Source: an optimization exercise on an open RTL-to-GDS flow (aim: small area). Production flows keep margins and buffers that such runs may drop.
RTL that was checked went through simulation tests only; none was proved equivalent to the original.
Not every run is shown, and edits may drop behaviour that the tests do not exercise.
The RTL of run 5 was laid out without a check of its function.

## design/flow/run.sh

```bash
#!/bin/bash
# synth_recipe.tcl (not shown) runs the flow's synth.tcl, then flattens the netlist and writes it again
# the make line also repeats each setting of config.mk as NAME=value (left out here)
make -C /OpenROAD-flow-scripts/flow DESIGN_CONFIG=/design/flow/config.mk WORK_HOME=/design/flow/orfs CLKGATE_MAP_FILE= SYNTH_SCRIPT=/design/flow/synth_recipe.tcl finish
```

## design/flow/config.mk

```make
export PLATFORM = sky130hd
export DESIGN_NAME = LightShow
export DESIGN_NICKNAME = LightShow
export VERILOG_FILES = /design/flow/design.v
export SDC_FILE = /design/flow/constraint.sdc
export NUM_CORES = 4
export LEC_CHECK = 0
export CAP_MARGIN = 20
export CORE_MARGIN = 2
export CORE_UTILIZATION = 50
export CTS_CLUSTER_DIAMETER = 20
export CTS_CLUSTER_SIZE = 5
export PLACE_DENSITY = 0.6
export SLEW_MARGIN = 20
```

## design/flow/constraint.sdc

```tcl
create_clock -name core_clock -period 10.0 [get_ports {Clock}]
set_input_delay 2.0000 -clock core_clock [delete_from_list [all_inputs] [get_ports {Clock}]]
set_output_delay 2.0000 -clock core_clock [all_outputs]
set_load 0.01 [all_outputs]
```

## design/flow/design.v

```verilog
module LightShow(Clock, Reset, Disp3, Disp2, Disp1, Disp0, LedRed, LedGrn);
  input Clock;
  wire Clock;
  input Reset;
  wire Reset;
  output [6:0] Disp3;
  wire [6:0] Disp3;
  output [6:0] Disp2;
  wire [6:0] Disp2;
  output [6:0] Disp1;
  wire [6:0] Disp1;
  output [6:0] Disp0;
  wire [6:0] Disp0;
  output [9:0] LedRed;
  wire [9:0] LedRed;
  output [7:0] LedGrn;
  wire [7:0] LedGrn;
  wire _0000_;
  wire _0001_;
  wire _0002_;
  wire _0003_;
  wire _0004_;
  wire _0005_;
  wire _0006_;
  wire _0007_;
  wire _0008_;
  wire _0009_;
  wire _0010_;
  wire _0011_;
  wire _0012_;
  wire _0013_;
  wire _0014_;
  wire _0015_;
  wire _0016_;
  wire _0017_;
  wire _0018_;
  wire _0019_;
  wire _0020_;
  wire _0021_;
  wire _0022_;
  wire _0023_;
  wire _0024_;
  wire _0025_;
  wire _0026_;
  wire _0027_;
  wire _0028_;
  wire _0029_;
  wire _0030_;
  wire _0031_;
  wire _0032_;
  wire _0033_;
  wire _0034_;
  wire _0035_;
  wire _0036_;
  wire _0037_;
  wire _0038_;
  wire _0039_;
  wire _0040_;
  wire _0041_;
  wire _0042_;
  wire _0043_;
  wire _0044_;
  wire _0045_;
  wire _0046_;
  wire _0047_;
  wire _0048_;
  wire _0049_;
  wire _0050_;
  wire _0051_;
  wire _0052_;
  wire _0053_;
  wire _0054_;
  wire _0055_;
  wire _0056_;
  wire _0057_;
  wire _0058_;
  wire _0059_;
  wire _0060_;
  wire _0061_;
  wire _0062_;
  wire _0063_;
  wire _0064_;
  wire _0065_;
  wire _0066_;
  wire _0067_;
  wire _0068_;
  wire _0069_;
  wire _0070_;
  wire _0071_;
  wire _0072_;
  wire _0073_;
  wire _0074_;
  wire _0075_;
  wire _0076_;
  wire _0077_;
  wire _0078_;
  wire _0079_;
  wire _0080_;
  wire _0081_;
  wire _0082_;
  wire _0083_;
  wire _0084_;
  wire _0085_;
  wire _0086_;
  wire _0087_;
  wire _0088_;
  wire _0089_;
  wire _0090_;
  wire _0091_;
  wire _0092_;
  wire _0093_;
  wire _0094_;
  wire _0095_;
  wire _0096_;
  wire _0097_;
  wire _0098_;
  wire _0099_;
  wire _0100_;
  wire _0101_;
  wire _0102_;
  wire _0103_;
  wire _0104_;
  wire _0105_;
  wire _0106_;
  wire _0107_;
  wire _0108_;
  wire _0109_;
  wire _0110_;
  wire _0111_;
  wire _0112_;
  wire _0113_;
  wire _0114_;
  wire _0115_;
  wire _0116_;
  wire _0117_;
  wire _0118_;
  wire _0119_;
  wire _0120_;
  wire _0121_;
  wire _0122_;
  wire _0123_;
  wire _0124_;
  wire _0125_;
  wire _0126_;
  wire _0127_;
  wire _0128_;
  wire _0129_;
  wire _0130_;
  wire _0131_;
  wire _0132_;
  wire _0133_;
  wire _0134_;
  wire _0135_;
  wire _0136_;
  wire _0137_;
  wire _0138_;
  wire _0139_;
  wire _0140_;
  wire _0141_;
  wire _0142_;
  wire _0143_;
  wire _0144_;
  wire _0145_;
  wire _0146_;
  wire _0147_;
  wire _0148_;
  wire _0149_;
  wire _0150_;
  wire _0151_;
  wire _0152_;
  wire _0153_;
  wire _0154_;
  wire _0155_;
  wire _0156_;
  wire _0157_;
  wire _0158_;
  wire _0159_;
  wire _0160_;
  wire _0161_;
  wire _0162_;
  wire _0163_;
  wire _0164_;
  wire _0165_;
  wire _0166_;
  wire _0167_;
  wire _0168_;
  wire _0169_;
  wire _0170_;
  wire _0171_;
  wire _0172_;
  wire _0173_;
  wire _0174_;
  wire _0175_;
  wire _0176_;
  wire _0177_;
  wire _0178_;
  wire _0179_;
  wire _0180_;
  wire _0181_;
  wire _0182_;
  wire _0183_;
  wire _0184_;
  wire _0185_;
  wire _0186_;
  wire _0187_;
  wire _0188_;
  wire _0189_;
  wire _0190_;
  wire _0191_;
  wire _0192_;
  wire _0193_;
  wire _0194_;
  wire _0195_;
  wire _0196_;
  wire _0197_;
  wire _0198_;
  wire _0199_;
  wire _0200_;
  wire _0201_;
  wire _0202_;
  wire _0203_;
  wire _0204_;
  wire _0205_;
  wire _0206_;
  wire _0207_;
  wire _0208_;
  wire _0209_;
  wire _0210_;
  wire _0211_;
  wire _0212_;
  wire _0213_;
  wire _0214_;
  wire _0215_;
  wire _0216_;
  wire _0217_;
  wire _0218_;
  wire _0219_;
  wire _0220_;
  wire _0221_;
  wire _0222_;
  wire _0223_;
  wire _0224_;
  wire _0225_;
  wire _0226_;
  wire _0227_;
  wire _0228_;
  wire _0229_;
  wire _0230_;
  wire _0231_;
  wire _0232_;
  wire _0233_;
  wire _0234_;
  wire _0235_;
  wire _0236_;
  wire _0237_;
  wire _0238_;
  wire _0239_;
  wire _0240_;
  wire _0241_;
  wire _0242_;
  wire _0243_;
  wire _0244_;
  wire _0245_;
  wire _0246_;
  wire _0247_;
  wire _0248_;
  wire _0249_;
  wire _0250_;
  wire _0251_;
  wire _0252_;
  wire _0253_;
  wire _0254_;
  wire _0255_;
  wire _0256_;
  wire _0257_;
  wire _0258_;
  wire _0259_;
  wire _0260_;
  wire _0261_;
  wire _0262_;
  wire _0263_;
  wire _0264_;
  wire _0265_;
  wire _0266_;
  wire _0267_;
  wire _0268_;
  wire _0269_;
  wire _0270_;
  wire _0271_;
  wire _0272_;
  wire _0273_;
  wire _0274_;
  wire _0275_;
  wire _0276_;
  wire _0277_;
  wire _0278_;
  wire _0279_;
  wire _0280_;
  wire _0281_;
  wire _0282_;
  wire _0283_;
  wire _0284_;
  wire _0285_;
  wire _0286_;
  wire _0287_;
  wire _0288_;
  wire _0289_;
  wire _0290_;
  wire _0291_;
  wire _0292_;
  wire _0293_;
  wire _0294_;
  wire _0295_;
  wire _0296_;
  wire _0297_;
  wire _0298_;
  wire _0299_;
  wire _0300_;
  wire _0301_;
  wire _0302_;
  wire _0303_;
  wire _0304_;
  wire _0305_;
  wire _0306_;
  wire _0307_;
  wire _0308_;
  wire _0309_;
  wire _0310_;
  wire _0311_;
  wire _0312_;
  wire _0313_;
  wire _0314_;
  wire _0315_;
  wire _0316_;
  wire _0317_;
  wire _0318_;
  wire _0319_;
  wire _0320_;
  wire _0321_;
  wire _0322_;
  wire _0323_;
  wire _0324_;
  wire _0325_;
  wire _0326_;
  wire _0327_;
  wire _0328_;
  wire _0329_;
  wire _0330_;
  wire _0331_;
  wire _0332_;
  wire _0333_;
  wire _0334_;
  wire _0335_;
  wire _0336_;
  wire _0337_;
  wire _0338_;
  wire _0339_;
  wire _0340_;
  wire _0341_;
  wire _0342_;
  wire _0343_;
  wire _0344_;
  wire _0345_;
  wire _0346_;
  wire _0347_;
  wire _0348_;
  wire _0349_;
  wire _0350_;
  wire _0351_;
  wire _0352_;
  wire _0353_;
  wire _0354_;
  wire _0355_;
  wire _0356_;
  wire _0357_;
  wire _0358_;
  wire _0359_;
  wire _0360_;
  wire _0361_;
  wire _0362_;
  wire _0363_;
  wire _0364_;
  wire _0365_;
  wire _0366_;
  wire _0367_;
  wire _0368_;
  wire _0369_;
  wire _0370_;
  wire _0371_;
  wire _0372_;
  wire _0373_;
  wire _0374_;
  wire _0375_;
  wire _0376_;
  wire _0377_;
  wire _0378_;
  wire _0379_;
  wire _0380_;
  wire _0381_;
  wire _0382_;
  wire _0383_;
  wire _0384_;
  wire _0385_;
  wire _0386_;
  wire _0387_;
  wire _0388_;
  wire _0389_;
  wire _0390_;
  wire _0391_;
  wire _0392_;
  wire _0393_;
  wire _0394_;
  wire _0395_;
  wire _0396_;
  wire _0397_;
  wire _0398_;
  wire _0399_;
  wire _0400_;
  wire _0401_;
  wire _0402_;
  wire _0403_;
  wire _0404_;
  wire _0405_;
  wire _0406_;
  wire _0407_;
  wire _0408_;
  wire _0409_;
  wire _0410_;
  wire _0411_;
  wire _0412_;
  wire _0413_;
  wire _0414_;
  wire _0415_;
  wire _0416_;
  wire _0417_;
  wire _0418_;
  wire _0419_;
  wire _0420_;
  wire _0421_;
  wire _0422_;
  wire _0423_;
  wire _0424_;
  wire _0425_;
  wire _0426_;
  wire _0427_;
  wire _0428_;
  wire _0429_;
  wire _0430_;
  wire _0431_;
  wire _0432_;
  wire _0433_;
  wire _0434_;
  wire _0435_;
  wire _0436_;
  wire _0437_;
  wire _0438_;
  wire _0439_;
  wire _0440_;
  wire _0441_;
  wire _0442_;
  wire _0443_;
  wire _0444_;
  wire _0445_;
  wire _0446_;
  wire _0447_;
  wire _0448_;
  wire _0449_;
  wire _0450_;
  wire _0451_;
  wire _0452_;
  wire _0453_;
  wire _0454_;
  wire _0455_;
  wire _0456_;
  wire _0457_;
  wire _0458_;
  wire _0459_;
  wire _0460_;
  wire _0461_;
  wire _0462_;
  wire _0463_;
  wire _0464_;
  wire _0465_;
  wire _0466_;
  wire _0467_;
  wire _0468_;
  wire _0469_;
  wire _0470_;
  wire _0471_;
  wire _0472_;
  wire _0473_;
  wire _0474_;
  wire _0475_;
  wire _0476_;
  wire _0477_;
  wire _0478_;
  wire _0479_;
  wire _0480_;
  wire _0481_;
  wire _0482_;
  wire _0483_;
  wire _0484_;
  wire _0485_;
  wire _0486_;
  wire _0487_;
  wire _0488_;
  wire _0489_;
  wire _0490_;
  wire _0491_;
  wire _0492_;
  wire _0493_;
  wire _0494_;
  wire _0495_;
  wire _0496_;
  wire _0497_;
  wire _0498_;
  wire _0499_;
  wire _0500_;
  wire _0501_;
  wire _0502_;
  wire _0503_;
  wire _0504_;
  wire _0505_;
  wire _0506_;
  wire _0507_;
  wire _0508_;
  wire _0509_;
  wire _0510_;
  wire _0511_;
  wire _0512_;
  wire _0513_;
  wire _0514_;
  wire _0515_;
  wire _0516_;
  wire _0517_;
  wire _0518_;
  wire _0519_;
  wire _0520_;
  wire _0521_;
  wire _0522_;
  wire _0523_;
  wire _0524_;
  wire _0525_;
  wire _0526_;
  wire _0527_;
  wire _0528_;
  wire _0529_;
  wire _0530_;
  wire _0531_;
  wire _0532_;
  wire _0533_;
  wire _0534_;
  wire _0535_;
  wire _0536_;
  wire _0537_;
  wire _0538_;
  wire _0539_;
  wire _0540_;
  wire _0541_;
  wire _0542_;
  wire _0543_;
  wire _0544_;
  wire _0545_;
  wire _0546_;
  wire _0547_;
  wire _0548_;
  wire _0549_;
  wire _0550_;
  wire _0551_;
  wire _0552_;
  wire _0553_;
  wire _0554_;
  wire _0555_;
  wire _0556_;
  wire _0557_;
  wire _0558_;
  wire _0559_;
  wire _0560_;
  wire _0561_;
  wire _0562_;
  wire _0563_;
  wire _0564_;
  wire _0565_;
  wire _0566_;
  wire _0567_;
  wire _0568_;
  wire _0569_;
  wire _0570_;
  wire _0571_;
  wire _0572_;
  wire _0573_;
  wire _0574_;
  wire _0575_;
  wire _0576_;
  wire _0577_;
  wire _0578_;
  wire _0579_;
  wire _0580_;
  wire _0581_;
  wire _0582_;
  wire _0583_;
  wire _0584_;
  wire _0585_;
  wire _0586_;
  wire _0587_;
  wire _0588_;
  wire _0589_;
  wire _0590_;
  wire _0591_;
  wire _0592_;
  wire _0593_;
  wire _0594_;
  wire _0595_;
  wire _0596_;
  wire _0597_;
  wire _0598_;
  wire _0599_;
  wire _0600_;
  wire _0601_;
  wire _0602_;
  wire _0603_;
  wire _0604_;
  wire _0605_;
  wire _0606_;
  wire _0607_;
  wire _0608_;
  wire _0609_;
  wire _0610_;
  wire _0611_;
  wire _0612_;
  wire _0613_;
  wire _0614_;
  wire _0615_;
  wire _0616_;
  wire _0617_;
  wire _0618_;
  wire _0619_;
  wire _0620_;
  wire _0621_;
  wire _0622_;
  wire _0623_;
  wire _0624_;
  wire _0625_;
  wire _0626_;
  wire _0627_;
  wire _0628_;
  wire _0629_;
  wire _0630_;
  wire _0631_;
  wire _0632_;
  wire _0633_;
  wire _0634_;
  wire _0635_;
  wire _0636_;
  wire _0637_;
  wire _0638_;
  wire _0639_;
  wire _0640_;
  wire _0641_;
  wire _0642_;
  wire _0643_;
  wire _0644_;
  wire _0645_;
  wire _0646_;
  wire _0647_;
  wire _0648_;
  wire _0649_;
  wire _0650_;
  wire _0651_;
  wire _0652_;
  wire _0653_;
  wire _0654_;
  wire _0655_;
  wire _0656_;
  wire _0657_;
  wire _0658_;
  wire _0659_;
  wire _0660_;
  wire _0661_;
  wire _0662_;
  wire _0663_;
  wire _0664_;
  wire _0665_;
  wire _0666_;
  wire _0667_;
  wire _0668_;
  wire _0669_;
  wire _0670_;
  wire _0671_;
  wire _0672_;
  wire _0673_;
  wire _0674_;
  wire _0675_;
  wire _0676_;
  wire _0677_;
  wire _0678_;
  wire _0679_;
  wire _0680_;
  wire _0681_;
  wire _0682_;
  wire _0683_;
  wire _0684_;
  wire _0685_;
  wire _0686_;
  wire _0687_;
  wire _0688_;
  wire _0689_;
  wire _0690_;
  wire _0691_;
  wire _0692_;
  wire _0693_;
  wire _0694_;
  wire _0695_;
  wire _0696_;
  wire _0697_;
  wire _0698_;
  wire _0699_;
  wire _0700_;
  wire _0701_;
  wire _0702_;
  wire _0703_;
  wire _0704_;
  wire _0705_;
  wire _0706_;
  wire _0707_;
  wire _0708_;
  wire _0709_;
  wire _0710_;
  wire _0711_;
  wire _0712_;
  wire _0713_;
  wire _0714_;
  wire _0715_;
  wire _0716_;
  wire _0717_;
  wire _0718_;
  wire _0719_;
  wire _0720_;
  wire _0721_;
  wire _0722_;
  wire _0723_;
  wire _0724_;
  wire _0725_;
  wire _0726_;
  wire _0727_;
  wire _0728_;
  wire _0729_;
  wire _0730_;
  wire _0731_;
  wire _0732_;
  wire _0733_;
  wire _0734_;
  wire _0735_;
  wire _0736_;
  wire _0737_;
  wire _0738_;
  wire [3:0] _0739_;
  wire [3:0] _0740_;
  reg [4:0] A;
  wire A0;
  reg [4:0] B;
  wire [2:0] B2;
  wire [3:0] B3;
  wire [29:0] T;
  wire c;
  reg [3:0] div;
  reg first;
  wire [45:0] lit;
  reg [2:0] part;
  wire [1:0] r;
  wire [27:0] sd;
  assign _0729_ = ~part[0];
  assign _0730_ = part[1] & part[2];
  assign _0731_ = ~(_0730_ & _0729_);
  assign _0732_ = _0731_ | B[3];
  assign _0733_ = B[4] & ~(_0732_);
  assign _0734_ = ~B[1];
  assign _0735_ = B[0] & B[2];
  assign _0736_ = _0735_ & ~(_0734_);
  assign _0737_ = B[4] & B[3];
  assign _0738_ = _0737_ | _0731_;
  assign _0022_ = B[1] | ~(B[2]);
  assign _0023_ = _0022_ | B[0];
  assign _0024_ = _0733_ & ~(_0023_);
  assign _0025_ = _0024_ | _0738_;
  assign _0026_ = ~(B[4] | B[3]);
  assign _0027_ = _0735_ & ~(_0026_);
  assign _0028_ = ~B[3];
  assign _0029_ = ~B[0];
  assign _0030_ = _0022_ | _0029_;
  assign _0031_ = _0028_ & ~(_0030_);
  assign _0032_ = _0027_ & ~(_0031_);
  assign _0033_ = ~B[2];
  assign _0034_ = B[1] & B[0];
  assign _0035_ = _0033_ & ~(_0034_);
  assign _0036_ = ~(B[1] | B[0]);
  assign _0037_ = B[3] & ~(_0036_);
  assign _0038_ = _0037_ | B[4];
  assign _0039_ = _0035_ & ~(_0038_);
  assign _0040_ = _0039_ | _0032_;
  assign _0041_ = _0040_ | _0025_;
  assign _0042_ = _0041_ | _0736_;
  assign _0043_ = B[2] & ~(_0034_);
  assign _0044_ = _0043_ | B[3];
  assign _0045_ = _0044_ | _0036_;
  assign _0046_ = B[3] & ~(_0030_);
  assign _0047_ = part[2] | ~(part[1]);
  assign _0048_ = _0047_ | _0046_;
  assign _0049_ = _0045_ & ~(_0048_);
  assign _0050_ = _0042_ & ~(_0049_);
  assign _0051_ = _0050_ | _0733_;
  assign _0052_ = _0036_ | ~(_0022_);
  assign _0053_ = _0052_ | ~(_0733_);
  assign _0054_ = ~A[3];
  assign _0055_ = ~part[2];
  assign _0056_ = part[1] | ~(part[0]);
  assign _0057_ = _0056_ | _0055_;
  assign _0058_ = _0057_ | A[4];
  assign _0059_ = _0058_ | _0054_;
  assign _0060_ = A[2] & A[1];
  assign _0061_ = A[2] | A[1];
  assign _0062_ = _0061_ & ~(_0060_);
  assign _0063_ = _0062_ & ~(_0059_);
  assign _0064_ = _0055_ & ~(_0056_);
  assign _0065_ = ~(A[3] | A[4]);
  assign _0066_ = _0064_ & ~(_0065_);
  assign _0067_ = ~(A[1] & A[0]);
  assign _0068_ = ~(A[3] | A[2]);
  assign _0069_ = _0068_ | _0067_;
  assign _0070_ = _0064_ & ~(_0069_);
  assign _0071_ = _0070_ | _0066_;
  assign _0072_ = ~(_0071_ | _0063_);
  assign _0073_ = ~(_0072_ & _0053_);
  assign Disp2[5] = _0051_ & ~(_0073_);
  assign _0739_[0] = ~div[0];
  assign _0074_ = ~(div[1] | div[0]);
  assign _0075_ = div[3] | ~(div[2]);
  assign _0006_ = _0074_ & ~(_0075_);
  assign _0076_ = A[1] | A[0];
  assign _0077_ = _0076_ | A[2];
  assign _0078_ = ~(_0076_ & A[2]);
  assign _0079_ = ~(_0078_ & _0077_);
  assign _0080_ = ~_0079_;
  assign _0081_ = _0080_ & ~(_0059_);
  assign _0082_ = ~_0047_;
  assign _0083_ = ~(B[1] | B[2]);
  assign _0084_ = _0083_ | _0028_;
  assign _0085_ = _0022_ & ~(B[0]);
  assign _0086_ = _0084_ & ~(_0085_);
  assign _0087_ = _0082_ & ~(_0086_);
  assign _0088_ = _0087_ | _0066_;
  assign _0089_ = _0088_ | _0081_;
  assign Disp2[4] = _0041_ & ~(_0089_);
  assign _0090_ = ~A[4];
  assign _0091_ = _0056_ | _0090_;
  assign _0092_ = ~_0091_;
  assign _0093_ = _0061_ & ~(_0054_);
  assign _0094_ = _0054_ & ~(_0060_);
  assign _0095_ = ~(_0094_ | _0093_);
  assign _0096_ = ~(_0095_ & _0092_);
  assign _0097_ = _0047_ | part[0];
  assign _0098_ = B[2] | ~(B[1]);
  assign _0099_ = ~(_0098_ & _0022_);
  assign _0100_ = B[0] | ~(B[2]);
  assign _0101_ = ~_0100_;
  assign _0102_ = _0101_ | _0099_;
  assign _0103_ = ~(_0102_ | _0097_);
  assign _0104_ = _0065_ & ~(_0047_);
  assign _0105_ = _0104_ & ~(_0077_);
  assign _0106_ = B[0] | B[3];
  assign _0107_ = ~(_0106_ | first);
  assign _0108_ = ~(_0107_ & _0105_);
  assign _0109_ = _0103_ & ~(_0108_);
  assign _0110_ = _0043_ & _0733_;
  assign _0111_ = B[1] & ~(B[0]);
  assign _0112_ = _0731_ | B[4];
  assign _0113_ = _0112_ | B[2];
  assign _0114_ = _0111_ & ~(_0113_);
  assign _0115_ = ~(_0114_ | _0110_);
  assign _0116_ = B[3] & ~(_0100_);
  assign _0117_ = ~(_0116_ | _0047_);
  assign _0118_ = _0100_ | _0734_;
  assign _0119_ = ~(B[0] & B[3]);
  assign _0120_ = _0119_ | _0734_;
  assign _0121_ = ~(_0120_ & _0118_);
  assign _0122_ = _0121_ | _0031_;
  assign _0123_ = _0117_ & ~(_0122_);
  assign _0124_ = _0100_ & ~(B[1]);
  assign _0125_ = _0112_ | _0028_;
  assign _0126_ = _0124_ & ~(_0125_);
  assign _0127_ = _0064_ & ~(_0090_);
  assign _0128_ = _0127_ & _0061_;
  assign _0129_ = _0128_ | _0126_;
  assign _0130_ = _0129_ | _0123_;
  assign _0131_ = _0115_ & ~(_0130_);
  assign _0132_ = ~(_0131_ | _0109_);
  assign Disp1[1] = _0096_ & ~(_0132_);
  assign _0133_ = _0735_ | ~(_0733_);
  assign _0134_ = _0029_ & ~(_0125_);
  assign _0135_ = _0133_ & ~(_0134_);
  assign _0136_ = _0732_ | _0033_;
  assign _0137_ = ~_0098_;
  assign _0138_ = _0137_ & ~(_0125_);
  assign _0139_ = _0138_ | ~(_0136_);
  assign _0140_ = ~(_0139_ & _0135_);
  assign _0141_ = B[0] & ~(B[1]);
  assign _0142_ = _0141_ & ~(B[2]);
  assign _0143_ = _0023_ & ~(_0142_);
  assign _0144_ = _0028_ & ~(_0143_);
  assign _0145_ = ~(_0144_ | _0047_);
  assign _0146_ = _0098_ | B[0];
  assign _0147_ = B[3] & ~(_0146_);
  assign _0148_ = _0147_ | _0736_;
  assign _0149_ = _0145_ & ~(_0148_);
  assign _0150_ = part[1] | ~(part[2]);
  assign _0151_ = _0150_ | part[0];
  assign _0152_ = _0151_ | A[4];
  assign _0153_ = ~(_0062_ & _0054_);
  assign _0154_ = ~(_0153_ | _0152_);
  assign _0155_ = _0090_ & ~(_0077_);
  assign _0156_ = _0066_ & ~(_0155_);
  assign _0157_ = ~(_0112_ | _0023_);
  assign _0158_ = _0157_ | _0156_;
  assign _0159_ = _0158_ | _0154_;
  assign _0160_ = ~A[2];
  assign _0161_ = _0160_ & ~(_0059_);
  assign _0162_ = _0733_ & ~(_0098_);
  assign _0163_ = _0162_ | _0161_;
  assign _0164_ = _0163_ | _0159_;
  assign _0165_ = _0164_ | _0149_;
  assign Disp2[3] = _0140_ & ~(_0165_);
  assign _0166_ = _0064_ | ~(_0151_);
  assign _0167_ = ~(_0095_ & _0090_);
  assign _0168_ = _0166_ & ~(_0167_);
  assign _0169_ = _0034_ & ~(_0732_);
  assign _0170_ = ~(_0169_ | _0066_);
  assign _0171_ = _0170_ | _0733_;
  assign _0172_ = _0171_ | _0168_;
  assign _0173_ = ~(_0142_ | _0111_);
  assign _0174_ = _0173_ | _0125_;
  assign _0175_ = B[0] & ~(B[2]);
  assign _0176_ = B[1] & B[2];
  assign _0177_ = ~(_0176_ | _0124_);
  assign _0178_ = _0177_ | _0175_;
  assign _0179_ = _0733_ & ~(_0178_);
  assign _0180_ = _0174_ & ~(_0179_);
  assign _0181_ = _0028_ & ~(_0146_);
  assign _0182_ = B[2] & ~(_0120_);
  assign _0183_ = _0117_ & ~(_0182_);
  assign _0184_ = _0183_ & ~(_0181_);
  assign _0185_ = _0034_ & ~(_0113_);
  assign _0186_ = A[2] & ~(_0067_);
  assign _0187_ = A[1] & A[0];
  assign _0188_ = _0160_ & ~(_0187_);
  assign _0189_ = ~(_0188_ | _0186_);
  assign _0190_ = ~(_0189_ & _0054_);
  assign _0191_ = _0092_ & ~(_0190_);
  assign _0192_ = _0191_ | _0185_;
  assign _0193_ = ~(_0192_ | _0184_);
  assign _0194_ = ~(_0193_ & _0180_);
  assign Disp2[2] = _0172_ & ~(_0194_);
  assign _0195_ = _0153_ | _0091_;
  assign _0196_ = _0180_ | _0036_;
  assign _0197_ = _0185_ | _0127_;
  assign _0198_ = ~(A[2] | A[0]);
  assign _0199_ = _0198_ | _0054_;
  assign _0200_ = _0199_ | ~(_0061_);
  assign _0201_ = _0064_ & ~(_0200_);
  assign _0202_ = _0201_ | _0123_;
  assign _0203_ = _0202_ | _0197_;
  assign _0204_ = _0196_ & ~(_0203_);
  assign _0205_ = ~(_0204_ | _0109_);
  assign Disp2[1] = _0195_ & ~(_0205_);
  assign _0206_ = _0135_ | _0734_;
  assign _0207_ = _0099_ & ~(_0119_);
  assign _0208_ = _0207_ | _0109_;
  assign _0209_ = _0145_ & ~(_0208_);
  assign _0210_ = _0079_ | A[3];
  assign _0211_ = _0092_ & ~(_0210_);
  assign _0212_ = ~(A[3] & A[2]);
  assign _0213_ = _0212_ & ~(A[4]);
  assign _0214_ = _0166_ & ~(_0213_);
  assign _0215_ = _0214_ | _0157_;
  assign _0216_ = _0215_ | _0211_;
  assign _0217_ = _0216_ | _0209_;
  assign Disp2[0] = _0206_ & ~(_0217_);
  assign _0020_ = part[0] ^ part[1];
  assign _0218_ = ~_0026_;
  assign _0219_ = _0218_ & ~(_0118_);
  assign _0220_ = _0219_ | _0738_;
  assign _0221_ = ~B[4];
  assign _0222_ = _0034_ & ~(_0221_);
  assign _0223_ = ~(_0222_ | _0116_);
  assign _0224_ = ~_0175_;
  assign _0225_ = _0036_ | _0221_;
  assign _0226_ = _0224_ & ~(_0225_);
  assign _0227_ = _0028_ & ~(_0118_);
  assign _0228_ = _0227_ | _0207_;
  assign _0229_ = _0228_ | _0226_;
  assign _0230_ = _0223_ & ~(_0229_);
  assign _0231_ = _0230_ | _0734_;
  assign _0232_ = _0221_ & ~(_0030_);
  assign _0233_ = _0232_ | ~(_0231_);
  assign _0234_ = ~(_0148_ | _0101_);
  assign _0235_ = _0234_ & ~(_0233_);
  assign _0236_ = _0235_ | _0220_;
  assign _0237_ = A[2] & ~(_0059_);
  assign _0238_ = ~(_0237_ | _0064_);
  assign _0239_ = _0083_ & ~(B[0]);
  assign _0240_ = _0731_ | _0028_;
  assign _0241_ = _0239_ & ~(_0240_);
  assign _0242_ = _0241_ & ~(_0221_);
  assign _0243_ = _0242_ | _0049_;
  assign _0244_ = _0243_ | ~(_0238_);
  assign Disp3[5] = _0236_ & ~(_0244_);
  assign _0245_ = _0134_ & ~(B[1]);
  assign _0246_ = ~A[0];
  assign _0247_ = part[2] & ~(_0068_);
  assign _0248_ = _0068_ & ~(A[4]);
  assign _0249_ = _0248_ | _0056_;
  assign _0250_ = _0249_ | _0247_;
  assign _0251_ = _0250_ | A[1];
  assign _0252_ = _0246_ & ~(_0251_);
  assign _0253_ = A[3] | ~(A[2]);
  assign _0254_ = ~(_0253_ | _0152_);
  assign _0255_ = _0254_ | _0087_;
  assign _0256_ = _0255_ | _0252_;
  assign _0257_ = _0256_ | _0245_;
  assign _0258_ = _0076_ & ~(_0238_);
  assign _0259_ = ~(_0136_ | _0027_);
  assign _0260_ = _0053_ & ~(_0259_);
  assign _0261_ = ~(_0260_ | _0034_);
  assign _0262_ = _0261_ | _0258_;
  assign _0263_ = _0262_ | _0257_;
  assign Disp3[4] = _0236_ & ~(_0263_);
  assign _0264_ = ~(_0100_ & _0098_);
  assign _0265_ = ~(_0264_ | _0125_);
  assign _0266_ = _0111_ & ~(_0732_);
  assign _0267_ = ~_0064_;
  assign _0268_ = A[3] & ~(_0078_);
  assign _0269_ = _0268_ & ~(_0267_);
  assign _0270_ = _0269_ | _0266_;
  assign _0271_ = ~(_0270_ | _0265_);
  assign _0272_ = _0271_ | _0112_;
  assign _0273_ = ~(_0077_ & _0055_);
  assign _0274_ = _0068_ | ~(_0212_);
  assign _0275_ = _0079_ & ~(_0274_);
  assign _0276_ = _0273_ & ~(_0275_);
  assign _0277_ = _0092_ & ~(_0276_);
  assign _0278_ = _0184_ | ~(_0115_);
  assign _0279_ = _0278_ | _0277_;
  assign Disp1[2] = _0272_ & ~(_0279_);
  assign _0280_ = _0133_ | _0035_;
  assign _0281_ = _0241_ | _0157_;
  assign _0282_ = _0281_ & ~(_0028_);
  assign _0283_ = _0282_ | _0149_;
  assign _0284_ = _0280_ & ~(_0283_);
  assign _0285_ = A[1] & ~(_0238_);
  assign _0286_ = ~(_0112_ | _0030_);
  assign _0287_ = _0286_ | ~(_0251_);
  assign _0288_ = ~_0152_;
  assign _0289_ = _0288_ & ~(_0190_);
  assign _0290_ = _0732_ | B[4];
  assign _0291_ = _0176_ & ~(_0290_);
  assign _0292_ = _0291_ | _0289_;
  assign _0293_ = _0292_ | _0287_;
  assign _0294_ = _0293_ | _0285_;
  assign Disp3[3] = _0284_ & ~(_0294_);
  assign _0295_ = _0288_ & ~(_0210_);
  assign _0296_ = ~(_0253_ | _0091_);
  assign _0297_ = _0296_ | _0138_;
  assign _0298_ = _0297_ | _0295_;
  assign _0299_ = _0197_ | _0149_;
  assign _0300_ = ~(_0299_ | _0298_);
  assign Disp1[3] = _0300_ & ~(_0261_);
  assign _0301_ = _0137_ | _0053_;
  assign _0302_ = ~(_0100_ & B[1]);
  assign _0303_ = ~(_0302_ | _0125_);
  assign _0304_ = _0303_ | _0281_;
  assign _0305_ = _0301_ & ~(_0304_);
  assign _0306_ = _0187_ & ~(_0238_);
  assign _0307_ = ~(_0250_ | _0187_);
  assign _0308_ = _0307_ | _0184_;
  assign _0309_ = _0308_ | _0306_;
  assign Disp3[2] = _0305_ & ~(_0309_);
  assign _0310_ = _0127_ & ~(_0067_);
  assign _0311_ = _0127_ & ~(_0068_);
  assign _0312_ = _0311_ | _0310_;
  assign _0313_ = _0312_ | _0185_;
  assign _0314_ = _0152_ | _0054_;
  assign _0315_ = _0189_ & ~(_0314_);
  assign _0316_ = _0275_ & ~(_0058_);
  assign _0317_ = _0181_ | _0141_;
  assign _0318_ = _0026_ | _0737_;
  assign _0319_ = _0318_ | _0731_;
  assign _0320_ = _0317_ & ~(_0319_);
  assign _0321_ = _0320_ | _0316_;
  assign _0322_ = _0321_ | _0315_;
  assign _0323_ = _0322_ | _0313_;
  assign Disp1[0] = ~(_0323_ | _0209_);
  assign _0324_ = div[1] & div[0];
  assign _0740_[2] = _0324_ ^ div[2];
  assign _0325_ = ~(div[3] & div[0]);
  assign _0326_ = _0325_ | _0740_[2];
  assign _0327_ = ~(_0326_ | div[1]);
  assign _0328_ = ~(_0324_ | _0074_);
  assign _0017_ = _0328_ & ~(_0327_);
  assign _0329_ = _0305_ | _0083_;
  assign _0330_ = _0123_ | ~(_0250_);
  assign _0331_ = _0330_ | _0242_;
  assign _0332_ = _0329_ & ~(_0331_);
  assign Disp3[1] = _0332_ | _0109_;
  assign _0333_ = _0239_ & ~(_0218_);
  assign _0334_ = _0333_ | _0738_;
  assign _0335_ = _0334_ | _0233_;
  assign _0336_ = _0311_ & _0210_;
  assign _0337_ = ~(_0253_ | _0058_);
  assign _0338_ = _0337_ | _0049_;
  assign _0339_ = _0338_ | _0336_;
  assign Disp0[5] = _0335_ & ~(_0339_);
  assign _0340_ = ~(_0314_ | _0737_);
  assign _0341_ = _0267_ & ~(_0340_);
  assign _0342_ = _0341_ | _0078_;
  assign _0343_ = _0286_ | _0066_;
  assign _0344_ = _0076_ | ~(_0068_);
  assign _0345_ = ~(_0344_ | _0151_);
  assign _0346_ = A[4] ? _0737_ : _0026_;
  assign _0347_ = _0345_ & ~(_0346_);
  assign _0348_ = _0034_ & ~(_0319_);
  assign _0349_ = _0348_ | _0347_;
  assign _0350_ = _0349_ | _0343_;
  assign _0351_ = _0189_ & ~(_0059_);
  assign _0352_ = _0351_ | _0024_;
  assign _0353_ = _0352_ | _0350_;
  assign _0354_ = _0353_ | _0209_;
  assign Disp3[0] = _0342_ & ~(_0354_);
  assign _0019_ = _0730_ | _0729_;
  assign _0355_ = _0334_ | _0229_;
  assign _0356_ = ~(_0190_ | _0058_);
  assign _0357_ = _0127_ & ~(_0094_);
  assign _0358_ = _0357_ | _0087_;
  assign _0359_ = _0358_ | _0356_;
  assign Disp0[4] = _0355_ & ~(_0359_);
  assign _0360_ = _0047_ | _0729_;
  assign _0361_ = ~(_0150_ & _0731_);
  assign _0021_ = _0361_ | ~(_0360_);
  assign _0362_ = _0021_ | _0020_;
  assign _0363_ = _0097_ | A[4];
  assign _0364_ = _0182_ & ~(_0363_);
  assign _0365_ = _0364_ | _0127_;
  assign _0366_ = A[2] & ~(_0730_);
  assign _0367_ = _0366_ | _0069_;
  assign _0368_ = part[2] & ~(_0091_);
  assign _0369_ = A[0] | ~(A[1]);
  assign _0370_ = _0369_ | _0054_;
  assign _0371_ = _0368_ & ~(_0370_);
  assign _0372_ = _0367_ & ~(_0371_);
  assign _0373_ = _0365_ & ~(_0372_);
  assign _0374_ = _0360_ | A[4];
  assign _0375_ = _0374_ | _0212_;
  assign _0376_ = _0375_ | _0146_;
  assign _0377_ = _0187_ & ~(_0212_);
  assign _0378_ = _0377_ | _0068_;
  assign _0379_ = _0378_ | _0189_;
  assign _0380_ = _0368_ & ~(_0379_);
  assign _0381_ = _0376_ & ~(_0380_);
  assign _0382_ = _0381_ | _0369_;
  assign _0383_ = _0314_ | _0079_;
  assign _0384_ = _0383_ | _0160_;
  assign _0385_ = _0061_ | _0246_;
  assign _0386_ = _0730_ & ~(_0385_);
  assign _0387_ = _0386_ & ~(_0118_);
  assign _0388_ = _0384_ & ~(_0387_);
  assign _0389_ = B[4] & ~(_0388_);
  assign _0390_ = _0382_ & ~(_0389_);
  assign _0391_ = B[3] & ~(_0390_);
  assign _0392_ = _0391_ | _0373_;
  assign _0393_ = _0362_ & ~(_0392_);
  assign _0394_ = _0360_ | _0090_;
  assign _0395_ = ~(_0394_ & _0363_);
  assign _0396_ = _0160_ & ~(_0395_);
  assign _0397_ = ~(_0396_ | _0372_);
  assign _0398_ = _0345_ & ~(_0090_);
  assign _0399_ = _0398_ | _0397_;
  assign _0400_ = _0393_ & ~(_0399_);
  assign _0401_ = _0378_ | ~(_0190_);
  assign _0015_ = _0400_ & ~(_0401_);
  assign _0014_ = _0400_ & _0189_;
  assign _0402_ = ~(_0076_ & _0067_);
  assign _0013_ = _0400_ & ~(_0402_);
  assign _0403_ = _0180_ | B[1];
  assign _0404_ = _0099_ & ~(_0290_);
  assign _0405_ = _0357_ & _0190_;
  assign _0406_ = _0068_ & ~(_0152_);
  assign _0407_ = ~(_0153_ | _0058_);
  assign _0408_ = _0407_ | _0406_;
  assign _0409_ = _0408_ | _0405_;
  assign _0410_ = _0409_ | _0404_;
  assign _0411_ = _0733_ & ~(_0224_);
  assign _0412_ = _0411_ | _0114_;
  assign _0413_ = _0412_ | _0149_;
  assign _0414_ = _0413_ | _0410_;
  assign Disp0[3] = _0403_ & ~(_0414_);
  assign _0415_ = _0176_ | _0035_;
  assign _0416_ = _0733_ & ~(_0415_);
  assign _0417_ = _0736_ & ~(_0290_);
  assign _0418_ = _0142_ & ~(_0112_);
  assign _0419_ = _0418_ | _0417_;
  assign _0420_ = ~(_0419_ | _0416_);
  assign _0421_ = _0420_ & ~(_0245_);
  assign _0422_ = A[3] & A[4];
  assign _0423_ = ~(_0422_ | _0065_);
  assign _0424_ = _0423_ | _0057_;
  assign _0425_ = ~(_0424_ | _0079_);
  assign _0426_ = _0127_ & ~(_0054_);
  assign _0427_ = _0426_ | _0425_;
  assign _0428_ = _0427_ | _0184_;
  assign _0429_ = _0101_ & ~(_0125_);
  assign _0430_ = _0735_ & ~(_0290_);
  assign _0431_ = _0430_ | _0429_;
  assign _0432_ = _0431_ | _0428_;
  assign Disp0[2] = _0421_ & ~(_0432_);
  assign _0012_ = _0400_ & ~(A[0]);
  assign _0433_ = ~(_0186_ | _0731_);
  assign _0434_ = _0433_ | _0029_;
  assign _0435_ = _0052_ & ~(_0057_);
  assign _0436_ = _0435_ | B[1];
  assign _0437_ = _0434_ ? _0734_ : _0436_;
  assign _0010_ = _0393_ & ~(_0437_);
  assign _0438_ = _0433_ ^ B[0];
  assign _0009_ = _0393_ & ~(_0438_);
  assign _0439_ = _0160_ & ~(_0424_);
  assign _0440_ = _0439_ | _0123_;
  assign _0441_ = ~_0077_;
  assign _0442_ = _0426_ & ~(_0441_);
  assign _0443_ = _0442_ | ~(_0383_);
  assign _0444_ = _0443_ | _0440_;
  assign _0445_ = _0421_ & ~(_0444_);
  assign Disp0[1] = _0445_ | _0109_;
  assign _0446_ = _0135_ | B[1];
  assign _0447_ = ~_0093_;
  assign _0448_ = _0127_ & ~(_0447_);
  assign _0449_ = _0448_ | _0114_;
  assign _0450_ = _0062_ & ~(_0314_);
  assign _0451_ = _0450_ | _0380_;
  assign _0452_ = _0451_ | _0449_;
  assign _0453_ = _0452_ | _0209_;
  assign Disp0[0] = _0446_ & ~(_0453_);
  assign _0454_ = _0176_ & ~(B[4]);
  assign _0455_ = ~(_0083_ & _0026_);
  assign _0456_ = ~(_0455_ & _0223_);
  assign _0457_ = _0456_ | _0454_;
  assign _0458_ = _0457_ | _0025_;
  assign _0459_ = A[1] & ~(_0212_);
  assign _0460_ = _0090_ & ~(_0459_);
  assign _0461_ = _0064_ & ~(_0460_);
  assign _0462_ = ~(_0167_ | _0057_);
  assign _0463_ = _0462_ | _0461_;
  assign _0464_ = _0463_ | _0049_;
  assign Disp1[5] = _0458_ & ~(_0464_);
  assign _0465_ = _0022_ | ~(_0733_);
  assign _0466_ = _0735_ | _0734_;
  assign _0467_ = _0082_ & ~(_0466_);
  assign _0468_ = _0117_ & _0044_;
  assign _0469_ = _0468_ | _0467_;
  assign _0470_ = _0469_ | _0109_;
  assign _0471_ = _0465_ & ~(_0470_);
  assign _0472_ = _0141_ & ~(_0732_);
  assign _0473_ = _0472_ | _0311_;
  assign _0474_ = _0473_ | _0134_;
  assign _0475_ = _0160_ & ~(_0314_);
  assign _0476_ = _0475_ | _0430_;
  assign _0477_ = _0476_ | _0474_;
  assign _0478_ = _0477_ | _0412_;
  assign Disp0[6] = _0471_ & ~(_0478_);
  assign _0479_ = _0288_ & ~(_0379_);
  assign _0480_ = ~(_0479_ | _0197_);
  assign _0481_ = ~(_0480_ & _0271_);
  assign Disp1[6] = _0471_ & ~(_0481_);
  assign _0482_ = _0170_ & ~(_0157_);
  assign _0483_ = _0482_ & ~(_0168_);
  assign _0484_ = _0470_ | ~(_0180_);
  assign Disp2[6] = _0483_ & ~(_0484_);
  assign _0485_ = _0033_ & ~(_0106_);
  assign _0486_ = B[4] & ~(_0119_);
  assign _0487_ = _0026_ & ~(_0734_);
  assign _0488_ = _0487_ | _0486_;
  assign _0489_ = _0488_ | _0485_;
  assign _0490_ = _0099_ & ~(_0225_);
  assign _0491_ = _0116_ | _0731_;
  assign _0492_ = _0491_ | _0490_;
  assign _0493_ = _0492_ | _0489_;
  assign _0494_ = _0493_ | _0418_;
  assign _0495_ = _0275_ & ~(_0152_);
  assign _0496_ = _0495_ | _0064_;
  assign _0497_ = _0496_ | _0470_;
  assign Disp3[6] = _0494_ & ~(_0497_);
  assign _0498_ = _0393_ & ~(part[2]);
  assign _0002_ = _0006_ & ~(_0498_);
  assign _0499_ = ~_0151_;
  assign _0500_ = ~(_0035_ | _0736_);
  assign _0501_ = _0499_ & ~(_0500_);
  assign _0502_ = ~(_0026_ & _0090_);
  assign _0503_ = ~(_0377_ | _0502_);
  assign _0504_ = _0501_ & ~(_0503_);
  assign _0505_ = _0435_ | _0105_;
  assign _0506_ = _0505_ | _0156_;
  assign _0507_ = _0246_ & ~(_0731_);
  assign _0508_ = _0730_ & ~(_0507_);
  assign _0509_ = ~(_0064_ & A[1]);
  assign _0510_ = _0189_ & ~(_0509_);
  assign _0511_ = _0510_ | _0508_;
  assign _0512_ = _0511_ | _0506_;
  assign LedRed[9] = _0512_ | _0504_;
  assign _0000_ = _0006_ & ~(_0393_);
  assign _0005_ = _0327_ | Reset;
  assign _0513_ = ~(_0104_ & A[1]);
  assign _0514_ = _0104_ & ~(A[2]);
  assign _0515_ = _0213_ | part[2];
  assign _0516_ = _0020_ & ~(_0515_);
  assign _0517_ = _0516_ | _0514_;
  assign _0518_ = ~(_0151_ | _0099_);
  assign _0519_ = ~(_0459_ | _0502_);
  assign _0520_ = _0518_ & ~(_0519_);
  assign _0521_ = _0124_ & ~(_0057_);
  assign _0522_ = _0521_ | _0520_;
  assign _0523_ = ~(_0522_ | _0517_);
  assign _0524_ = _0513_ & ~(_0523_);
  assign _0525_ = A[1] | ~(_0064_);
  assign _0526_ = ~(_0525_ | _0078_);
  assign _0527_ = ~(_0068_ & _0064_);
  assign _0528_ = ~(_0527_ | _0369_);
  assign _0529_ = _0508_ | _0127_;
  assign _0530_ = _0529_ | _0528_;
  assign _0531_ = _0530_ | _0526_;
  assign _0532_ = _0395_ & ~(_0199_);
  assign _0533_ = _0532_ | _0066_;
  assign _0534_ = A[0] & ~(_0093_);
  assign _0535_ = _0533_ & ~(_0534_);
  assign _0536_ = _0535_ | _0531_;
  assign LedRed[8] = _0536_ | _0524_;
  assign _0537_ = _0186_ ? _0423_ : A[4];
  assign _0016_ = _0537_ & _0400_;
  assign _0538_ = ~(_0525_ | _0210_);
  assign _0539_ = _0538_ | _0508_;
  assign _0540_ = _0395_ & ~(_0447_);
  assign _0541_ = _0035_ & ~(_0057_);
  assign _0542_ = _0541_ | _0070_;
  assign _0543_ = _0542_ | _0540_;
  assign _0544_ = _0543_ | _0539_;
  assign _0545_ = _0502_ | _0268_;
  assign _0546_ = _0499_ & ~(_0178_);
  assign _0547_ = _0546_ & _0545_;
  assign _0548_ = ~_0104_;
  assign _0549_ = _0189_ & ~(_0548_);
  assign _0550_ = _0517_ & ~(_0549_);
  assign _0551_ = _0550_ | _0547_;
  assign LedRed[7] = _0551_ | _0544_;
  assign _0552_ = part[0] & ~(_0422_);
  assign _0553_ = _0065_ | _0047_;
  assign _0554_ = ~(_0553_ | _0552_);
  assign _0555_ = _0554_ & ~(_0441_);
  assign _0556_ = B[2] & ~(_0151_);
  assign _0557_ = _0213_ & ~(_0218_);
  assign _0558_ = _0556_ & ~(_0557_);
  assign _0559_ = _0558_ | _0555_;
  assign _0560_ = _0559_ | _0517_;
  assign _0561_ = _0402_ & ~(_0527_);
  assign _0562_ = _0561_ | _0508_;
  assign _0563_ = A[2] & ~(_0369_);
  assign _0564_ = _0563_ & _0064_;
  assign _0565_ = _0036_ | B[2];
  assign _0566_ = ~(_0565_ | _0057_);
  assign _0567_ = _0566_ | _0564_;
  assign _0568_ = _0502_ | A[3];
  assign _0569_ = _0441_ & ~(_0568_);
  assign _0570_ = _0567_ & ~(_0569_);
  assign _0571_ = _0570_ | _0562_;
  assign LedRed[6] = _0571_ | _0560_;
  assign _0572_ = _0568_ | _0061_;
  assign _0573_ = _0057_ | ~(_0177_);
  assign _0574_ = _0200_ & ~(_0502_);
  assign _0575_ = ~(_0500_ & _0499_);
  assign _0576_ = ~(_0575_ | _0574_);
  assign _0577_ = _0573_ & ~(_0576_);
  assign _0578_ = _0572_ & ~(_0577_);
  assign _0579_ = _0104_ & ~(_0079_);
  assign _0580_ = _0554_ | _0269_;
  assign _0581_ = _0580_ | _0579_;
  assign _0582_ = _0581_ | _0531_;
  assign LedRed[5] = _0582_ | _0578_;
  assign _0583_ = _0099_ & ~(_0151_);
  assign _0584_ = ~(_0502_ | _0093_);
  assign _0585_ = _0583_ & ~(_0584_);
  assign _0586_ = _0104_ & _0062_;
  assign _0587_ = _0586_ | _0461_;
  assign _0588_ = _0587_ | _0585_;
  assign _0589_ = _0395_ & ~(_0379_);
  assign _0590_ = ~(_0415_ | _0057_);
  assign _0591_ = _0188_ & ~(_0568_);
  assign _0592_ = _0590_ & ~(_0591_);
  assign _0593_ = _0592_ | _0589_;
  assign _0594_ = _0593_ | _0588_;
  assign LedRed[4] = _0594_ | _0539_;
  assign _0595_ = _0584_ & _0199_;
  assign _0596_ = _0178_ & ~(_0151_);
  assign _0597_ = _0596_ & ~(_0595_);
  assign _0598_ = _0090_ & ~(_0186_);
  assign _0599_ = _0066_ & ~(_0598_);
  assign _0600_ = _0068_ & ~(_0502_);
  assign _0601_ = _0435_ & ~(_0600_);
  assign _0602_ = _0601_ | _0549_;
  assign _0603_ = _0602_ | _0599_;
  assign _0604_ = _0395_ & _0095_;
  assign _0605_ = _0604_ | _0562_;
  assign _0606_ = _0605_ | _0603_;
  assign LedRed[3] = _0606_ | _0597_;
  assign _0607_ = _0395_ & _0275_;
  assign _0608_ = _0078_ & ~(_0568_);
  assign _0609_ = _0521_ & ~(_0608_);
  assign _0610_ = _0104_ & ~(_0160_);
  assign _0611_ = _0033_ & ~(_0151_);
  assign _0612_ = _0611_ & _0568_;
  assign _0613_ = _0612_ | _0610_;
  assign _0614_ = _0613_ | _0609_;
  assign _0615_ = _0614_ | _0607_;
  assign LedRed[2] = _0615_ | _0530_;
  assign _0616_ = _0399_ | _0055_;
  assign _0617_ = _0150_ & ~(_0736_);
  assign _0618_ = _0616_ & ~(_0617_);
  assign _0619_ = _0618_ ^ _0028_;
  assign _0008_ = _0393_ & ~(_0619_);
  assign _0620_ = _0394_ | A[3];
  assign _0621_ = A[2] & ~(_0620_);
  assign _0622_ = ~(_0568_ | _0060_);
  assign _0623_ = _0541_ & ~(_0622_);
  assign _0624_ = _0623_ | _0621_;
  assign _0625_ = ~(_0568_ | _0186_);
  assign _0626_ = _0501_ & ~(_0625_);
  assign _0627_ = _0374_ & _0548_;
  assign _0628_ = _0275_ & ~(_0627_);
  assign _0629_ = _0628_ | _0626_;
  assign _0630_ = _0629_ | _0624_;
  assign _0631_ = _0538_ & ~(_0246_);
  assign _0632_ = _0426_ | _0128_;
  assign _0633_ = _0632_ | _0508_;
  assign _0634_ = _0633_ | _0631_;
  assign LedRed[1] = _0634_ | _0630_;
  assign _0635_ = ~(_0324_ & div[2]);
  assign _0636_ = _0635_ & ~(div[3]);
  assign _0018_ = _0326_ & ~(_0636_);
  assign _0637_ = _0189_ & ~(_0620_);
  assign _0638_ = _0518_ & ~(_0622_);
  assign _0639_ = _0638_ | _0637_;
  assign _0640_ = _0566_ & ~(_0625_);
  assign _0641_ = _0090_ & ~(_0187_);
  assign _0642_ = _0641_ & _0561_;
  assign _0643_ = _0642_ | _0640_;
  assign _0644_ = _0643_ | _0639_;
  assign _0645_ = _0374_ & ~(_0549_);
  assign _0646_ = _0095_ & ~(_0645_);
  assign _0647_ = _0646_ | _0633_;
  assign LedRed[0] = _0647_ | _0644_;
  assign _0648_ = _0546_ & ~(_0608_);
  assign _0649_ = _0507_ | _0311_;
  assign _0650_ = _0649_ | _0310_;
  assign _0651_ = _0650_ | _0648_;
  assign _0652_ = _0568_ & ~(_0573_);
  assign _0653_ = ~(_0379_ | _0374_);
  assign _0654_ = _0653_ | _0652_;
  assign _0655_ = ~(_0097_ | _0023_);
  assign _0656_ = _0062_ & ~(_0620_);
  assign _0657_ = ~(_0656_ | _0655_);
  assign _0658_ = _0654_ | ~(_0657_);
  assign LedGrn[7] = _0658_ | _0651_;
  assign _0659_ = _0415_ & ~(_0097_);
  assign _0660_ = _0375_ & ~(_0659_);
  assign _0661_ = A[3] & ~(_0374_);
  assign _0662_ = _0097_ & ~(_0661_);
  assign _0663_ = _0660_ & ~(_0662_);
  assign _0664_ = _0556_ & ~(_0600_);
  assign _0665_ = _0664_ | _0649_;
  assign _0666_ = _0080_ & ~(_0620_);
  assign _0667_ = _0590_ & ~(_0595_);
  assign _0668_ = _0667_ | _0666_;
  assign _0669_ = _0668_ | _0665_;
  assign LedGrn[6] = _0669_ | _0663_;
  assign _0670_ = _0661_ & ~(_0079_);
  assign _0671_ = _0670_ | ~(_0575_);
  assign _0672_ = _0671_ & ~(_0591_);
  assign _0673_ = _0160_ & ~(_0620_);
  assign _0674_ = _0097_ ? _0673_ : _0102_;
  assign _0675_ = _0435_ & ~(_0584_);
  assign _0676_ = _0675_ | _0507_;
  assign _0677_ = _0676_ | _0336_;
  assign _0678_ = _0677_ | _0674_;
  assign LedGrn[5] = _0678_ | _0672_;
  assign _0001_ = _0006_ & ~(_0097_);
  assign _0679_ = _0574_ | ~(_0521_);
  assign _0680_ = _0583_ | _0357_;
  assign _0681_ = _0679_ & ~(_0680_);
  assign _0682_ = _0572_ & ~(_0681_);
  assign _0683_ = ~(_0673_ | _0507_);
  assign _0684_ = _0683_ | _0187_;
  assign _0685_ = ~(_0239_ | _0097_);
  assign _0686_ = _0563_ | ~(_0093_);
  assign _0687_ = ~(_0686_ | _0374_);
  assign _0688_ = ~(_0687_ | _0685_);
  assign _0689_ = ~(_0688_ & _0684_);
  assign LedGrn[4] = _0689_ | _0682_;
  assign _0690_ = _0064_ & ~(_0392_);
  assign _0004_ = _0006_ & ~(_0690_);
  assign _0691_ = ~(_0736_ | _0731_);
  assign _0692_ = _0691_ | ~(_0399_);
  assign _0693_ = _0692_ ? _0221_ : _0318_;
  assign _0007_ = _0393_ & ~(_0693_);
  assign _0694_ = _0661_ | _0596_;
  assign _0695_ = _0654_ | _0569_;
  assign _0696_ = _0694_ & ~(_0695_);
  assign _0697_ = _0097_ & ~(_0673_);
  assign _0698_ = _0657_ & ~(_0697_);
  assign _0699_ = _0541_ & ~(_0557_);
  assign _0700_ = _0699_ | _0507_;
  assign _0701_ = _0700_ | _0405_;
  assign _0702_ = _0701_ | _0698_;
  assign LedGrn[3] = _0702_ | _0696_;
  assign _0703_ = ~(_0683_ | _0666_);
  assign _0704_ = _0566_ & _0545_;
  assign _0705_ = ~(_0611_ | _0426_);
  assign _0706_ = ~(_0705_ & _0660_);
  assign _0707_ = _0706_ | _0704_;
  assign LedGrn[2] = _0707_ | _0703_;
  assign _0708_ = _0268_ & ~(_0374_);
  assign _0709_ = _0507_ | _0103_;
  assign _0710_ = ~(_0709_ | _0708_);
  assign _0711_ = ~(_0573_ | _0519_);
  assign _0712_ = _0501_ | _0442_;
  assign _0713_ = ~(_0712_ | _0711_);
  assign LedGrn[1] = ~(_0713_ & _0710_);
  assign _0714_ = _0434_ | _0098_;
  assign _0715_ = _0436_ & ~(_0434_);
  assign _0716_ = B[2] & ~(_0715_);
  assign _0717_ = _0714_ & ~(_0716_);
  assign _0011_ = _0393_ & ~(_0717_);
  assign _0718_ = _0688_ & ~(_0710_);
  assign _0719_ = _0590_ & ~(_0503_);
  assign _0720_ = _0518_ | _0448_;
  assign _0721_ = _0720_ | _0719_;
  assign LedGrn[0] = _0721_ | _0718_;
  assign _0722_ = ~(_0220_ | _0736_);
  assign _0723_ = _0125_ & ~(_0722_);
  assign _0724_ = _0723_ | _0456_;
  assign _0725_ = _0463_ & ~(_0641_);
  assign _0726_ = _0161_ & ~(_0187_);
  assign _0727_ = _0726_ | _0087_;
  assign _0728_ = _0727_ | _0725_;
  assign Disp1[4] = _0724_ & ~(_0728_);
  assign _0003_ = _0006_ & ~(_0690_);
  always @(posedge Clock)
    if (Reset) A[0] <= 1'h0;
    else if (_0006_) A[0] <= _0012_;
  always @(posedge Clock)
    if (Reset) A[1] <= 1'h0;
    else if (_0006_) A[1] <= _0013_;
  always @(posedge Clock)
    if (Reset) A[2] <= 1'h0;
    else if (_0006_) A[2] <= _0014_;
  always @(posedge Clock)
    if (Reset) A[3] <= 1'h0;
    else if (_0006_) A[3] <= _0015_;
  always @(posedge Clock)
    if (Reset) A[4] <= 1'h0;
    else if (_0006_) A[4] <= _0016_;
  always @(posedge Clock)
    if (Reset) B[0] <= 1'h0;
    else if (_0004_) B[0] <= _0009_;
  always @(posedge Clock)
    if (Reset) B[1] <= 1'h0;
    else if (_0004_) B[1] <= _0010_;
  always @(posedge Clock)
    if (Reset) B[2] <= 1'h0;
    else if (_0004_) B[2] <= _0011_;
  always @(posedge Clock)
    if (Reset) B[3] <= 1'h0;
    else if (_0003_) B[3] <= _0008_;
  always @(posedge Clock)
    if (Reset) B[4] <= 1'h0;
    else if (_0002_) B[4] <= _0007_;
  always @(posedge Clock)
    if (Reset) first <= 1'h1;
    else if (_0001_) first <= 1'h0;
  always @(posedge Clock)
    if (Reset) part[0] <= 1'h0;
    else if (_0000_) part[0] <= _0019_;
  always @(posedge Clock)
    if (Reset) part[1] <= 1'h0;
    else if (_0000_) part[1] <= _0020_;
  always @(posedge Clock)
    if (Reset) part[2] <= 1'h0;
    else if (_0000_) part[2] <= _0021_;
  always @(posedge Clock)
    if (_0005_) div[0] <= 1'h0;
    else div[0] <= _0739_[0];
  always @(posedge Clock)
    if (_0005_) div[2] <= 1'h0;
    else div[2] <= _0740_[2];
  always @(posedge Clock)
    if (Reset) div[1] <= 1'h1;
    else div[1] <= _0017_;
  always @(posedge Clock)
    if (Reset) div[3] <= 1'h1;
    else div[3] <= _0018_;
  assign _0739_[3:1] = div[3:1];
  assign T[0] = 1'hx;
  assign _0740_[0] = _0739_[0];
  assign { sd[26:23], sd[19:16], sd[12:9], sd[5:2] } = { lit[44:41], lit[37:34], lit[30:27], lit[23:20] };
  assign lit[17:0] = { LedRed, LedGrn };
  assign c = 1'h0;
  assign A0 = A[0];
  assign r = B[4:3];
  assign B3 = B[3:0];
  assign B2 = B[2:0];
endmodule
```

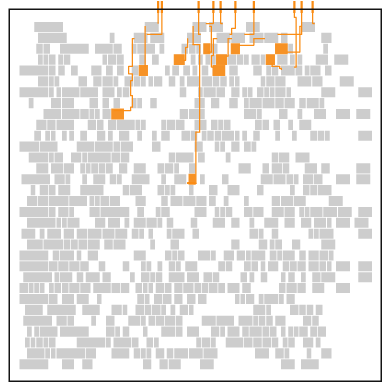
Run 1: wires at chosen ports, followed through buffers
Drawn at 4 px/um.
LedRed -> orange  # bits 10, direction output, end cells 10, buffers 10, wire 207 um
Ports: 48
Port Buffers: 47

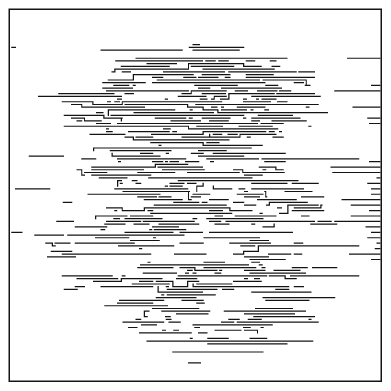
Run 1: metal 3
Drawn at 4 px/um.
nets with wire on the layer = 211
main direction = horizontal
longest straight run = 41.4 um
wire length on this layer = 3,130 um
share of all routed wire = 16%
met3 GRT Util: 14.0%
via count: 5,741
Routed WL: 19,200 um

==> impl_results.md, run 1 <==
* Status: complete, no violations
* Multi-input gate area at 3290 sq um
* Slew headroom at 12.2%
* DRC viols at 0
* Asr flop ratio synth at 0%
* Worst Setup End Kind: primary output
* Post-synth top flop: dfxtp_1
* Post-layout minimum cycle time at 6070 ps
* Fin worst setup slack at 3930 ps
* Starting Density at between 50% and 60%
* Max Cap Viol at 0
* GRT Util Overall at 43.3%
* Number of flops mapped to enable cells by yosys at 0
* Die Ht at 92.6 um
* Post-DR wirelength/cell at 25.9 um
* Routability Congestion at 1.10
* Cell taking the most area after synthesis: dfxtp_1
* CP delay by family, top: simple AND/OR/NAND/NOR gates
* DRT Pass-1 Iters at 9
* Post-Syn Area at 3930 sq um
* DP Worst Slack at 4460 ps
* Bufs on Longest Clock Path at 2
* Vias in the first global route at 5,296
* Seq cells post-synth at 18
* Std cell rows at 32
* Actual slew at the worst max-slew pin at 1310 ps
* Unrepaired setup endpoints after global routing: false
* Period utilization at 60.7%
* CTS clk-pin slew, worst paths at ~60 ps
* Die Width at 92.6 um
* Crit path from: B[2]$_SDFFE_PP0P_
* Max-slew violation count at 0
* Drt first-iter violations at 1,306
* Layout fillers at 763
* Hold Crit Class: reg -> reg
* CTS Hold Bufs at 0
* Final #Nets at about 670
* Antenna Nets Post-Route at 0
* Top-count cell post-synth: nand2_1
* Final Hold Violating Endpoints at 0
* HP Start: div[0]$_SDFF_PP0_
* Mean post-synth cell area at 6.19 sq um
* Sequential element share of the synthesized area at under 10%
* Yosys cell types at 70
* Slowest Stage Delay on Critical Path at 630 ps
* Setup repair bufs after CTS at 0
* Synth warnings at 1
* Antenna Diode Count at 0
* Placeable Area at roughly 7700 sq um
* Worst Path Buf+Inv at 3
* CTS tree: done
* Post-DP HPWL at approximately 14,000 um
* Layout area overhead at 13.3%
* Setup violations, final at 0
* Final Skew at 3.16 ps
* Post-Syn Nets at 660
* WS Path Type: reg -> out
* Initial antenna violation count at 0
* Largest cells by area after synthesis: dfxtp_1, nand2_1, ha_1
* Die area at 8580 sq um
* Reg area at 360 sq um
* Slowest-stage cell, CP: clkdlybuf4s50_1
* PostCTS Resize Cnt at 0
* Crit-path max FO at 29
* R2R Path Start: A[2]$_SDFFE_PP0P_
* CP required at 8000 ps
* Wire length of the first global-routing pass at 29,200 um
* Max Fclk at about 160 MHz
* Crit path DAT at 4070 ps
* Synth top area share at 9.17%
* Largest net degree at the start of global routing at 36
* Setup_tns at 0 ps
* Crit path cell chain: buf_4, inv_1, ha_1, nor3_1, nand4b_1, and3b_1, a211oi_1, clkdlybuf4s50_1
* Clock latency at the later pin of the worst-skew pair at 250 ps
* Post-Syn Instances at 635
* Post-synth top cells: nand2_1, nor2_1, o21ai_0
* Critical path launch point type: register
* Avg Vias per Cell at 7.72
* Layout cell share with drive strength beyond 1 at 4.36%
* GR Overflow Total at 0
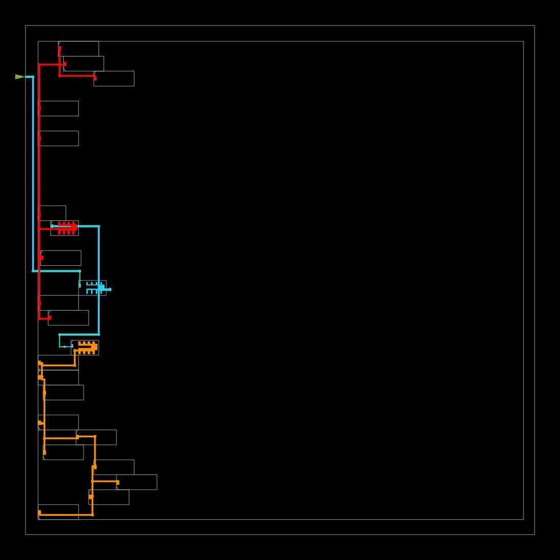
Run 1: clock tree after CTS
H-Tree Depth: 1
Clock Sinks: 18
Seq cells: 18
CTS root buffer: clkbuf_8
Inserted Clock Buffers: 3

==> run 1: worst register-to-register path, stage by stage (launching register included) <==
cell	delay [ps]
dfxtp_1	1010
ha_1	640
a21oi_1	180
and3_1	380
a311o_1	360
nor3b_1	640
nand4b_1	190
a21oi_1	180
==> run 1: cell families after synthesis <==
kind of cell,Yosys count,synth area share (%)
buffers and inverters,73,7.39
muxes,4,1.08
adders and majority gates,23,7.32
and+or+nand+nor,304,38.9
AOI/OAI and AO/OA,211,35.7
xor gates and xnor gates,2,0.446
DFF,18,9.17
==> run 1: registers in the layout, indices dropped and copies added (netlist names) <==
| signal | count |
|---|---|
| first | 1 |
| B | 5 |
| div | 4 |
| A | 5 |
| part | 3 |
==> run 1: per-stage QoR <==
step	util, %	hold WS [ps]	cells	area (sq um)
2_1_floorplan	-	417	635	3930
3_3_place_gp	57.2	433	740	4400
3_5_place_dp	57.2	438	740	4400
4_1_cts	57.9	449	744	4450
5_1_grt	57.9	483	744	4450
6_report	57.9	447	744	4450
==> run 1: metal layers <==
layer  vias to the layer above  global-route usage [%]  wire, um
li1                       2382                       -         -
met1                      2562                    55.8      6910
met2                       624                    63.1      7680
met3                       173                    14.0      3130
met4                         0                    24.6      1510
met5                         -                       0         0
==> run 1: layout make-up <==
type,instances,area share (%)
well taps,102,2.87
flip-flops and latches,18,8.10
repair buffers,57,12.3
multi-input cells,544,73.9
inverters,19,1.60
clock buffers,4,1.24
==> run 1: path summary, 6_finish.rpt <==
| path | endpoint | slack (ps) | depth (start not counted) |
|---|---|---|---|
| setup / recovery | Disp3[0] | 3930 | 8 |
| setup reg to reg | A[3]$_SDFFE_PP0P_ | 6340 | 7 |
| hold reg to reg | div[0]$_SDFF_PP0_ | 450 | 1 |
| hold / removal | div[0]$_SDFF_PP0_ | 450 | 1 |
==> run 1: cells in the final DEF, fill, tap and decap left out, drive strengths merged, types with 18 or more instances in the layout <==
| cell | count |
|---|---|
| ha | 23 |
| nor3 | 26 |
| nand2b | 20 |
| o21ai | 48 |
| dfxtp | 18 |
| a21oi | 44 |
| nand2 | 88 |
| inv | 18 |
| nor2b | 20 |
| nor2 | 68 |
| nand3 | 21 |
| clkdlybuf4s50 | 47 |
--- run 2 (diff from run 1) ---
==> design/flow/flow/run.sh (new file) <==
#!/bin/bash
# Own layout flow: the standard flow (standard.sh) with two changes.
#  1. After the standard synthesis, its combinational logic is re-mapped for area by Yosys/ABC
#     (resynth.tcl with abc_area.script). The flip-flops keep their instances, names and cell types.
#  2. Ports are buffered with sky130_fd_sc_hd__buf_1 (BUFFER_PORTS_ARGS) instead of the default
#     buffer; every input and output port still gets its buffer.
# Each tool's output goes to a log file in the work folder.
set -euo pipefail
W=$(pwd)
F=$W/flow
R=$W/orfs/results/$FLOW_PLATFORM/LightShow/base
YOSYS=$FLOW_HOME/../tools/install/yosys/bin/yosys
[ -x "$YOSYS" ] || YOSYS=$(command -v yosys)
LIB=$FLOW_HOME/platforms/$FLOW_PLATFORM/lib/sky130_fd_sc_hd__tt_025C_1v80.lib
export BUFFER_PORTS_ARGS="-buffer_cell sky130_fd_sc_hd__buf_1"

bash standard.sh synth > $W/std_synth.log 2>&1
cp $R/1_2_yosys.v $W/std_1_2_yosys.v

# sequential cells of the standard netlist stay as they are
KEEP=$(grep -oE '^\s*sky130_fd_sc_hd__[a-z0-9_]+' $W/std_1_2_yosys.v | tr -d ' ' | sort -u \
       | grep -E '__(df|edf|sdf|dl|sdl)' | tr '\n' ' ' || true)
DONT_USE="sky130_fd_sc_hd__probe_p_8 sky130_fd_sc_hd__probec_p_8 sky130_fd_sc_hd__lpflow_*"
RS_LIB=$LIB RS_KEEP="$KEEP" RS_DONT_USE="$DONT_USE" RS_IN=$W/std_1_2_yosys.v RS_TOP=$FLOW_TOP \
  RS_ABC=$F/abc_area.script RS_STAT=$W/resynth_stat.txt RS_OUT=$W/resynth.v \
  $YOSYS -c $F/resynth.tcl > $W/resynth.log 2>&1
if ! grep -q "Chip area" $W/resynth_stat.txt; then echo "resynthesis failed" >&2; exit 1; fi
cp $W/resynth.v $R/1_2_yosys.v
rm -f $R/1_synth.odb

bash standard.sh finish > $W/std_finish.log 2>&1
==> design/flow/flow/abc_area.script (new file) <==
strash
&get -n
&deepsyn -T 60
&put
dch -f
map -a
topo
==> design/flow/flow/resynth.tcl (new file) <==
# Yosys script (run by run.sh): re-maps the combinational logic of the standard synthesis's
# netlist for area with ABC (abc_area.script). The flip-flop instances keep their names and
# cell types: their cells are black boxes here, so ABC never sees them.
yosys -import
set lib $::env(RS_LIB)
read_liberty -overwrite -setattr liberty_cell -lib $lib
read_liberty -overwrite -ignore_miss_func $lib
foreach ff [split $::env(RS_KEEP) " "] { if {$ff ne ""} { blackbox $ff } }
read_verilog $::env(RS_IN)
hierarchy -top $::env(RS_TOP)
flatten
opt_clean -purge
set dua {}
foreach c [split $::env(RS_DONT_USE) " "] { if {$c ne ""} { lappend dua -dont_use $c } }
abc -liberty $lib {*}$dua -script $::env(RS_ABC)
opt_clean -purge
hilomap -singleton -hicell sky130_fd_sc_hd__conb_1 HI -locell sky130_fd_sc_hd__conb_1 LO
splitnets
opt_clean -purge
tee -o $::env(RS_STAT) stat -liberty $lib
write_verilog -noattr -nohex -nodec $::env(RS_OUT)
==> design/flow/standard.sh (new file) <==
#!/bin/bash
# synth_recipe.tcl (not shown) runs the flow's synth.tcl, then flattens the netlist and writes it again
# the make line also repeats each setting of config.mk as NAME=value (left out here)
make -C /OpenROAD-flow-scripts/flow DESIGN_CONFIG=/design/flow/config.mk WORK_HOME=/design/flow/orfs CLKGATE_MAP_FILE= SYNTH_SCRIPT=/design/flow/synth_recipe.tcl "${@:-finish}"
removed: design/flow/run.sh
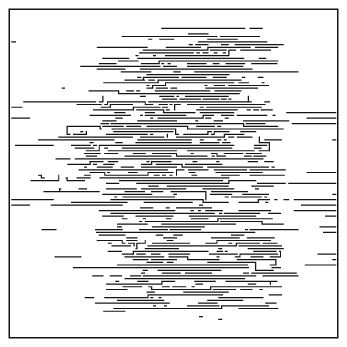
Run 2: metal 3
Drawn at 4 px/um.
main direction = horizontal
wire length on this layer = 3,090 um
nets with wire on the layer = 236
longest straight run = 46.9 um
via count: 5,180
Routed WL: 16,400 um

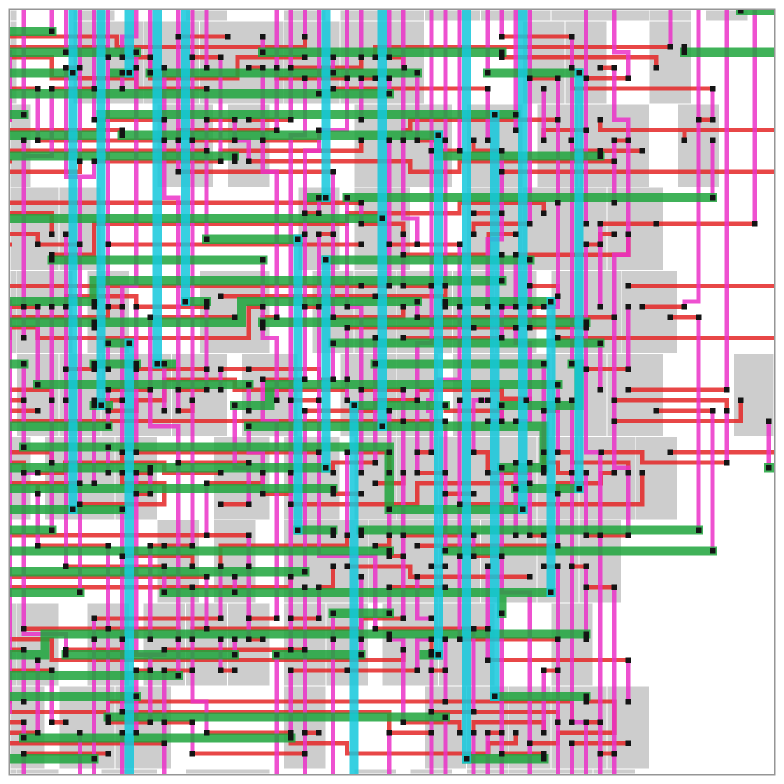
Run 2: close-up of the layout
Window x 49 to 74, y 8 to 33 um. Cells in gray, sequential cells in the stronger gray; small squares are vias.
metal 1 -> red
metal 4 -> cyan
metal 3 -> green
metal 2 -> magenta
most frequent = nor2_1 (19), clkinv_1 (11), o21ai_0 (9)
cells with their middle in the window = 79
sequential cells in the window = 0

==> impl_results.md, run 2 <==
* Layout cell share with drive strength beyond 1 at 0.792% (-3.6 points)
* Setup violations, final at 0 (unchanged)
* Final Hold Violating Endpoints at 0 (unchanged)
* DRC viols at 0 (unchanged)
* Period utilization at 64.7% (+4.0 points)
* Ports at 48 (unchanged)
* Placeable Area at 5890 sq um (-23%)
* Synth warnings at 1 (unchanged)
* CTS Hold Bufs at 0 (unchanged)
* Antenna Diode Count at 0 (unchanged)
* Final Skew at 1.80 ps (-1.36 ps)
* PostCTS Resize Cnt at 0 (unchanged)
* Avg Vias per Cell at 7.34 (-4.9%)
* Worst Path Buf+Inv at 7 (+4)
* Std cell rows at 28 (-13%)
* Max Cap Viol at 0 (unchanged)
* CP delay by family, top: simple AND/OR/NAND/NOR gates
* Commonest non-fill, non-tap cell in the layout: nor2_1
* Wire length of the first global-routing pass at 24,700 um (-15%)
* Design Area, Final at 3350 sq um (-25%)
* Dpl cells at 702 (-5.1%)
* Post-DP HPWL at 12,900 um (-7.7%)
* Port Buffers at 47 (unchanged)
* Post-DR wirelength/cell at 23.3 um (-9.9%)
* Antenna Nets Post-Route at 0 (unchanged)
* Setup repair bufs after CTS at 0 (unchanged)
* Post-Syn Nets at 582 (-12%)
* Crit-path max FO at 14 (-52%)
* H-Tree Depth at 1 (unchanged)
* Largest net degree at the start of global routing at 15 (-58%)
* DP Worst Slack at 4090 ps (-368 ps)
* Hold Crit Class: reg -> reg
* CTS tree: done
* GR Overflow Total at 0 (unchanged)
* DP Area at 3290 sq um (-25%)
* Worst Setup End Kind: primary output
* Slew headroom at 19.2% (+7.1 points)
* Final #Nets at 634 (-5.1%)
* Actual slew at the worst max-slew pin at 1200 ps (-103 ps)
* Status: complete, no violations
* Max Fclk at 154 MHz (-6.2%)
* CTS root buffer: clkbuf_8
* WS Path Type: reg -> out
* Post-Syn Instances at 580 (-8.7%)
* Slowest Stage Delay on Critical Path at 860 ps (+230 ps)
* Drt first-iter violations at 1,558 (+19%)
* CTS clk-pin slew, worst paths at 60 ps (about the same)
* Die area at 6690 sq um (-22%)
* Die Width at 81.8 um (-12%)
* Finished Layout Cells at 706 (-5.1%)
* Mean post-synth cell area at 5.21 sq um (-16%)
* Clock Sinks at 18 (unchanged)
* Die Ht at 81.8 um (-12%)
* Initial antenna violation count at 0 (unchanged)
* Layout area overhead at 10.8%
* Crit path cell chain: clkinv_1, nor2_1, clkinv_1, nor2_1, clkinv_1, nor2_1, clkinv_1, nor2_1, nor2_1, o21ai_0, clkinv_1, a211oi_1, clkinv_1, nor2_1, a2111oi_0, buf_1
* Layout Utilization at 56.9% (-0.98 points)
* Slowest-stage cell, CP: nor2_1
* CP required at 8000 ps (about the same)
* Routability Congestion at 1.22 (+11%)
* Inserted Clock Buffers at 3 (unchanged)
* Most frequent cells in the layout: nor2_1, clkinv_1, nand2_1
* Vias in the first global route at 4,617 (-13%)
* Unrepaired setup endpoints after global routing: false
* Setup_tns at 0 ps (unchanged)
* Post-Syn Area at 3020 sq um (-23%)
* Starting Density at 51.4% (+0.28 points)
* Max-slew violation count at 0 (unchanged)
* Layout fillers at 625 (-18%)
* Worst Hold Slack at 444 ps (-3.73 ps)
* Crit path DAT at 4470 ps (+400 ps)
* Post-layout minimum cycle time at 6470 ps (+401 ps)
* Bufs on Longest Clock Path at 2 (unchanged)
* GRT Util Overall at 49.9% (+6.6 points)
* Critical path launch point type: register
* DRT Pass-1 Iters at 34 (+25)
* Fin worst setup slack at 3530 ps (-401 ps)
* Clock latency at the later pin of the worst-skew pair at 260 ps (about the same)
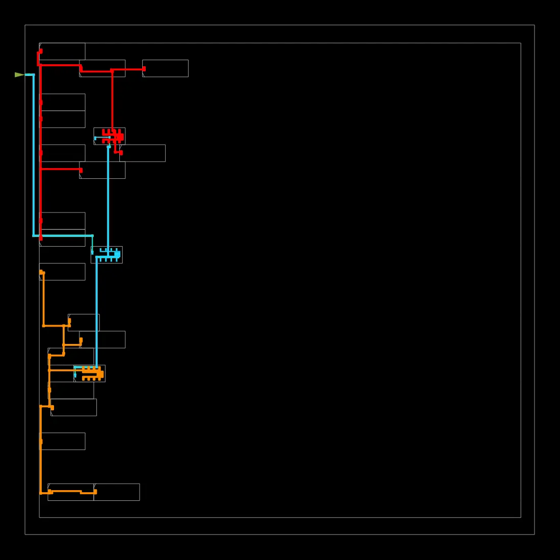
Run 2: clock tree after CTS

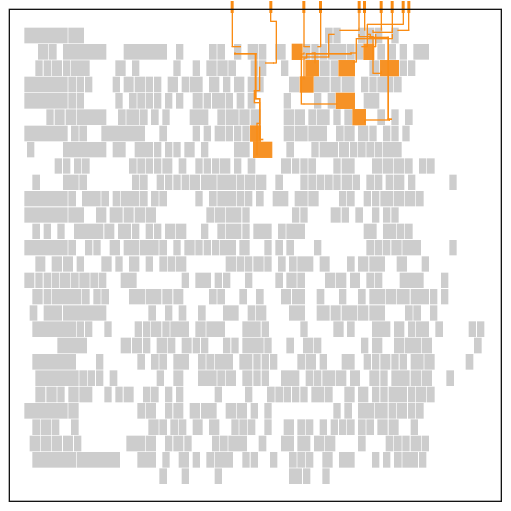
Run 2: wires at chosen ports, followed through buffers
Drawn at 6 px/um.
LedRed -> orange  # bits 10, direction output, end cells 10, buffers 10, wire 191 um

-- run 2: cell type report --
cell class | count | area (sq um) | share of cell area [%]
Clock buffer | 4 | 55.1 | 1.64
Inverter | 102 | 383 | 11.4
Multi-Input combinational cell | 460 | 2280 | 68.1
Sequential cell | 18 | 360 | 10.8
Tap cell | 75 | 93.8 | 2.80
Timing Repair Buffer | 47 | 176 | 5.27
-- run 2: worst paths after layout --
kind | startpoint | endpoint | slack, ps | cells past startpoint
max | part[1]$_SDFFE_PP0P_ | Disp1[4] | 3530 | 16
min | div[0]$_SDFF_PP0_ | div[0]$_SDFF_PP0_ | 440 | 1
max reg2reg | A[1]$_SDFFE_PP0P_ | B[2]$_SDFFE_PP0P_ | 5510 | 14
min reg2reg | div[0]$_SDFF_PP0_ | div[0]$_SDFF_PP0_ | 440 | 1
-- run 2: routing by layer --
metal | track usage [%] | vias to the layer above | share of wire (%)
li1 | - | 2152 | -
met1 | 62.8 | 2153 | 34
met2 | 68.9 | 637 | 36
met3 | 21.0 | 238 | 19
met4 | 32.5 | 0 | 11
met5 | 0 | - | 0
-- run 2: worst register-to-register path, stage by stage (launching register included) --
cell      delay [ps]
dfxtp_1          410
clkinv_1         300
nor2_1           430
clkinv_1         280
nor2_1           370
nor2_1           110
nor3_1           970
a22oi_1          250
o31ai_1          430
o221ai_1         250
nor2_1           220
o21ai_0          120
clkinv_1         110
o21ai_0           70
a21oi_1          130
--- run 3 (diff from run 2) ---
==> design/flow/flow/abc_area.script (replaced) <==
strash
&get -n
&deepsyn -T 60
&put
dch -f
amap
topo
--- a/design/flow/config.mk
+++ b/design/flow/config.mk
@@ -9,6 +9,7 @@
 export CORE_MARGIN = 2
-export CORE_UTILIZATION = 50
-export CTS_CLUSTER_DIAMETER = 20
-export CTS_CLUSTER_SIZE = 5
-export PLACE_DENSITY = 0.6
+export CORE_UTILIZATION = 35
+export CTS_BUF_LIST = sky130_fd_sc_hd__clkbuf_4 sky130_fd_sc_hd__clkbuf_8
+export CTS_CLUSTER_DIAMETER = 40
+export CTS_CLUSTER_SIZE = 10
+export PLACE_DENSITY = 0.5
 export SLEW_MARGIN = 20
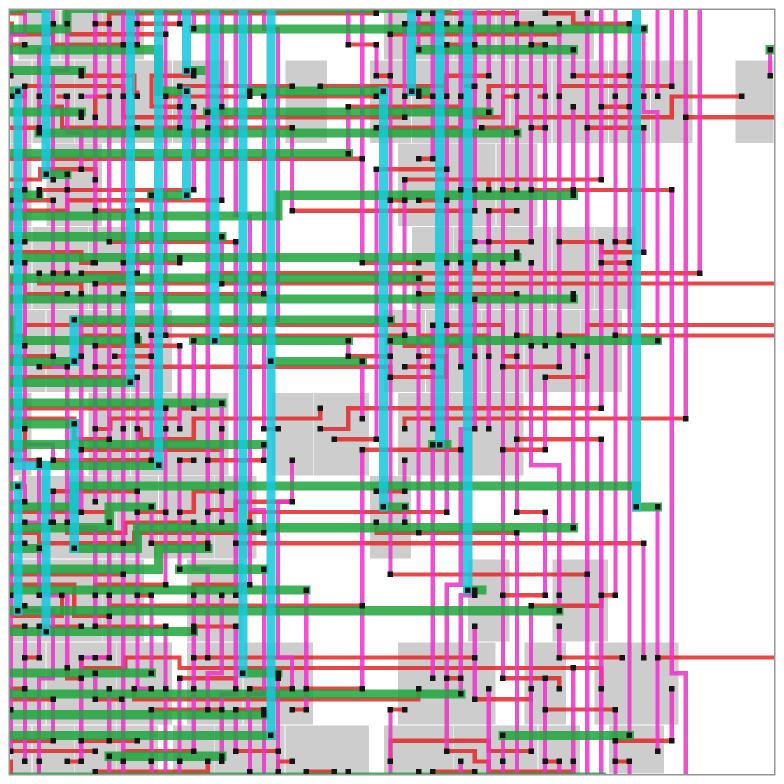
Run 3: close-up of the layout
Window x 60 to 85, y 12 to 37 um. Cells in gray, sequential cells in the stronger gray; small squares are vias.
metal 1 -> red
metal 4 -> cyan
metal 2 -> magenta
metal 3 -> green
cells with their middle in the window = 72
sequential cells in the window = 0
most frequent = nor2_1 (21), clkinv_1 (11)

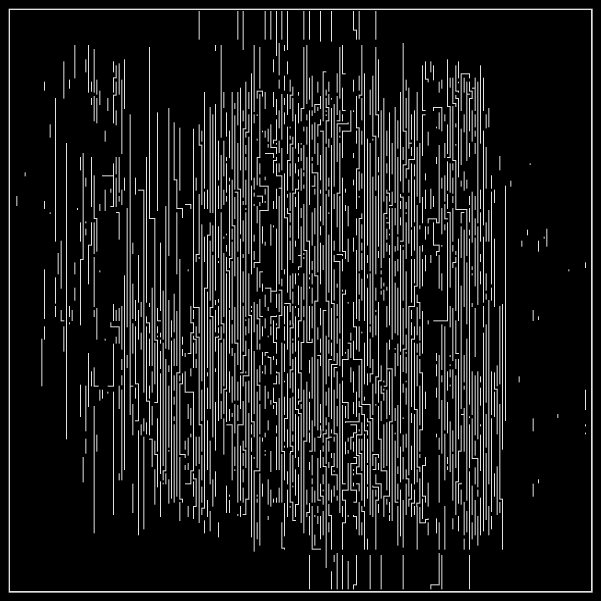
Run 3: met2 routing
Drawn at 6 px/um.
nets with wire on the layer = 559
share of all routed wire = 39%
main direction = vertical
via count: 5,029
Routed WL: 17,200 um

==> impl_results.md, run 3 <==
* GRT Util Overall at 34.3% (-16 points)
* Initial antenna violation count at 0 (unchanged)
* Crit path DAT at 4860 ps (+390 ps)
* Bufs on Longest Clock Path at 2 (unchanged)
* Port Buffers at 47 (unchanged)
* Die Ht at 96.8 um (+18%)
* Fin worst setup slack at 3140 ps (-391 ps)
* Clock latency at the later pin of the worst-skew pair at 250 ps (about the same)
* Finished Layout Cells at 721 (+2.1%)
* Slew headroom at 18.1% (-1.1 points)
* Post-Syn Instances at 564 (-2.8%)
* Routing usage on met1 at 43.6% (-19 points)
* Setup violations, final at 0 (unchanged)
* Largest net degree at the start of global routing at 20 (+5)
* Post-layout minimum cycle time at 6860 ps (+391 ps)
* CTS Hold Bufs at 0 (unchanged)
* Ports at 48 (unchanged)
* Max Fclk at 146 MHz (-5.7%)
* Actual slew at the worst max-slew pin at 1220 ps (+13.3 ps)
* DP Worst Slack at 3800 ps (-290 ps)
* Unrepaired setup endpoints after global routing: false
* Commonest non-fill, non-tap cell in the layout: nor2_1
* Synth warnings at 1 (unchanged)
* DP Area at 3330 sq um (+1.1%)
* Status: complete, no violations
* Crit-path max FO at 12 (-2)
* Starting Density at 36.3% (-15 points)
* Vias in the first global route at 4,589 (-0.61%)
* Dpl cells at 717 (+2.1%)
* Multi-input gate area at 2360 sq um (+3.3%)
* Die area at 9380 sq um (+40%)
* Final Hold Violating Endpoints at 0 (unchanged)
* Max Cap Viol at 0 (unchanged)
* Placeable Area at 8300 sq um (+41%)
* Setup_tns at 0 ps (unchanged)
* Antenna Nets Post-Route at 0 (unchanged)
* Routability Congestion at 1.20 (-1.7%)
* Layout area overhead at 12.3%
* CP required at 8000 ps (about the same)
* Design Area, Final at 3390 sq um (+1.1%)
* WS Path Type: reg -> out
* Critical path launch point type: register
* CTS tree: done
* Inserted Clock Buffers at 3 (unchanged)
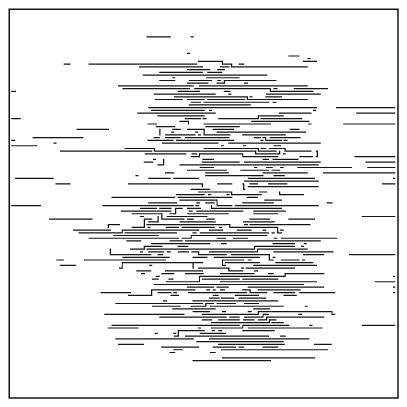
Run 3: metal 3
Drawn at 4 px/um.
wire length on this layer = 2,970 um
share of all routed wire = 17%
met3 GRT Util: 11.1%

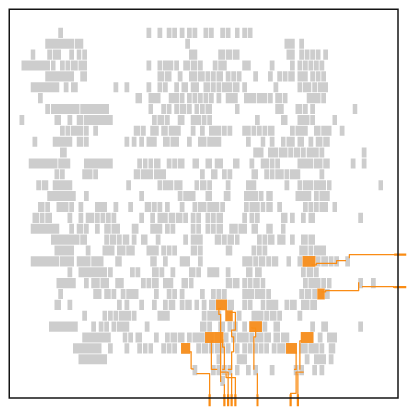
Run 3: wires at chosen ports, followed through buffers
Drawn at 4 px/um.
LedRed -> orange  # bits 10, direction output, end cells 10, buffers 10, wire 180 um

==> run 3: critical path, cell delays in order, from the launching register on <==
cell and delay [ps]:
dfxtp_1 610, clkinv_1 450, nor3_1 800, clkinv_1 450, nor2_1 420, clkinv_1 360
nor2_1 420, nor2_1 100, o21ai_0 150, a21oi_1 60, o21ai_0 140, o21ai_0 230
nor4bb_1 250, buf_1 160
==> run 3: final timing paths <==
kind                startpoint              endpoint  slack (ps)  cells after the start
min          div[0]$_SDFF_PP0_     div[0]$_SDFF_PP0_         410                      1
min reg2reg  div[0]$_SDFF_PP0_     div[0]$_SDFF_PP0_         410                      1
max reg2reg  A[1]$_SDFFE_PP0P_  part[2]$_SDFFE_PP0P_        5380                     17
max          A[4]$_SDFFE_PP0P_              Disp1[2]        3140                     13
==> run 3: cell type report <==
| type | instances | area share [%] |
|---|---|---|
| tap | 105 | 3.88 |
| timing repair buffer | 48 | 5.43 |
| clock buffer | 4 | 1.63 |
| multi-input combinational | 466 | 69.6 |
| inverter | 80 | 8.87 |
| sequential | 18 | 10.6 |
==> run 3: routing by layer <==
layer | part of all wire [%] | wire (um) | vias to the layer above
li1 | - | - | 2122
met1 | 34 | 5920 | 2143
met2 | 39 | 6720 | 571
met3 | 17 | 2970 | 193
met4 | 9.4 | 1630 | 0
met5 | 0 | 0 | -
==> run 3: per-stage QoR <==
stage | hold WS (ps) | util, %
6_report | 412 | 40.8
5_1_grt | 446 | 40.8
4_1_cts | 418 | 40.8
3_5_place_dp | 406 | 40.1
3_3_place_gp | 401 | 40.1
2_1_floorplan | 389 | -
--- run 4 (diff from run 3) ---
--- a/design/flow/flow/run.sh
+++ b/design/flow/flow/run.sh
@@ -3,3 +3,4 @@
 #  1. After the standard synthesis, its combinational logic is re-mapped for area by Yosys/ABC
-#     (resynth.tcl with abc_area.script). The flip-flops keep their instances, names and cell types.
+#     (resynth.tcl with abc_area.script), with a few random seeds of ABC's deepsyn run side by side;
+#     the smallest result is kept. The flip-flops keep their instances, names and cell types.
 #  2. Ports are buffered with sky130_fd_sc_hd__buf_1 (BUFFER_PORTS_ARGS) instead of the default
@@ -23,7 +24,20 @@
 DONT_USE="sky130_fd_sc_hd__probe_p_8 sky130_fd_sc_hd__probec_p_8 sky130_fd_sc_hd__lpflow_*"
-RS_LIB=$LIB RS_KEEP="$KEEP" RS_DONT_USE="$DONT_USE" RS_IN=$W/std_1_2_yosys.v RS_TOP=$FLOW_TOP \
-  RS_ABC=$F/abc_area.script RS_STAT=$W/resynth_stat.txt RS_OUT=$W/resynth.v \
-  $YOSYS -c $F/resynth.tcl > $W/resynth.log 2>&1
-if ! grep -q "Chip area" $W/resynth_stat.txt; then echo "resynthesis failed" >&2; exit 1; fi
-cp $W/resynth.v $R/1_2_yosys.v
+for s in 1 2 3 4; do
+  sed "s/@SEED@/$s/" $F/abc_area.script > $W/abc_area_$s.script
+  RS_LIB=$LIB RS_KEEP="$KEEP" RS_DONT_USE="$DONT_USE" RS_IN=$W/std_1_2_yosys.v RS_TOP=$FLOW_TOP \
+    RS_ABC=$W/abc_area_$s.script RS_STAT=$W/resynth_stat_$s.txt RS_OUT=$W/resynth_$s.v \
+    $YOSYS -c $F/resynth.tcl > $W/resynth_$s.log 2>&1 &
+done
+wait
+best=""; besta=""
+for s in 1 2 3 4; do
+  a=$(grep "Chip area" $W/resynth_stat_$s.txt 2>/dev/null | awk '{print $NF}' || true)
+  echo "seed $s: ${a:-failed}" >> $W/resynth_choice.log
+  if [ -n "$a" ] && { [ -z "$besta" ] || awk -v a="$a" -v b="$besta" 'BEGIN{exit !(a<b)}'; }; then
+    best=$s; besta=$a
+  fi
+done
+if [ -z "$best" ]; then echo "resynthesis failed" >&2; exit 1; fi
+echo "kept seed $best ($besta)" >> $W/resynth_choice.log
+cp $W/resynth_$best.v $R/1_2_yosys.v
 rm -f $R/1_synth.odb
==> design/flow/flow/abc_area.script (replaced) <==
strash
&get -n
&deepsyn -T 90 -S @SEED@
&put
dch -f
amap
topo
--- a/design/flow/config.mk
+++ b/design/flow/config.mk
@@ -10,5 +10,5 @@
 export CORE_UTILIZATION = 35
-export CTS_BUF_LIST = sky130_fd_sc_hd__clkbuf_4 sky130_fd_sc_hd__clkbuf_8
-export CTS_CLUSTER_DIAMETER = 40
-export CTS_CLUSTER_SIZE = 10
+export CTS_BUF_LIST = sky130_fd_sc_hd__clkbuf_4
+export CTS_CLUSTER_DIAMETER = 100
+export CTS_CLUSTER_SIZE = 20
 export PLACE_DENSITY = 0.5
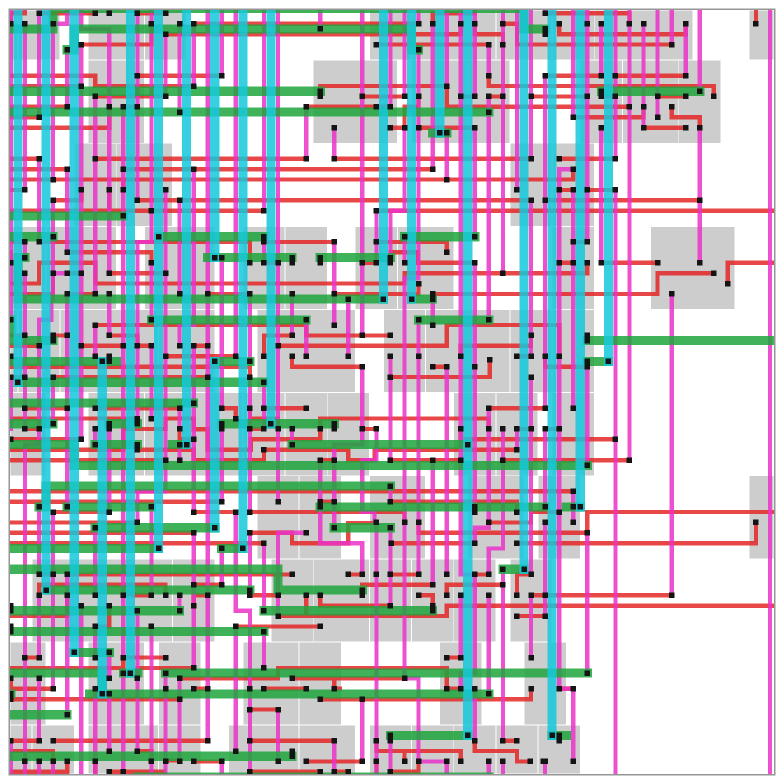
Run 4: close-up of the layout
Window x 60 to 85, y 12 to 37 um. Cells in gray, sequential cells in the stronger gray; small squares are vias.
metal 2 -> magenta
metal 1 -> red
metal 4 -> cyan
metal 3 -> green
sequential cells in the window = 0
most frequent = nor2_1 (32), clkinv_1 (7), o21ai_0 (7)
cells with their middle in the window = 78

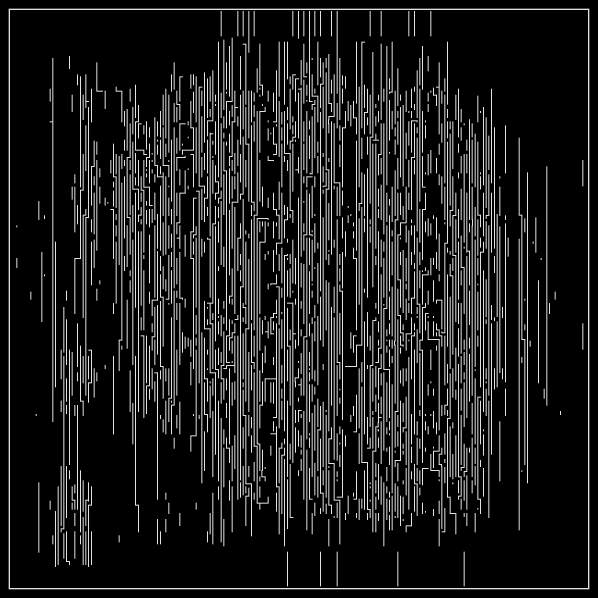
Run 4: met2 routing
Drawn at 6 px/um.
main direction = vertical
wire length on this layer = 7,230 um
met2 Usage GRT: 58.7%
via count: 5,026
Routed WL: 17,900 um

==> impl_results.md, run 4 <==
* Cell mode on critical path: clkinv_1
* CTS Hold Bufs at 0 (unchanged)
* Mean post-synth cell area at 5.37 sq um
* DRC viols at 0
* Worst Path Buf+Inv at 6 (+2)
* Avg Vias per Cell at 7.03
* Dpl cells at 711 (-0.84%)
* WS Path Type: reg -> out
* Worst Hold Slack at 443 ps (+30.7 ps)
* Finished Layout Cells at 715 (-0.83%)
* CTS clk-pin slew, worst paths at between 100 and 150 ps
* Hold Path Sink: div[0]$_SDFF_PP0_
* Antenna Diode Count at 0
* Final Hold Violating Endpoints at 0 (unchanged)
* Largest net degree at the start of global routing at 19 (-5.0%)
* Post-layout minimum cycle time at 7040 ps (+178 ps)
* Clock Sinks at 18
* Vias in the first global route at 4,751 (+3.5%)
* Slowest Stage Delay on Critical Path at 800 ps (about the same)
* Wire length of the first global-routing pass at ~27,000 um
* Die Width at 96.3 um
* Post-DR wirelength/cell at 25.1 um
* Layout cell share with drive strength beyond 1 at 1.15%
* DP Area at 3320 sq um (-0.34%)
* Routability Congestion at 1.26 (+5.5%)
* Post-DP HPWL at 14,100 um
* Die area at 9280 sq um (-1.1%)
* Slowest-stage cell, CP: dfxtp_1
* Max Cap Viol at 0 (unchanged)
* Port Buffers at 47 (unchanged)
* Initial antenna violation count at 0 (unchanged)
* Synth warnings at 1 (unchanged)
* Setup_tns at 0 ps (unchanged)
* Bufs on Longest Clock Path at 2 (unchanged)
* Slew headroom at 38.2% (+20 points)
* GRT Util Overall at 38.9% (+4.6 points)
* Crit path cell chain: clkinv_1, nor2_1, clkinv_1, nor2_1, clkinv_1, nor2_1, clkinv_1, nand3_1, clkinv_1, a2111oi_0, o21ai_0, nor3_1, buf_1
* Design Area, Final at 3350 sq um (-1.2%)
* Reg2Reg Setup Slack at 5390 ps (about the same)
* R2R Path Start: A[1]$_SDFFE_PP0P_
* Drt first-iter violations at 1,059
* Worst Setup End Kind: primary output
* Crit path DAT at 5040 ps (+180 ps)
* Setup violations, final at 0 (unchanged)
* Critical path launch point type: register
* Status: complete, no violations
* HP Start: div[0]$_SDFF_PP0_
* Die Ht at 96.3 um (-0.54%)
* Setup repair bufs after CTS at 0
* Period utilization at 70.4%
* PostCTS Resize Cnt at 0
* Worst hold path cell count at 1 (unchanged)
* Hold Crit Class: reg -> reg
* GR Overflow Total at 0
* Std cell rows at 33
* CP delay by family, top: simple AND/OR/NAND/NOR gates
* Unrepaired setup endpoints after global routing: false
* Placeable Area at 8260 sq um (-0.50%)
* Starting Density at 36.1% (-0.23 points)
* Layout area overhead at 12.2% (about the same)
* DRT Pass-1 Iters at 7
* Max-slew violation count at 0
* Clock latency at the later pin of the worst-skew pair at 290 ps (+40 ps)
* Post-Syn Area at 2980 sq um
* Actual slew at the worst max-slew pin at 920 ps (-296 ps)
* Final Skew at ~1.9 ps
* Post-Syn Instances at 555 (-1.6%)
* Commonest non-fill, non-tap cell in the layout: nor2_1
* CP required at 8000 ps (about the same)
* Max Fclk at 142 MHz (-2.5%)
* R2r endpoint: A[4]$_SDFFE_PP0P_
* Antenna Nets Post-Route at 0 (unchanged)
* Most frequent cells in the layout: nor2_1, clkinv_1, buf_1
* Inserted Clock Buffers at 3 (unchanged)
* Ports at 48 (unchanged)
* CTS tree: done
* Crit-path max FO at 18 (+6)
* H-Tree Depth at 1
* Post-Syn Nets at 557
* FF-to-FF path depth at 16 (-1)
* Final #Nets at 613
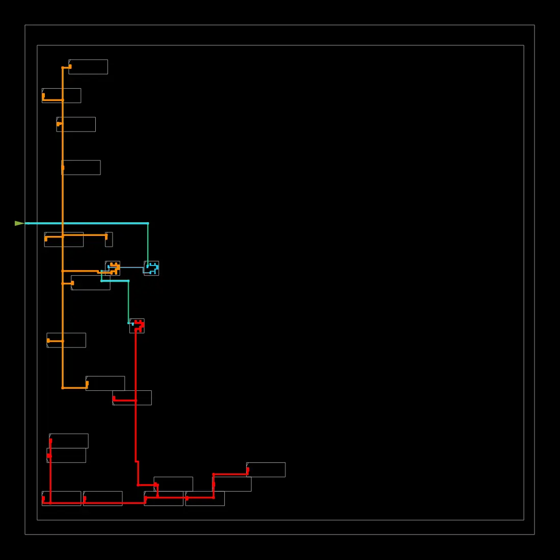
Run 4: clock tree after CTS
CTS root buffer: clkbuf_4

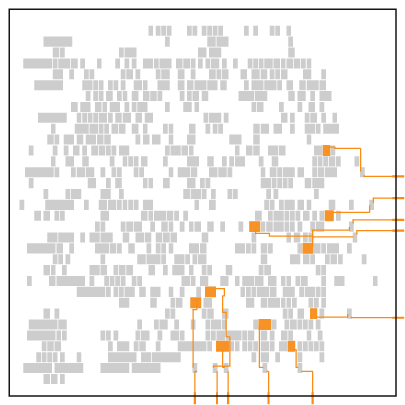
Run 4: wires at chosen ports, followed through buffers
Drawn at 4 px/um.
LedRed -> orange  # bits 10, direction output, end cells 10, buffers 10, wire 223 um

run 4: how the worst max path moves through the flow:
stage                            startpoint       end  depth (start not counted)
final                     B[2]$_SDFFE_PP0P_  Disp3[4]                         13
after global routing      B[2]$_SDFFE_PP0P_  Disp3[4]                         13
after CTS                 B[2]$_SDFFE_PP0P_  Disp3[4]                         13
after detailed placement  B[2]$_SDFFE_PP0P_  Disp3[4]                         13
after global placement    B[2]$_SDFFE_PP0P_  Disp3[4]                         13
after floorplan           B[2]$_SDFFE_PP0P_  Disp2[3]                         11
run 4: layout make-up:
cell class | count | area, sq um
clock inverter | 1 | 3.75
clock buffer | 3 | 22.5
sequential | 18 | 360
fill | 966 | 4910
tap | 105 | 131
multi-input combinational | 455 | 2310
inverter | 82 | 308
timing repair buffer | 51 | 206
run 4: stage by stage:
step	setup WS [ps]	utilization, %
after floorplan	4810	-
after global placement	3870	40.2
after detailed placement	3720	40.2
after CTS	3360	40.5
after global routing	2780	40.5
final	2960	40.5
run 4: worst register-to-register path, delay by kind of cell, from the launching register on:
family / cells / cell delay, ps
simple gates: 6 / 1900
compound gates: 6 / 1220
buf+inv: 4 / 900
flops: 1 / 520
run 4: layer usage:
| metal | vias to the layer above | track usage, % | part of all wire, % |
|---|---|---|---|
| li1 | 2121 | - | - |
| met2 | 562 | 58.7 | 40 |
| met3 | 153 | 10.1 | 16 |
| met4 | 0 | 23.7 | 8.8 |
| met1 | 2190 | 49.2 | 35 |
| met5 | - | 0 | 0 |
--- run 5 (changed files replaced; the others as in run 4) ---
removed: design/flow/flow/run.sh
removed: design/flow/flow/abc_area.script
removed: design/flow/flow/resynth.tcl
removed: design/flow/standard.sh
==> design/flow/design.v <==
module myrrBcd7sdDecoder(Input, Output);
  input  [3:0]Input;
  output [6:0]Output;
  reg    [6:0]Output;
  always @ (Input)
  begin
    case (Input)
      4'b0000 : Output = 7'b1000000;  
      4'b0001 : Output = 7'b1111001;  
      4'b0010 : Output = 7'b0100100;  
      4'b0011 : Output = 7'b0110000;  
      4'b0100 : Output = 7'b0011001;  
      4'b0101 : Output = 7'b0010010;  
      4'b0110 : Output = 7'b0000010;  
      4'b0111 : Output = 7'b1111000;  
      4'b1000 : Output = 7'b0000000;  
      4'b1001 : Output = 7'b0010000;  
      4'b1010 : Output = 7'b0001000;  
      4'b1011 : Output = 7'b0000011;  
      4'b1100 : Output = 7'b1000110;  
      4'b1101 : Output = 7'b0100001;  
      4'b1110 : Output = 7'b0000110;  
      4'b1111 : Output = 7'b0001110;  
    endcase
  end
endmodule
module myrr50M10H(Clock, Reset, Control);
  input  Clock;
  input  Reset;
  output Control;
  reg    Control;
  reg    [31:0]Q;
  always @ (posedge Clock)
   begin
    if (Reset)
     begin
      Q <= 32'd0;
      Control <= 1'b0;
     end
    else if (Q == 32'd9)
     begin
      Q <= 32'd0;
      Control <= 1'b1;
     end
    else
     begin
      Q <= Q + 1;
      Control <= 1'b0;
     end
   end
endmodule
module LightShow(
 Clock,
 Reset,
 Disp3,
 Disp2,
 Disp1,
 Disp0,
 LedRed,
 LedGrn
 );
  input       Clock;
  input       Reset;
  output [6:0]Disp3;
  output [6:0]Disp2;
  output [6:0]Disp1;
  output [6:0]Disp0;
  output [9:0]LedRed;
  output [7:0]LedGrn;
  wire        Pulse;
  reg   [15:0]Stopwatch;
  reg    [9:0]StateLedRed;
  reg    [3:0]SlideLedRed;
  reg    [7:0]StateLedGrn;
  reg    [3:0]SlideLedGrn;
  reg   [17:0]StateLedAll;
  reg    [4:0]SlideLedAll;
  reg   [27:0]StateDisplay;
  reg    [7:0]SnakeDisplay;
  reg    [3:0]StateHex;
  wire   [6:0]DispHex;
  reg    [7:0]TextPacer;
  reg   [15:0]RTN0START;
  reg   [15:0]RTN1START;
  reg   [15:0]RTN2START;
  reg   [15:0]RTN3START;
  reg   [15:0]RTN4START;
  reg   [15:0]RTN5START;
  reg   [15:0]RTN0CYCLE;
  myrrBcd7sdDecoder HexDisplay(StateHex, DispHex);
  myrr50M10H MasterClock(Clock, Reset, Pulse);
  always @ (posedge Clock)
   if (Reset)
    begin
     Stopwatch    = 16'd0;
     StateLedRed  = 10'd0;
     SlideLedRed  = 4'd0;
     StateLedGrn  = 8'd0;
     SlideLedGrn  = 4'd0;
     StateLedAll  = 18'd0;
     SlideLedAll  = 5'd0;
     StateDisplay = 28'd0;
     SnakeDisplay = 8'd0;
     StateHex     = 4'd0;
     TextPacer    = 8'd0;
    end
   else if (Pulse)
   begin
    RTN0START = 16'b0000_0000__0000_0000;
    RTN1START = 16'b0000_0000__0001_1100;
    RTN2START = 16'b0000_0000__0100_1100;
    RTN3START = 16'b0000_0000__0111_0111;
    RTN4START = 16'b0000_0000__1011_0111;
    RTN5START = 16'b0000_0000__1111_0001;
    RTN0CYCLE = 16'b0000_0001__1110_0011;
    if (Stopwatch == RTN0START)
     begin
      StateDisplay = 28'b1000000_0000000__0000000_0000000;
      StateLedAll  = 18'b10001_00100__1000_0000;
      StateLedRed  = 10'b00000_00001;
      StateLedGrn  =               8'b0000_0000;
     end
    if (Stopwatch < RTN1START)
     begin
      StateDisplay = (StateDisplay >> 1) + (1 << 27);
      if (Stopwatch < 16'b0000_0000__0000_1010)
       begin
        StateLedAll = StateLedAll << 1;
       end
      else
       begin
        StateLedAll = (StateLedAll >> 1) + (1 << 17);
       end
      StateLedRed = StateLedAll[17:8];
      StateLedGrn = StateLedAll[7:0];
     end
    else if (Stopwatch < RTN2START)
     begin
      if (Stopwatch == RTN1START)
       begin
        StateLedRed = 10'b11110_00000;
        SlideLedRed = 4'b0000;
        StateLedGrn =   8'b0000_1111;
        SlideLedGrn = 3'b000;
        StateHex    = 4'b0000;
       end
      else
       begin
        if (SlideLedGrn < 4'b0101)
         begin
          StateLedGrn = StateLedGrn << 1;
         end
        else if (SlideLedGrn < 4'b1001)
         begin
          StateLedGrn = StateLedGrn >> 1;
         end
        else if (SlideLedGrn == 4'b1001)
         begin
          StateLedGrn = StateLedGrn << 1;
          SlideLedGrn = 4'b0001;
         end
        if (SlideLedRed < 4'b0111)
         begin
          StateLedRed = StateLedRed >> 1;
         end
        else if (SlideLedRed < 4'b1101)
         begin
          StateLedRed = StateLedRed << 1;
         end
        else if (SlideLedRed == 4'b1101)
         begin
          StateLedRed = StateLedRed >> 1;
          SlideLedRed = 4'b0001;
         end
       end
      StateDisplay[27:21] = ~DispHex;
      StateDisplay[20:14] = ~DispHex;
      StateDisplay[13:7]  = ~DispHex;
      StateDisplay[6:0]   = ~DispHex;
      SlideLedRed = SlideLedRed + 1;
      SlideLedGrn = SlideLedGrn + 1;
      StateHex    = StateHex    + 1;
     end
    else if (Stopwatch < RTN3START)
     begin
      if (Stopwatch == RTN2START)
       begin
        StateLedAll = 18'b11110_00000__0000_0000;
        SlideLedAll = 5'b0_0000;
       end
      else if (SlideLedAll < 5'b0_1111)
       begin
        StateLedAll = StateLedAll >> 1;
       end
      else if (SlideLedAll < 5'b1_1101)
       begin
        StateLedAll = StateLedAll << 1;
       end
      else if (SlideLedAll == 5'b1_1101)
       begin
        StateLedAll = StateLedAll >> 1;
        SlideLedAll = 5'b0_0001;
       end
      StateDisplay[27:21] = ~DispHex;
      StateDisplay[20:14] = ~DispHex;
      StateDisplay[13:7]  = ~DispHex;
      StateDisplay[6:0]   = ~DispHex;
      StateHex = StateHex + 1;
      StateLedRed = StateLedAll[17:8];
      StateLedGrn = StateLedAll[7:0];
      SlideLedAll = SlideLedAll + 1;
     end
    else if (Stopwatch < RTN4START)
     begin
      if (Stopwatch == RTN3START)
       begin
        StateDisplay = 28'b0000000_0000000__0000000_0000000;
        SnakeDisplay = 8'b0000_0000;
        StateLedAll  = 18'b00000_00000__0000_0011;
       end
      case (SnakeDisplay)
        8'b0000_0000 : StateDisplay = StateDisplay + (1 << 3)  - (StateDisplay[14] ? (1 << 14) : 0);
        8'b0000_0001 : StateDisplay = StateDisplay + (1 << 10) - (StateDisplay[21] ? (1 << 21) : 0);
        8'b0000_0010 : StateDisplay = StateDisplay + (1 << 17);
        8'b0000_0011 : StateDisplay = StateDisplay + (1 << 24);
        8'b0000_0100 : StateDisplay = StateDisplay + (1 << 25) - (1 << 3);
        8'b0000_0101 : StateDisplay = StateDisplay + (1 << 27) - (1 << 10);
        8'b0000_0110 : StateDisplay = StateDisplay + (1 << 20) - (1 << 17);
        8'b0000_0111 : StateDisplay = StateDisplay + (1 << 13) - (1 << 24);
        8'b0000_1000 : StateDisplay = StateDisplay + (1 << 6)  - (1 << 25);
        8'b0000_1001 : StateDisplay = StateDisplay + (1 << 1)  - (1 << 27);
        8'b0000_1010 : StateDisplay = StateDisplay + (1 << 0)  - (1 << 20);
        8'b0000_1011 : StateDisplay = StateDisplay + (1 << 7)  - (1 << 13);
        8'b0000_1100 : StateDisplay = StateDisplay + (1 << 14) - (1 << 6);
        8'b0000_1101 : StateDisplay = StateDisplay + (1 << 21) - (1 << 1);
        8'b0000_1110 : StateDisplay = StateDisplay             - (1 << 0);
        8'b0000_1111 : StateDisplay = StateDisplay             - (1 << 7);
        8'b0001_0000 : SnakeDisplay = 8'b1111_1111;
      endcase
      StateLedAll = (StateLedAll << 1) + (StateLedAll[3] ? 0 : 1);
      StateLedRed = StateLedAll[17:8];
      StateLedGrn = StateLedAll[7:0];
      SnakeDisplay = SnakeDisplay + 1;
     end
    else if (Stopwatch < RTN5START)
     begin
      if (Stopwatch == RTN4START)
       begin
        StateDisplay = 28'b0000000_0000000__0000000_0000000;
        SnakeDisplay = 8'b0000_0000;
        StateLedAll  = 18'b11000_00000__0000_0000;
       end
      case (SnakeDisplay)
        8'b00000 : StateDisplay = StateDisplay + (1 << 1);
        8'b00001 : StateDisplay = StateDisplay + (1 << 2);
        8'b00010 : StateDisplay = StateDisplay + (1 << 3);
        8'b00011 : StateDisplay = StateDisplay + (1 << 4);
        8'b00100 : StateDisplay = StateDisplay + (1 << 5)  - (1 << 1);
        8'b00101 : StateDisplay = StateDisplay + (1 << 7)  - (1 << 2);
        8'b00110 : StateDisplay = StateDisplay + (1 << 12) - (1 << 3);
        8'b00111 : StateDisplay = StateDisplay + (1 << 11) - (1 << 4);
        8'b01000 : StateDisplay = StateDisplay + (1 << 17) - (1 << 5);
        8'b01001 : StateDisplay = StateDisplay + (1 << 18) - (1 << 7);
        8'b01010 : StateDisplay = StateDisplay + (1 << 19) - (1 << 12);
        8'b01011 : StateDisplay = StateDisplay + (1 << 21) - (1 << 11);
        8'b01100 : StateDisplay = StateDisplay + (1 << 26) - (1 << 17);
        8'b01101 : StateDisplay = StateDisplay + (1 << 25) - (1 << 18);
        8'b01110 : StateDisplay = StateDisplay + (1 << 24) - (1 << 19);
        8'b01111 : StateDisplay = StateDisplay + (1 << 23) - (1 << 21);
        8'b10000 : StateDisplay = StateDisplay + (1 << 22) - (1 << 26);
        8'b10001 : StateDisplay = StateDisplay + (1 << 14) - (1 << 25);
        8'b10010 : StateDisplay = StateDisplay + (1 << 15) - (1 << 24);
        8'b10011 : StateDisplay = StateDisplay + (1 << 16) - (1 << 23);
        8'b10100 : StateDisplay = StateDisplay + (1 << 10) - (1 << 22);
        8'b10101 : StateDisplay = StateDisplay + (1 << 9)  - (1 << 14);
        8'b10110 : StateDisplay = StateDisplay + (1 << 8)  - (1 << 15);
        8'b10111 : StateDisplay = StateDisplay + (1 << 0)  - (1 << 16);
        8'b11000 : StateDisplay = StateDisplay + (1 << 1)  - (1 << 10);
        8'b11001 : StateDisplay = StateDisplay + (1 << 2)  - (1 << 9);
        8'b11010 : StateDisplay = StateDisplay             - (1 << 8);
        8'b11011 : StateDisplay = StateDisplay             - (1 << 0);
        8'b11100 : StateDisplay = StateDisplay             - (1 << 1);
        8'b11101 : StateDisplay = StateDisplay             - (1 << 2);
        8'b11110 : SnakeDisplay = 8'b1111_1111;
      endcase
      StateLedAll = (StateLedAll >> 1) + (StateLedAll[15] ? 0 : (1 << 17));
      StateLedRed = StateLedAll[17:8];
      StateLedGrn = StateLedAll[7:0];
      SnakeDisplay = SnakeDisplay + 1;
     end
    else if (Stopwatch < RTN0CYCLE)
     begin
      if (Stopwatch == RTN5START)
       begin
        StateDisplay = 28'b0000000_0000000_0000000_0000000;  
        StateLedAll = 18'b11111_11111__0000_0000;
        TextPacer = 8'b0000_0000;
       end
      if (TextPacer[2:0] == 3'b000)
       begin
        StateDisplay = StateDisplay << 7;
        case (TextPacer)
         8'b0000_1000 : StateDisplay = StateDisplay + 7'b1110110;  
         8'b0001_0000 : StateDisplay = StateDisplay + 7'b1111001;  
         8'b0001_1000 : StateDisplay = StateDisplay + 7'b0111000;  
         8'b0010_0000 : StateDisplay = StateDisplay + 7'b0111000;  
         8'b0010_1000 : StateDisplay = StateDisplay + 7'b1011100;  
         8'b0011_0000 : StateDisplay = StateDisplay + 7'b0000000;  
         8'b0011_1000 : StateDisplay = StateDisplay + 7'b1110110;  
         8'b0100_0000 : StateDisplay = StateDisplay + 7'b1110111;  
         8'b0100_1000 : StateDisplay = StateDisplay + 7'b0111110;  
         8'b0101_0000 : StateDisplay = StateDisplay + 7'b1111001;  
         8'b0101_1000 : StateDisplay = StateDisplay + 7'b0000000;  
         8'b0110_0000 : StateDisplay = StateDisplay + 7'b1110111;  
         8'b0110_1000 : StateDisplay = StateDisplay + 7'b0000000;  
         8'b0111_0000 : StateDisplay = StateDisplay + 7'b1010100;  
         8'b0111_1000 : StateDisplay = StateDisplay + 7'b0110000;  
         8'b1000_0000 : StateDisplay = StateDisplay + 7'b0111001;  
         8'b1000_1000 : StateDisplay = StateDisplay + 7'b1111001;  
         8'b1001_0000 : StateDisplay = StateDisplay + 7'b0000000;  
         8'b1001_1000 : StateDisplay = StateDisplay + 7'b1011110;  
         8'b1010_0000 : StateDisplay = StateDisplay + 7'b1110111;  
         8'b1010_1000 : StateDisplay = StateDisplay + 7'b1101110;  
        endcase
       end
      SnakeDisplay = SnakeDisplay + 1;
      StateLedAll = ~StateLedAll;
      TextPacer = TextPacer + 1;
      StateLedRed = StateLedAll[17:8];
      StateLedGrn = StateLedAll[7:0];
     end
    else
     begin
      Stopwatch = ~(16'b0000_0000__0000_0000);
     end
    Stopwatch = Stopwatch + 1;
   end
  assign Disp3 = ~StateDisplay[27:21];
  assign Disp2 = ~StateDisplay[20:14];
  assign Disp1 = ~StateDisplay[13:7];
  assign Disp0 = ~StateDisplay[6:0];
  assign LedRed = StateLedRed;
  assign LedGrn = StateLedGrn;
endmodule
==> design/flow/run.sh <==
#!/bin/bash
# synth_recipe.tcl (not shown) runs the flow's synth.tcl, then flattens the netlist and writes it again
# the make line also repeats each setting of config.mk as NAME=value (left out here)
make -C /OpenROAD-flow-scripts/flow DESIGN_CONFIG=/design/flow/config.mk WORK_HOME=/design/flow/orfs CLKGATE_MAP_FILE= SYNTH_SCRIPT=/design/flow/synth_recipe.tcl finish
==> design/flow/config.mk <==
export PLATFORM = sky130hd
export DESIGN_NAME = LightShow
export DESIGN_NICKNAME = LightShow
export VERILOG_FILES = /design/flow/design.v
export SDC_FILE = /design/flow/constraint.sdc
export NUM_CORES = 4
export LEC_CHECK = 0
export CAP_MARGIN = 20
export CORE_MARGIN = 2
export CORE_UTILIZATION = 25
export CTS_CLUSTER_DIAMETER = 20
export CTS_CLUSTER_SIZE = 5
export PLACE_DENSITY = 0.5
export SLEW_MARGIN = 20
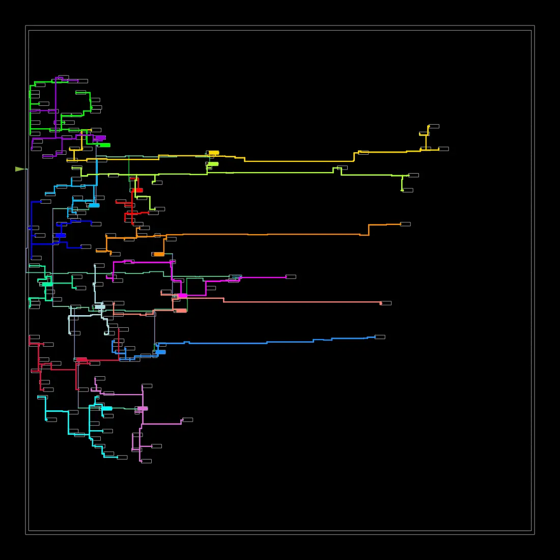
Run 5: clock tree after CTS
Clock Sinks: 153
Seq cells: 153
CTS root buffer: clkbuf_16
Inserted Clock Buffers: 17

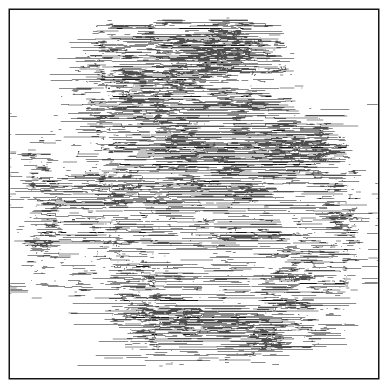
Run 5: metal 3
Drawn at 1 px/um.
main direction = horizontal
share of all routed wire = 15%
nets with wire on the layer = 1,225
via count: 52,200
Routed WL: 317,000 um
met3 GRT Util: 21.5%

==> impl_results.md, run 5 <==
* PostCTS Resize Cnt at 0 (unchanged)
* Largest net degree at the start of global routing at 98 (+79)
* Design Area, Final at 37,100 sq um (+1000%)
* Bufs on Longest Clock Path at 2 (unchanged)
* Worst Setup End Kind: register
* Ports at 48 (unchanged)
* Final Skew at 47.9 ps (+46.0 ps)
* HP Start: MasterClock.Q[0]$_SDFF_PP0_
* GRT Util Overall at 44.5% (+5.6 points)
* Post-DP HPWL at 231,000 um (+1500%)
* Crit path cell chain: nor4_1, nand2_1, a21oi_4, buf_12, nor2_1, clkinv_1, ha_1, and2_1, nand3_1, o21ai_0, nor3_1, a21oi_1, o41a_1, a21oi_1, o21ai_0, o2111ai_1, o31ai_1, o21ai_0
* Vias in the first global route at 47,100 (+890%)
* R2r endpoint: StateDisplay[23]$_SDFFE_PP0P_
* Slew headroom at 9.03% (-29 points)
* Post-DR wirelength/cell at 45.1 um (+80%)
* Avg Vias per Cell at 7.43 (+5.6%)
* Setup repair bufs after CTS at 0 (unchanged)
* Setup_tns at 0 ps (unchanged)
* Cell mode on critical path: o21ai_0
* Routing usage on met1 at 53.3% (+4.2 points)
* CP required at 10,390 ps (+2390 ps)
* CP delay by family, top: compound AO/OA/AOI/OAI gates
* Antenna Nets Post-Route at 0 (unchanged)
* Drt first-iter violations at 10,400 (+880%)
* Mean post-synth cell area at 6.21 sq um (+16%)
* Critical path launch point type: register
* Final #Nets at 5,389 (+780%)
* Actual slew at the worst max-slew pin at 1350 ps (+431 ps)
* Reg2Reg Setup Slack at 1890 ps (-3500 ps)
* Worst Hold Slack at 492 ps (+49.1 ps)
* Crit-path max FO at 97 (+79)
* Std cell rows at 133 (+300%)
* Slowest-stage cell, CP: o31ai_1
* Die Ht at 368 um (+280%)
* Unrepaired setup endpoints after global routing: false
* DRT Pass-1 Iters at 14 (+7)
* Clock latency at the later pin of the worst-skew pair at 540 ps (+250 ps)
* Port Buffers at 47 (unchanged)
* Worst Path Buf+Inv at 2 (-4)
* Placeable Area at 131,000 sq um (+1500%)
* Layer with the highest usage: met2
* Post-Syn Nets at 5,484 (+880%)
* CTS clk-pin slew, worst paths at 120 ps (about the same)
* Max Fclk at 123 MHz (-13%)
* Most frequent cells in the layout: nand2_1, nor2_1, a21oi_1
* Slowest Stage Delay on Critical Path at 890 ps (+90 ps)
* FF-to-FF path depth at 18 (+2)
* H-Tree Depth at 4 (+3)
* Setup violations, final at 0 (unchanged)
* GR Overflow Total at 0 (unchanged)
* Period utilization at 81.1% (+11 points)
* Post-layout minimum cycle time at 8110 ps (+1070 ps)
* WS Path Type: reg -> reg
* Status: complete, no violations
* DRC viols at 0 (unchanged)
* Hold Path Sink: MasterClock.Q[0]$_SDFF_PP0_
* R2R Path Start: Stopwatch[4]$_SDFFE_PP0P_
* Wire length of the first global-routing pass at 421,000 um (+1500%)
* Layout cell share with drive strength beyond 1 at 9.25% (+8.1 points)
* Initial antenna violation count at 56 (+56)
* Layout area overhead at 12.0%
* Post-Syn Instances at 5,336 (+860%)
* Die Width at 368 um (+280%)
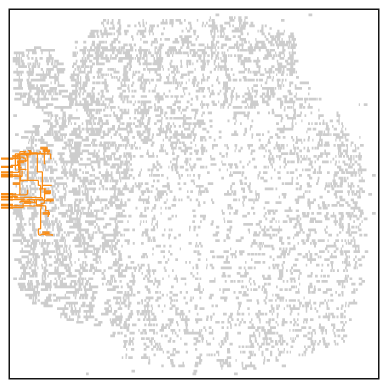
Run 5: wires at chosen ports, followed through buffers
Drawn at 1 px/um.
LedRed -> orange  # bits 10, direction output, end cells 10, buffers 10, wire 748 um

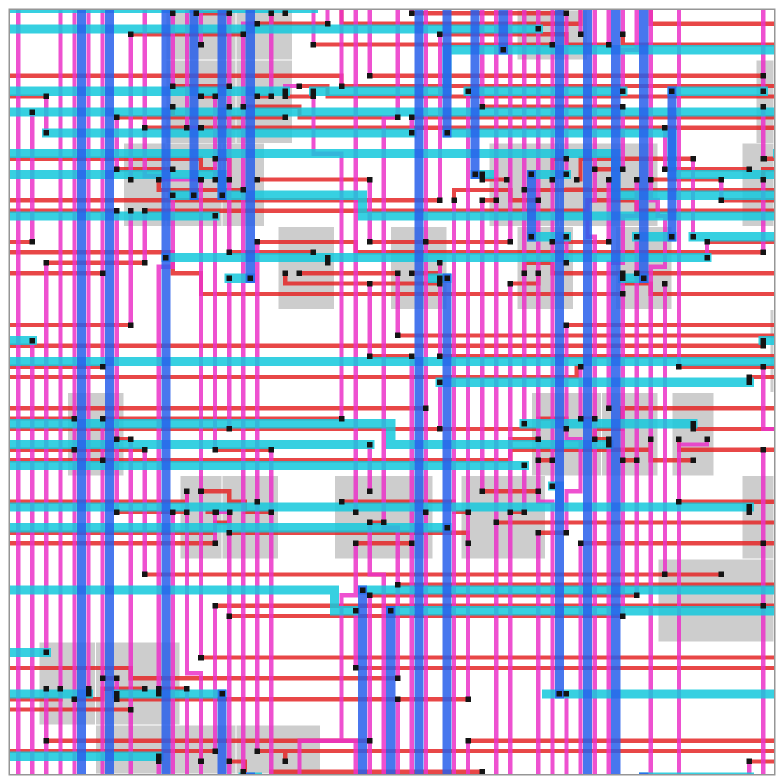
Run 5: close-up of the layout
Window x 264 to 289, y 80 to 105 um. Cells in gray, sequential cells in the stronger gray; small squares are vias.
metal 2 -> magenta
metal 3 -> cyan
metal 4 -> blue
metal 1 -> red
cells with their middle in the window = 29
most frequent = a21oi_1 (5), nand2_1 (3), o21ai_0 (3)
sequential cells in the window = 0

[run 5: changes by cell type in the layout (fill, tap and decap cells not counted), moves of 134 or more]
cell,previous run,this run
nor2_1,175,566
o21ai_0,44,460
nor3_1,38,179
a21oi_1,38,511
ha_1,0,146
nand2_1,33,596
buf_4,4,291
nand3_1,7,233
dfxtp_1,18,152
[run 5: worst reg2reg max path, stage by stage (launching register included)]
cell and delay [ps]:
dfxtp_1 430, nor4_1 500, nand2_1 740, a21oi_4 510, buf_12 510, nor2_1 270
clkinv_1 340, ha_1 650, and2_1 670, nand3_1 200, o21ai_0 820, nor3_1 180
a21oi_1 230, o41a_1 230, a21oi_1 60, o21ai_0 420, o2111ai_1 180, o31ai_1 890
o21ai_0 180
[run 5: routing by layer]
metal / part of all wire (%) / up-vias
met5: 0.15 / -
met4: 10 / 48
met3: 15 / 1683
met2: 37 / 5321
met1: 37 / 25000
li1: - / 20200
[run 5: worst max-delay path by stage]
| stage | start | end | slack [ps] | depth (start not counted) |
|---|---|---|---|---|
| 5_1_grt | Stopwatch[0]$_SDFFE_PP0P_ | StateDisplay[23]$_SDFFE_PP0P_ | 2070 | 18 |
| 3_3_place_gp | Stopwatch[4]$_SDFFE_PP0P_ | StateDisplay[23]$_SDFFE_PP0P_ | 2220 | 18 |
| 4_1_cts | Stopwatch[6]$_SDFFE_PP0P_ | StateDisplay[23]$_SDFFE_PP0P_ | 2470 | 18 |
| 2_1_floorplan | Stopwatch[3]$_SDFFE_PP0P_ | StateDisplay[15]$_SDFFE_PP0P_ | 5060 | 26 |
| 6_report | Stopwatch[4]$_SDFFE_PP0P_ | StateDisplay[23]$_SDFFE_PP0P_ | 1890 | 18 |
| 3_5_place_dp | Stopwatch[4]$_SDFFE_PP0P_ | StateDisplay[23]$_SDFFE_PP0P_ | 2460 | 18 |
[run 5: logic make-up after synthesis]
kind of cell / count (synthesis) / synth area share [%]
AOI/OAI and AO/OA: 2098 / 41.1
adders and majority gates: 146 / 5.51
buffers and inverters: 587 / 7.22
DFF: 153 / 9.25
muxes: 50 / 1.57
xor gates and xnor gates: 182 / 4.81
and+or+nand+nor: 2120 / 30.5
[run 5: final cells by class]
class / instances / area share [%]
Clock buffer: 17 / 1.15
Timing Repair Buffer: 340 / 7.26
Inverter: 133 / 1.35
Sequential cell: 153 / 8.26
Clock inverter: 15 / 0.405
Antenna cell: 24 / 0.162
Tap cell: 1755 / 5.92
Multi-Input combinational cell: 4596 / 75.5
[run 5: through the flow]
step	std cells	setup slack [ps]
3_3_place_gp	6973	2220
6_report	7033	1890
3_5_place_dp	6974	2460
2_1_floorplan	5336	5060
4_1_cts	7006	2470
5_1_grt	7011	2070
==> run 6: a larger rewrite; changed files in full <==
removed: design/flow/run.sh
==> design/flow/design.v <==
module LightShow(Clock, Reset, Disp3, Disp2, Disp1, Disp0, LedRed, LedGrn);
  input Clock;
  input Reset;
  output [6:0] Disp3;
  output [6:0] Disp2;
  output [6:0] Disp1;
  output [6:0] Disp0;
  output [9:0] LedRed;
  output [7:0] LedGrn;
  reg [3:0] div;
  wire tick = (div == 4'd4);
  always @(posedge Clock)
    if (Reset) div <= 4'd10;
    else if (div == 4'd9) div <= 4'd0;
    else div <= div + 4'd1;
  reg [2:0] part;
  reg [4:0] A;
  reg [4:0] B;
  reg first;
  reg last, awrap;
  always @* begin
    last = 1'b0; awrap = 1'b0;
    case (part)
      3'd1: last = (A == 5'd27);
      3'd2: begin last = (A == 5'd11) && (B[3:0] == 4'd15); awrap = (A == 5'd11); end
      3'd3: begin last = (A == 5'd14) && (B[3:0] == 4'd10); awrap = (A == 5'd27); end
      3'd4: begin awrap = (A == 5'd16); last = (A == 5'd12) && (B[4:3] == 2'd3); end
      3'd5: begin awrap = (A == 5'd30); last = (A == 5'd26) && B[3]; end
      3'd6: begin awrap = (A[2:0] == 3'd7); last = (A[2:0] == 3'd1) && (B == 5'd30); end
      default: last = 1'b1;
    endcase
  end
  always @(posedge Clock)
    if (Reset) begin
      part <= 3'd0; A <= 5'd0; B <= 5'd0; first <= 1'b1;
    end else if (tick) begin
      if (part == 3'd2) first <= 1'b0;
      if (last) begin
        part <= (part == 3'd7) ? 3'd1 : part + 3'd1;
        A <= 5'd0; B <= 5'd0;
      end else begin
        A <= awrap ? 5'd0 : A + 5'd1;
        case (part)
          3'd2, 3'd3: B[3:0] <= B[3:0] + 4'd1;
          3'd4: begin B[2:0] <= B[2:0] + 3'd1; B[4:3] <= B[4:3] + awrap; end
          3'd5: begin B[2:0] <= (B[2:0] == 3'd5) ? 3'd0 : B[2:0] + 3'd1; B[4:3] <= B[4:3] + awrap; end
          3'd6: B <= B + awrap;
          default: ;
        endcase
      end
    end
  wire [2:0] B2 = B[2:0];
  wire [3:0] B3 = B[3:0];
  wire [1:0] r = B[4:3];
  wire A0 = A[0];
  wire c = 1'b0;
  wire [7:0] P = 8'd1 << part;
  wire [31:0] T;
  genvar gi;
  generate for (gi = 0; gi < 32; gi = gi + 1) begin : th
    assign T[gi] = (A >= gi);
  end endgenerate
  wire [45:0] lit;
  reg [6:0] H;    
  always @* case (B3)
    4'd0: H = 7'h3f;
    4'd1: H = 7'h06;
    4'd2: H = 7'h5b;
    4'd3: H = 7'h4f;
    4'd4: H = 7'h66;
    4'd5: H = 7'h6d;
    4'd6: H = 7'h7d;
    4'd7: H = 7'h07;
    4'd8: H = 7'h7f;
    4'd9: H = 7'h6f;
    4'd10: H = 7'h77;
    4'd11: H = 7'h7c;
    4'd12: H = 7'h39;
    4'd13: H = 7'h5e;
    4'd14: H = 7'h79;
    4'd15: H = 7'h71;
  endcase
  wire P23 = P[2] | P[3];
  wire r0 = (r == 2'd0);
  assign lit[0] = (P[1] & ((T[26]))) | (P[2] & ((B2 == 3'd0))) | (P[3] & ((T[14] & !T[15]))) | (P[4] & ((B2 == 3'd0) | (B2 == 3'd1) | (B2 == 3'd6) | (B2 == 3'd7)) & 1'b1) | (P[5] & ((B2 == 3'd3) | (B2 == 3'd4) | (B2 == 3'd5)) & (!r0 | T[15])) | (P[6] & ((A0 == 1'd0)));
  assign lit[1] = (P[1] & ((T[25]))) | (P[2] & ((B2 == 3'd0) | (B2 == 3'd1) | (B2 == 3'd7))) | (P[3] & ((T[13] & !T[16]))) | (P[4] & ((B2 == 3'd0) | (B2 == 3'd1) | (B2 == 3'd2) | (B2 == 3'd7)) & 1'b1) | (P[5] & ((B2 == 3'd2) | (B2 == 3'd3) | (B2 == 3'd4)) & (!r0 | T[14])) | (P[6] & ((A0 == 1'd0)));
  assign lit[2] = (P[1] & ((T[24]))) | (P[2] & ((B2 == 3'd0) | (B2 == 3'd1) | (B2 == 3'd2) | (B2 == 3'd6) | (B2 == 3'd7))) | (P[3] & ((T[12] & !T[17]))) | (P[4] & ((B2 == 3'd0) | (B2 == 3'd1) | (B2 == 3'd2) | (B2 == 3'd3)) & 1'b1) | (P[5] & ((B2 == 3'd1) | (B2 == 3'd2) | (B2 == 3'd3)) & (!r0 | T[13])) | (P[6] & ((A0 == 1'd0)));
  assign lit[3] = (P[1] & ((T[23]))) | (P[2] & ((B2 == 3'd0) | (B2 == 3'd1) | (B2 == 3'd2) | (B2 == 3'd3) | (B2 == 3'd5) | (B2 == 3'd6) | (B2 == 3'd7))) | (P[3] & ((T[11] & !T[18]))) | (P[4] & ((B2 == 3'd1) | (B2 == 3'd2) | (B2 == 3'd3) | (B2 == 3'd4)) & (!r0 | T[1])) | (P[5] & ((B2 == 3'd0) | (B2 == 3'd1) | (B2 == 3'd2)) & (!r0 | T[12])) | (P[6] & ((A0 == 1'd0)));
  assign lit[4] = (P[1] & ((T[22]))) | (P[2] & ((B2 == 3'd1) | (B2 == 3'd2) | (B2 == 3'd3) | (B2 == 3'd4) | (B2 == 3'd5) | (B2 == 3'd6) | (B2 == 3'd7))) | (P[3] & ((T[10] & !T[14]) | (T[15] & !T[19]))) | (P[4] & ((B2 == 3'd2) | (B2 == 3'd3) | (B2 == 3'd4) | (B2 == 3'd5)) & (!r0 | T[2])) | (P[5] & ((B2 == 3'd0) | (B2 == 3'd1) | (B2 == 3'd5)) & (!r0 | T[11])) | (P[6] & ((A0 == 1'd0)));
  assign lit[5] = (P[1] & ((T[21]))) | (P[2] & ((B2 == 3'd2) | (B2 == 3'd3) | (B2 == 3'd4) | (B2 == 3'd5) | (B2 == 3'd6))) | (P[3] & ((T[9] & !T[13]) | (T[16] & !T[20]))) | (P[4] & ((B2 == 3'd3) | (B2 == 3'd4) | (B2 == 3'd5) | (B2 == 3'd6)) & (!r0 | T[3])) | (P[5] & ((B2 == 3'd0) | (B2 == 3'd4) | (B2 == 3'd5)) & (!r0 | T[10])) | (P[6] & ((A0 == 1'd0)));
  assign lit[6] = (P[1] & ((T[20]))) | (P[2] & ((B2 == 3'd3) | (B2 == 3'd4) | (B2 == 3'd5))) | (P[3] & ((T[8] & !T[12]) | (T[17] & !T[21]))) | (P[4] & ((B2 == 3'd4) | (B2 == 3'd5) | (B2 == 3'd6) | (B2 == 3'd7)) & (!r0 | T[4])) | (P[5] & ((B2 == 3'd3) | (B2 == 3'd4) | (B2 == 3'd5)) & (!r0 | T[9])) | (P[6] & ((A0 == 1'd0)));
  assign lit[7] = (P[1] & ((T[19]))) | (P[2] & ((B2 == 3'd4))) | (P[3] & ((T[7] & !T[11]) | (T[18] & !T[22]))) | (P[4] & ((B2 == 3'd0) | (B2 == 3'd5) | (B2 == 3'd6) | (B2 == 3'd7)) & (!r0 | T[5])) | (P[5] & ((B2 == 3'd2) | (B2 == 3'd3) | (B2 == 3'd4)) & (!r0 | T[8])) | (P[6] & ((A0 == 1'd0)));
  assign lit[8] = (P[1] & ((!T[1]) | (T[18]))) | (P[2] & ((T[6] & !T[7]))) | (P[3] & ((T[6] & !T[10]) | (T[19] & !T[23]))) | (P[4] & ((B2 == 3'd0) | (B2 == 3'd1) | (B2 == 3'd6) | (B2 == 3'd7)) & (!r0 | T[6])) | (P[5] & ((B2 == 3'd1) | (B2 == 3'd2) | (B2 == 3'd3)) & (!r0 | T[7])) | (P[6] & ((A0 == 1'd1))) | (P[7] & 1'b1);
  assign lit[9] = (P[1] & ((T[1] & !T[2]) | (T[17]))) | (P[2] & ((T[5] & !T[8]))) | (P[3] & ((T[5] & !T[9]) | (T[20] & !T[24]))) | (P[4] & ((B2 == 3'd0) | (B2 == 3'd1) | (B2 == 3'd2) | (B2 == 3'd7)) & (!r0 | T[7])) | (P[5] & ((B2 == 3'd0) | (B2 == 3'd1) | (B2 == 3'd2)) & (!r0 | T[6])) | (P[6] & ((A0 == 1'd1))) | (P[7] & 1'b1);
  assign lit[10] = (P[1] & ((T[2] & !T[3]) | (T[16]))) | (P[2] & ((T[4] & !T[9]))) | (P[3] & ((T[4] & !T[8]) | (T[21] & !T[25]))) | (P[4] & ((B2 == 3'd0) | (B2 == 3'd1) | (B2 == 3'd2) | (B2 == 3'd3)) & (!r0 | T[8])) | (P[5] & ((B2 == 3'd0) | (B2 == 3'd1) | (B2 == 3'd5)) & (!r0 | T[5])) | (P[6] & ((A0 == 1'd1))) | (P[7] & 1'b1);
  assign lit[11] = (P[1] & ((!T[1]) | (T[3] & !T[4]) | (T[15]))) | (P[2] & ((T[3] & !T[10]))) | (P[3] & ((T[3] & !T[7]) | (T[22] & !T[26]))) | (P[4] & ((B2 == 3'd1) | (B2 == 3'd2) | (B2 == 3'd3) | (B2 == 3'd4)) & (!r0 | T[9])) | (P[5] & ((B2 == 3'd0) | (B2 == 3'd4) | (B2 == 3'd5)) & (!r0 | T[4])) | (P[6] & ((A0 == 1'd1))) | (P[7] & 1'b1);
  assign lit[12] = (P[1] & ((T[1] & !T[2]) | (T[4] & !T[5]) | (T[14]))) | (P[2] & ((T[2] & !T[6]) | (T[7] & !T[11]))) | (P[3] & ((T[2] & !T[6]) | (T[23] & !T[27]))) | (P[4] & ((B2 == 3'd2) | (B2 == 3'd3) | (B2 == 3'd4) | (B2 == 3'd5)) & (!r0 | T[10])) | (P[5] & ((B2 == 3'd3) | (B2 == 3'd4) | (B2 == 3'd5)) & (!r0 | T[3])) | (P[6] & ((A0 == 1'd1))) | (P[7] & 1'b1);
  assign lit[13] = (P[1] & ((T[2] & !T[3]) | (T[5] & !T[6]) | (T[13]))) | (P[2] & ((T[1] & !T[5]) | (T[8]))) | (P[3] & ((T[1] & !T[5]) | (T[24]))) | (P[4] & ((B2 == 3'd3) | (B2 == 3'd4) | (B2 == 3'd5) | (B2 == 3'd6)) & (!r0 | T[11])) | (P[5] & ((B2 == 3'd2) | (B2 == 3'd3) | (B2 == 3'd4)) & (!r0 | T[2])) | (P[6] & ((A0 == 1'd1))) | (P[7] & 1'b1);
  assign lit[14] = (P[1] & ((!T[1]) | (T[3] & !T[4]) | (T[6] & !T[7]) | (T[12]))) | (P[2] & ((!T[4]) | (T[9]))) | (P[3] & ((!T[4]) | (T[25]))) | (P[4] & ((B2 == 3'd4) | (B2 == 3'd5) | (B2 == 3'd6) | (B2 == 3'd7)) & (!r0 | T[12])) | (P[5] & ((B2 == 3'd1) | (B2 == 3'd2) | (B2 == 3'd3)) & (!r0 | T[1])) | (P[6] & ((A0 == 1'd1))) | (P[7] & 1'b1);
  assign lit[15] = (P[1] & ((T[1] & !T[2]) | (T[4] & !T[5]) | (T[7] & !T[8]) | (T[11]))) | (P[2] & ((!T[3]) | (T[10]))) | (P[3] & ((!T[3]) | (T[26]))) | (P[4] & ((B2 == 3'd0) | (B2 == 3'd5) | (B2 == 3'd6) | (B2 == 3'd7)) & (!r0 | T[13])) | (P[5] & ((B2 == 3'd0) | (B2 == 3'd1) | (B2 == 3'd2)) & 1'b1) | (P[6] & ((A0 == 1'd1))) | (P[7] & 1'b1);
  assign lit[16] = (P[1] & ((T[2] & !T[3]) | (T[5] & !T[6]) | (T[8] & !T[9]) | (T[10]))) | (P[2] & ((!T[2]) | (T[11]))) | (P[3] & ((!T[2]) | (T[27]))) | (P[4] & ((B2 == 3'd0) | (B2 == 3'd1) | (B2 == 3'd6) | (B2 == 3'd7)) & (!r0 | T[14])) | (P[5] & ((B2 == 3'd0) | (B2 == 3'd1) | (B2 == 3'd5)) & 1'b1) | (P[6] & ((A0 == 1'd1))) | (P[7] & 1'b1);
  assign lit[17] = (P[1] & ((T[3] & !T[4]) | (T[6] & !T[7]) | (T[9]))) | (P[2] & ((!T[1]))) | (P[3] & ((!T[1]))) | (P[4] & ((B2 == 3'd0) | (B2 == 3'd1) | (B2 == 3'd2) | (B2 == 3'd7)) & (!r0 | T[15])) | (P[5] & ((B2 == 3'd0) | (B2 == 3'd4) | (B2 == 3'd5)) & 1'b1) | (P[6] & ((A0 == 1'd1))) | (P[7] & 1'b1);
  assign lit[18] = (P[1] & ((T[26]))) | (P23 & H[0]) | (P[4] & ((T[10] & !T[14]))) | (P[5] & ((T[23] & !T[27]))) | (P[6] & ((B == 5'd2) | (B == 5'd8) | (B == 5'd10) | (B == 5'd12) | (B == 5'd16) | (B == 5'd17) | (B == 5'd20)));
  assign lit[19] = (P[1] & ((T[25]))) | (P23 & H[1]) | (P[4] & ((T[9] & !T[13]))) | (P[5] & ((!T[4]) | (T[24] & !T[28]))) | (P[6] & ((B == 5'd1) | (B == 5'd7) | (B == 5'd8) | (B == 5'd9) | (B == 5'd12) | (B == 5'd19) | (B == 5'd20) | (B == 5'd21)));
  assign lit[20] = (P[1] & ((T[24]))) | (P23 & H[2]) | (P[5] & ((T[1] & !T[5]) | (T[25] & !T[29]))) | (P[6] & ((B == 5'd1) | (B == 5'd5) | (B == 5'd7) | (B == 5'd8) | (B == 5'd9) | (B == 5'd12) | (B == 5'd14) | (B == 5'd19) | (B == 5'd20) | (B == 5'd21)));
  assign lit[21] = (P[1] & ((T[23]))) | (P23 & H[3]) | (P[4] & ((!T[4]))) | (P[5] & ((T[2] & !T[6]))) | (P[6] & ((B == 5'd2) | (B == 5'd3) | (B == 5'd4) | (B == 5'd5) | (B == 5'd9) | (B == 5'd10) | (B == 5'd16) | (B == 5'd17) | (B == 5'd19) | (B == 5'd21)));
  assign lit[22] = (P[1] & ((T[22]))) | (P23 & H[4]) | (P[5] & ((T[3] & !T[7]))) | (P[6] & ((B == 5'd1) | (B == 5'd2) | (B == 5'd3) | (B == 5'd4) | (B == 5'd5) | (B == 5'd7) | (B == 5'd8) | (B == 5'd9) | (B == 5'd10) | (B == 5'd12) | (B == 5'd14) | (B == 5'd15) | (B == 5'd16) | (B == 5'd17) | (B == 5'd19) | (B == 5'd20)));
  assign lit[23] = (P[1] & ((T[21]))) | (P23 & H[5]) | (P[5] & ((T[4] & !T[8]))) | (P[6] & ((B == 5'd1) | (B == 5'd2) | (B == 5'd3) | (B == 5'd4) | (B == 5'd7) | (B == 5'd8) | (B == 5'd9) | (B == 5'd10) | (B == 5'd12) | (B == 5'd15) | (B == 5'd16) | (B == 5'd17) | (B == 5'd20) | (B == 5'd21)));
  assign lit[24] = (P[1] & ((T[20]))) | (P23 & H[6]) | (P[4] & ((T[8] & !T[12]))) | (P[6] & ((B == 5'd1) | (B == 5'd2) | (B == 5'd5) | (B == 5'd7) | (B == 5'd8) | (B == 5'd10) | (B == 5'd12) | (B == 5'd14) | (B == 5'd17) | (B == 5'd19) | (B == 5'd20) | (B == 5'd21)));
  assign lit[25] = (P[1] & ((T[19]))) | (P23 & H[0]) | (P[4] & ((T[11] & !T[15]))) | (P[5] & ((T[5] & !T[9]))) | (P[6] & ((B == 5'd3) | (B == 5'd9) | (B == 5'd11) | (B == 5'd13) | (B == 5'd17) | (B == 5'd18) | (B == 5'd21)));
  assign lit[26] = (P[1] & ((T[18]))) | (P23 & H[1]) | (P[5] & ((T[22] & !T[26]))) | (P[6] & ((B == 5'd2) | (B == 5'd8) | (B == 5'd9) | (B == 5'd10) | (B == 5'd13) | (B == 5'd20) | (B == 5'd21) | (B == 5'd22)));
  assign lit[27] = (P[1] & ((T[17]))) | (P23 & H[2]) | (P[5] & ((T[21] & !T[25]))) | (P[6] & ((B == 5'd2) | (B == 5'd6) | (B == 5'd8) | (B == 5'd9) | (B == 5'd10) | (B == 5'd13) | (B == 5'd15) | (B == 5'd20) | (B == 5'd21) | (B == 5'd22)));
  assign lit[28] = (P[1] & ((T[16]))) | (P23 & H[3]) | (P[4] & ((T[1] & !T[5]))) | (P[5] & ((T[20] & !T[24]))) | (P[6] & ((B == 5'd3) | (B == 5'd4) | (B == 5'd5) | (B == 5'd6) | (B == 5'd10) | (B == 5'd11) | (B == 5'd17) | (B == 5'd18) | (B == 5'd20) | (B == 5'd22)));
  assign lit[29] = (P[1] & ((T[15]))) | (P23 & H[4]) | (P[5] & ((T[7] & !T[11]))) | (P[6] & ((B == 5'd2) | (B == 5'd3) | (B == 5'd4) | (B == 5'd5) | (B == 5'd6) | (B == 5'd8) | (B == 5'd9) | (B == 5'd10) | (B == 5'd11) | (B == 5'd13) | (B == 5'd15) | (B == 5'd16) | (B == 5'd17) | (B == 5'd18) | (B == 5'd20) | (B == 5'd21)));
  assign lit[30] = (P[1] & ((T[14]))) | (P23 & H[5]) | (P[5] & ((T[6] & !T[10]))) | (P[6] & ((B == 5'd2) | (B == 5'd3) | (B == 5'd4) | (B == 5'd5) | (B == 5'd8) | (B == 5'd9) | (B == 5'd10) | (B == 5'd11) | (B == 5'd13) | (B == 5'd16) | (B == 5'd17) | (B == 5'd18) | (B == 5'd21) | (B == 5'd22)));
  assign lit[31] = (P[1] & ((T[13]))) | (P23 & H[6]) | (P[4] & ((T[7] & !T[11]))) | (P[6] & ((B == 5'd2) | (B == 5'd3) | (B == 5'd6) | (B == 5'd8) | (B == 5'd9) | (B == 5'd11) | (B == 5'd13) | (B == 5'd15) | (B == 5'd18) | (B == 5'd20) | (B == 5'd21) | (B == 5'd22)));
  assign lit[32] = (P[1] & ((T[12]))) | (P23 & H[0]) | (P[4] & ((T[12]))) | (P[5] & ((T[17] & !T[21]))) | (P[6] & ((B == 5'd4) | (B == 5'd10) | (B == 5'd12) | (B == 5'd14) | (B == 5'd18) | (B == 5'd19) | (B == 5'd22)));
  assign lit[33] = (P[1] & ((T[11]))) | (P23 & H[1]) | (P[5] & ((T[18] & !T[22]))) | (P[6] & ((B == 5'd3) | (B == 5'd9) | (B == 5'd10) | (B == 5'd11) | (B == 5'd14) | (B == 5'd21) | (B == 5'd22) | (B == 5'd23)));
  assign lit[34] = (P[1] & ((T[10]))) | (P23 & H[2]) | (P[5] & ((T[19] & !T[23]))) | (P[6] & ((B == 5'd3) | (B == 5'd7) | (B == 5'd9) | (B == 5'd10) | (B == 5'd11) | (B == 5'd14) | (B == 5'd16) | (B == 5'd21) | (B == 5'd22) | (B == 5'd23)));
  assign lit[35] = (P[1] & ((T[9]))) | (P23 & H[3]) | (P[4] & ((T[2] & !T[6]))) | (P[5] & ((T[8] & !T[12]))) | (P[6] & ((B == 5'd4) | (B == 5'd5) | (B == 5'd6) | (B == 5'd7) | (B == 5'd11) | (B == 5'd12) | (B == 5'd18) | (B == 5'd19) | (B == 5'd21) | (B == 5'd23)));
  assign lit[36] = (P[1] & ((T[8]))) | (P23 & H[4]) | (P[5] & ((T[9] & !T[13]))) | (P[6] & ((B == 5'd3) | (B == 5'd4) | (B == 5'd5) | (B == 5'd6) | (B == 5'd7) | (B == 5'd9) | (B == 5'd10) | (B == 5'd11) | (B == 5'd12) | (B == 5'd14) | (B == 5'd16) | (B == 5'd17) | (B == 5'd18) | (B == 5'd19) | (B == 5'd21) | (B == 5'd22)));
  assign lit[37] = (P[1] & ((T[7]))) | (P23 & H[5]) | (P[5] & ((T[10] & !T[14]))) | (P[6] & ((B == 5'd3) | (B == 5'd4) | (B == 5'd5) | (B == 5'd6) | (B == 5'd9) | (B == 5'd10) | (B == 5'd11) | (B == 5'd12) | (B == 5'd14) | (B == 5'd17) | (B == 5'd18) | (B == 5'd19) | (B == 5'd22) | (B == 5'd23)));
  assign lit[38] = (P[1] & ((T[6]))) | (P23 & H[6]) | (P[4] & ((T[6] & !T[10]))) | (P[6] & ((B == 5'd3) | (B == 5'd4) | (B == 5'd7) | (B == 5'd9) | (B == 5'd10) | (B == 5'd12) | (B == 5'd14) | (B == 5'd16) | (B == 5'd19) | (B == 5'd21) | (B == 5'd22) | (B == 5'd23)));
  assign lit[39] = (P[1] & ((T[5]))) | (P23 & H[0]) | (P[4] & (({A,r} == 7'd1) | ({A,r} == 7'd2) | ({A,r} == 7'd3) | ({A,r} == 7'd52) | ({A,r} == 7'd53) | ({A,r} == 7'd54) | ({A,r} == 7'd56) | ({A,r} == 7'd57) | ({A,r} == 7'd58) | ({A,r} == 7'd60) | ({A,r} == 7'd61) | ({A,r} == 7'd62) | ({A,r} == 7'd64) | ({A,r} == 7'd65) | ({A,r} == 7'd66))) | (P[5] & ((T[11] & !T[15]))) | (P[6] & ((B == 5'd5) | (B == 5'd11) | (B == 5'd13) | (B == 5'd15) | (B == 5'd19) | (B == 5'd20) | (B == 5'd23)));
  assign lit[40] = (P[1] & ((T[4]))) | (P23 & H[1]) | (P[5] & ((T[16] & !T[20]))) | (P[6] & ((B == 5'd4) | (B == 5'd10) | (B == 5'd11) | (B == 5'd12) | (B == 5'd15) | (B == 5'd22) | (B == 5'd23) | (B == 5'd24)));
  assign lit[41] = (P[1] & ((T[3]))) | (P23 & H[2]) | (P[5] & ((T[15] & !T[19]))) | (P[6] & ((B == 5'd4) | (B == 5'd8) | (B == 5'd10) | (B == 5'd11) | (B == 5'd12) | (B == 5'd15) | (B == 5'd17) | (B == 5'd22) | (B == 5'd23) | (B == 5'd24)));
  assign lit[42] = (P[1] & ((T[2]))) | (P23 & H[3]) | (P[4] & ((T[3] & !T[7]))) | (P[5] & ((T[14] & !T[18]))) | (P[6] & ((B == 5'd5) | (B == 5'd6) | (B == 5'd7) | (B == 5'd8) | (B == 5'd12) | (B == 5'd13) | (B == 5'd19) | (B == 5'd20) | (B == 5'd22) | (B == 5'd24)));
  assign lit[43] = (P[1] & ((T[1]))) | (P23 & H[4]) | (P[4] & ((T[4] & !T[8]))) | (P[5] & ((T[13] & !T[17]))) | (P[6] & ((B == 5'd4) | (B == 5'd5) | (B == 5'd6) | (B == 5'd7) | (B == 5'd8) | (B == 5'd10) | (B == 5'd11) | (B == 5'd12) | (B == 5'd13) | (B == 5'd15) | (B == 5'd17) | (B == 5'd18) | (B == 5'd19) | (B == 5'd20) | (B == 5'd22) | (B == 5'd23)));
  assign lit[44] = (P[1] & 1'b1) | (P23 & H[5]) | (P[5] & ((T[12] & !T[16]))) | (P[6] & ((B == 5'd4) | (B == 5'd5) | (B == 5'd6) | (B == 5'd7) | (B == 5'd10) | (B == 5'd11) | (B == 5'd12) | (B == 5'd13) | (B == 5'd15) | (B == 5'd18) | (B == 5'd19) | (B == 5'd20) | (B == 5'd23) | (B == 5'd24)));
  assign lit[45] = (P[1] & 1'b1) | (P23 & H[6]) | (P[4] & ((T[5] & !T[9]))) | (P[6] & ((B == 5'd4) | (B == 5'd5) | (B == 5'd8) | (B == 5'd10) | (B == 5'd11) | (B == 5'd13) | (B == 5'd15) | (B == 5'd17) | (B == 5'd20) | (B == 5'd22) | (B == 5'd23) | (B == 5'd24)));
  wire fix = !first & P[2] & (B[3:0] == 4'd0) & (A == 5'd0);
  wire [27:0] sd = lit[45:18] ^ ({28{fix}} & {4{7'h3f ^ 7'h7c}});
  assign Disp3 = ~sd[27:21];
  assign Disp2 = ~sd[20:14];
  assign Disp1 = ~sd[13:7];
  assign Disp0 = ~sd[6:0];
  assign LedRed = lit[17:8];
  assign LedGrn = lit[7:0];
endmodule
==> design/flow/flow/run.sh <==
#!/bin/bash
# Own layout flow: the standard flow (standard.sh) with two changes.
#  1. After the standard synthesis, its combinational logic is re-mapped for area by Yosys/ABC
#     (resynth.tcl with abc_area.script), with a few random seeds of ABC's deepsyn run side by side;
#     the smallest result is kept. The flip-flops keep their instances, names and cell types.
#  2. Ports are buffered with sky130_fd_sc_hd__buf_1 (BUFFER_PORTS_ARGS) instead of the default
#     buffer; every input and output port still gets its buffer.
# Each tool's output goes to a log file in the work folder.
set -euo pipefail
W=$(pwd)
F=$W/flow
R=$W/orfs/results/$FLOW_PLATFORM/LightShow/base
YOSYS=$FLOW_HOME/../tools/install/yosys/bin/yosys
[ -x "$YOSYS" ] || YOSYS=$(command -v yosys)
LIB=$FLOW_HOME/platforms/$FLOW_PLATFORM/lib/sky130_fd_sc_hd__tt_025C_1v80.lib
export BUFFER_PORTS_ARGS="-buffer_cell sky130_fd_sc_hd__buf_1"

bash standard.sh synth > $W/std_synth.log 2>&1
cp $R/1_2_yosys.v $W/std_1_2_yosys.v

# sequential cells of the standard netlist stay as they are
KEEP=$(grep -oE '^\s*sky130_fd_sc_hd__[a-z0-9_]+' $W/std_1_2_yosys.v | tr -d ' ' | sort -u \
       | grep -E '__(df|edf|sdf|dl|sdl)' | tr '\n' ' ' || true)
DONT_USE="sky130_fd_sc_hd__probe_p_8 sky130_fd_sc_hd__probec_p_8 sky130_fd_sc_hd__lpflow_*"
for s in 1 2 3 4; do
  sed "s/@SEED@/$s/" $F/abc_area.script > $W/abc_area_$s.script
  RS_LIB=$LIB RS_KEEP="$KEEP" RS_DONT_USE="$DONT_USE" RS_IN=$W/std_1_2_yosys.v RS_TOP=$FLOW_TOP \
    RS_ABC=$W/abc_area_$s.script RS_STAT=$W/resynth_stat_$s.txt RS_OUT=$W/resynth_$s.v \
    $YOSYS -c $F/resynth.tcl > $W/resynth_$s.log 2>&1 &
done
wait
best=""; besta=""
for s in 1 2 3 4; do
  a=$(grep "Chip area" $W/resynth_stat_$s.txt 2>/dev/null | awk '{print $NF}' || true)
  echo "seed $s: ${a:-failed}" >> $W/resynth_choice.log
  if [ -n "$a" ] && { [ -z "$besta" ] || awk -v a="$a" -v b="$besta" 'BEGIN{exit !(a<b)}'; }; then
    best=$s; besta=$a
  fi
done
if [ -z "$best" ]; then echo "resynthesis failed" >&2; exit 1; fi
echo "kept seed $best ($besta)" >> $W/resynth_choice.log
cp $W/resynth_$best.v $R/1_2_yosys.v
rm -f $R/1_synth.odb

bash standard.sh finish > $W/std_finish.log 2>&1
==> design/flow/flow/abc_area.script <==
strash
&get -n
&deepsyn -T 90 -S @SEED@
&put
dch -f
amap
topo
==> design/flow/flow/resynth.tcl <==
# Yosys script (run by run.sh): re-maps the combinational logic of the standard synthesis's
# netlist for area with ABC (abc_area.script). The flip-flop instances keep their names and
# cell types: their cells are black boxes here, so ABC never sees them.
yosys -import
set lib $::env(RS_LIB)
read_liberty -overwrite -setattr liberty_cell -lib $lib
read_liberty -overwrite -ignore_miss_func $lib
foreach ff [split $::env(RS_KEEP) " "] { if {$ff ne ""} { blackbox $ff } }
read_verilog $::env(RS_IN)
hierarchy -top $::env(RS_TOP)
flatten
opt_clean -purge
set dua {}
foreach c [split $::env(RS_DONT_USE) " "] { if {$c ne ""} { lappend dua -dont_use $c } }
abc -liberty $lib {*}$dua -script $::env(RS_ABC)
opt_clean -purge
hilomap -singleton -hicell sky130_fd_sc_hd__conb_1 HI -locell sky130_fd_sc_hd__conb_1 LO
splitnets
opt_clean -purge
tee -o $::env(RS_STAT) stat -liberty $lib
write_verilog -noattr -nohex -nodec $::env(RS_OUT)
==> design/flow/standard.sh <==
#!/bin/bash
# synth_recipe.tcl (not shown) runs the flow's synth.tcl, then flattens the netlist and writes it again
# the make line also repeats each setting of config.mk as NAME=value (left out here)
make -C /OpenROAD-flow-scripts/flow DESIGN_CONFIG=/design/flow/config.mk WORK_HOME=/design/flow/orfs CLKGATE_MAP_FILE= SYNTH_SCRIPT=/design/flow/synth_recipe.tcl "${@:-finish}"
==> design/flow/config.mk <==
export PLATFORM = sky130hd
export DESIGN_NAME = LightShow
export DESIGN_NICKNAME = LightShow
export VERILOG_FILES = /design/flow/design.v
export SDC_FILE = /design/flow/constraint.sdc
export NUM_CORES = 4
export LEC_CHECK = 0
export CAP_MARGIN = 20
export CORE_MARGIN = 2
export CORE_UTILIZATION = 35
export CTS_BUF_LIST = sky130_fd_sc_hd__clkbuf_4
export CTS_CLUSTER_DIAMETER = 100
export CTS_CLUSTER_SIZE = 20
export PLACE_DENSITY = 0.5
export SLEW_MARGIN = 20
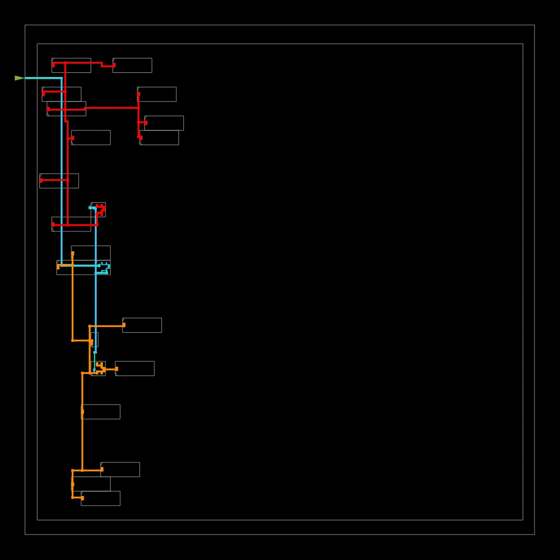
Run 6: clock tree after CTS
Inserted Clock Buffers: 3
CTS root buffer: clkbuf_4
Clock Sinks: 18
Seq cells: 18

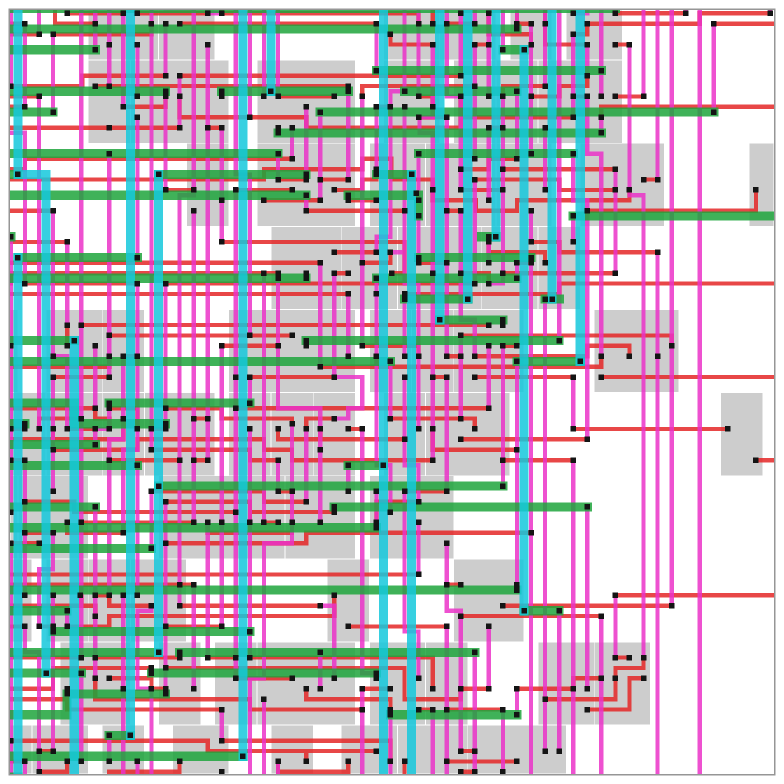
Run 6: close-up of the layout
Window x 60 to 85, y 12 to 37 um. Cells in gray, sequential cells in the stronger gray; small squares are vias.
metal 3 -> green
metal 4 -> cyan
metal 1 -> red
metal 2 -> magenta
cells with their middle in the window = 67
sequential cells in the window = 0
most frequent = nor2_1 (14), o21ai_0 (8)

==> impl_results.md, run 6 <==
* Placeable Area at 8220 sq um (-94%)
* Post-Syn Instances at 547 (-90%)
* Post-layout minimum cycle time at 6970 ps (-1140 ps)
* Antenna Diode Count at 0 (-100%)
* Slew headroom at 22.9% (+14 points)
* CTS clk-pin slew, worst paths at 100 ps (-20 ps)
* Mean post-synth cell area at 5.42 sq um (-13%)
* Antenna Nets Post-Route at 0 (unchanged)
* Most frequent cells in the layout: nor2_1, clkinv_1, nand2_1, o21ai_0, buf_1
* R2R Path Start: part[2]$_SDFFE_PP0P_
* Vias in the first global route at 4,712 (-90%)
* Ports at 48 (unchanged)
* Setup_tns at 0 ps (unchanged)
* Layout cell share with drive strength beyond 1 at 0.833% (-8.4 points)
* Layout area overhead at 11.8%
* Worst setup path end: Disp0[0]
* Actual slew at the worst max-slew pin at 1150 ps (-202 ps)
* GR Overflow Total at 0 (unchanged)
* Die Width at 96.0 um (-74%)
* Post-DP HPWL at 13,100 um (-94%)
* Post-Syn Nets at 549 (-90%)
* Max Fclk at 144 MHz (+16%)
* Worst Setup End Kind: primary output
* Starting Density at around 36%
* R2r endpoint: A[4]$_SDFFE_PP0P_
* Die Ht at 96.0 um (-74%)
* Crit-path max FO at 14 (-86%)
* Critical path launch point type: register
* Setup violations, final at 0 (unchanged)
* GRT Util Overall at 36.6% (-7.9 points)
* Wire length of the first global-routing pass at 25,600 um (-94%)
* Clock latency at the later pin of the worst-skew pair at 300 ps (-240 ps)
* Unrepaired setup endpoints after global routing: false
* Avg Vias per Cell at 7.19 (-3.1%)
* Drt first-iter violations at 1,147 (-89%)
* Crit path from: B[2]$_SDFFE_PP0P_
* DRT Pass-1 Iters at 12 (-2)
* Largest net degree at the start of global routing at 19 (-81%)
* H-Tree Depth at 1 (-3)
* CP required at 8000 ps (-2390 ps)
* FF-to-FF path depth at 15 (-3)
* Status: complete, no violations
* Final #Nets at 603 (-89%)
* Final Skew at 10.8 ps (-37.1 ps)
* Worst Hold Slack at 452 ps (-40.2 ps)
* Bufs on Longest Clock Path at 2 (unchanged)
* Port Buffers at 47 (unchanged)
* PostCTS Resize Cnt at 0 (unchanged)
* Reg2Reg Setup Slack at 5770 ps (+3880 ps)
* Period utilization at 69.7% (-11 points)
* WS Path Type: reg -> out
* Post-DR wirelength/cell at 24.1 um (-46%)
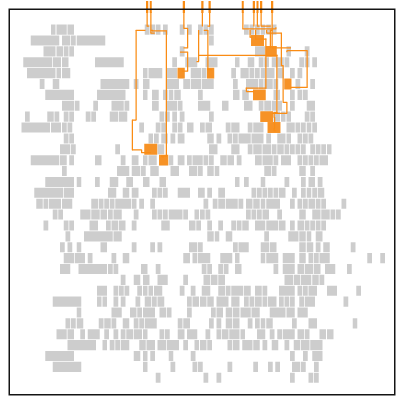
Run 6: wires at chosen ports, followed through buffers
Drawn at 4 px/um.
LedRed -> orange  # bits 10, direction output, end cells 10, buffers 10, wire 292 um

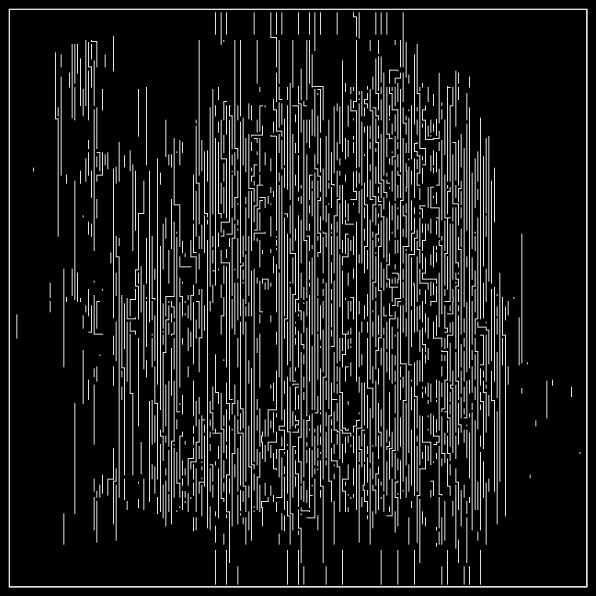
Run 6: met2 routing
Drawn at 6 px/um.
wire length on this layer = 6,630 um
main direction = vertical
nets with wire on the layer = 546
share of all routed wire = 39%
longest straight run = 47.9 um
Routed WL: 17,000 um
via count: 5,071
met2 Usage GRT: 51.8%

-- run 6: changes by cell type in the layout (fill, tap and decap cells not counted), moves of 146 or more --
cell,delta
a21oi_1,-485
nor2_1,-405
o21ai_0,-412
nand2_1,-548
ha_1,-146
buf_4,-289
nand3_1,-224
-- run 6: worst max-delay path, stage by stage (launching register included) --
cell	delay, ps
dfxtp_1	760
clkinv_1	680
nor2_1	600
clkinv_1	240
nor2_1	500
nor3_1	320
o31ai_1	450
nor2_1	170
a2111oi_0	590
nand2_1	110
nand2_1	90
buf_1	160
-- run 6: layout make-up --
cell class | instances | area share [%]
clock inverter | 1 | 0.113
clock buffer | 3 | 0.680
inverter | 74 | 8.38
tap | 105 | 3.97
sequential | 18 | 10.9
multi-input combinational | 455 | 70.2
timing repair buffer | 49 | 5.78
-- run 6: per-stage QoR --
step,area [sq um],instances,worst slack [ps]
floorplan,2960,547,5290
detailed placement,3290,701,3840
global placement,3290,701,3440
finish,3310,705,3030
CTS,3310,705,3490
global route,3310,705,3070
-- run 6: metal layers --
layer | GRT usage, % | vias up | wire, um
met3 | 12.0 | 210 | 2800
met5 | 0 | - | 0
met4 | 26.4 | 0 | 1750
met2 | 51.8 | 570 | 6630
met1 | 45.9 | 2199 | 5840
li1 | - | 2092 | -
-- run 6: how the worst min path moves through the flow --
stage,start,endpoint
3_3_place_gp,div[0]$_SDFF_PP0_,div[0]$_SDFF_PP0_
5_1_grt,div[0]$_SDFF_PP0_,div[0]$_SDFF_PP0_
2_1_floorplan,div[0]$_SDFF_PP0_,div[0]$_SDFF_PP0_
3_5_place_dp,div[0]$_SDFF_PP0_,div[0]$_SDFF_PP0_
4_1_cts,div[0]$_SDFF_PP0_,div[0]$_SDFF_PP0_
6_report,div[0]$_SDFF_PP0_,div[0]$_SDFF_PP0_
--- run 7 (diff from run 6) ---
--- a/design/flow/design.v
+++ b/design/flow/design.v
@@ -18,3 +18,2 @@
   reg [4:0] B;
-  reg first;
   reg last, awrap;
@@ -34,8 +33,8 @@
     if (Reset) begin
-      part <= 3'd0; A <= 5'd0; B <= 5'd0; first <= 1'b1;
+      part <= 3'd0; A <= 5'd0; B <= 5'd0;
     end else if (tick) begin
-      if (part == 3'd2) first <= 1'b0;
       if (last) begin
         part <= (part == 3'd7) ? 3'd1 : part + 3'd1;
-        A <= 5'd0; B <= 5'd0;
+        A <= 5'd0;
+        B <= (part == 3'd7) ? 5'd1 : (part == 3'd1) ? {B[0], 4'd0} : 5'd0;
       end else begin
@@ -130,3 +129,3 @@
   assign lit[45] = (P[1] & 1'b1) | (P23 & H[6]) | (P[4] & ((T[5] & !T[9]))) | (P[6] & ((B == 5'd4) | (B == 5'd5) | (B == 5'd8) | (B == 5'd10) | (B == 5'd11) | (B == 5'd13) | (B == 5'd15) | (B == 5'd17) | (B == 5'd20) | (B == 5'd22) | (B == 5'd23) | (B == 5'd24)));
-  wire fix = !first & P[2] & (B[3:0] == 4'd0) & (A == 5'd0);
+  wire fix = P[2] & B[4] & (B[3:0] == 4'd0) & (A == 5'd0);
   wire [27:0] sd = lit[45:18] ^ ({28{fix}} & {4{7'h3f ^ 7'h7c}});
--- a/design/flow/flow/run.sh
+++ b/design/flow/flow/run.sh
@@ -3,3 +3,3 @@
 #  1. After the standard synthesis, its combinational logic is re-mapped for area by Yosys/ABC
-#     (resynth.tcl with abc_area.script), with a few random seeds of ABC's deepsyn run side by side;
+#     (resynth.tcl with abc_area.script), with eight random seeds of ABC's deepsyn (run four at a time);
 #     the smallest result is kept. The flip-flops keep their instances, names and cell types.
@@ -24,3 +24,6 @@
 DONT_USE="sky130_fd_sc_hd__probe_p_8 sky130_fd_sc_hd__probec_p_8 sky130_fd_sc_hd__lpflow_*"
-for s in 1 2 3 4; do
+SEEDS="1 2 3 4 5 6 7 8"
+PAR=${NUM_CORES:-4}
+n=0
+for s in $SEEDS; do
   sed "s/@SEED@/$s/" $F/abc_area.script > $W/abc_area_$s.script
@@ -29,2 +32,3 @@
     $YOSYS -c $F/resynth.tcl > $W/resynth_$s.log 2>&1 &
+  n=$((n+1)); if [ $((n % PAR)) -eq 0 ]; then wait; fi
 done
@@ -32,3 +36,3 @@
 best=""; besta=""
-for s in 1 2 3 4; do
+for s in $SEEDS; do
   a=$(grep "Chip area" $W/resynth_stat_$s.txt 2>/dev/null | awk '{print $NF}' || true)
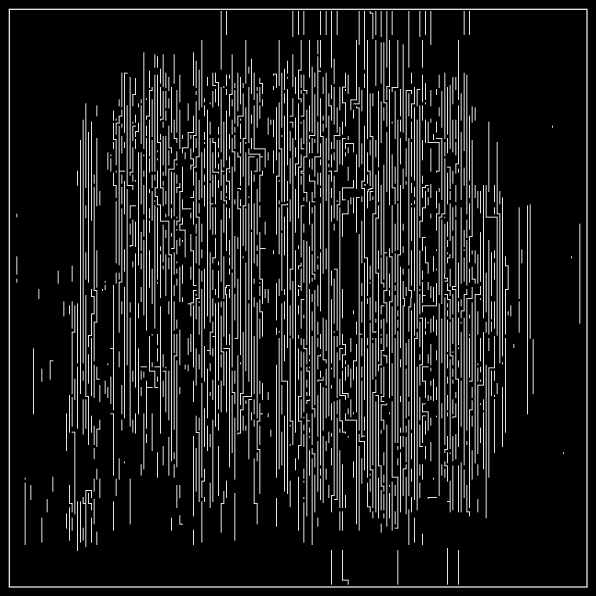
Run 7: met2 routing
Drawn at 6 px/um.
longest straight run = 42.2 um
share of all routed wire = 38%
Routed WL: 17,900 um
via count: 5,122
met2 Usage GRT: 55.0%

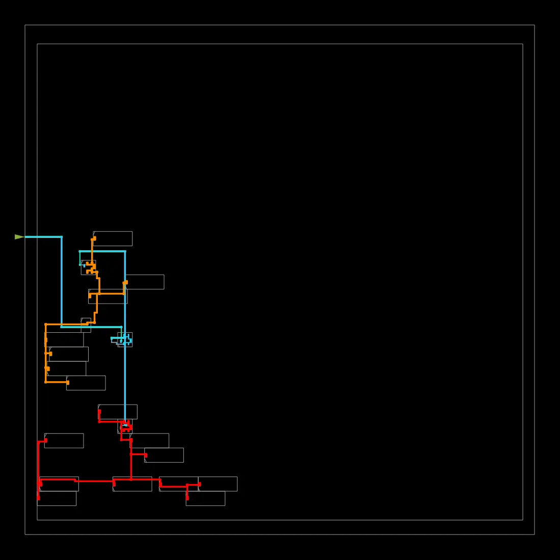
Run 7: clock tree after CTS
Seq cells: 17
Clock Sinks: 17

==> impl_results.md, run 7 <==
* Most frequent cells in the layout: nor2_1, clkinv_1, nand2_1
* GRT Util Overall at 38.7% (+2.1 points)
* Antenna Diode Count at 0 (unchanged)
* Die Width at 96.0 um (about the same)
* Post-Syn Instances at 547 (unchanged)
* Status: complete, no violations
* Max Fclk at 134 MHz (-6.4%)
* Setup violations, final at 0 (unchanged)
* Actual slew at the worst max-slew pin at 953 ps (-196 ps)
* DRT Pass-1 Iters at 12 (unchanged)
* Antenna Nets Post-Route at 0 (unchanged)
* Post-layout minimum cycle time at 7440 ps (+479 ps)
* Ports at 48 (unchanged)
* Layout cell share with drive strength beyond 1 at 1.16% (+0.33 points)
* Hold Path Sink: div[0]$_SDFF_PP0_
* Slew headroom at 35.8% (+13 points)
* Critical path launch point type: register
* CP delay by family, top: simple AND/OR/NAND/NOR gates
* Reg2Reg Setup Slack at 5210 ps (-560 ps)
* CP required at 8000 ps (about the same)
* PostCTS Resize Cnt at 0 (unchanged)
* Design Area, Final at 3320 sq um (+0.34%)
* Mean post-synth cell area at 5.42 sq um (about the same)
* Die Ht at 96.0 um (about the same)
* CTS root buffer: clkbuf_4
* Largest net degree at the start of global routing at 18 (-1)
* WS Path Type: reg -> out
* Cell mode on critical path: clkinv_1
* DP Area at 3300 sq um (+0.30%)
* Unrepaired setup endpoints after global routing: false
* Starting Density at 36.1% (about the same)
* Final Skew at 6.77 ps (-4.04 ps)
* R2r endpoint: B[4]$_SDFFE_PP0P_
* Inserted Clock Buffers at 3 (unchanged)
* Slowest-stage cell, CP: nor2_1
* Wire length of the first global-routing pass at 26,600 um (+4.1%)
* Post-DR wirelength/cell at 25.3 um (+4.8%)
* Placeable Area at 8220 sq um (unchanged)
* Bufs on Longest Clock Path at 2 (unchanged)
* Worst Path Buf+Inv at 6 (+3)
* Crit path cell chain: clkinv_1, nor2_1, clkinv_1, nor2_1, clkinv_1, nor2_1, clkinv_1, nor2_1, clkinv_1, nand2_1, nor4_1, a2111oi_0, o21ai_0, buf_1
* Avg Vias per Cell at 7.25 (+0.86%)
* Setup_tns at 0 ps (unchanged)
* H-Tree Depth at 1 (unchanged)
* Final #Nets at 604 (+0.17%)
* Post-Syn Nets at 549 (unchanged)
* Post-Syn Area at 2970 sq um
* Port Buffers at 47 (unchanged)
* Slowest Stage Delay on Critical Path at 780 ps (+20 ps)
* Period utilization at 74.4% (+4.8 points)
* Worst Setup End Kind: primary output
* R2R Path Start: A[1]$_SDFFE_PP0P_
* Finished Layout Cells at 706 (+0.14%)
* FF-to-FF path depth at 15 (unchanged)
* Worst Hold Slack at 444 ps (-7.84 ps)
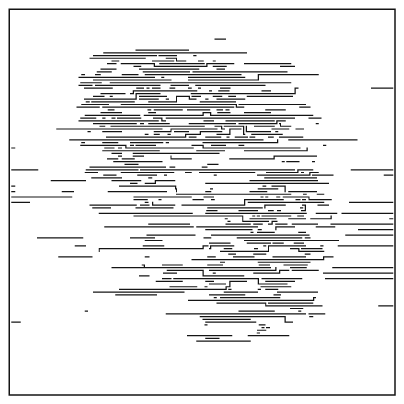
Run 7: metal 3
Drawn at 4 px/um.
longest straight run = 48.3 um
nets with wire on the layer = 200
wire length on this layer = 3,020 um
share of all routed wire = 17%
main direction = horizontal
met3 GRT Util: 15.3%

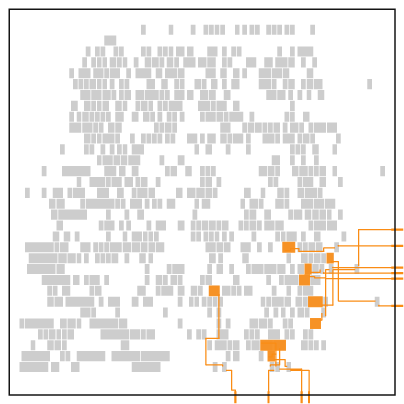
Run 7: wires at chosen ports, followed through buffers
Drawn at 4 px/um.
LedRed -> orange  # bits 10, direction output, end cells 10, buffers 10, wire 244 um

run 7: cell types whose count changed in the layout (fill, tap and decap cells not counted), moves of 4 or more:
cell      before  now
o221ai_1       7    3
nand2_1       48   55
o22ai_1       11   19
a221oi_1       6    2
nand4_1        6    2
a21oi_1       26   22
nor2_1       161  156
o41ai_1        0    4
a31oi_1       12    8
clkinv_1      75   71
run 7: through the flow:
stage / setup slack, ps / util [%]
after floorplan: 5070 / -
after global placement: 3150 / 40.1
after detailed placement: 3360 / 40.1
after CTS: 2960 / 40.5
after global routing: 2530 / 40.5
final: 2560 / 40.5
run 7: worst max-delay path by stage:
| stage | startpoint | end | slack (ps) | depth (start not counted) |
|---|---|---|---|---|
| 2_1_floorplan | part[0]$_SDFFE_PP0P_ | LedGrn[2] | 5070 | 13 |
| 3_3_place_gp | part[0]$_SDFFE_PP0P_ | LedGrn[2] | 3150 | 14 |
| 3_5_place_dp | part[0]$_SDFFE_PP0P_ | LedGrn[2] | 3360 | 14 |
| 4_1_cts | part[0]$_SDFFE_PP0P_ | LedGrn[2] | 2960 | 14 |
| 5_1_grt | part[0]$_SDFFE_PP0P_ | LedGrn[2] | 2530 | 14 |
| 6_report | part[0]$_SDFFE_PP0P_ | LedGrn[2] | 2560 | 14 |
run 7: area by class of cell:
class,instances,area share [%]
Multi-Input combinational cell,459,71.0
Sequential cell,17,10.2
Inverter,71,8.02
Timing Repair Buffer,50,5.98
Tap cell,105,3.95
Clock buffer,3,0.677
Clock inverter,1,0.151
run 7: routing by layer:
layer / track usage [%] / wire length (um) / share of wire [%]
met4: 25.8 / 1710 / 9.6
met3: 15.3 / 3020 / 17
met5: 0 / 0 / 0
met2: 55.0 / 6830 / 38
met1: 47.6 / 6290 / 35
--- run 8 (diff from run 7) ---
--- a/design/flow/design.v
+++ b/design/flow/design.v
@@ -18,2 +18,3 @@
   reg [4:0] B;
+  reg first;
   reg last, awrap;
@@ -33,8 +34,8 @@
     if (Reset) begin
-      part <= 3'd0; A <= 5'd0; B <= 5'd0;
+      part <= 3'd0; A <= 5'd0; B <= 5'd0; first <= 1'b1;
     end else if (tick) begin
+      if (part == 3'd2) first <= 1'b0;
       if (last) begin
         part <= (part == 3'd7) ? 3'd1 : part + 3'd1;
-        A <= 5'd0;
-        B <= (part == 3'd7) ? 5'd1 : (part == 3'd1) ? {B[0], 4'd0} : 5'd0;
+        A <= 5'd0; B <= 5'd0;
       end else begin
@@ -129,3 +130,3 @@
   assign lit[45] = (P[1] & 1'b1) | (P23 & H[6]) | (P[4] & ((T[5] & !T[9]))) | (P[6] & ((B == 5'd4) | (B == 5'd5) | (B == 5'd8) | (B == 5'd10) | (B == 5'd11) | (B == 5'd13) | (B == 5'd15) | (B == 5'd17) | (B == 5'd20) | (B == 5'd22) | (B == 5'd23) | (B == 5'd24)));
-  wire fix = P[2] & B[4] & (B[3:0] == 4'd0) & (A == 5'd0);
+  wire fix = !first & P[2] & (B[3:0] == 4'd0) & (A == 5'd0);
   wire [27:0] sd = lit[45:18] ^ ({28{fix}} & {4{7'h3f ^ 7'h7c}});
--- a/design/flow/flow/run.sh
+++ b/design/flow/flow/run.sh
@@ -3,3 +3,3 @@
 #  1. After the standard synthesis, its combinational logic is re-mapped for area by Yosys/ABC
-#     (resynth.tcl with abc_area.script), with eight random seeds of ABC's deepsyn (run four at a time);
+#     (resynth.tcl with abc_area.script), with a portfolio of runs (ABC deepsyn seeds, start-up passes and mappers, four at a time);
 #     the smallest result is kept. The flip-flops keep their instances, names and cell types.
@@ -24,10 +24,24 @@
 DONT_USE="sky130_fd_sc_hd__probe_p_8 sky130_fd_sc_hd__probec_p_8 sky130_fd_sc_hd__lpflow_*"
-SEEDS="1 2 3 4 5 6 7 8"
+# portfolio: deepsyn seed x start-up pass x mapper; each run is an equivalent netlist of the same
+# combinational logic, and the smallest one is kept
+RUNS=""
+for s in 1 2 3 4; do
+  for v in p d r; do RUNS="$RUNS $v$s"; done
+  RUNS="$RUNS m$s"
+done
 PAR=${NUM_CORES:-4}
 n=0
-for s in $SEEDS; do
-  sed "s/@SEED@/$s/" $F/abc_area.script > $W/abc_area_$s.script
+for run in $RUNS; do
+  v=${run:0:1}; s=${run:1}
+  case $v in
+    p|m) pre="" ;;
+    d) pre="dch -f; strash" ;;
+    r) pre="balance; rewrite; refactor; balance; rewrite -z; balance; refactor -z; rewrite -z; balance" ;;
+  esac
+  if [ $v = m ]; then map="map -a"; else map="amap"; fi
+  sed -e "s/@SEED@/$s/" -e "s/@PRE@/$pre/" -e "s/@MAP@/$map/" $F/abc_area.script | tr ';' '\n' \
+    | sed 's/^ *//' > $W/abc_area_$run.script
   RS_LIB=$LIB RS_KEEP="$KEEP" RS_DONT_USE="$DONT_USE" RS_IN=$W/std_1_2_yosys.v RS_TOP=$FLOW_TOP \
-    RS_ABC=$W/abc_area_$s.script RS_STAT=$W/resynth_stat_$s.txt RS_OUT=$W/resynth_$s.v \
-    $YOSYS -c $F/resynth.tcl > $W/resynth_$s.log 2>&1 &
+    RS_ABC=$W/abc_area_$run.script RS_STAT=$W/resynth_stat_$run.txt RS_OUT=$W/resynth_$run.v \
+    $YOSYS -c $F/resynth.tcl > $W/resynth_$run.log 2>&1 &
   n=$((n+1)); if [ $((n % PAR)) -eq 0 ]; then wait; fi
@@ -36,7 +50,7 @@
 best=""; besta=""
-for s in $SEEDS; do
-  a=$(grep "Chip area" $W/resynth_stat_$s.txt 2>/dev/null | awk '{print $NF}' || true)
-  echo "seed $s: ${a:-failed}" >> $W/resynth_choice.log
+for run in $RUNS; do
+  a=$(grep "Chip area" $W/resynth_stat_$run.txt 2>/dev/null | awk '{print $NF}' || true)
+  echo "run $run: ${a:-failed}" >> $W/resynth_choice.log
   if [ -n "$a" ] && { [ -z "$besta" ] || awk -v a="$a" -v b="$besta" 'BEGIN{exit !(a<b)}'; }; then
-    best=$s; besta=$a
+    best=$run; besta=$a
   fi
==> design/flow/flow/abc_area.script (replaced) <==
strash
@PRE@
&get -n
&deepsyn -T 90 -S @SEED@
&put
dch -f
@MAP@
topo
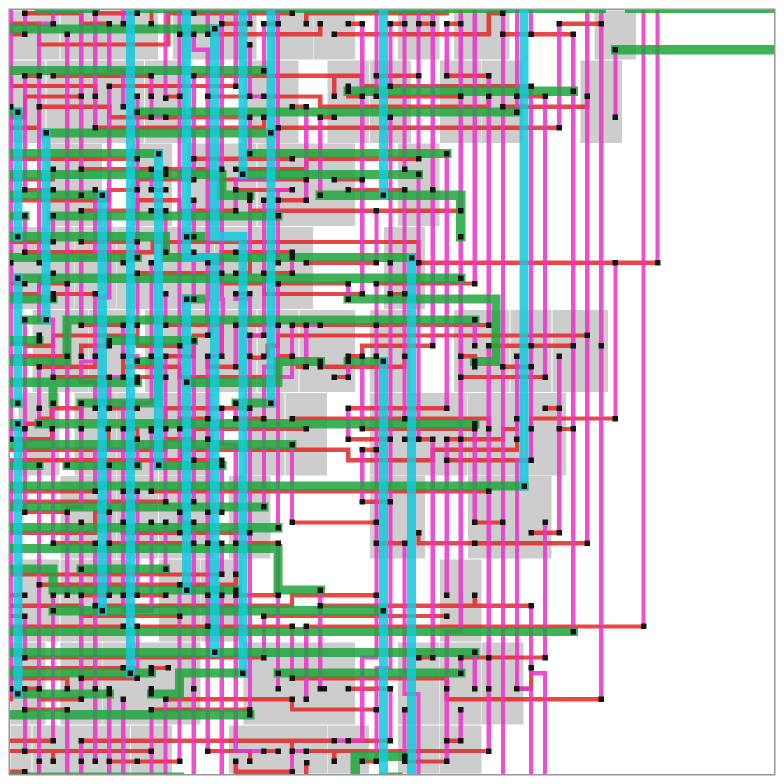
Run 8: close-up of the layout
Window x 60 to 85, y 12 to 37 um. Cells in gray, sequential cells in the stronger gray; small squares are vias.
metal 4 -> cyan
metal 1 -> red
metal 2 -> magenta
metal 3 -> green
most frequent = nor2_1 (27), clkinv_1 (12), o21ai_0 (7)
cells with their middle in the window = 72
sequential cells in the window = 0

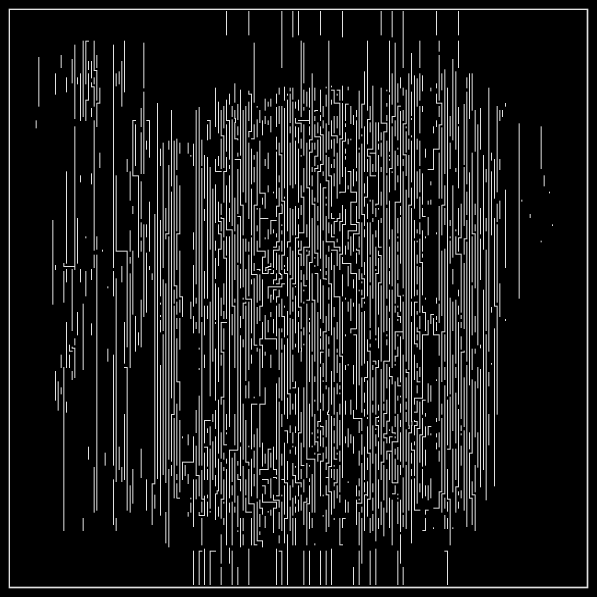
Run 8: met2 routing
Drawn at 6 px/um.
share of all routed wire = 40%
longest straight run = 62.6 um
main direction = vertical
wire length on this layer = 6,760 um
nets with wire on the layer = 557
met2 Usage GRT: 53.7%
via count: 5,082
Routed WL: 17,000 um

==> impl_results.md, run 8 <==
* Die Width at 96.1 um (about the same)
* Crit path cell chain: clkinv_1, nor2_1, clkinv_1, nor2_1, o21ai_0, nand2_1, nor2_1, o21ai_0, nand2_1, a2111oi_0, buf_1
* Die Ht at 96.1 um (about the same)
* Actual slew at the worst max-slew pin at 918 ps (-34.9 ps)
* Cell mode on critical path: nor2_1
* Post-Syn Nets at 554 (+0.91%)
* Inserted Clock Buffers at 3 (unchanged)
* Setup repair bufs after CTS at 0
* GRT Util Overall at 36.6% (-2.0 points)
* Final #Nets at 609 (+0.83%)
* H-Tree Depth at 1 (unchanged)
* Hold Path Sink: div[0]$_SDFF_PP0_
* Placeable Area at 8220 sq um (unchanged)
* Starting Density at 36.2% (+0.061 points)
* Ports at 48 (unchanged)
* Reg2Reg Setup Slack at 5240 ps (+30 ps)
* Post-Syn Instances at 552 (+0.91%)
* Final Skew at 7.60 ps (+0.824 ps)
* R2R Path Start: B[1]$_SDFFE_PP0P_
* Mean post-synth cell area at 5.38 sq um (-0.74%)
* Antenna Diode Count at 0 (unchanged)
* Port Buffers at 47 (unchanged)
* Worst Setup End Kind: primary output
* Most frequent cells in the layout: nor2_1, clkinv_1, o21ai_0
* DRT Pass-1 Iters at 20 (+8)
* Post-DR wirelength/cell at 24.0 um (-5.2%)
* FF-to-FF path depth at 14 (-1)
* CTS clk-pin slew, worst paths at 110 ps
* Bufs on Longest Clock Path at 2 (unchanged)
* Layout cell share with drive strength beyond 1 at 0.990% (-0.17 points)
* Largest net degree at the start of global routing at 18 (unchanged)
* Slowest-stage cell, CP: dfxtp_1
* Post-layout minimum cycle time at 7090 ps (-352 ps)
* Unrepaired setup endpoints after global routing: false
* CTS tree: done
* Antenna Nets Post-Route at 0 (unchanged)
* PostCTS Resize Cnt at 0 (unchanged)
* Slowest Stage Delay on Critical Path at 840 ps (+60 ps)
* R2r endpoint: A[2]$_SDFFE_PP0P_
* Status: complete, no violations
* Period utilization at 70.9% (-3.5 points)
* Wire length of the first global-routing pass at 25,500 um (-4.4%)
* WS Path Type: reg -> out
* Drt first-iter violations at 1,524
* Post-Syn Area at 2970 sq um (+0.17%)
* CTS root buffer: clkbuf_4
* Max Fclk at 141 MHz (+5.0%)
* Setup violations, final at 0 (unchanged)
* CP required at 8000 ps (about the same)
* Setup_tns at 0 ps (unchanged)
* Layout fillers at approximately 920
* Slew headroom at 38.6% (+2.8 points)
* Layout area overhead at 12.0%
* Critical path launch point type: register
* Avg Vias per Cell at 7.15 (-1.5%)
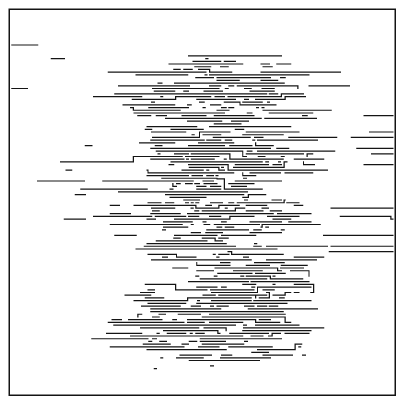
Run 8: metal 3
Drawn at 4 px/um.
nets with wire on the layer = 206
main direction = horizontal
longest straight run = 38.0 um
wire length on this layer = 2,970 um
share of all routed wire = 17%
met3 GRT Util: 17.0%

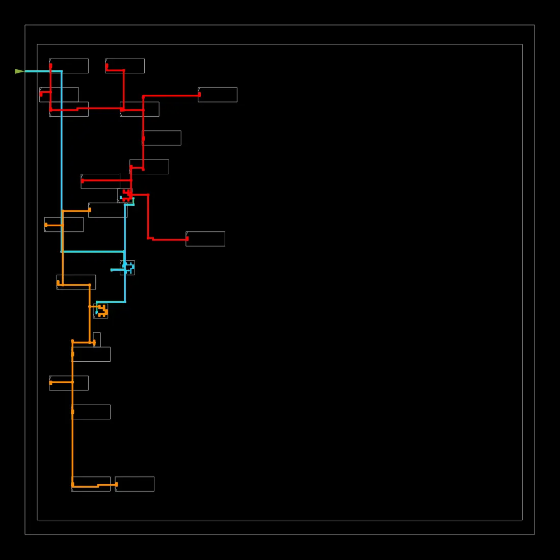
Run 8: clock tree after CTS
Seq cells: 18
Clock Sinks: 18

-- run 8: final cells by class --
cell class                 count  area, sq um  share of cell area (%)
clock buffer                   3         22.5                   0.677
sequential                    18          360                    10.8
inverter                      80          300                    9.03
multi-input combinational    454         2310                    69.4
clock inverter                 1         3.75                   0.113
tap                          105          131                    3.95
timing repair buffer          50          199                    5.98
-- run 8: worst max path at each step --
stage	start	to	slack, ps	cells after the start
2_1_floorplan	part[1]$_SDFFE_PP0P_	LedGrn[0]	5240	13
3_3_place_gp	B[2]$_SDFFE_PP0P_	Disp3[3]	3460	11
3_5_place_dp	B[2]$_SDFFE_PP0P_	Disp3[3]	3770	11
4_1_cts	B[2]$_SDFFE_PP0P_	Disp3[3]	3420	11
5_1_grt	part[0]$_SDFFE_PP0P_	LedGrn[0]	3000	13
6_report	B[2]$_SDFFE_PP0P_	Disp3[3]	2910	11
-- run 8: routing by layer --
layer,GRT usage (%),share of wire [%],vias up
met5,0,0,-
met4,22.4,10,0
met3,17.0,17,224
met2,53.7,40,587
met1,43.1,33,2167
li1,-,-,2104
-- run 8: through the flow --
step / hold slack (ps) / instance area, sq um / util [%] / setup slack (ps) / instances
finish: 420 / 3330 / 40.5 / 2910 / 711
global route: 457 / 3330 / 40.5 / 3000 / 711
CTS: 421 / 3330 / 40.5 / 3420 / 711
detailed placement: 404 / 3300 / 40.2 / 3770 / 707
global placement: 400 / 3300 / 40.2 / 3460 / 707
floorplan: 389 / 2970 / - / 5240 / 552
-- run 8: worst max-delay path: cells and delay by family, from the launching register on --
| family | cells | cell delay [ps] |
|---|---|---|
| compound gates | 3 | 1200 |
| buf+inv | 3 | 1190 |
| flops | 1 | 840 |
| simple gates | 5 | 1550 |
==> run 9: a larger rewrite; changed files in full <==
==> design/flow/design.v <==
module LightShow(Clock, Reset, Disp3, Disp2, Disp1, Disp0, LedRed, LedGrn);
  input Clock;
  input Reset;
  output [6:0] Disp3;
  output [6:0] Disp2;
  output [6:0] Disp1;
  output [6:0] Disp0;
  output [9:0] LedRed;
  output [7:0] LedGrn;
  reg [3:0] div;
  wire tick = (div == 4'd4);
  always @(posedge Clock)
    if (Reset) div <= 4'd10;
    else if (div == 4'd9) div <= 4'd0;
    else div <= div + 4'd1;
  reg [2:0] part;
  reg [4:0] A;
  reg [4:0] B;
  reg first;
  reg last, awrap;
  always @* begin
    last = 1'b0; awrap = 1'b0;
    case (part)
      3'd1: last = (A == 5'd27);
      3'd2: begin last = (A == 5'd11) && (B[3:0] == 4'd15); awrap = (A == 5'd11); end
      3'd3: begin last = (A == 5'd14) && (B[3:0] == 4'd10); awrap = 1'b0; end
      3'd4: begin awrap = (A == 5'd16); last = (A == 5'd12) && (B[4:3] == 2'd3); end
      3'd5: begin awrap = (A == 5'd30); last = (A == 5'd26) && B[3]; end
      3'd6: begin awrap = (A[2:0] == 3'd7); last = (A[2:0] == 3'd1) && (B == 5'd30); end
      default: last = 1'b1;
    endcase
  end
  always @(posedge Clock)
    if (Reset) begin
      part <= 3'd0; A <= 5'd0; B <= 5'd0; first <= 1'b1;
    end else if (tick) begin
      if (part == 3'd2) first <= 1'b0;
      if (last) begin
        part <= (part == 3'd7) ? 3'd1 : part + 3'd1;
        A <= 5'd0; B <= 5'd0;
      end else begin
        A <= awrap ? 5'd0 : (part == 3'd3 && B[4]) ? A - 5'd1 : A + 5'd1;
        case (part)
          3'd2: B[3:0] <= B[3:0] + 4'd1;
          3'd3: begin
            B[3:0] <= B[3:0] + 4'd1;
            B[4] <= B[4] ? (A != 5'd1) : (A == 5'd13);
          end
          3'd4: begin B[2:0] <= B[2:0] + 3'd1; B[4:3] <= B[4:3] + awrap; end
          3'd5: begin B[2:0] <= (B[2:0] == 3'd5) ? 3'd0 : B[2:0] + 3'd1; B[4:3] <= B[4:3] + awrap; end
          3'd6: B <= B + awrap;
          default: ;
        endcase
      end
    end
  wire [2:0] B2 = B[2:0];
  wire [3:0] B3 = B[3:0];
  wire [1:0] r = B[4:3];
  wire A0 = A[0];
  wire c = 1'b0;
  wire [7:0] P = 8'd1 << part;
  wire [31:0] T;
  genvar gi;
  generate for (gi = 0; gi < 32; gi = gi + 1) begin : th
    assign T[gi] = (A >= gi);
  end endgenerate
  wire [45:0] lit;
  reg [6:0] H;    
  always @* case (B3)
    4'd0: H = 7'h3f;
    4'd1: H = 7'h06;
    4'd2: H = 7'h5b;
    4'd3: H = 7'h4f;
    4'd4: H = 7'h66;
    4'd5: H = 7'h6d;
    4'd6: H = 7'h7d;
    4'd7: H = 7'h07;
    4'd8: H = 7'h7f;
    4'd9: H = 7'h6f;
    4'd10: H = 7'h77;
    4'd11: H = 7'h7c;
    4'd12: H = 7'h39;
    4'd13: H = 7'h5e;
    4'd14: H = 7'h79;
    4'd15: H = 7'h71;
  endcase
  wire P23 = P[2] | P[3];
  wire r0 = (r == 2'd0);
  assign lit[0] = (P[1] & ((T[26]))) | (P[2] & ((B2 == 3'd0))) | (P[3] & ((T[14]))) | (P[4] & ((B2 == 3'd0) | (B2 == 3'd1) | (B2 == 3'd6) | (B2 == 3'd7)) & 1'b1) | (P[5] & ((B2 == 3'd3) | (B2 == 3'd4) | (B2 == 3'd5)) & (!r0 | T[15])) | (P[6] & ((A0 == 1'd0)));
  assign lit[1] = (P[1] & ((T[25]))) | (P[2] & ((B2 == 3'd0) | (B2 == 3'd1) | (B2 == 3'd7))) | (P[3] & ((T[13]))) | (P[4] & ((B2 == 3'd0) | (B2 == 3'd1) | (B2 == 3'd2) | (B2 == 3'd7)) & 1'b1) | (P[5] & ((B2 == 3'd2) | (B2 == 3'd3) | (B2 == 3'd4)) & (!r0 | T[14])) | (P[6] & ((A0 == 1'd0)));
  assign lit[2] = (P[1] & ((T[24]))) | (P[2] & ((B2 == 3'd0) | (B2 == 3'd1) | (B2 == 3'd2) | (B2 == 3'd6) | (B2 == 3'd7))) | (P[3] & ((T[12]))) | (P[4] & ((B2 == 3'd0) | (B2 == 3'd1) | (B2 == 3'd2) | (B2 == 3'd3)) & 1'b1) | (P[5] & ((B2 == 3'd1) | (B2 == 3'd2) | (B2 == 3'd3)) & (!r0 | T[13])) | (P[6] & ((A0 == 1'd0)));
  assign lit[3] = (P[1] & ((T[23]))) | (P[2] & ((B2 == 3'd0) | (B2 == 3'd1) | (B2 == 3'd2) | (B2 == 3'd3) | (B2 == 3'd5) | (B2 == 3'd6) | (B2 == 3'd7))) | (P[3] & ((T[11]))) | (P[4] & ((B2 == 3'd1) | (B2 == 3'd2) | (B2 == 3'd3) | (B2 == 3'd4)) & (!r0 | T[1])) | (P[5] & ((B2 == 3'd0) | (B2 == 3'd1) | (B2 == 3'd2)) & (!r0 | T[12])) | (P[6] & ((A0 == 1'd0)));
  assign lit[4] = (P[1] & ((T[22]))) | (P[2] & ((B2 == 3'd1) | (B2 == 3'd2) | (B2 == 3'd3) | (B2 == 3'd4) | (B2 == 3'd5) | (B2 == 3'd6) | (B2 == 3'd7))) | (P[3] & ((T[10] & !T[14]))) | (P[4] & ((B2 == 3'd2) | (B2 == 3'd3) | (B2 == 3'd4) | (B2 == 3'd5)) & (!r0 | T[2])) | (P[5] & ((B2 == 3'd0) | (B2 == 3'd1) | (B2 == 3'd5)) & (!r0 | T[11])) | (P[6] & ((A0 == 1'd0)));
  assign lit[5] = (P[1] & ((T[21]))) | (P[2] & ((B2 == 3'd2) | (B2 == 3'd3) | (B2 == 3'd4) | (B2 == 3'd5) | (B2 == 3'd6))) | (P[3] & ((T[9] & !T[13]))) | (P[4] & ((B2 == 3'd3) | (B2 == 3'd4) | (B2 == 3'd5) | (B2 == 3'd6)) & (!r0 | T[3])) | (P[5] & ((B2 == 3'd0) | (B2 == 3'd4) | (B2 == 3'd5)) & (!r0 | T[10])) | (P[6] & ((A0 == 1'd0)));
  assign lit[6] = (P[1] & ((T[20]))) | (P[2] & ((B2 == 3'd3) | (B2 == 3'd4) | (B2 == 3'd5))) | (P[3] & ((T[8] & !T[12]))) | (P[4] & ((B2 == 3'd4) | (B2 == 3'd5) | (B2 == 3'd6) | (B2 == 3'd7)) & (!r0 | T[4])) | (P[5] & ((B2 == 3'd3) | (B2 == 3'd4) | (B2 == 3'd5)) & (!r0 | T[9])) | (P[6] & ((A0 == 1'd0)));
  assign lit[7] = (P[1] & ((T[19]))) | (P[2] & ((B2 == 3'd4))) | (P[3] & ((T[7] & !T[11]))) | (P[4] & ((B2 == 3'd0) | (B2 == 3'd5) | (B2 == 3'd6) | (B2 == 3'd7)) & (!r0 | T[5])) | (P[5] & ((B2 == 3'd2) | (B2 == 3'd3) | (B2 == 3'd4)) & (!r0 | T[8])) | (P[6] & ((A0 == 1'd0)));
  assign lit[8] = (P[1] & ((!T[1]) | (T[18]))) | (P[2] & ((T[6] & !T[7]))) | (P[3] & ((T[6] & !T[10]))) | (P[4] & ((B2 == 3'd0) | (B2 == 3'd1) | (B2 == 3'd6) | (B2 == 3'd7)) & (!r0 | T[6])) | (P[5] & ((B2 == 3'd1) | (B2 == 3'd2) | (B2 == 3'd3)) & (!r0 | T[7])) | (P[6] & ((A0 == 1'd1))) | (P[7] & 1'b1);
  assign lit[9] = (P[1] & ((T[1] & !T[2]) | (T[17]))) | (P[2] & ((T[5] & !T[8]))) | (P[3] & ((T[5] & !T[9]))) | (P[4] & ((B2 == 3'd0) | (B2 == 3'd1) | (B2 == 3'd2) | (B2 == 3'd7)) & (!r0 | T[7])) | (P[5] & ((B2 == 3'd0) | (B2 == 3'd1) | (B2 == 3'd2)) & (!r0 | T[6])) | (P[6] & ((A0 == 1'd1))) | (P[7] & 1'b1);
  assign lit[10] = (P[1] & ((T[2] & !T[3]) | (T[16]))) | (P[2] & ((T[4] & !T[9]))) | (P[3] & ((T[4] & !T[8]))) | (P[4] & ((B2 == 3'd0) | (B2 == 3'd1) | (B2 == 3'd2) | (B2 == 3'd3)) & (!r0 | T[8])) | (P[5] & ((B2 == 3'd0) | (B2 == 3'd1) | (B2 == 3'd5)) & (!r0 | T[5])) | (P[6] & ((A0 == 1'd1))) | (P[7] & 1'b1);
  assign lit[11] = (P[1] & ((!T[1]) | (T[3] & !T[4]) | (T[15]))) | (P[2] & ((T[3] & !T[10]))) | (P[3] & ((T[3] & !T[7]))) | (P[4] & ((B2 == 3'd1) | (B2 == 3'd2) | (B2 == 3'd3) | (B2 == 3'd4)) & (!r0 | T[9])) | (P[5] & ((B2 == 3'd0) | (B2 == 3'd4) | (B2 == 3'd5)) & (!r0 | T[4])) | (P[6] & ((A0 == 1'd1))) | (P[7] & 1'b1);
  assign lit[12] = (P[1] & ((T[1] & !T[2]) | (T[4] & !T[5]) | (T[14]))) | (P[2] & ((T[2] & !T[6]) | (T[7] & !T[11]))) | (P[3] & ((T[2] & !T[6]))) | (P[4] & ((B2 == 3'd2) | (B2 == 3'd3) | (B2 == 3'd4) | (B2 == 3'd5)) & (!r0 | T[10])) | (P[5] & ((B2 == 3'd3) | (B2 == 3'd4) | (B2 == 3'd5)) & (!r0 | T[3])) | (P[6] & ((A0 == 1'd1))) | (P[7] & 1'b1);
  assign lit[13] = (P[1] & ((T[2] & !T[3]) | (T[5] & !T[6]) | (T[13]))) | (P[2] & ((T[1] & !T[5]) | (T[8]))) | (P[3] & ((T[1] & !T[5]))) | (P[4] & ((B2 == 3'd3) | (B2 == 3'd4) | (B2 == 3'd5) | (B2 == 3'd6)) & (!r0 | T[11])) | (P[5] & ((B2 == 3'd2) | (B2 == 3'd3) | (B2 == 3'd4)) & (!r0 | T[2])) | (P[6] & ((A0 == 1'd1))) | (P[7] & 1'b1);
  assign lit[14] = (P[1] & ((!T[1]) | (T[3] & !T[4]) | (T[6] & !T[7]) | (T[12]))) | (P[2] & ((!T[4]) | (T[9]))) | (P[3] & ((!T[4]))) | (P[4] & ((B2 == 3'd4) | (B2 == 3'd5) | (B2 == 3'd6) | (B2 == 3'd7)) & (!r0 | T[12])) | (P[5] & ((B2 == 3'd1) | (B2 == 3'd2) | (B2 == 3'd3)) & (!r0 | T[1])) | (P[6] & ((A0 == 1'd1))) | (P[7] & 1'b1);
  assign lit[15] = (P[1] & ((T[1] & !T[2]) | (T[4] & !T[5]) | (T[7] & !T[8]) | (T[11]))) | (P[2] & ((!T[3]) | (T[10]))) | (P[3] & ((!T[3]))) | (P[4] & ((B2 == 3'd0) | (B2 == 3'd5) | (B2 == 3'd6) | (B2 == 3'd7)) & (!r0 | T[13])) | (P[5] & ((B2 == 3'd0) | (B2 == 3'd1) | (B2 == 3'd2)) & 1'b1) | (P[6] & ((A0 == 1'd1))) | (P[7] & 1'b1);
  assign lit[16] = (P[1] & ((T[2] & !T[3]) | (T[5] & !T[6]) | (T[8] & !T[9]) | (T[10]))) | (P[2] & ((!T[2]) | (T[11]))) | (P[3] & ((!T[2]))) | (P[4] & ((B2 == 3'd0) | (B2 == 3'd1) | (B2 == 3'd6) | (B2 == 3'd7)) & (!r0 | T[14])) | (P[5] & ((B2 == 3'd0) | (B2 == 3'd1) | (B2 == 3'd5)) & 1'b1) | (P[6] & ((A0 == 1'd1))) | (P[7] & 1'b1);
  assign lit[17] = (P[1] & ((T[3] & !T[4]) | (T[6] & !T[7]) | (T[9]))) | (P[2] & ((!T[1]))) | (P[3] & ((!T[1]))) | (P[4] & ((B2 == 3'd0) | (B2 == 3'd1) | (B2 == 3'd2) | (B2 == 3'd7)) & (!r0 | T[15])) | (P[5] & ((B2 == 3'd0) | (B2 == 3'd4) | (B2 == 3'd5)) & 1'b1) | (P[6] & ((A0 == 1'd1))) | (P[7] & 1'b1);
  assign lit[18] = (P[1] & ((T[26]))) | (P23 & H[0]) | (P[4] & ((T[10] & !T[14]))) | (P[5] & ((T[23] & !T[27]))) | (P[6] & ((B == 5'd2) | (B == 5'd8) | (B == 5'd10) | (B == 5'd12) | (B == 5'd16) | (B == 5'd17) | (B == 5'd20)));
  assign lit[19] = (P[1] & ((T[25]))) | (P23 & H[1]) | (P[4] & ((T[9] & !T[13]))) | (P[5] & ((!T[4]) | (T[24] & !T[28]))) | (P[6] & ((B == 5'd1) | (B == 5'd7) | (B == 5'd8) | (B == 5'd9) | (B == 5'd12) | (B == 5'd19) | (B == 5'd20) | (B == 5'd21)));
  assign lit[20] = (P[1] & ((T[24]))) | (P23 & H[2]) | (P[5] & ((T[1] & !T[5]) | (T[25] & !T[29]))) | (P[6] & ((B == 5'd1) | (B == 5'd5) | (B == 5'd7) | (B == 5'd8) | (B == 5'd9) | (B == 5'd12) | (B == 5'd14) | (B == 5'd19) | (B == 5'd20) | (B == 5'd21)));
  assign lit[21] = (P[1] & ((T[23]))) | (P23 & H[3]) | (P[4] & ((!T[4]))) | (P[5] & ((T[2] & !T[6]))) | (P[6] & ((B == 5'd2) | (B == 5'd3) | (B == 5'd4) | (B == 5'd5) | (B == 5'd9) | (B == 5'd10) | (B == 5'd16) | (B == 5'd17) | (B == 5'd19) | (B == 5'd21)));
  assign lit[22] = (P[1] & ((T[22]))) | (P23 & H[4]) | (P[5] & ((T[3] & !T[7]))) | (P[6] & ((B == 5'd1) | (B == 5'd2) | (B == 5'd3) | (B == 5'd4) | (B == 5'd5) | (B == 5'd7) | (B == 5'd8) | (B == 5'd9) | (B == 5'd10) | (B == 5'd12) | (B == 5'd14) | (B == 5'd15) | (B == 5'd16) | (B == 5'd17) | (B == 5'd19) | (B == 5'd20)));
  assign lit[23] = (P[1] & ((T[21]))) | (P23 & H[5]) | (P[5] & ((T[4] & !T[8]))) | (P[6] & ((B == 5'd1) | (B == 5'd2) | (B == 5'd3) | (B == 5'd4) | (B == 5'd7) | (B == 5'd8) | (B == 5'd9) | (B == 5'd10) | (B == 5'd12) | (B == 5'd15) | (B == 5'd16) | (B == 5'd17) | (B == 5'd20) | (B == 5'd21)));
  assign lit[24] = (P[1] & ((T[20]))) | (P23 & H[6]) | (P[4] & ((T[8] & !T[12]))) | (P[6] & ((B == 5'd1) | (B == 5'd2) | (B == 5'd5) | (B == 5'd7) | (B == 5'd8) | (B == 5'd10) | (B == 5'd12) | (B == 5'd14) | (B == 5'd17) | (B == 5'd19) | (B == 5'd20) | (B == 5'd21)));
  assign lit[25] = (P[1] & ((T[19]))) | (P23 & H[0]) | (P[4] & ((T[11] & !T[15]))) | (P[5] & ((T[5] & !T[9]))) | (P[6] & ((B == 5'd3) | (B == 5'd9) | (B == 5'd11) | (B == 5'd13) | (B == 5'd17) | (B == 5'd18) | (B == 5'd21)));
  assign lit[26] = (P[1] & ((T[18]))) | (P23 & H[1]) | (P[5] & ((T[22] & !T[26]))) | (P[6] & ((B == 5'd2) | (B == 5'd8) | (B == 5'd9) | (B == 5'd10) | (B == 5'd13) | (B == 5'd20) | (B == 5'd21) | (B == 5'd22)));
  assign lit[27] = (P[1] & ((T[17]))) | (P23 & H[2]) | (P[5] & ((T[21] & !T[25]))) | (P[6] & ((B == 5'd2) | (B == 5'd6) | (B == 5'd8) | (B == 5'd9) | (B == 5'd10) | (B == 5'd13) | (B == 5'd15) | (B == 5'd20) | (B == 5'd21) | (B == 5'd22)));
  assign lit[28] = (P[1] & ((T[16]))) | (P23 & H[3]) | (P[4] & ((T[1] & !T[5]))) | (P[5] & ((T[20] & !T[24]))) | (P[6] & ((B == 5'd3) | (B == 5'd4) | (B == 5'd5) | (B == 5'd6) | (B == 5'd10) | (B == 5'd11) | (B == 5'd17) | (B == 5'd18) | (B == 5'd20) | (B == 5'd22)));
  assign lit[29] = (P[1] & ((T[15]))) | (P23 & H[4]) | (P[5] & ((T[7] & !T[11]))) | (P[6] & ((B == 5'd2) | (B == 5'd3) | (B == 5'd4) | (B == 5'd5) | (B == 5'd6) | (B == 5'd8) | (B == 5'd9) | (B == 5'd10) | (B == 5'd11) | (B == 5'd13) | (B == 5'd15) | (B == 5'd16) | (B == 5'd17) | (B == 5'd18) | (B == 5'd20) | (B == 5'd21)));
  assign lit[30] = (P[1] & ((T[14]))) | (P23 & H[5]) | (P[5] & ((T[6] & !T[10]))) | (P[6] & ((B == 5'd2) | (B == 5'd3) | (B == 5'd4) | (B == 5'd5) | (B == 5'd8) | (B == 5'd9) | (B == 5'd10) | (B == 5'd11) | (B == 5'd13) | (B == 5'd16) | (B == 5'd17) | (B == 5'd18) | (B == 5'd21) | (B == 5'd22)));
  assign lit[31] = (P[1] & ((T[13]))) | (P23 & H[6]) | (P[4] & ((T[7] & !T[11]))) | (P[6] & ((B == 5'd2) | (B == 5'd3) | (B == 5'd6) | (B == 5'd8) | (B == 5'd9) | (B == 5'd11) | (B == 5'd13) | (B == 5'd15) | (B == 5'd18) | (B == 5'd20) | (B == 5'd21) | (B == 5'd22)));
  assign lit[32] = (P[1] & ((T[12]))) | (P23 & H[0]) | (P[4] & ((T[12]))) | (P[5] & ((T[17] & !T[21]))) | (P[6] & ((B == 5'd4) | (B == 5'd10) | (B == 5'd12) | (B == 5'd14) | (B == 5'd18) | (B == 5'd19) | (B == 5'd22)));
  assign lit[33] = (P[1] & ((T[11]))) | (P23 & H[1]) | (P[5] & ((T[18] & !T[22]))) | (P[6] & ((B == 5'd3) | (B == 5'd9) | (B == 5'd10) | (B == 5'd11) | (B == 5'd14) | (B == 5'd21) | (B == 5'd22) | (B == 5'd23)));
  assign lit[34] = (P[1] & ((T[10]))) | (P23 & H[2]) | (P[5] & ((T[19] & !T[23]))) | (P[6] & ((B == 5'd3) | (B == 5'd7) | (B == 5'd9) | (B == 5'd10) | (B == 5'd11) | (B == 5'd14) | (B == 5'd16) | (B == 5'd21) | (B == 5'd22) | (B == 5'd23)));
  assign lit[35] = (P[1] & ((T[9]))) | (P23 & H[3]) | (P[4] & ((T[2] & !T[6]))) | (P[5] & ((T[8] & !T[12]))) | (P[6] & ((B == 5'd4) | (B == 5'd5) | (B == 5'd6) | (B == 5'd7) | (B == 5'd11) | (B == 5'd12) | (B == 5'd18) | (B == 5'd19) | (B == 5'd21) | (B == 5'd23)));
  assign lit[36] = (P[1] & ((T[8]))) | (P23 & H[4]) | (P[5] & ((T[9] & !T[13]))) | (P[6] & ((B == 5'd3) | (B == 5'd4) | (B == 5'd5) | (B == 5'd6) | (B == 5'd7) | (B == 5'd9) | (B == 5'd10) | (B == 5'd11) | (B == 5'd12) | (B == 5'd14) | (B == 5'd16) | (B == 5'd17) | (B == 5'd18) | (B == 5'd19) | (B == 5'd21) | (B == 5'd22)));
  assign lit[37] = (P[1] & ((T[7]))) | (P23 & H[5]) | (P[5] & ((T[10] & !T[14]))) | (P[6] & ((B == 5'd3) | (B == 5'd4) | (B == 5'd5) | (B == 5'd6) | (B == 5'd9) | (B == 5'd10) | (B == 5'd11) | (B == 5'd12) | (B == 5'd14) | (B == 5'd17) | (B == 5'd18) | (B == 5'd19) | (B == 5'd22) | (B == 5'd23)));
  assign lit[38] = (P[1] & ((T[6]))) | (P23 & H[6]) | (P[4] & ((T[6] & !T[10]))) | (P[6] & ((B == 5'd3) | (B == 5'd4) | (B == 5'd7) | (B == 5'd9) | (B == 5'd10) | (B == 5'd12) | (B == 5'd14) | (B == 5'd16) | (B == 5'd19) | (B == 5'd21) | (B == 5'd22) | (B == 5'd23)));
  assign lit[39] = (P[1] & ((T[5]))) | (P23 & H[0]) | (P[4] & (({A,r} == 7'd1) | ({A,r} == 7'd2) | ({A,r} == 7'd3) | ({A,r} == 7'd52) | ({A,r} == 7'd53) | ({A,r} == 7'd54) | ({A,r} == 7'd56) | ({A,r} == 7'd57) | ({A,r} == 7'd58) | ({A,r} == 7'd60) | ({A,r} == 7'd61) | ({A,r} == 7'd62) | ({A,r} == 7'd64) | ({A,r} == 7'd65) | ({A,r} == 7'd66))) | (P[5] & ((T[11] & !T[15]))) | (P[6] & ((B == 5'd5) | (B == 5'd11) | (B == 5'd13) | (B == 5'd15) | (B == 5'd19) | (B == 5'd20) | (B == 5'd23)));
  assign lit[40] = (P[1] & ((T[4]))) | (P23 & H[1]) | (P[5] & ((T[16] & !T[20]))) | (P[6] & ((B == 5'd4) | (B == 5'd10) | (B == 5'd11) | (B == 5'd12) | (B == 5'd15) | (B == 5'd22) | (B == 5'd23) | (B == 5'd24)));
  assign lit[41] = (P[1] & ((T[3]))) | (P23 & H[2]) | (P[5] & ((T[15] & !T[19]))) | (P[6] & ((B == 5'd4) | (B == 5'd8) | (B == 5'd10) | (B == 5'd11) | (B == 5'd12) | (B == 5'd15) | (B == 5'd17) | (B == 5'd22) | (B == 5'd23) | (B == 5'd24)));
  assign lit[42] = (P[1] & ((T[2]))) | (P23 & H[3]) | (P[4] & ((T[3] & !T[7]))) | (P[5] & ((T[14] & !T[18]))) | (P[6] & ((B == 5'd5) | (B == 5'd6) | (B == 5'd7) | (B == 5'd8) | (B == 5'd12) | (B == 5'd13) | (B == 5'd19) | (B == 5'd20) | (B == 5'd22) | (B == 5'd24)));
  assign lit[43] = (P[1] & ((T[1]))) | (P23 & H[4]) | (P[4] & ((T[4] & !T[8]))) | (P[5] & ((T[13] & !T[17]))) | (P[6] & ((B == 5'd4) | (B == 5'd5) | (B == 5'd6) | (B == 5'd7) | (B == 5'd8) | (B == 5'd10) | (B == 5'd11) | (B == 5'd12) | (B == 5'd13) | (B == 5'd15) | (B == 5'd17) | (B == 5'd18) | (B == 5'd19) | (B == 5'd20) | (B == 5'd22) | (B == 5'd23)));
  assign lit[44] = (P[1] & 1'b1) | (P23 & H[5]) | (P[5] & ((T[12] & !T[16]))) | (P[6] & ((B == 5'd4) | (B == 5'd5) | (B == 5'd6) | (B == 5'd7) | (B == 5'd10) | (B == 5'd11) | (B == 5'd12) | (B == 5'd13) | (B == 5'd15) | (B == 5'd18) | (B == 5'd19) | (B == 5'd20) | (B == 5'd23) | (B == 5'd24)));
  assign lit[45] = (P[1] & 1'b1) | (P23 & H[6]) | (P[4] & ((T[5] & !T[9]))) | (P[6] & ((B == 5'd4) | (B == 5'd5) | (B == 5'd8) | (B == 5'd10) | (B == 5'd11) | (B == 5'd13) | (B == 5'd15) | (B == 5'd17) | (B == 5'd20) | (B == 5'd22) | (B == 5'd23) | (B == 5'd24)));
  wire fix = !first & P[2] & (B[3:0] == 4'd0) & (A == 5'd0);
  wire [27:0] sd = lit[45:18] ^ ({28{fix}} & {4{7'h3f ^ 7'h7c}});
  assign Disp3 = ~sd[27:21];
  assign Disp2 = ~sd[20:14];
  assign Disp1 = ~sd[13:7];
  assign Disp0 = ~sd[6:0];
  assign LedRed = lit[17:8];
  assign LedGrn = lit[7:0];
endmodule
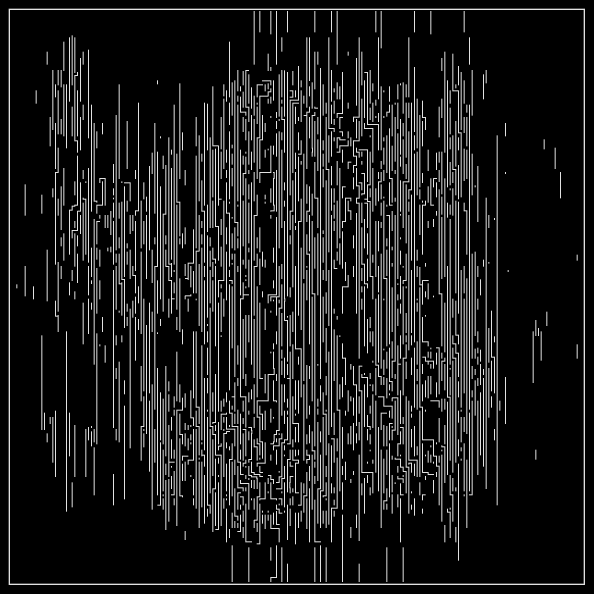
Run 9: met2 routing
Drawn at 6 px/um.
nets with wire on the layer = 536
longest straight run = 61.5 um
share of all routed wire = 38%
main direction = vertical
met2 Usage GRT: 53.3%
via count: 5,017
Routed WL: 17,300 um

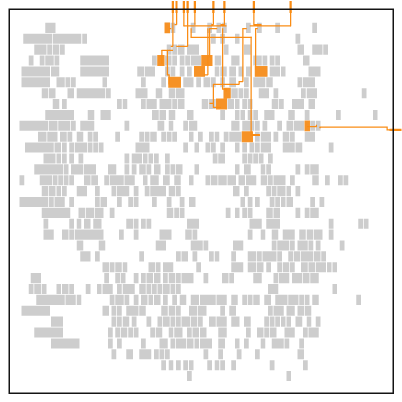
Run 9: wires at chosen ports, followed through buffers
Drawn at 4 px/um.
LedRed -> orange  # bits 10, direction output, end cells 10, buffers 10, wire 232 um

==> impl_results.md, run 9 <==
* Port Buffers at 47 (unchanged)
* Final #Nets at 600 (-1.5%)
* Mean post-synth cell area at 5.43 sq um (+0.87%)
* DRT Pass-1 Iters at 20 (unchanged)
* R2r endpoint: A[2]$_SDFFE_PP0P_
* Inserted Clock Buffers at 3 (unchanged)
* Clock Sinks at 18 (unchanged)
* R2R Path Start: A[1]$_SDFFE_PP0P_
* Final Hold Violating Endpoints at 0
* Max-slew violation count at 0
* Wire length of the first global-routing pass at 25,500 um (+0.19%)
* Setup violations, final at 0 (unchanged)
* Post-DP HPWL at 13,400 um
* Synth warnings at 1
* Antenna Diode Count at 0 (unchanged)
* Crit path DAT at 5500 ps
* Reg area at 360 sq um (unchanged)
* Setup repair bufs after CTS at 0 (unchanged)
* CTS clk-pin slew, worst paths at 100 ps (about the same)
* Max Fclk at 133 MHz (-5.4%)
* Placeable Area at 8180 sq um (-0.50%)
* Crit-path max FO at 15
* Worst Hold Slack at 444 ps (+24.1 ps)
* Die Ht at 95.6 um (-0.55%)
* Commonest non-fill, non-tap cell in the layout: nor2_1
* WS Path Type: reg -> out
* Setup_tns at 0 ps (unchanged)
* Slowest-stage cell, CP: dfxtp_1
* CTS Hold Bufs at 0
* GRT Util Overall at 37.3% (+0.63 points)
* Layout Utilization at 40.5% (about the same)
* Avg Vias per Cell at 7.15 (about the same)
* Post-Syn Area at 2940 sq um (-1.1%)
* FF-to-FF path depth at 16 (+2)
* Antenna Nets Post-Route at 0 (unchanged)
* Worst Setup End Kind: primary output
* Post-Syn Instances at 541 (-2.0%)
* Most frequent cells in the layout: nor2_1, clkinv_1, buf_1
* Multi-input gate area at 2310 sq um (-0.16%)
* Hold Crit Class: reg -> reg
* Layout cell share with drive strength beyond 1 at 1.34% (+0.35 points)
* CTS tree: done
* Initial antenna violation count at 0
* Final Skew at 7.10 ps (-0.500 ps)
* Actual slew at the worst max-slew pin at 920 ps (+1.97 ps)
* CP delay by family, top: simple AND/OR/NAND/NOR gates
* Die area at 9140 sq um
* GR Overflow Total at 0
* Status: complete, no violations
* Slowest Stage Delay on Critical Path at 800 ps (-40 ps)
* CP required at 8000 ps (about the same)
* Post-DR wirelength/cell at 24.7 um (+3.0%)
* Period utilization at 75.0% (+4.1 points)
* Die Width at 95.6 um (-0.55%)
* Crit path cell chain: clkinv_1, nor2_1, clkinv_1, nor2_1, clkinv_1, o21ai_0, nor2_1, o21ai_0, o221ai_1, o21a_1, nor4_1, buf_1
* Bufs on Longest Clock Path at 2 (unchanged)
* Routability Congestion at around 1.2
* Largest net degree at the start of global routing at 20 (+2)
* Reg2Reg Setup Slack at 4930 ps (-310 ps)
* Post-layout minimum cycle time at 7500 ps (+408 ps)
* Layout area overhead at 12.7%
* Worst Path Buf+Inv at 4 (+1)
* Drt first-iter violations at 1,161 (-24%)
* CTS root buffer: clkbuf_4
* Critical path launch point type: register
* Starting Density at 35.9% (-0.23 points)
* Max Cap Viol at 0
* Ports at 48 (unchanged)
* Slew headroom at 37.1% (-1.5 points)
* H-Tree Depth at 1 (unchanged)
* Post-Syn Nets at 543 (-2.0%)
* PostCTS Resize Cnt at 0 (unchanged)
* Hold Path Sink: div[0]$_SDFF_PP0_
* Unrepaired setup endpoints after global routing: false
* Layout fillers at 937 (+2.0%)
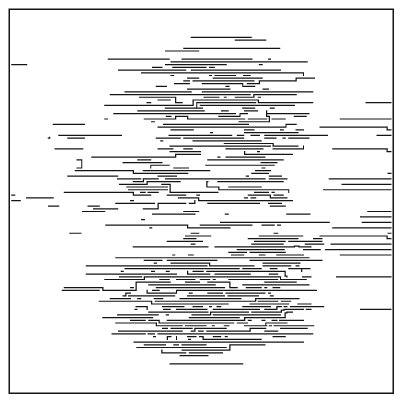
Run 9: metal 3
Drawn at 4 px/um.
share of all routed wire = 18%
main direction = horizontal
nets with wire on the layer = 202
longest straight run = 48.3 um
wire length on this layer = 3,090 um
met3 GRT Util: 13.4%

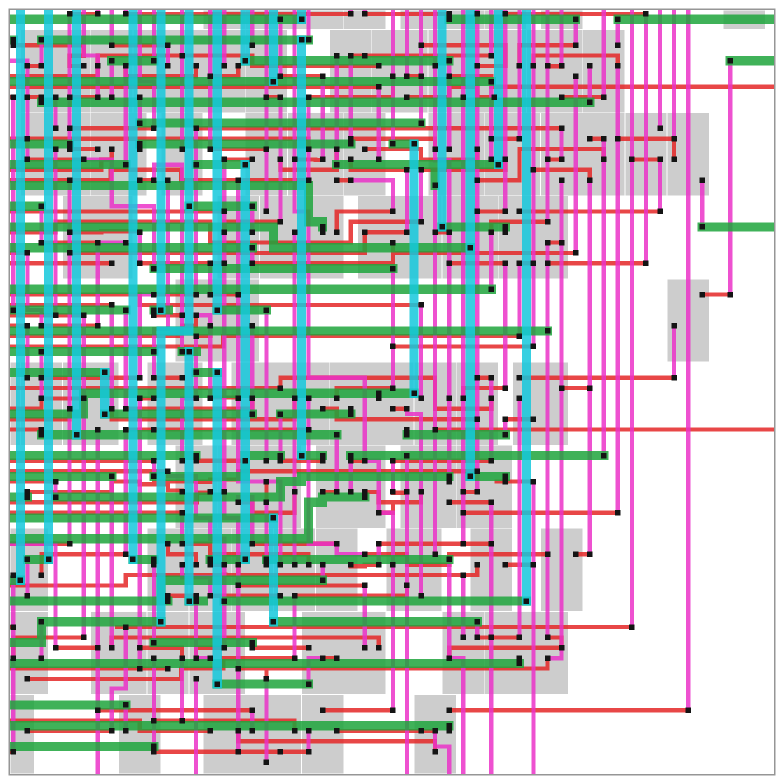
Run 9: close-up of the layout
Window x 59 to 84, y 11 to 36 um. Cells in gray, sequential cells in the stronger gray; small squares are vias.
metal 2 -> magenta
metal 4 -> cyan
metal 3 -> green
metal 1 -> red
cells with their middle in the window = 62
most frequent = nor2_1 (15), o21ai_0 (8), clkinv_1 (7)
sequential cells in the window = 0

run 9: per-stage QoR:
step	instance area [sq um]	cells	setup WS, ps
after floorplan	2940	541	5130
after global placement	3280	698	2950
after detailed placement	3280	698	3250
after CTS	3310	702	2900
after global routing	3310	702	2430
final	3310	702	2500
run 9: layer usage:
metal,up-vias,global-route usage [%],part of all wire (%)
met5,-,0,0
met4,0,22.5,9.3
met3,171,13.4,18
met2,560,53.3,38
met1,2199,47.4,35
li1,2087,-,-
run 9: worst max path at each step:
stage                      startpoint  endpoint  slack, ps  depth (start not counted)
floorplan           B[2]$_SDFFE_PP0P_  Disp2[5]       5130                         13
global placement    B[2]$_SDFFE_PP0P_  Disp0[3]       2950                         12
detailed placement  B[2]$_SDFFE_PP0P_  Disp0[3]       3250                         12
CTS                 B[2]$_SDFFE_PP0P_  Disp0[3]       2900                         12
global route        B[2]$_SDFFE_PP0P_  Disp0[3]       2430                         12
finish              B[2]$_SDFFE_PP0P_  Disp0[3]       2500                         12
run 9: cell type report:
class / count / share of cell area [%]
multi-input combinational: 451 / 69.7
sequential: 18 / 10.9
inverter: 72 / 8.17
timing repair buffer: 52 / 6.47
tap: 105 / 3.97
clock buffer: 3 / 0.681
clock inverter: 1 / 0.113
--- run 10 (diff from run 9) ---
--- a/design/flow/flow/run.sh
+++ b/design/flow/flow/run.sh
@@ -26,7 +26,3 @@
 # combinational logic, and the smallest one is kept
-RUNS=""
-for s in 1 2 3 4; do
-  for v in p d r; do RUNS="$RUNS $v$s"; done
-  RUNS="$RUNS m$s"
-done
+RUNS="p1 p2 p3 p4 p5 p6 p7 p8 d1 d2 d3 d4 r1 r2 r3 r4"
 PAR=${NUM_CORES:-4}
--- a/design/flow/config.mk
+++ b/design/flow/config.mk
@@ -13,2 +13,3 @@
 export CTS_CLUSTER_SIZE = 20
+export GPL_TIMING_DRIVEN = 0
 export PLACE_DENSITY = 0.5
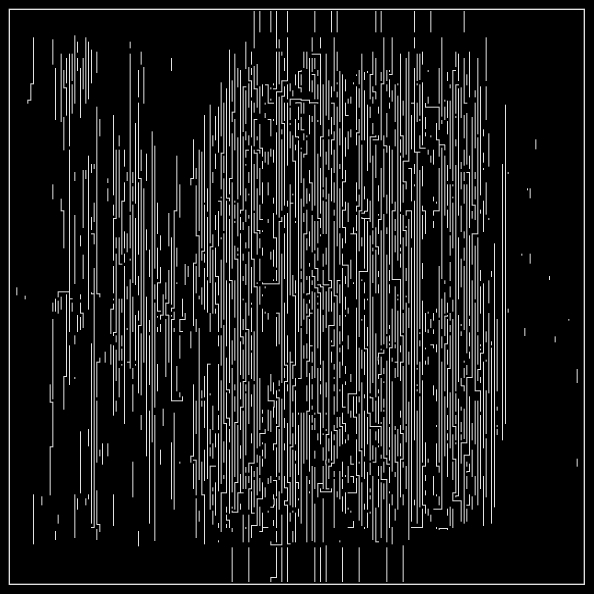
Run 10: met2 routing
Drawn at 6 px/um.
wire length on this layer = 6,600 um
share of all routed wire = 40%
Routed WL: 16,600 um
via count: 4,914
met2 Usage GRT: 52.4%

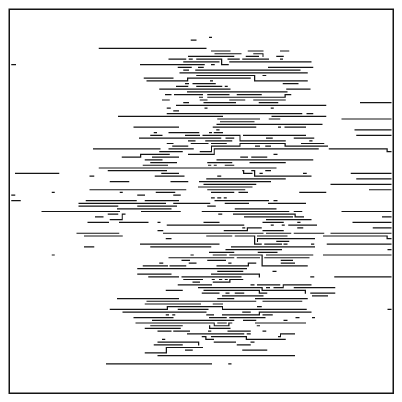
Run 10: metal 3
Drawn at 4 px/um.
longest straight run = 44.2 um
wire length on this layer = 2,580 um
nets with wire on the layer = 199
main direction = horizontal
share of all routed wire = 16%
met3 GRT Util: 10.4%

==> impl_results.md, run 10 <==
* Die area at 9140 sq um (unchanged)
* PostCTS Resize Cnt at 0 (unchanged)
* Std cell rows at 33
* Dpl cells at 693 (-0.72%)
* Drt first-iter violations at 1,064 (-8.4%)
* Wire length of the first global-routing pass at 24,900 um (-2.6%)
* Max-slew violation count at 0 (unchanged)
* Worst Setup End Kind: primary output
* DP Area at 3240 sq um (-1.1%)
* Die Ht at 95.6 um (unchanged)
* Slew headroom at 26.8% (-10 points)
* Avg Vias per Cell at 7.05 (-1.4%)
* Layer with the highest usage: met2
* CP required at 8000 ps (about the same)
* Final Hold Violating Endpoints at 0 (unchanged)
* Initial antenna violation count at 0 (unchanged)
* Unrepaired setup endpoints after global routing: false
* Max Cap Viol at 0 (unchanged)
* H-Tree Depth at 1 (unchanged)
* Hold Crit Class: reg -> reg
* Placeable Area at 8180 sq um (unchanged)
* CTS tree: done
* Ports at 48 (unchanged)
* CTS root buffer: clkbuf_4
* GRT Util Overall at 36.2% (-1.1 points)
* Antenna Nets Post-Route at 0 (unchanged)
* Antenna Diode Count at 0 (unchanged)
* Crit path cell chain: clkinv_1, nor2_1, clkinv_1, nor2_1, clkinv_1, o21ai_0, nor2_1, o21ai_0, o221ai_1, o21a_1, nor4_1, buf_1
* Layout area overhead at 11.4%
* Routability Congestion at 1.09 (-12%)
* Mean post-synth cell area at 5.43 sq um (unchanged)
* Period utilization at 74.7% (-0.34 points)
* Setup repair bufs after CTS at 0 (unchanged)
* Setup_tns at 0 ps (unchanged)
* Setup violations, final at 0 (unchanged)
* Inserted Clock Buffers at 3 (unchanged)
* CTS Hold Bufs at 0 (unchanged)
* GR Overflow Total at 0 (unchanged)
* Final Skew at 7.03 ps (-0.0672 ps)
* Final #Nets at 595 (-0.83%)
* Bufs on Longest Clock Path at 2 (unchanged)
* Post-DP HPWL at 13,000 um (-3.5%)
* Post-layout minimum cycle time at 7470 ps (-33.8 ps)
* DRC viols at 0
* Finished Layout Cells at 697 (-0.71%)
* Layout fillers at 974 (+3.9%)
* Worst Hold Slack at 454 ps (+9.68 ps)
* Layout cell share with drive strength beyond 1 at 0.507% (-0.83 points)
* Clock Sinks at 18 (unchanged)
* Port Buffers at 47 (unchanged)
* Critical path launch point type: register
* Multi-input gate area at 2310 sq um (unchanged)
* WS Path Type: reg -> out
* Commonest non-fill, non-tap cell in the layout: nor2_1
* Most frequent cells in the layout: nor2_1, clkinv_1, buf_1
* Crit path DAT at 5470 ps (-30 ps)
* Vias in the first global route at 4,404
* Clock latency at the later pin of the worst-skew pair at about 290 ps
* Slowest-stage cell, CP: dfxtp_1
* Max Fclk at 134 MHz (+0.45%)
* Slowest Stage Delay on Critical Path at 810 ps (about the same)
* Die Width at 95.6 um (unchanged)
* Status: complete, no violations
* Synth warnings at 1 (unchanged)
* Actual slew at the worst max-slew pin at 1090 ps (+170 ps)
* Crit-path max FO at 15 (unchanged)
* Reg area at 360 sq um (unchanged)
* Worst Path Buf+Inv at 4 (unchanged)
* DRT Pass-1 Iters at 7 (-65%)
* Starting Density at 35.9% (unchanged)
* Post-DR wirelength/cell at 23.8 um (-3.6%)
* Post-Syn Nets at 543 (unchanged)
* Routing usage on met1 at 47.2% (-0.14 points)
* Design Area, Final at 3270 sq um (-1.1%)
* Post-Syn Area at 2940 sq um (unchanged)
* Post-Syn Instances at 541 (unchanged)
* CTS clk-pin slew, worst paths at 100 ps (about the same)
* CP delay by family, top: buffers and inverters
* Largest net degree at the start of global routing at 20 (unchanged)
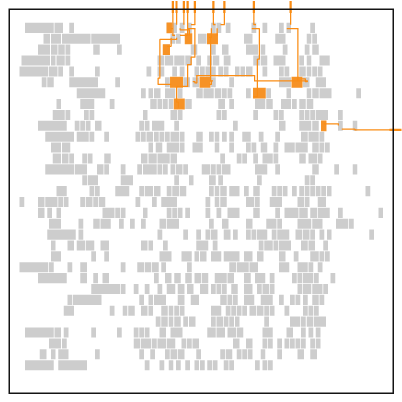
Run 10: wires at chosen ports, followed through buffers
Drawn at 4 px/um.
LedRed -> orange  # bits 10, direction output, end cells 10, buffers 10, wire 198 um

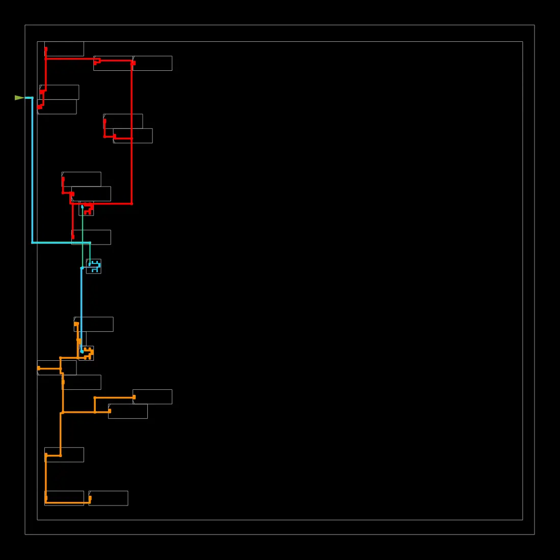
Run 10: clock tree after CTS

==> run 10: metrics by stage <==
stage | setup slack, ps | utilization (%)
final | 2530 | 40.0
after global routing | 2480 | 40.0
after CTS | 3020 | 40.0
after detailed placement | 3350 | 39.7
after global placement | 3070 | 39.7
after floorplan | 5130 | -
==> run 10: cell type report <==
cell class              instances  share of cell area [%]
multi-input cells             451                    70.5
flip-flops and latches         18                    11.0
inverters                      72                    8.26
repair buffers                 47                    5.39
well taps                     105                    4.02
clock buffers                   3                   0.689
clock inverters                 1                   0.115
==> run 10: worst reg2reg max path: stages (launching register included) <==
cell	delay, ps
dfxtp_1	490
clkinv_1	370
nor2_1	620
clkinv_1	460
nor2_1	310
clkinv_1	170
o21ai_1	470
nand3_1	270
clkinv_1	250
nor4_1	130
a21oi_1	180
nor2_1	50
o21ai_0	370
nand2_1	260
or4_1	560
a221oi_1	300
==> run 10: final timing paths <==
kind	start	to	slack, ps	cells past startpoint
setup / recovery	B[2]$_SDFFE_PP0P_	Disp0[3]	2530	12
hold / removal	div[0]$_SDFF_PP0_	div[0]$_SDFF_PP0_	450	1
setup reg to reg	A[1]$_SDFFE_PP0P_	A[2]$_SDFFE_PP0P_	4660	15
hold reg to reg	div[0]$_SDFF_PP0_	div[0]$_SDFF_PP0_	450	1
==> run 10: per-layer routing <==
metal	vias up	part of all wire (%)
met3	150	16
met2	538	40
met1	2155	36
met5	-	0
met4	0	8.6
li1	2071	-
--- run 11 (diff from run 10) ---
--- a/design/flow/design.v
+++ b/design/flow/design.v
@@ -18,3 +18,2 @@
   reg [4:0] B;
-  reg first;
   reg last, awrap;
@@ -34,8 +33,8 @@
     if (Reset) begin
-      part <= 3'd0; A <= 5'd0; B <= 5'd0; first <= 1'b1;
+      part <= 3'd0; A <= 5'd0; B <= 5'd0;
     end else if (tick) begin
-      if (part == 3'd2) first <= 1'b0;
       if (last) begin
         part <= (part == 3'd7) ? 3'd1 : part + 3'd1;
-        A <= 5'd0; B <= 5'd0;
+        A <= 5'd0;
+        B <= (part == 3'd7) ? 5'd1 : (part == 3'd1) ? {B[0], 4'd0} : 5'd0;
       end else begin
@@ -134,3 +133,3 @@
   assign lit[45] = (P[1] & 1'b1) | (P23 & H[6]) | (P[4] & ((T[5] & !T[9]))) | (P[6] & ((B == 5'd4) | (B == 5'd5) | (B == 5'd8) | (B == 5'd10) | (B == 5'd11) | (B == 5'd13) | (B == 5'd15) | (B == 5'd17) | (B == 5'd20) | (B == 5'd22) | (B == 5'd23) | (B == 5'd24)));
-  wire fix = !first & P[2] & (B[3:0] == 4'd0) & (A == 5'd0);
+  wire fix = P[2] & B[4] & (B[3:0] == 4'd0) & (A == 5'd0);
   wire [27:0] sd = lit[45:18] ^ ({28{fix}} & {4{7'h3f ^ 7'h7c}});
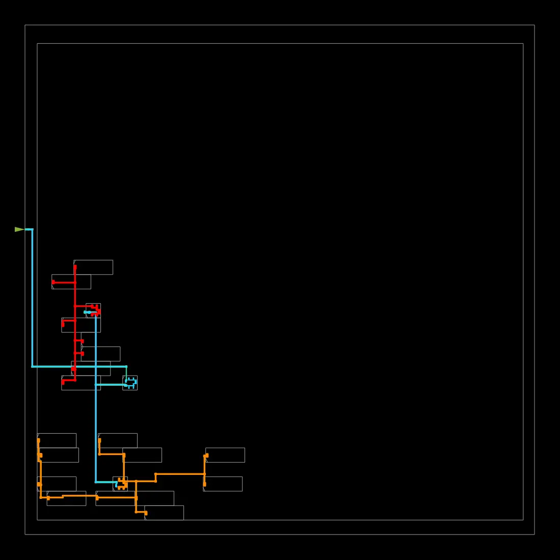
Run 11: clock tree after CTS
Seq cells: 17
Clock Sinks: 17

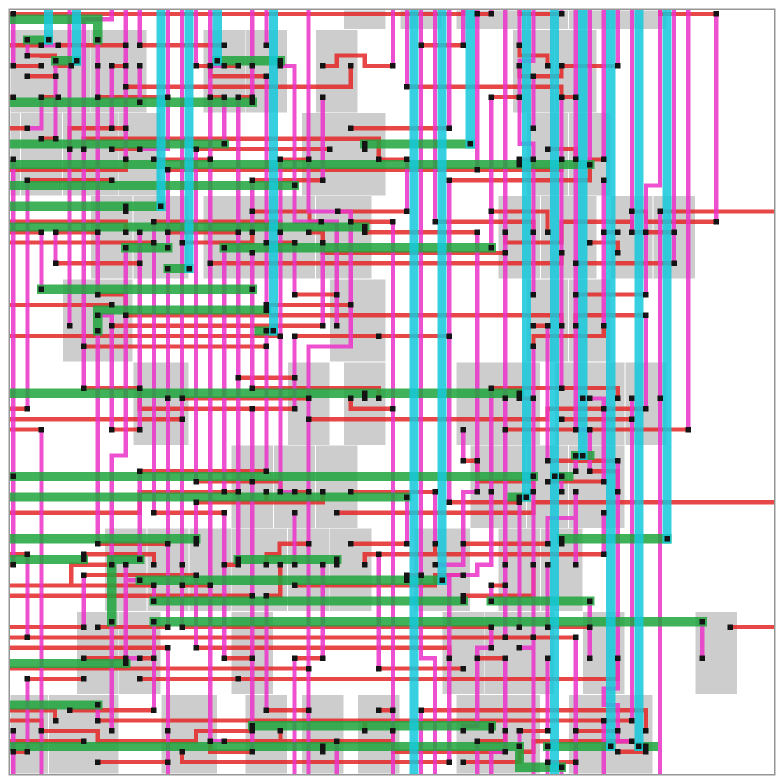
Run 11: close-up of the layout
Window x 59 to 84, y 11 to 36 um. Cells in gray, sequential cells in the stronger gray; small squares are vias.
metal 1 -> red
metal 3 -> green
metal 4 -> cyan
metal 2 -> magenta
cells with their middle in the window = 61
sequential cells in the window = 0
most frequent = nor2_1 (27), clkinv_1 (9), nor3_1 (5)

==> impl_results.md, run 11 <==
* Vias in the first global route at 4,544 (+3.2%)
* FF-to-FF path depth at 16 (+1)
* Synth warnings at 1 (unchanged)
* HP Start: div[0]$_SDFF_PP0_
* Die Ht at 96.0 um (+0.39%)
* Routing usage on met1 at 48.7% (+1.5 points)
* Post-DR wirelength/cell at 24.8 um (+4.0%)
* Post-Syn Area at 2960 sq um (+0.81%)
* Finished Layout Cells at 710 (+1.9%)
* Dpl cells at 706 (+1.9%)
* Actual slew at the worst max-slew pin at 1040 ps (-47.3 ps)
* Critical path launch point type: register
* Fin worst setup slack at 3420 ps (+884 ps)
* CTS clk-pin slew, worst paths at 100 ps (about the same)
* Bufs on Longest Clock Path at 2 (unchanged)
* Die area at 9210 sq um (+0.78%)
* PostCTS Resize Cnt at 0 (unchanged)
* Inserted Clock Buffers at 3 (unchanged)
* DP Area at 3270 sq um (+0.73%)
* DRC viols at 0 (unchanged)
* H-Tree Depth at 1 (unchanged)
* R2R Path Start: part[0]$_SDFFE_PP0P_
* Post-Syn Instances at 554 (+2.4%)
* Levels on crit path at 11 (-1)
* Slew headroom at 29.9% (+3.1 points)
* Status: complete, no violations
* CP required at 8000 ps (about the same)
* Layout fillers at 948 (-2.7%)
* Drt first-iter violations at 958 (-10%)
* WS Path Type: reg -> out
* Reg area at 340 sq um (-5.6%)
* Worst Path Buf+Inv at 4 (unchanged)
* CP delay by family, top: simple AND/OR/NAND/NOR gates
* Routability Congestion at 1.12 (+2.7%)
* Crit-path max FO at 12 (-3)
* Setup_tns at 0 ps (unchanged)
* Max Cap Viol at 0 (unchanged)
* Max Fclk at 152 MHz (+13%)
* Placeable Area at 8220 sq um (+0.51%)
* Largest net degree at the start of global routing at 18 (-10%)
* Crit path from: B[1]$_SDFFE_PP0P_
* Clock latency at the later pin of the worst-skew pair at 300 ps (about the same)
* Std cell rows at 33 (unchanged)
* Setup violations, final at 0 (unchanged)
* Most frequent cells in the layout: nor2_1, clkinv_1, buf_1
* Max-slew violation count at 0 (unchanged)
* Antenna Diode Count at 0 (unchanged)
* Starting Density at 36.0% (+0.11 points)
* Post-DP HPWL at 13,900 um (+7.1%)
* GRT Util Overall at 38.5% (+2.3 points)
* Period utilization at 65.8% (-8.8 points)
* Commonest non-fill, non-tap cell in the layout: nor2_1
* Design Area, Final at 3300 sq um (+0.84%)
* Layout cell share with drive strength beyond 1 at 0.661% (+0.15 points)
* Crit path DAT at 4580 ps (-890 ps)
* Slowest-stage cell, CP: dfxtp_1
* Final Skew at 12.5 ps (+5.48 ps)
* Antenna Nets Post-Route at 0 (unchanged)
* Worst Setup End Kind: primary output
* Mean post-synth cell area at 5.34 sq um (-1.6%)
* DRT Pass-1 Iters at 7 (unchanged)
* CTS Hold Bufs at 0 (unchanged)
* CTS tree: done
* GR Overflow Total at 0 (unchanged)
* Wire length of the first global-routing pass at 26,300 um (+5.7%)
* Hold Crit Class: reg -> reg
* Die Width at 96.0 um (+0.39%)
* Worst hold path cell count at 1 (unchanged)
* Post-Syn Nets at 556 (+2.4%)
* Post-layout minimum cycle time at 6580 ps (-884 ps)
* Initial antenna violation count at 0 (unchanged)
* Avg Vias per Cell at 7.01 (-0.57%)
* Final Hold Violating Endpoints at 0 (unchanged)
* Unrepaired setup endpoints after global routing: false
* Layer with the highest usage: met2
* Port Buffers at 47 (unchanged)
* Setup repair bufs after CTS at 0 (unchanged)
* Multi-input gate area at 2330 sq um (+1.2%)
* Crit path cell chain: clkinv_1, nor2_1, clkinv_1, nor2_1, clkinv_1, nor2_1, nor3_1, nand2_1, o21ai_0, a2111oi_0, buf_1
* Slowest Stage Delay on Critical Path at 640 ps (-170 ps)
* Ports at 48 (unchanged)
* Layout area overhead at 11.4% (about the same)
* Final #Nets at 608 (+2.2%)
* DP Worst Slack at 4050 ps (+707 ps)
* CTS root buffer: clkbuf_4
* Layout Utilization at 40.1% (+0.13 points)
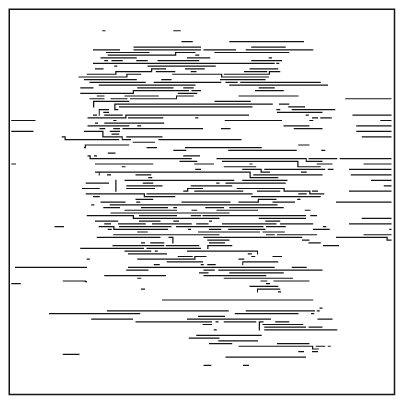
Run 11: metal 3
Drawn at 4 px/um.
wire length on this layer = 2,730 um
longest straight run = 45.1 um
nets with wire on the layer = 187
via count: 4,977
Routed WL: 17,600 um
met3 GRT Util: 11.0%

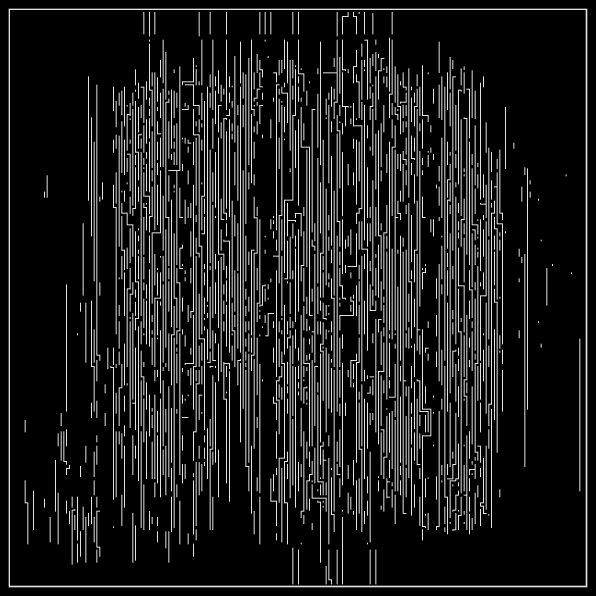
Run 11: met2 routing
Drawn at 6 px/um.
nets with wire on the layer = 529
wire length on this layer = 6,990 um
met2 Usage GRT: 56.1%

## run 11: final timing paths
| kind | slack [ps] | endpoint |
|---|---|---|
| max | 3420 | Disp0[0] |
| min | 460 | div[0]$_SDFF_PP0_ |
| max reg2reg | 5090 | A[4]$_SDFFE_PP0P_ |
| min reg2reg | 460 | div[0]$_SDFF_PP0_ |
## run 11: final cells by class
class                   count  share of cell area (%)
clock buffers               3                   0.683
clock inverters             1                   0.228
inverters                  76                    8.65
multi-input cells         461                    70.8
flip-flops and latches     17                    10.3
well taps                 105                    3.98
repair buffers             47                    5.35
## run 11: routing by layer
| layer | vias to the layer above | share of wire (%) |
|---|---|---|
| met4 | 0 | 8.9 |
| met3 | 149 | 16 |
| met1 | 2186 | 36 |
| met2 | 527 | 40 |
| met5 | - | 0 |
| li1 | 2115 | - |
## run 11: stage by stage
stage	hold WS [ps]
after global routing	516
after detailed placement	443
after CTS	469
final	463
after global placement	435
after floorplan	418
## Run 12: large edit since run 11, in outline
design/flow/design.v: 142 -> 143 lines; modules unchanged: 0
  LightShow: edited, 142 -> 143 lines
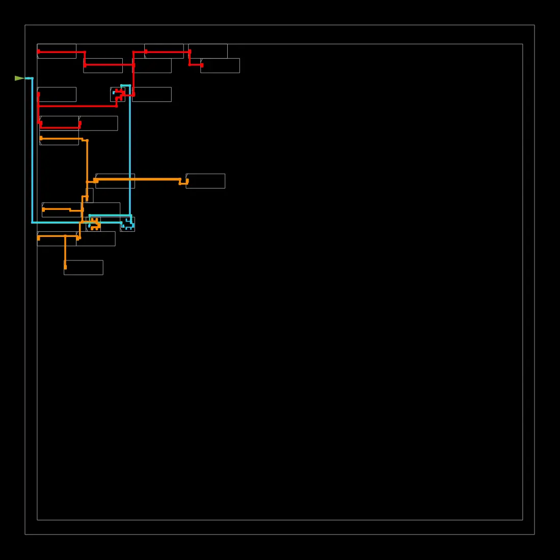
Run 12: clock tree after CTS
Clock Sinks: 18
Seq cells: 18

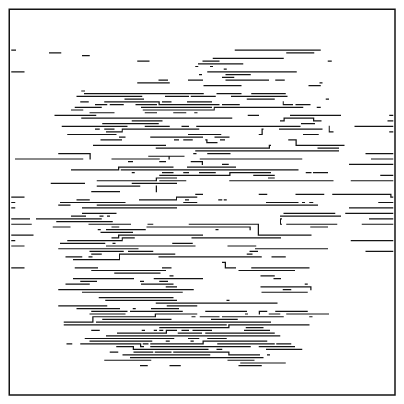
Run 12: metal 3
Drawn at 4 px/um.
longest straight run = 55.0 um
nets with wire on the layer = 183
main direction = horizontal
wire length on this layer = 2,710 um
met3 GRT Util: 12.8%
via count: 4,963
Routed WL: 18,200 um

==> impl_results.md, run 12 <==
* Status: complete, no violations
* Fin worst setup slack at 2810 ps (-605 ps)
* H-Tree Depth at 1 (unchanged)
* Post-Syn Nets at 543 (-2.3%)
* Post-Syn Instances at 541 (-2.3%)
* Crit path DAT at 5190 ps (+610 ps)
* Crit path cell chain: clkinv_1, nor2_1, clkinv_1, nor2_1, clkinv_1, nor2_1, o22ai_1, nor4_1, clkinv_1, o21ai_0, o21bai_1, nor4b_1, buf_1
* Starting Density at 36.1% (+0.076 points)
* Largest net degree at the start of global routing at 19 (+1)
* Antenna Diode Count at 0 (unchanged)
* Final Hold Violating Endpoints at 0 (unchanged)
* GR Overflow Total at 0 (unchanged)
* Worst Hold Slack at 425 ps (-37.9 ps)
* CTS clk-pin slew, worst paths at 100 ps (about the same)
* DRC viols at 0 (unchanged)
* Crit-path max FO at 8 (-4)
* Synth warnings at 1 (unchanged)
* Antenna Nets Post-Route at 0 (unchanged)
* Routability Congestion at 1.10 (-1.8%)
* Max-slew violation count at 0 (unchanged)
* Slew headroom at 36.8% (+7.0 points)
* PostCTS Resize Cnt at 0 (unchanged)
* Drt first-iter violations at 690 (-28%)
* Post-DR wirelength/cell at 26.1 um (+5.4%)
* Post-layout minimum cycle time at 7190 ps (+605 ps)
* Actual slew at the worst max-slew pin at 938 ps (-105 ps)
* Setup violations, final at 0 (unchanged)
* Inserted Clock Buffers at 3 (unchanged)
* Final Skew at 3.11 ps (-9.40 ps)
* Period utilization at 71.9% (+6.1 points)
* Post-DP HPWL at 14,400 um (+3.5%)
* Ports at 48 (unchanged)
* Max Cap Viol at 0 (unchanged)
* CTS root buffer: clkbuf_4
* Initial antenna violation count at 0 (unchanged)
* WS Path Type: reg -> out
* Post-Syn Area at 2970 sq um (+0.21%)
* GRT Util Overall at 39.0% (+0.50 points)
* Avg Vias per Cell at 7.11 (+1.4%)
* Slowest Stage Delay on Critical Path at 620 ps (-20 ps)
* Std cell rows at 33 (unchanged)
* Mean post-synth cell area at 5.48 sq um (+2.6%)
* Port Buffers at 47 (unchanged)
* Die Width at 96.1 um (+0.10%)
* CP required at 8000 ps (about the same)
* Layout area overhead at 11.7%
* Cell mode on critical path: clkinv_1
* Vias in the first global route at 4,445 (-2.2%)
* Max Fclk at 139 MHz (-8.4%)
* Most frequent cells in the layout: nor2_1, clkinv_1, o21ai_0
* Worst Setup End Kind: primary output
* Placeable Area at 8220 sq um (unchanged)
* Setup repair bufs after CTS at 0 (unchanged)
* Unrepaired setup endpoints after global routing: false
* Setup_tns at 0 ps (unchanged)
* Critical path launch point type: register
* Bufs on Longest Clock Path at 2 (unchanged)
* DRT Pass-1 Iters at 5 (-2)
* Slowest-stage cell, CP: nor2_1
* Layout cell share with drive strength beyond 1 at 0.843% (+0.18 points)
* CTS tree: done
* Commonest non-fill, non-tap cell in the layout: nor2_1
* Die area at 9230 sq um (+0.21%)
* Wire length of the first global-routing pass at 26,300 um (about the same)
* Final #Nets at 596 (-2.0%)
* Layout fillers at 981 (+3.5%)
* Clock latency at the later pin of the worst-skew pair at 300 ps (about the same)
* CTS Hold Bufs at 0 (unchanged)
* Hold Crit Class: reg -> reg
* DP Worst Slack at 3610 ps (-444 ps)
* Die Ht at 96.1 um (+0.10%)
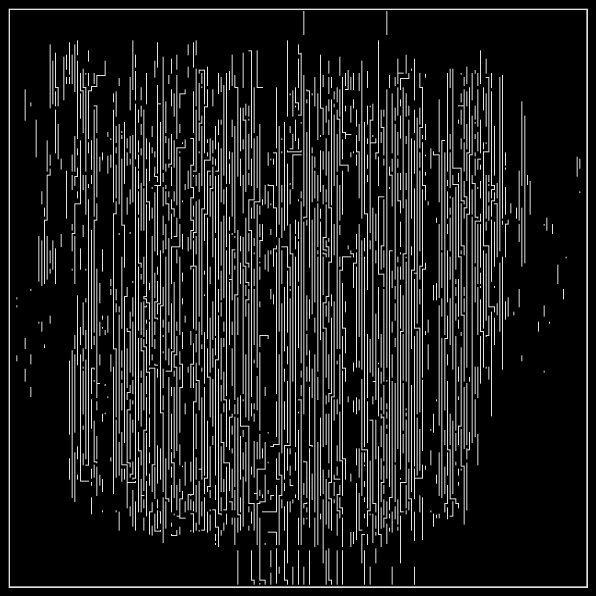
Run 12: met2 routing
Drawn at 6 px/um.
nets with wire on the layer = 532
wire length on this layer = 7,310 um
met2 Usage GRT: 56.3%

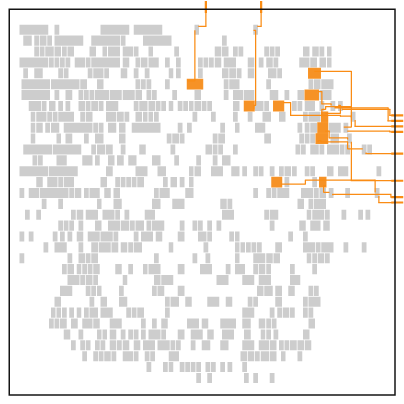
Run 12: wires at chosen ports, followed through buffers
Drawn at 4 px/um.
LedRed -> orange  # bits 10, direction output, end cells 10, buffers 10, wire 268 um

[run 12: cell types whose count changed in the layout (fill, tap and decap cells not counted), sizes merged, moves of 7 or more]
cell    change
a211oi      +7
o21ai       +7
or3         -9
nor4       -10
nor3       -11
o221ai      +8
nor2       -14
[run 12: per-layer routing]
layer	vias up	GRT usage [%]	share of wire, %
met4	0	20.8	6.7
met2	491	56.3	40
met5	-	0	0
li1	2090	-	-
met3	121	12.8	15
met1	2261	51.0	38
[run 12: through the flow]
step / instance area [sq um] / std cells / util [%]
finish: 3310 / 698 / 40.3
global route: 3310 / 698 / 40.3
CTS: 3310 / 698 / 40.3
detailed placement: 3290 / 694 / 40.0
global placement: 3270 / 693 / 39.9
floorplan: 2970 / 541 / -
[run 12: path summary, 6_finish.rpt]
kind / from / endpoint / slack [ps] / cells past startpoint
max: part[1]$_SDFFE_PP0P_ / Disp0[6] / 2810 / 13
min: div[0]$_SDFF_PP0_ / div[0]$_SDFF_PP0_ / 420 / 1
max reg2reg: part[0]$_SDFFE_PP0P_ / part[0]$_SDFFE_PP0P_ / 5200 / 15
min reg2reg: div[0]$_SDFF_PP0_ / div[0]$_SDFF_PP0_ / 420 / 1
[run 12: critical path, delay by kind of cell (launching register included)]
| family | cells | cell delay [ps] |
|---|---|---|
| AO/OA/AOI/OAI | 3 | 870 |
| buffers and inverters | 5 | 1660 |
| flip-flops | 1 | 470 |
| AND/OR/NAND/NOR | 5 | 1890 |
[run 12: final cells by class]
class	instances	area, sq um	area share [%]
multi-input cells	444	2310	69.9
flip-flops and latches	18	360	10.9
inverters	79	297	8.95
repair buffers	48	184	5.55
well taps	105	131	3.97
clock buffers	3	22.5	0.680
clock inverters	1	3.75	0.113

## Gallery

Met2 routing.
image #1
Drawn at 1.5 px/um.
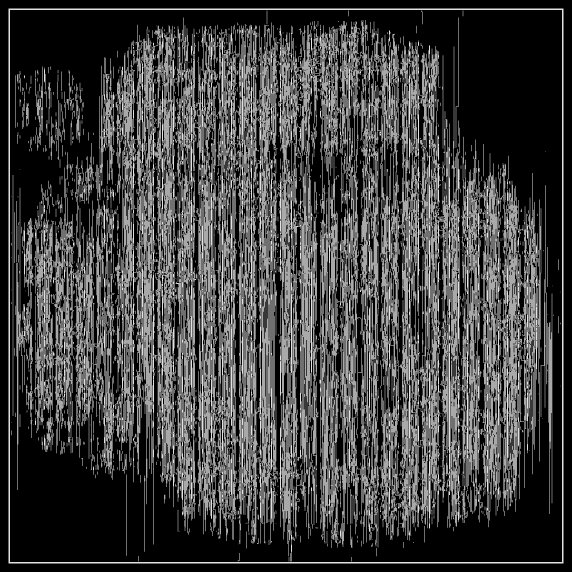
image #2
Drawn at 6 px/um.
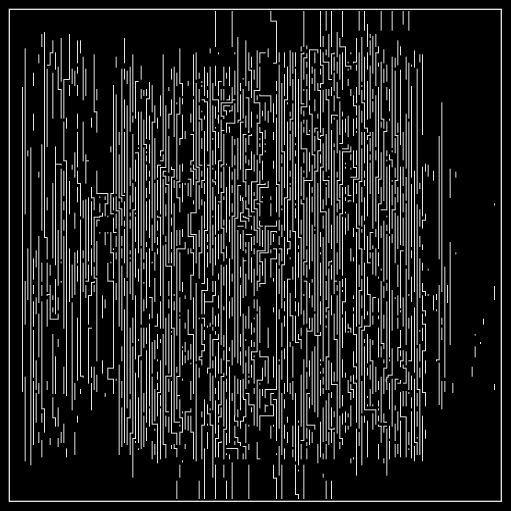
image #3
Drawn at 6 px/um.
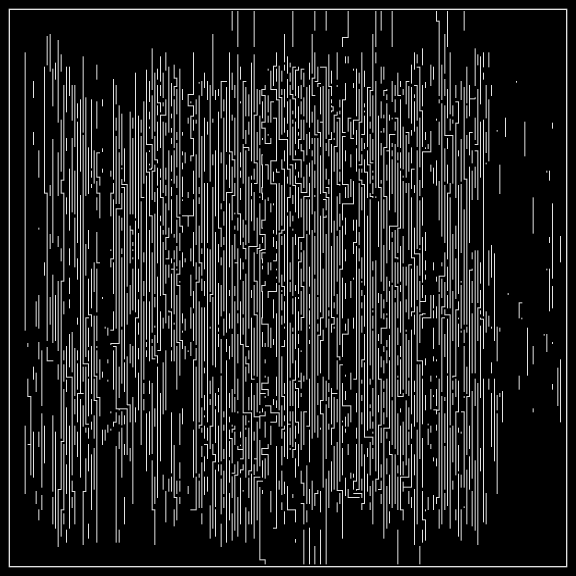
The one with the largest die is image #1.
Image #2 is run 2.
Image #3 is run 1.
Image #1 is run 5.


## Gallery

Close-up of the layout.
(a)
Window x 59 to 84, y 11 to 36 um. Cells in gray, sequential cells in the stronger gray; small squares are vias.
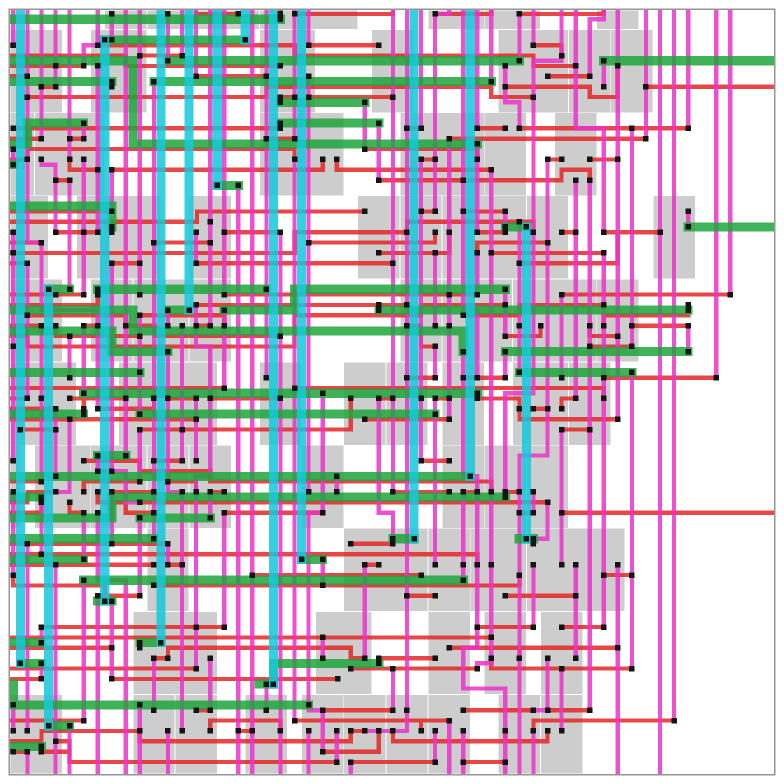
(b)
Window x 60 to 85, y 12 to 37 um. Cells in gray, sequential cells in the stronger gray; small squares are vias.
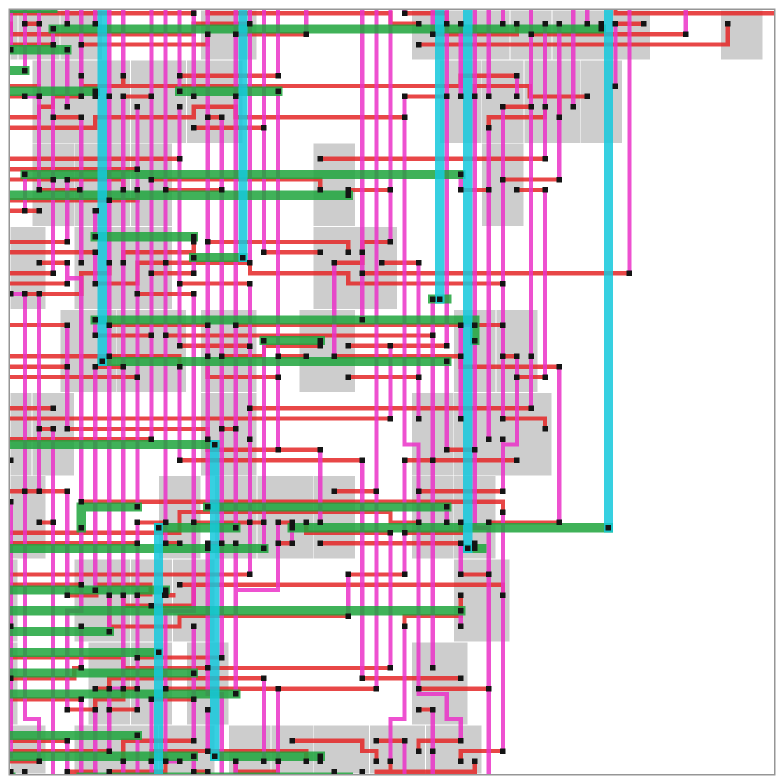
(c)
Window x 60 to 85, y 12 to 37 um. Cells in gray, sequential cells in the stronger gray; small squares are vias.
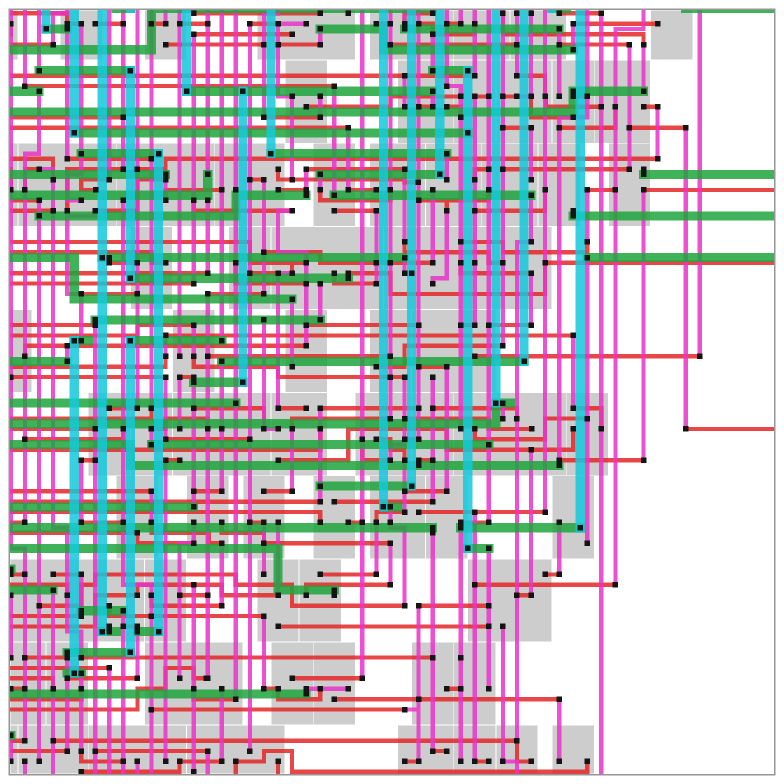
(d)
Window x 57 to 82, y 11 to 36 um. Cells in gray, sequential cells in the stronger gray; small squares are vias.
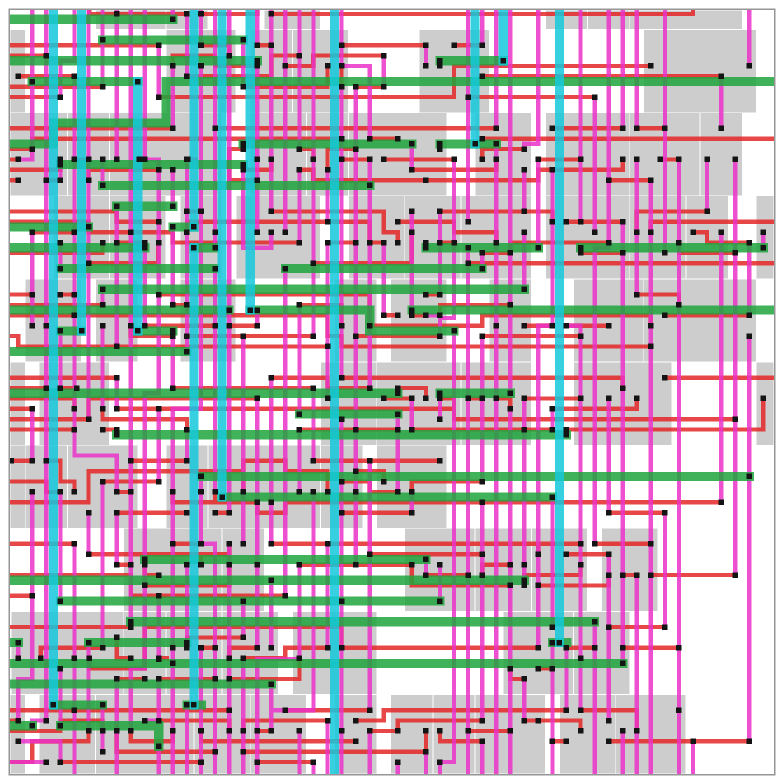
- (c) = run 7
- (b) = run 12
- (a) = run 10
- (d) = run 1

Key to (c):
metal 2 -> magenta
metal 4 -> cyan
metal 1 -> red
metal 3 -> green
sequential cells in the window = 0
cells with their middle in the window = 67
most frequent = nor2_1 (21), clkinv_1 (9), o21ai_0 (8)

==> port drivers added, routing unchanged <==
How much do the figures lean on ideal ports? The routed layouts below were timed once more, with nothing changed but the port constraints. Step 1 assumes that a clkbuf_16 drives the clock port and a buf_2 every other input. Step 2, shift: input delay + t, output delay - t, t = (earliest + latest rising clock arrival at the registers) / 2. This alone moves slack from input paths to output paths. Slacks: ideal ports / drivers / drivers and shift; pairs: ideal ports / drivers.
run	t (ns)	setup slack, ns	clock arrival spread, ns	worst slew at a driven data input, ns
run 1	0.276	3.928 / 3.905 / 4.181	0.003 / 0.003	0.03
run 2	0.278	3.527 / 3.504 / 3.782	0.002 / 0.001	0.03
run 3	0.271	3.136 / 3.115 / 3.386	0.004 / 0.004	0.03
run 4	0.312	2.958 / 2.939 / 3.251	0.001 / 0.002	0.03
run 5	0.586	1.892 / 1.892 / 1.892	0.049 / 0.048	0.03
run 6	0.312	3.034 / 3.012 / 3.324	0.010 / 0.011	0.03
run 7	0.318	2.555 / 2.535 / 2.853	0.006 / 0.006	0.03
run 8	0.320	2.907 / 2.884 / 3.204	0.007 / 0.008	0.03
run 9	0.309	2.499 / 2.478 / 2.788	0.007 / 0.007	0.03
run 10	0.307	2.533 / 2.514 / 2.822	0.007 / 0.007	0.03
run 11	0.316	3.417 / 3.397 / 3.713	0.013 / 0.012	0.03
run 12	0.320	2.812 / 2.791 / 3.111	0.003 / 0.003	0.03
After both steps setup and hold are still met in every run listed.
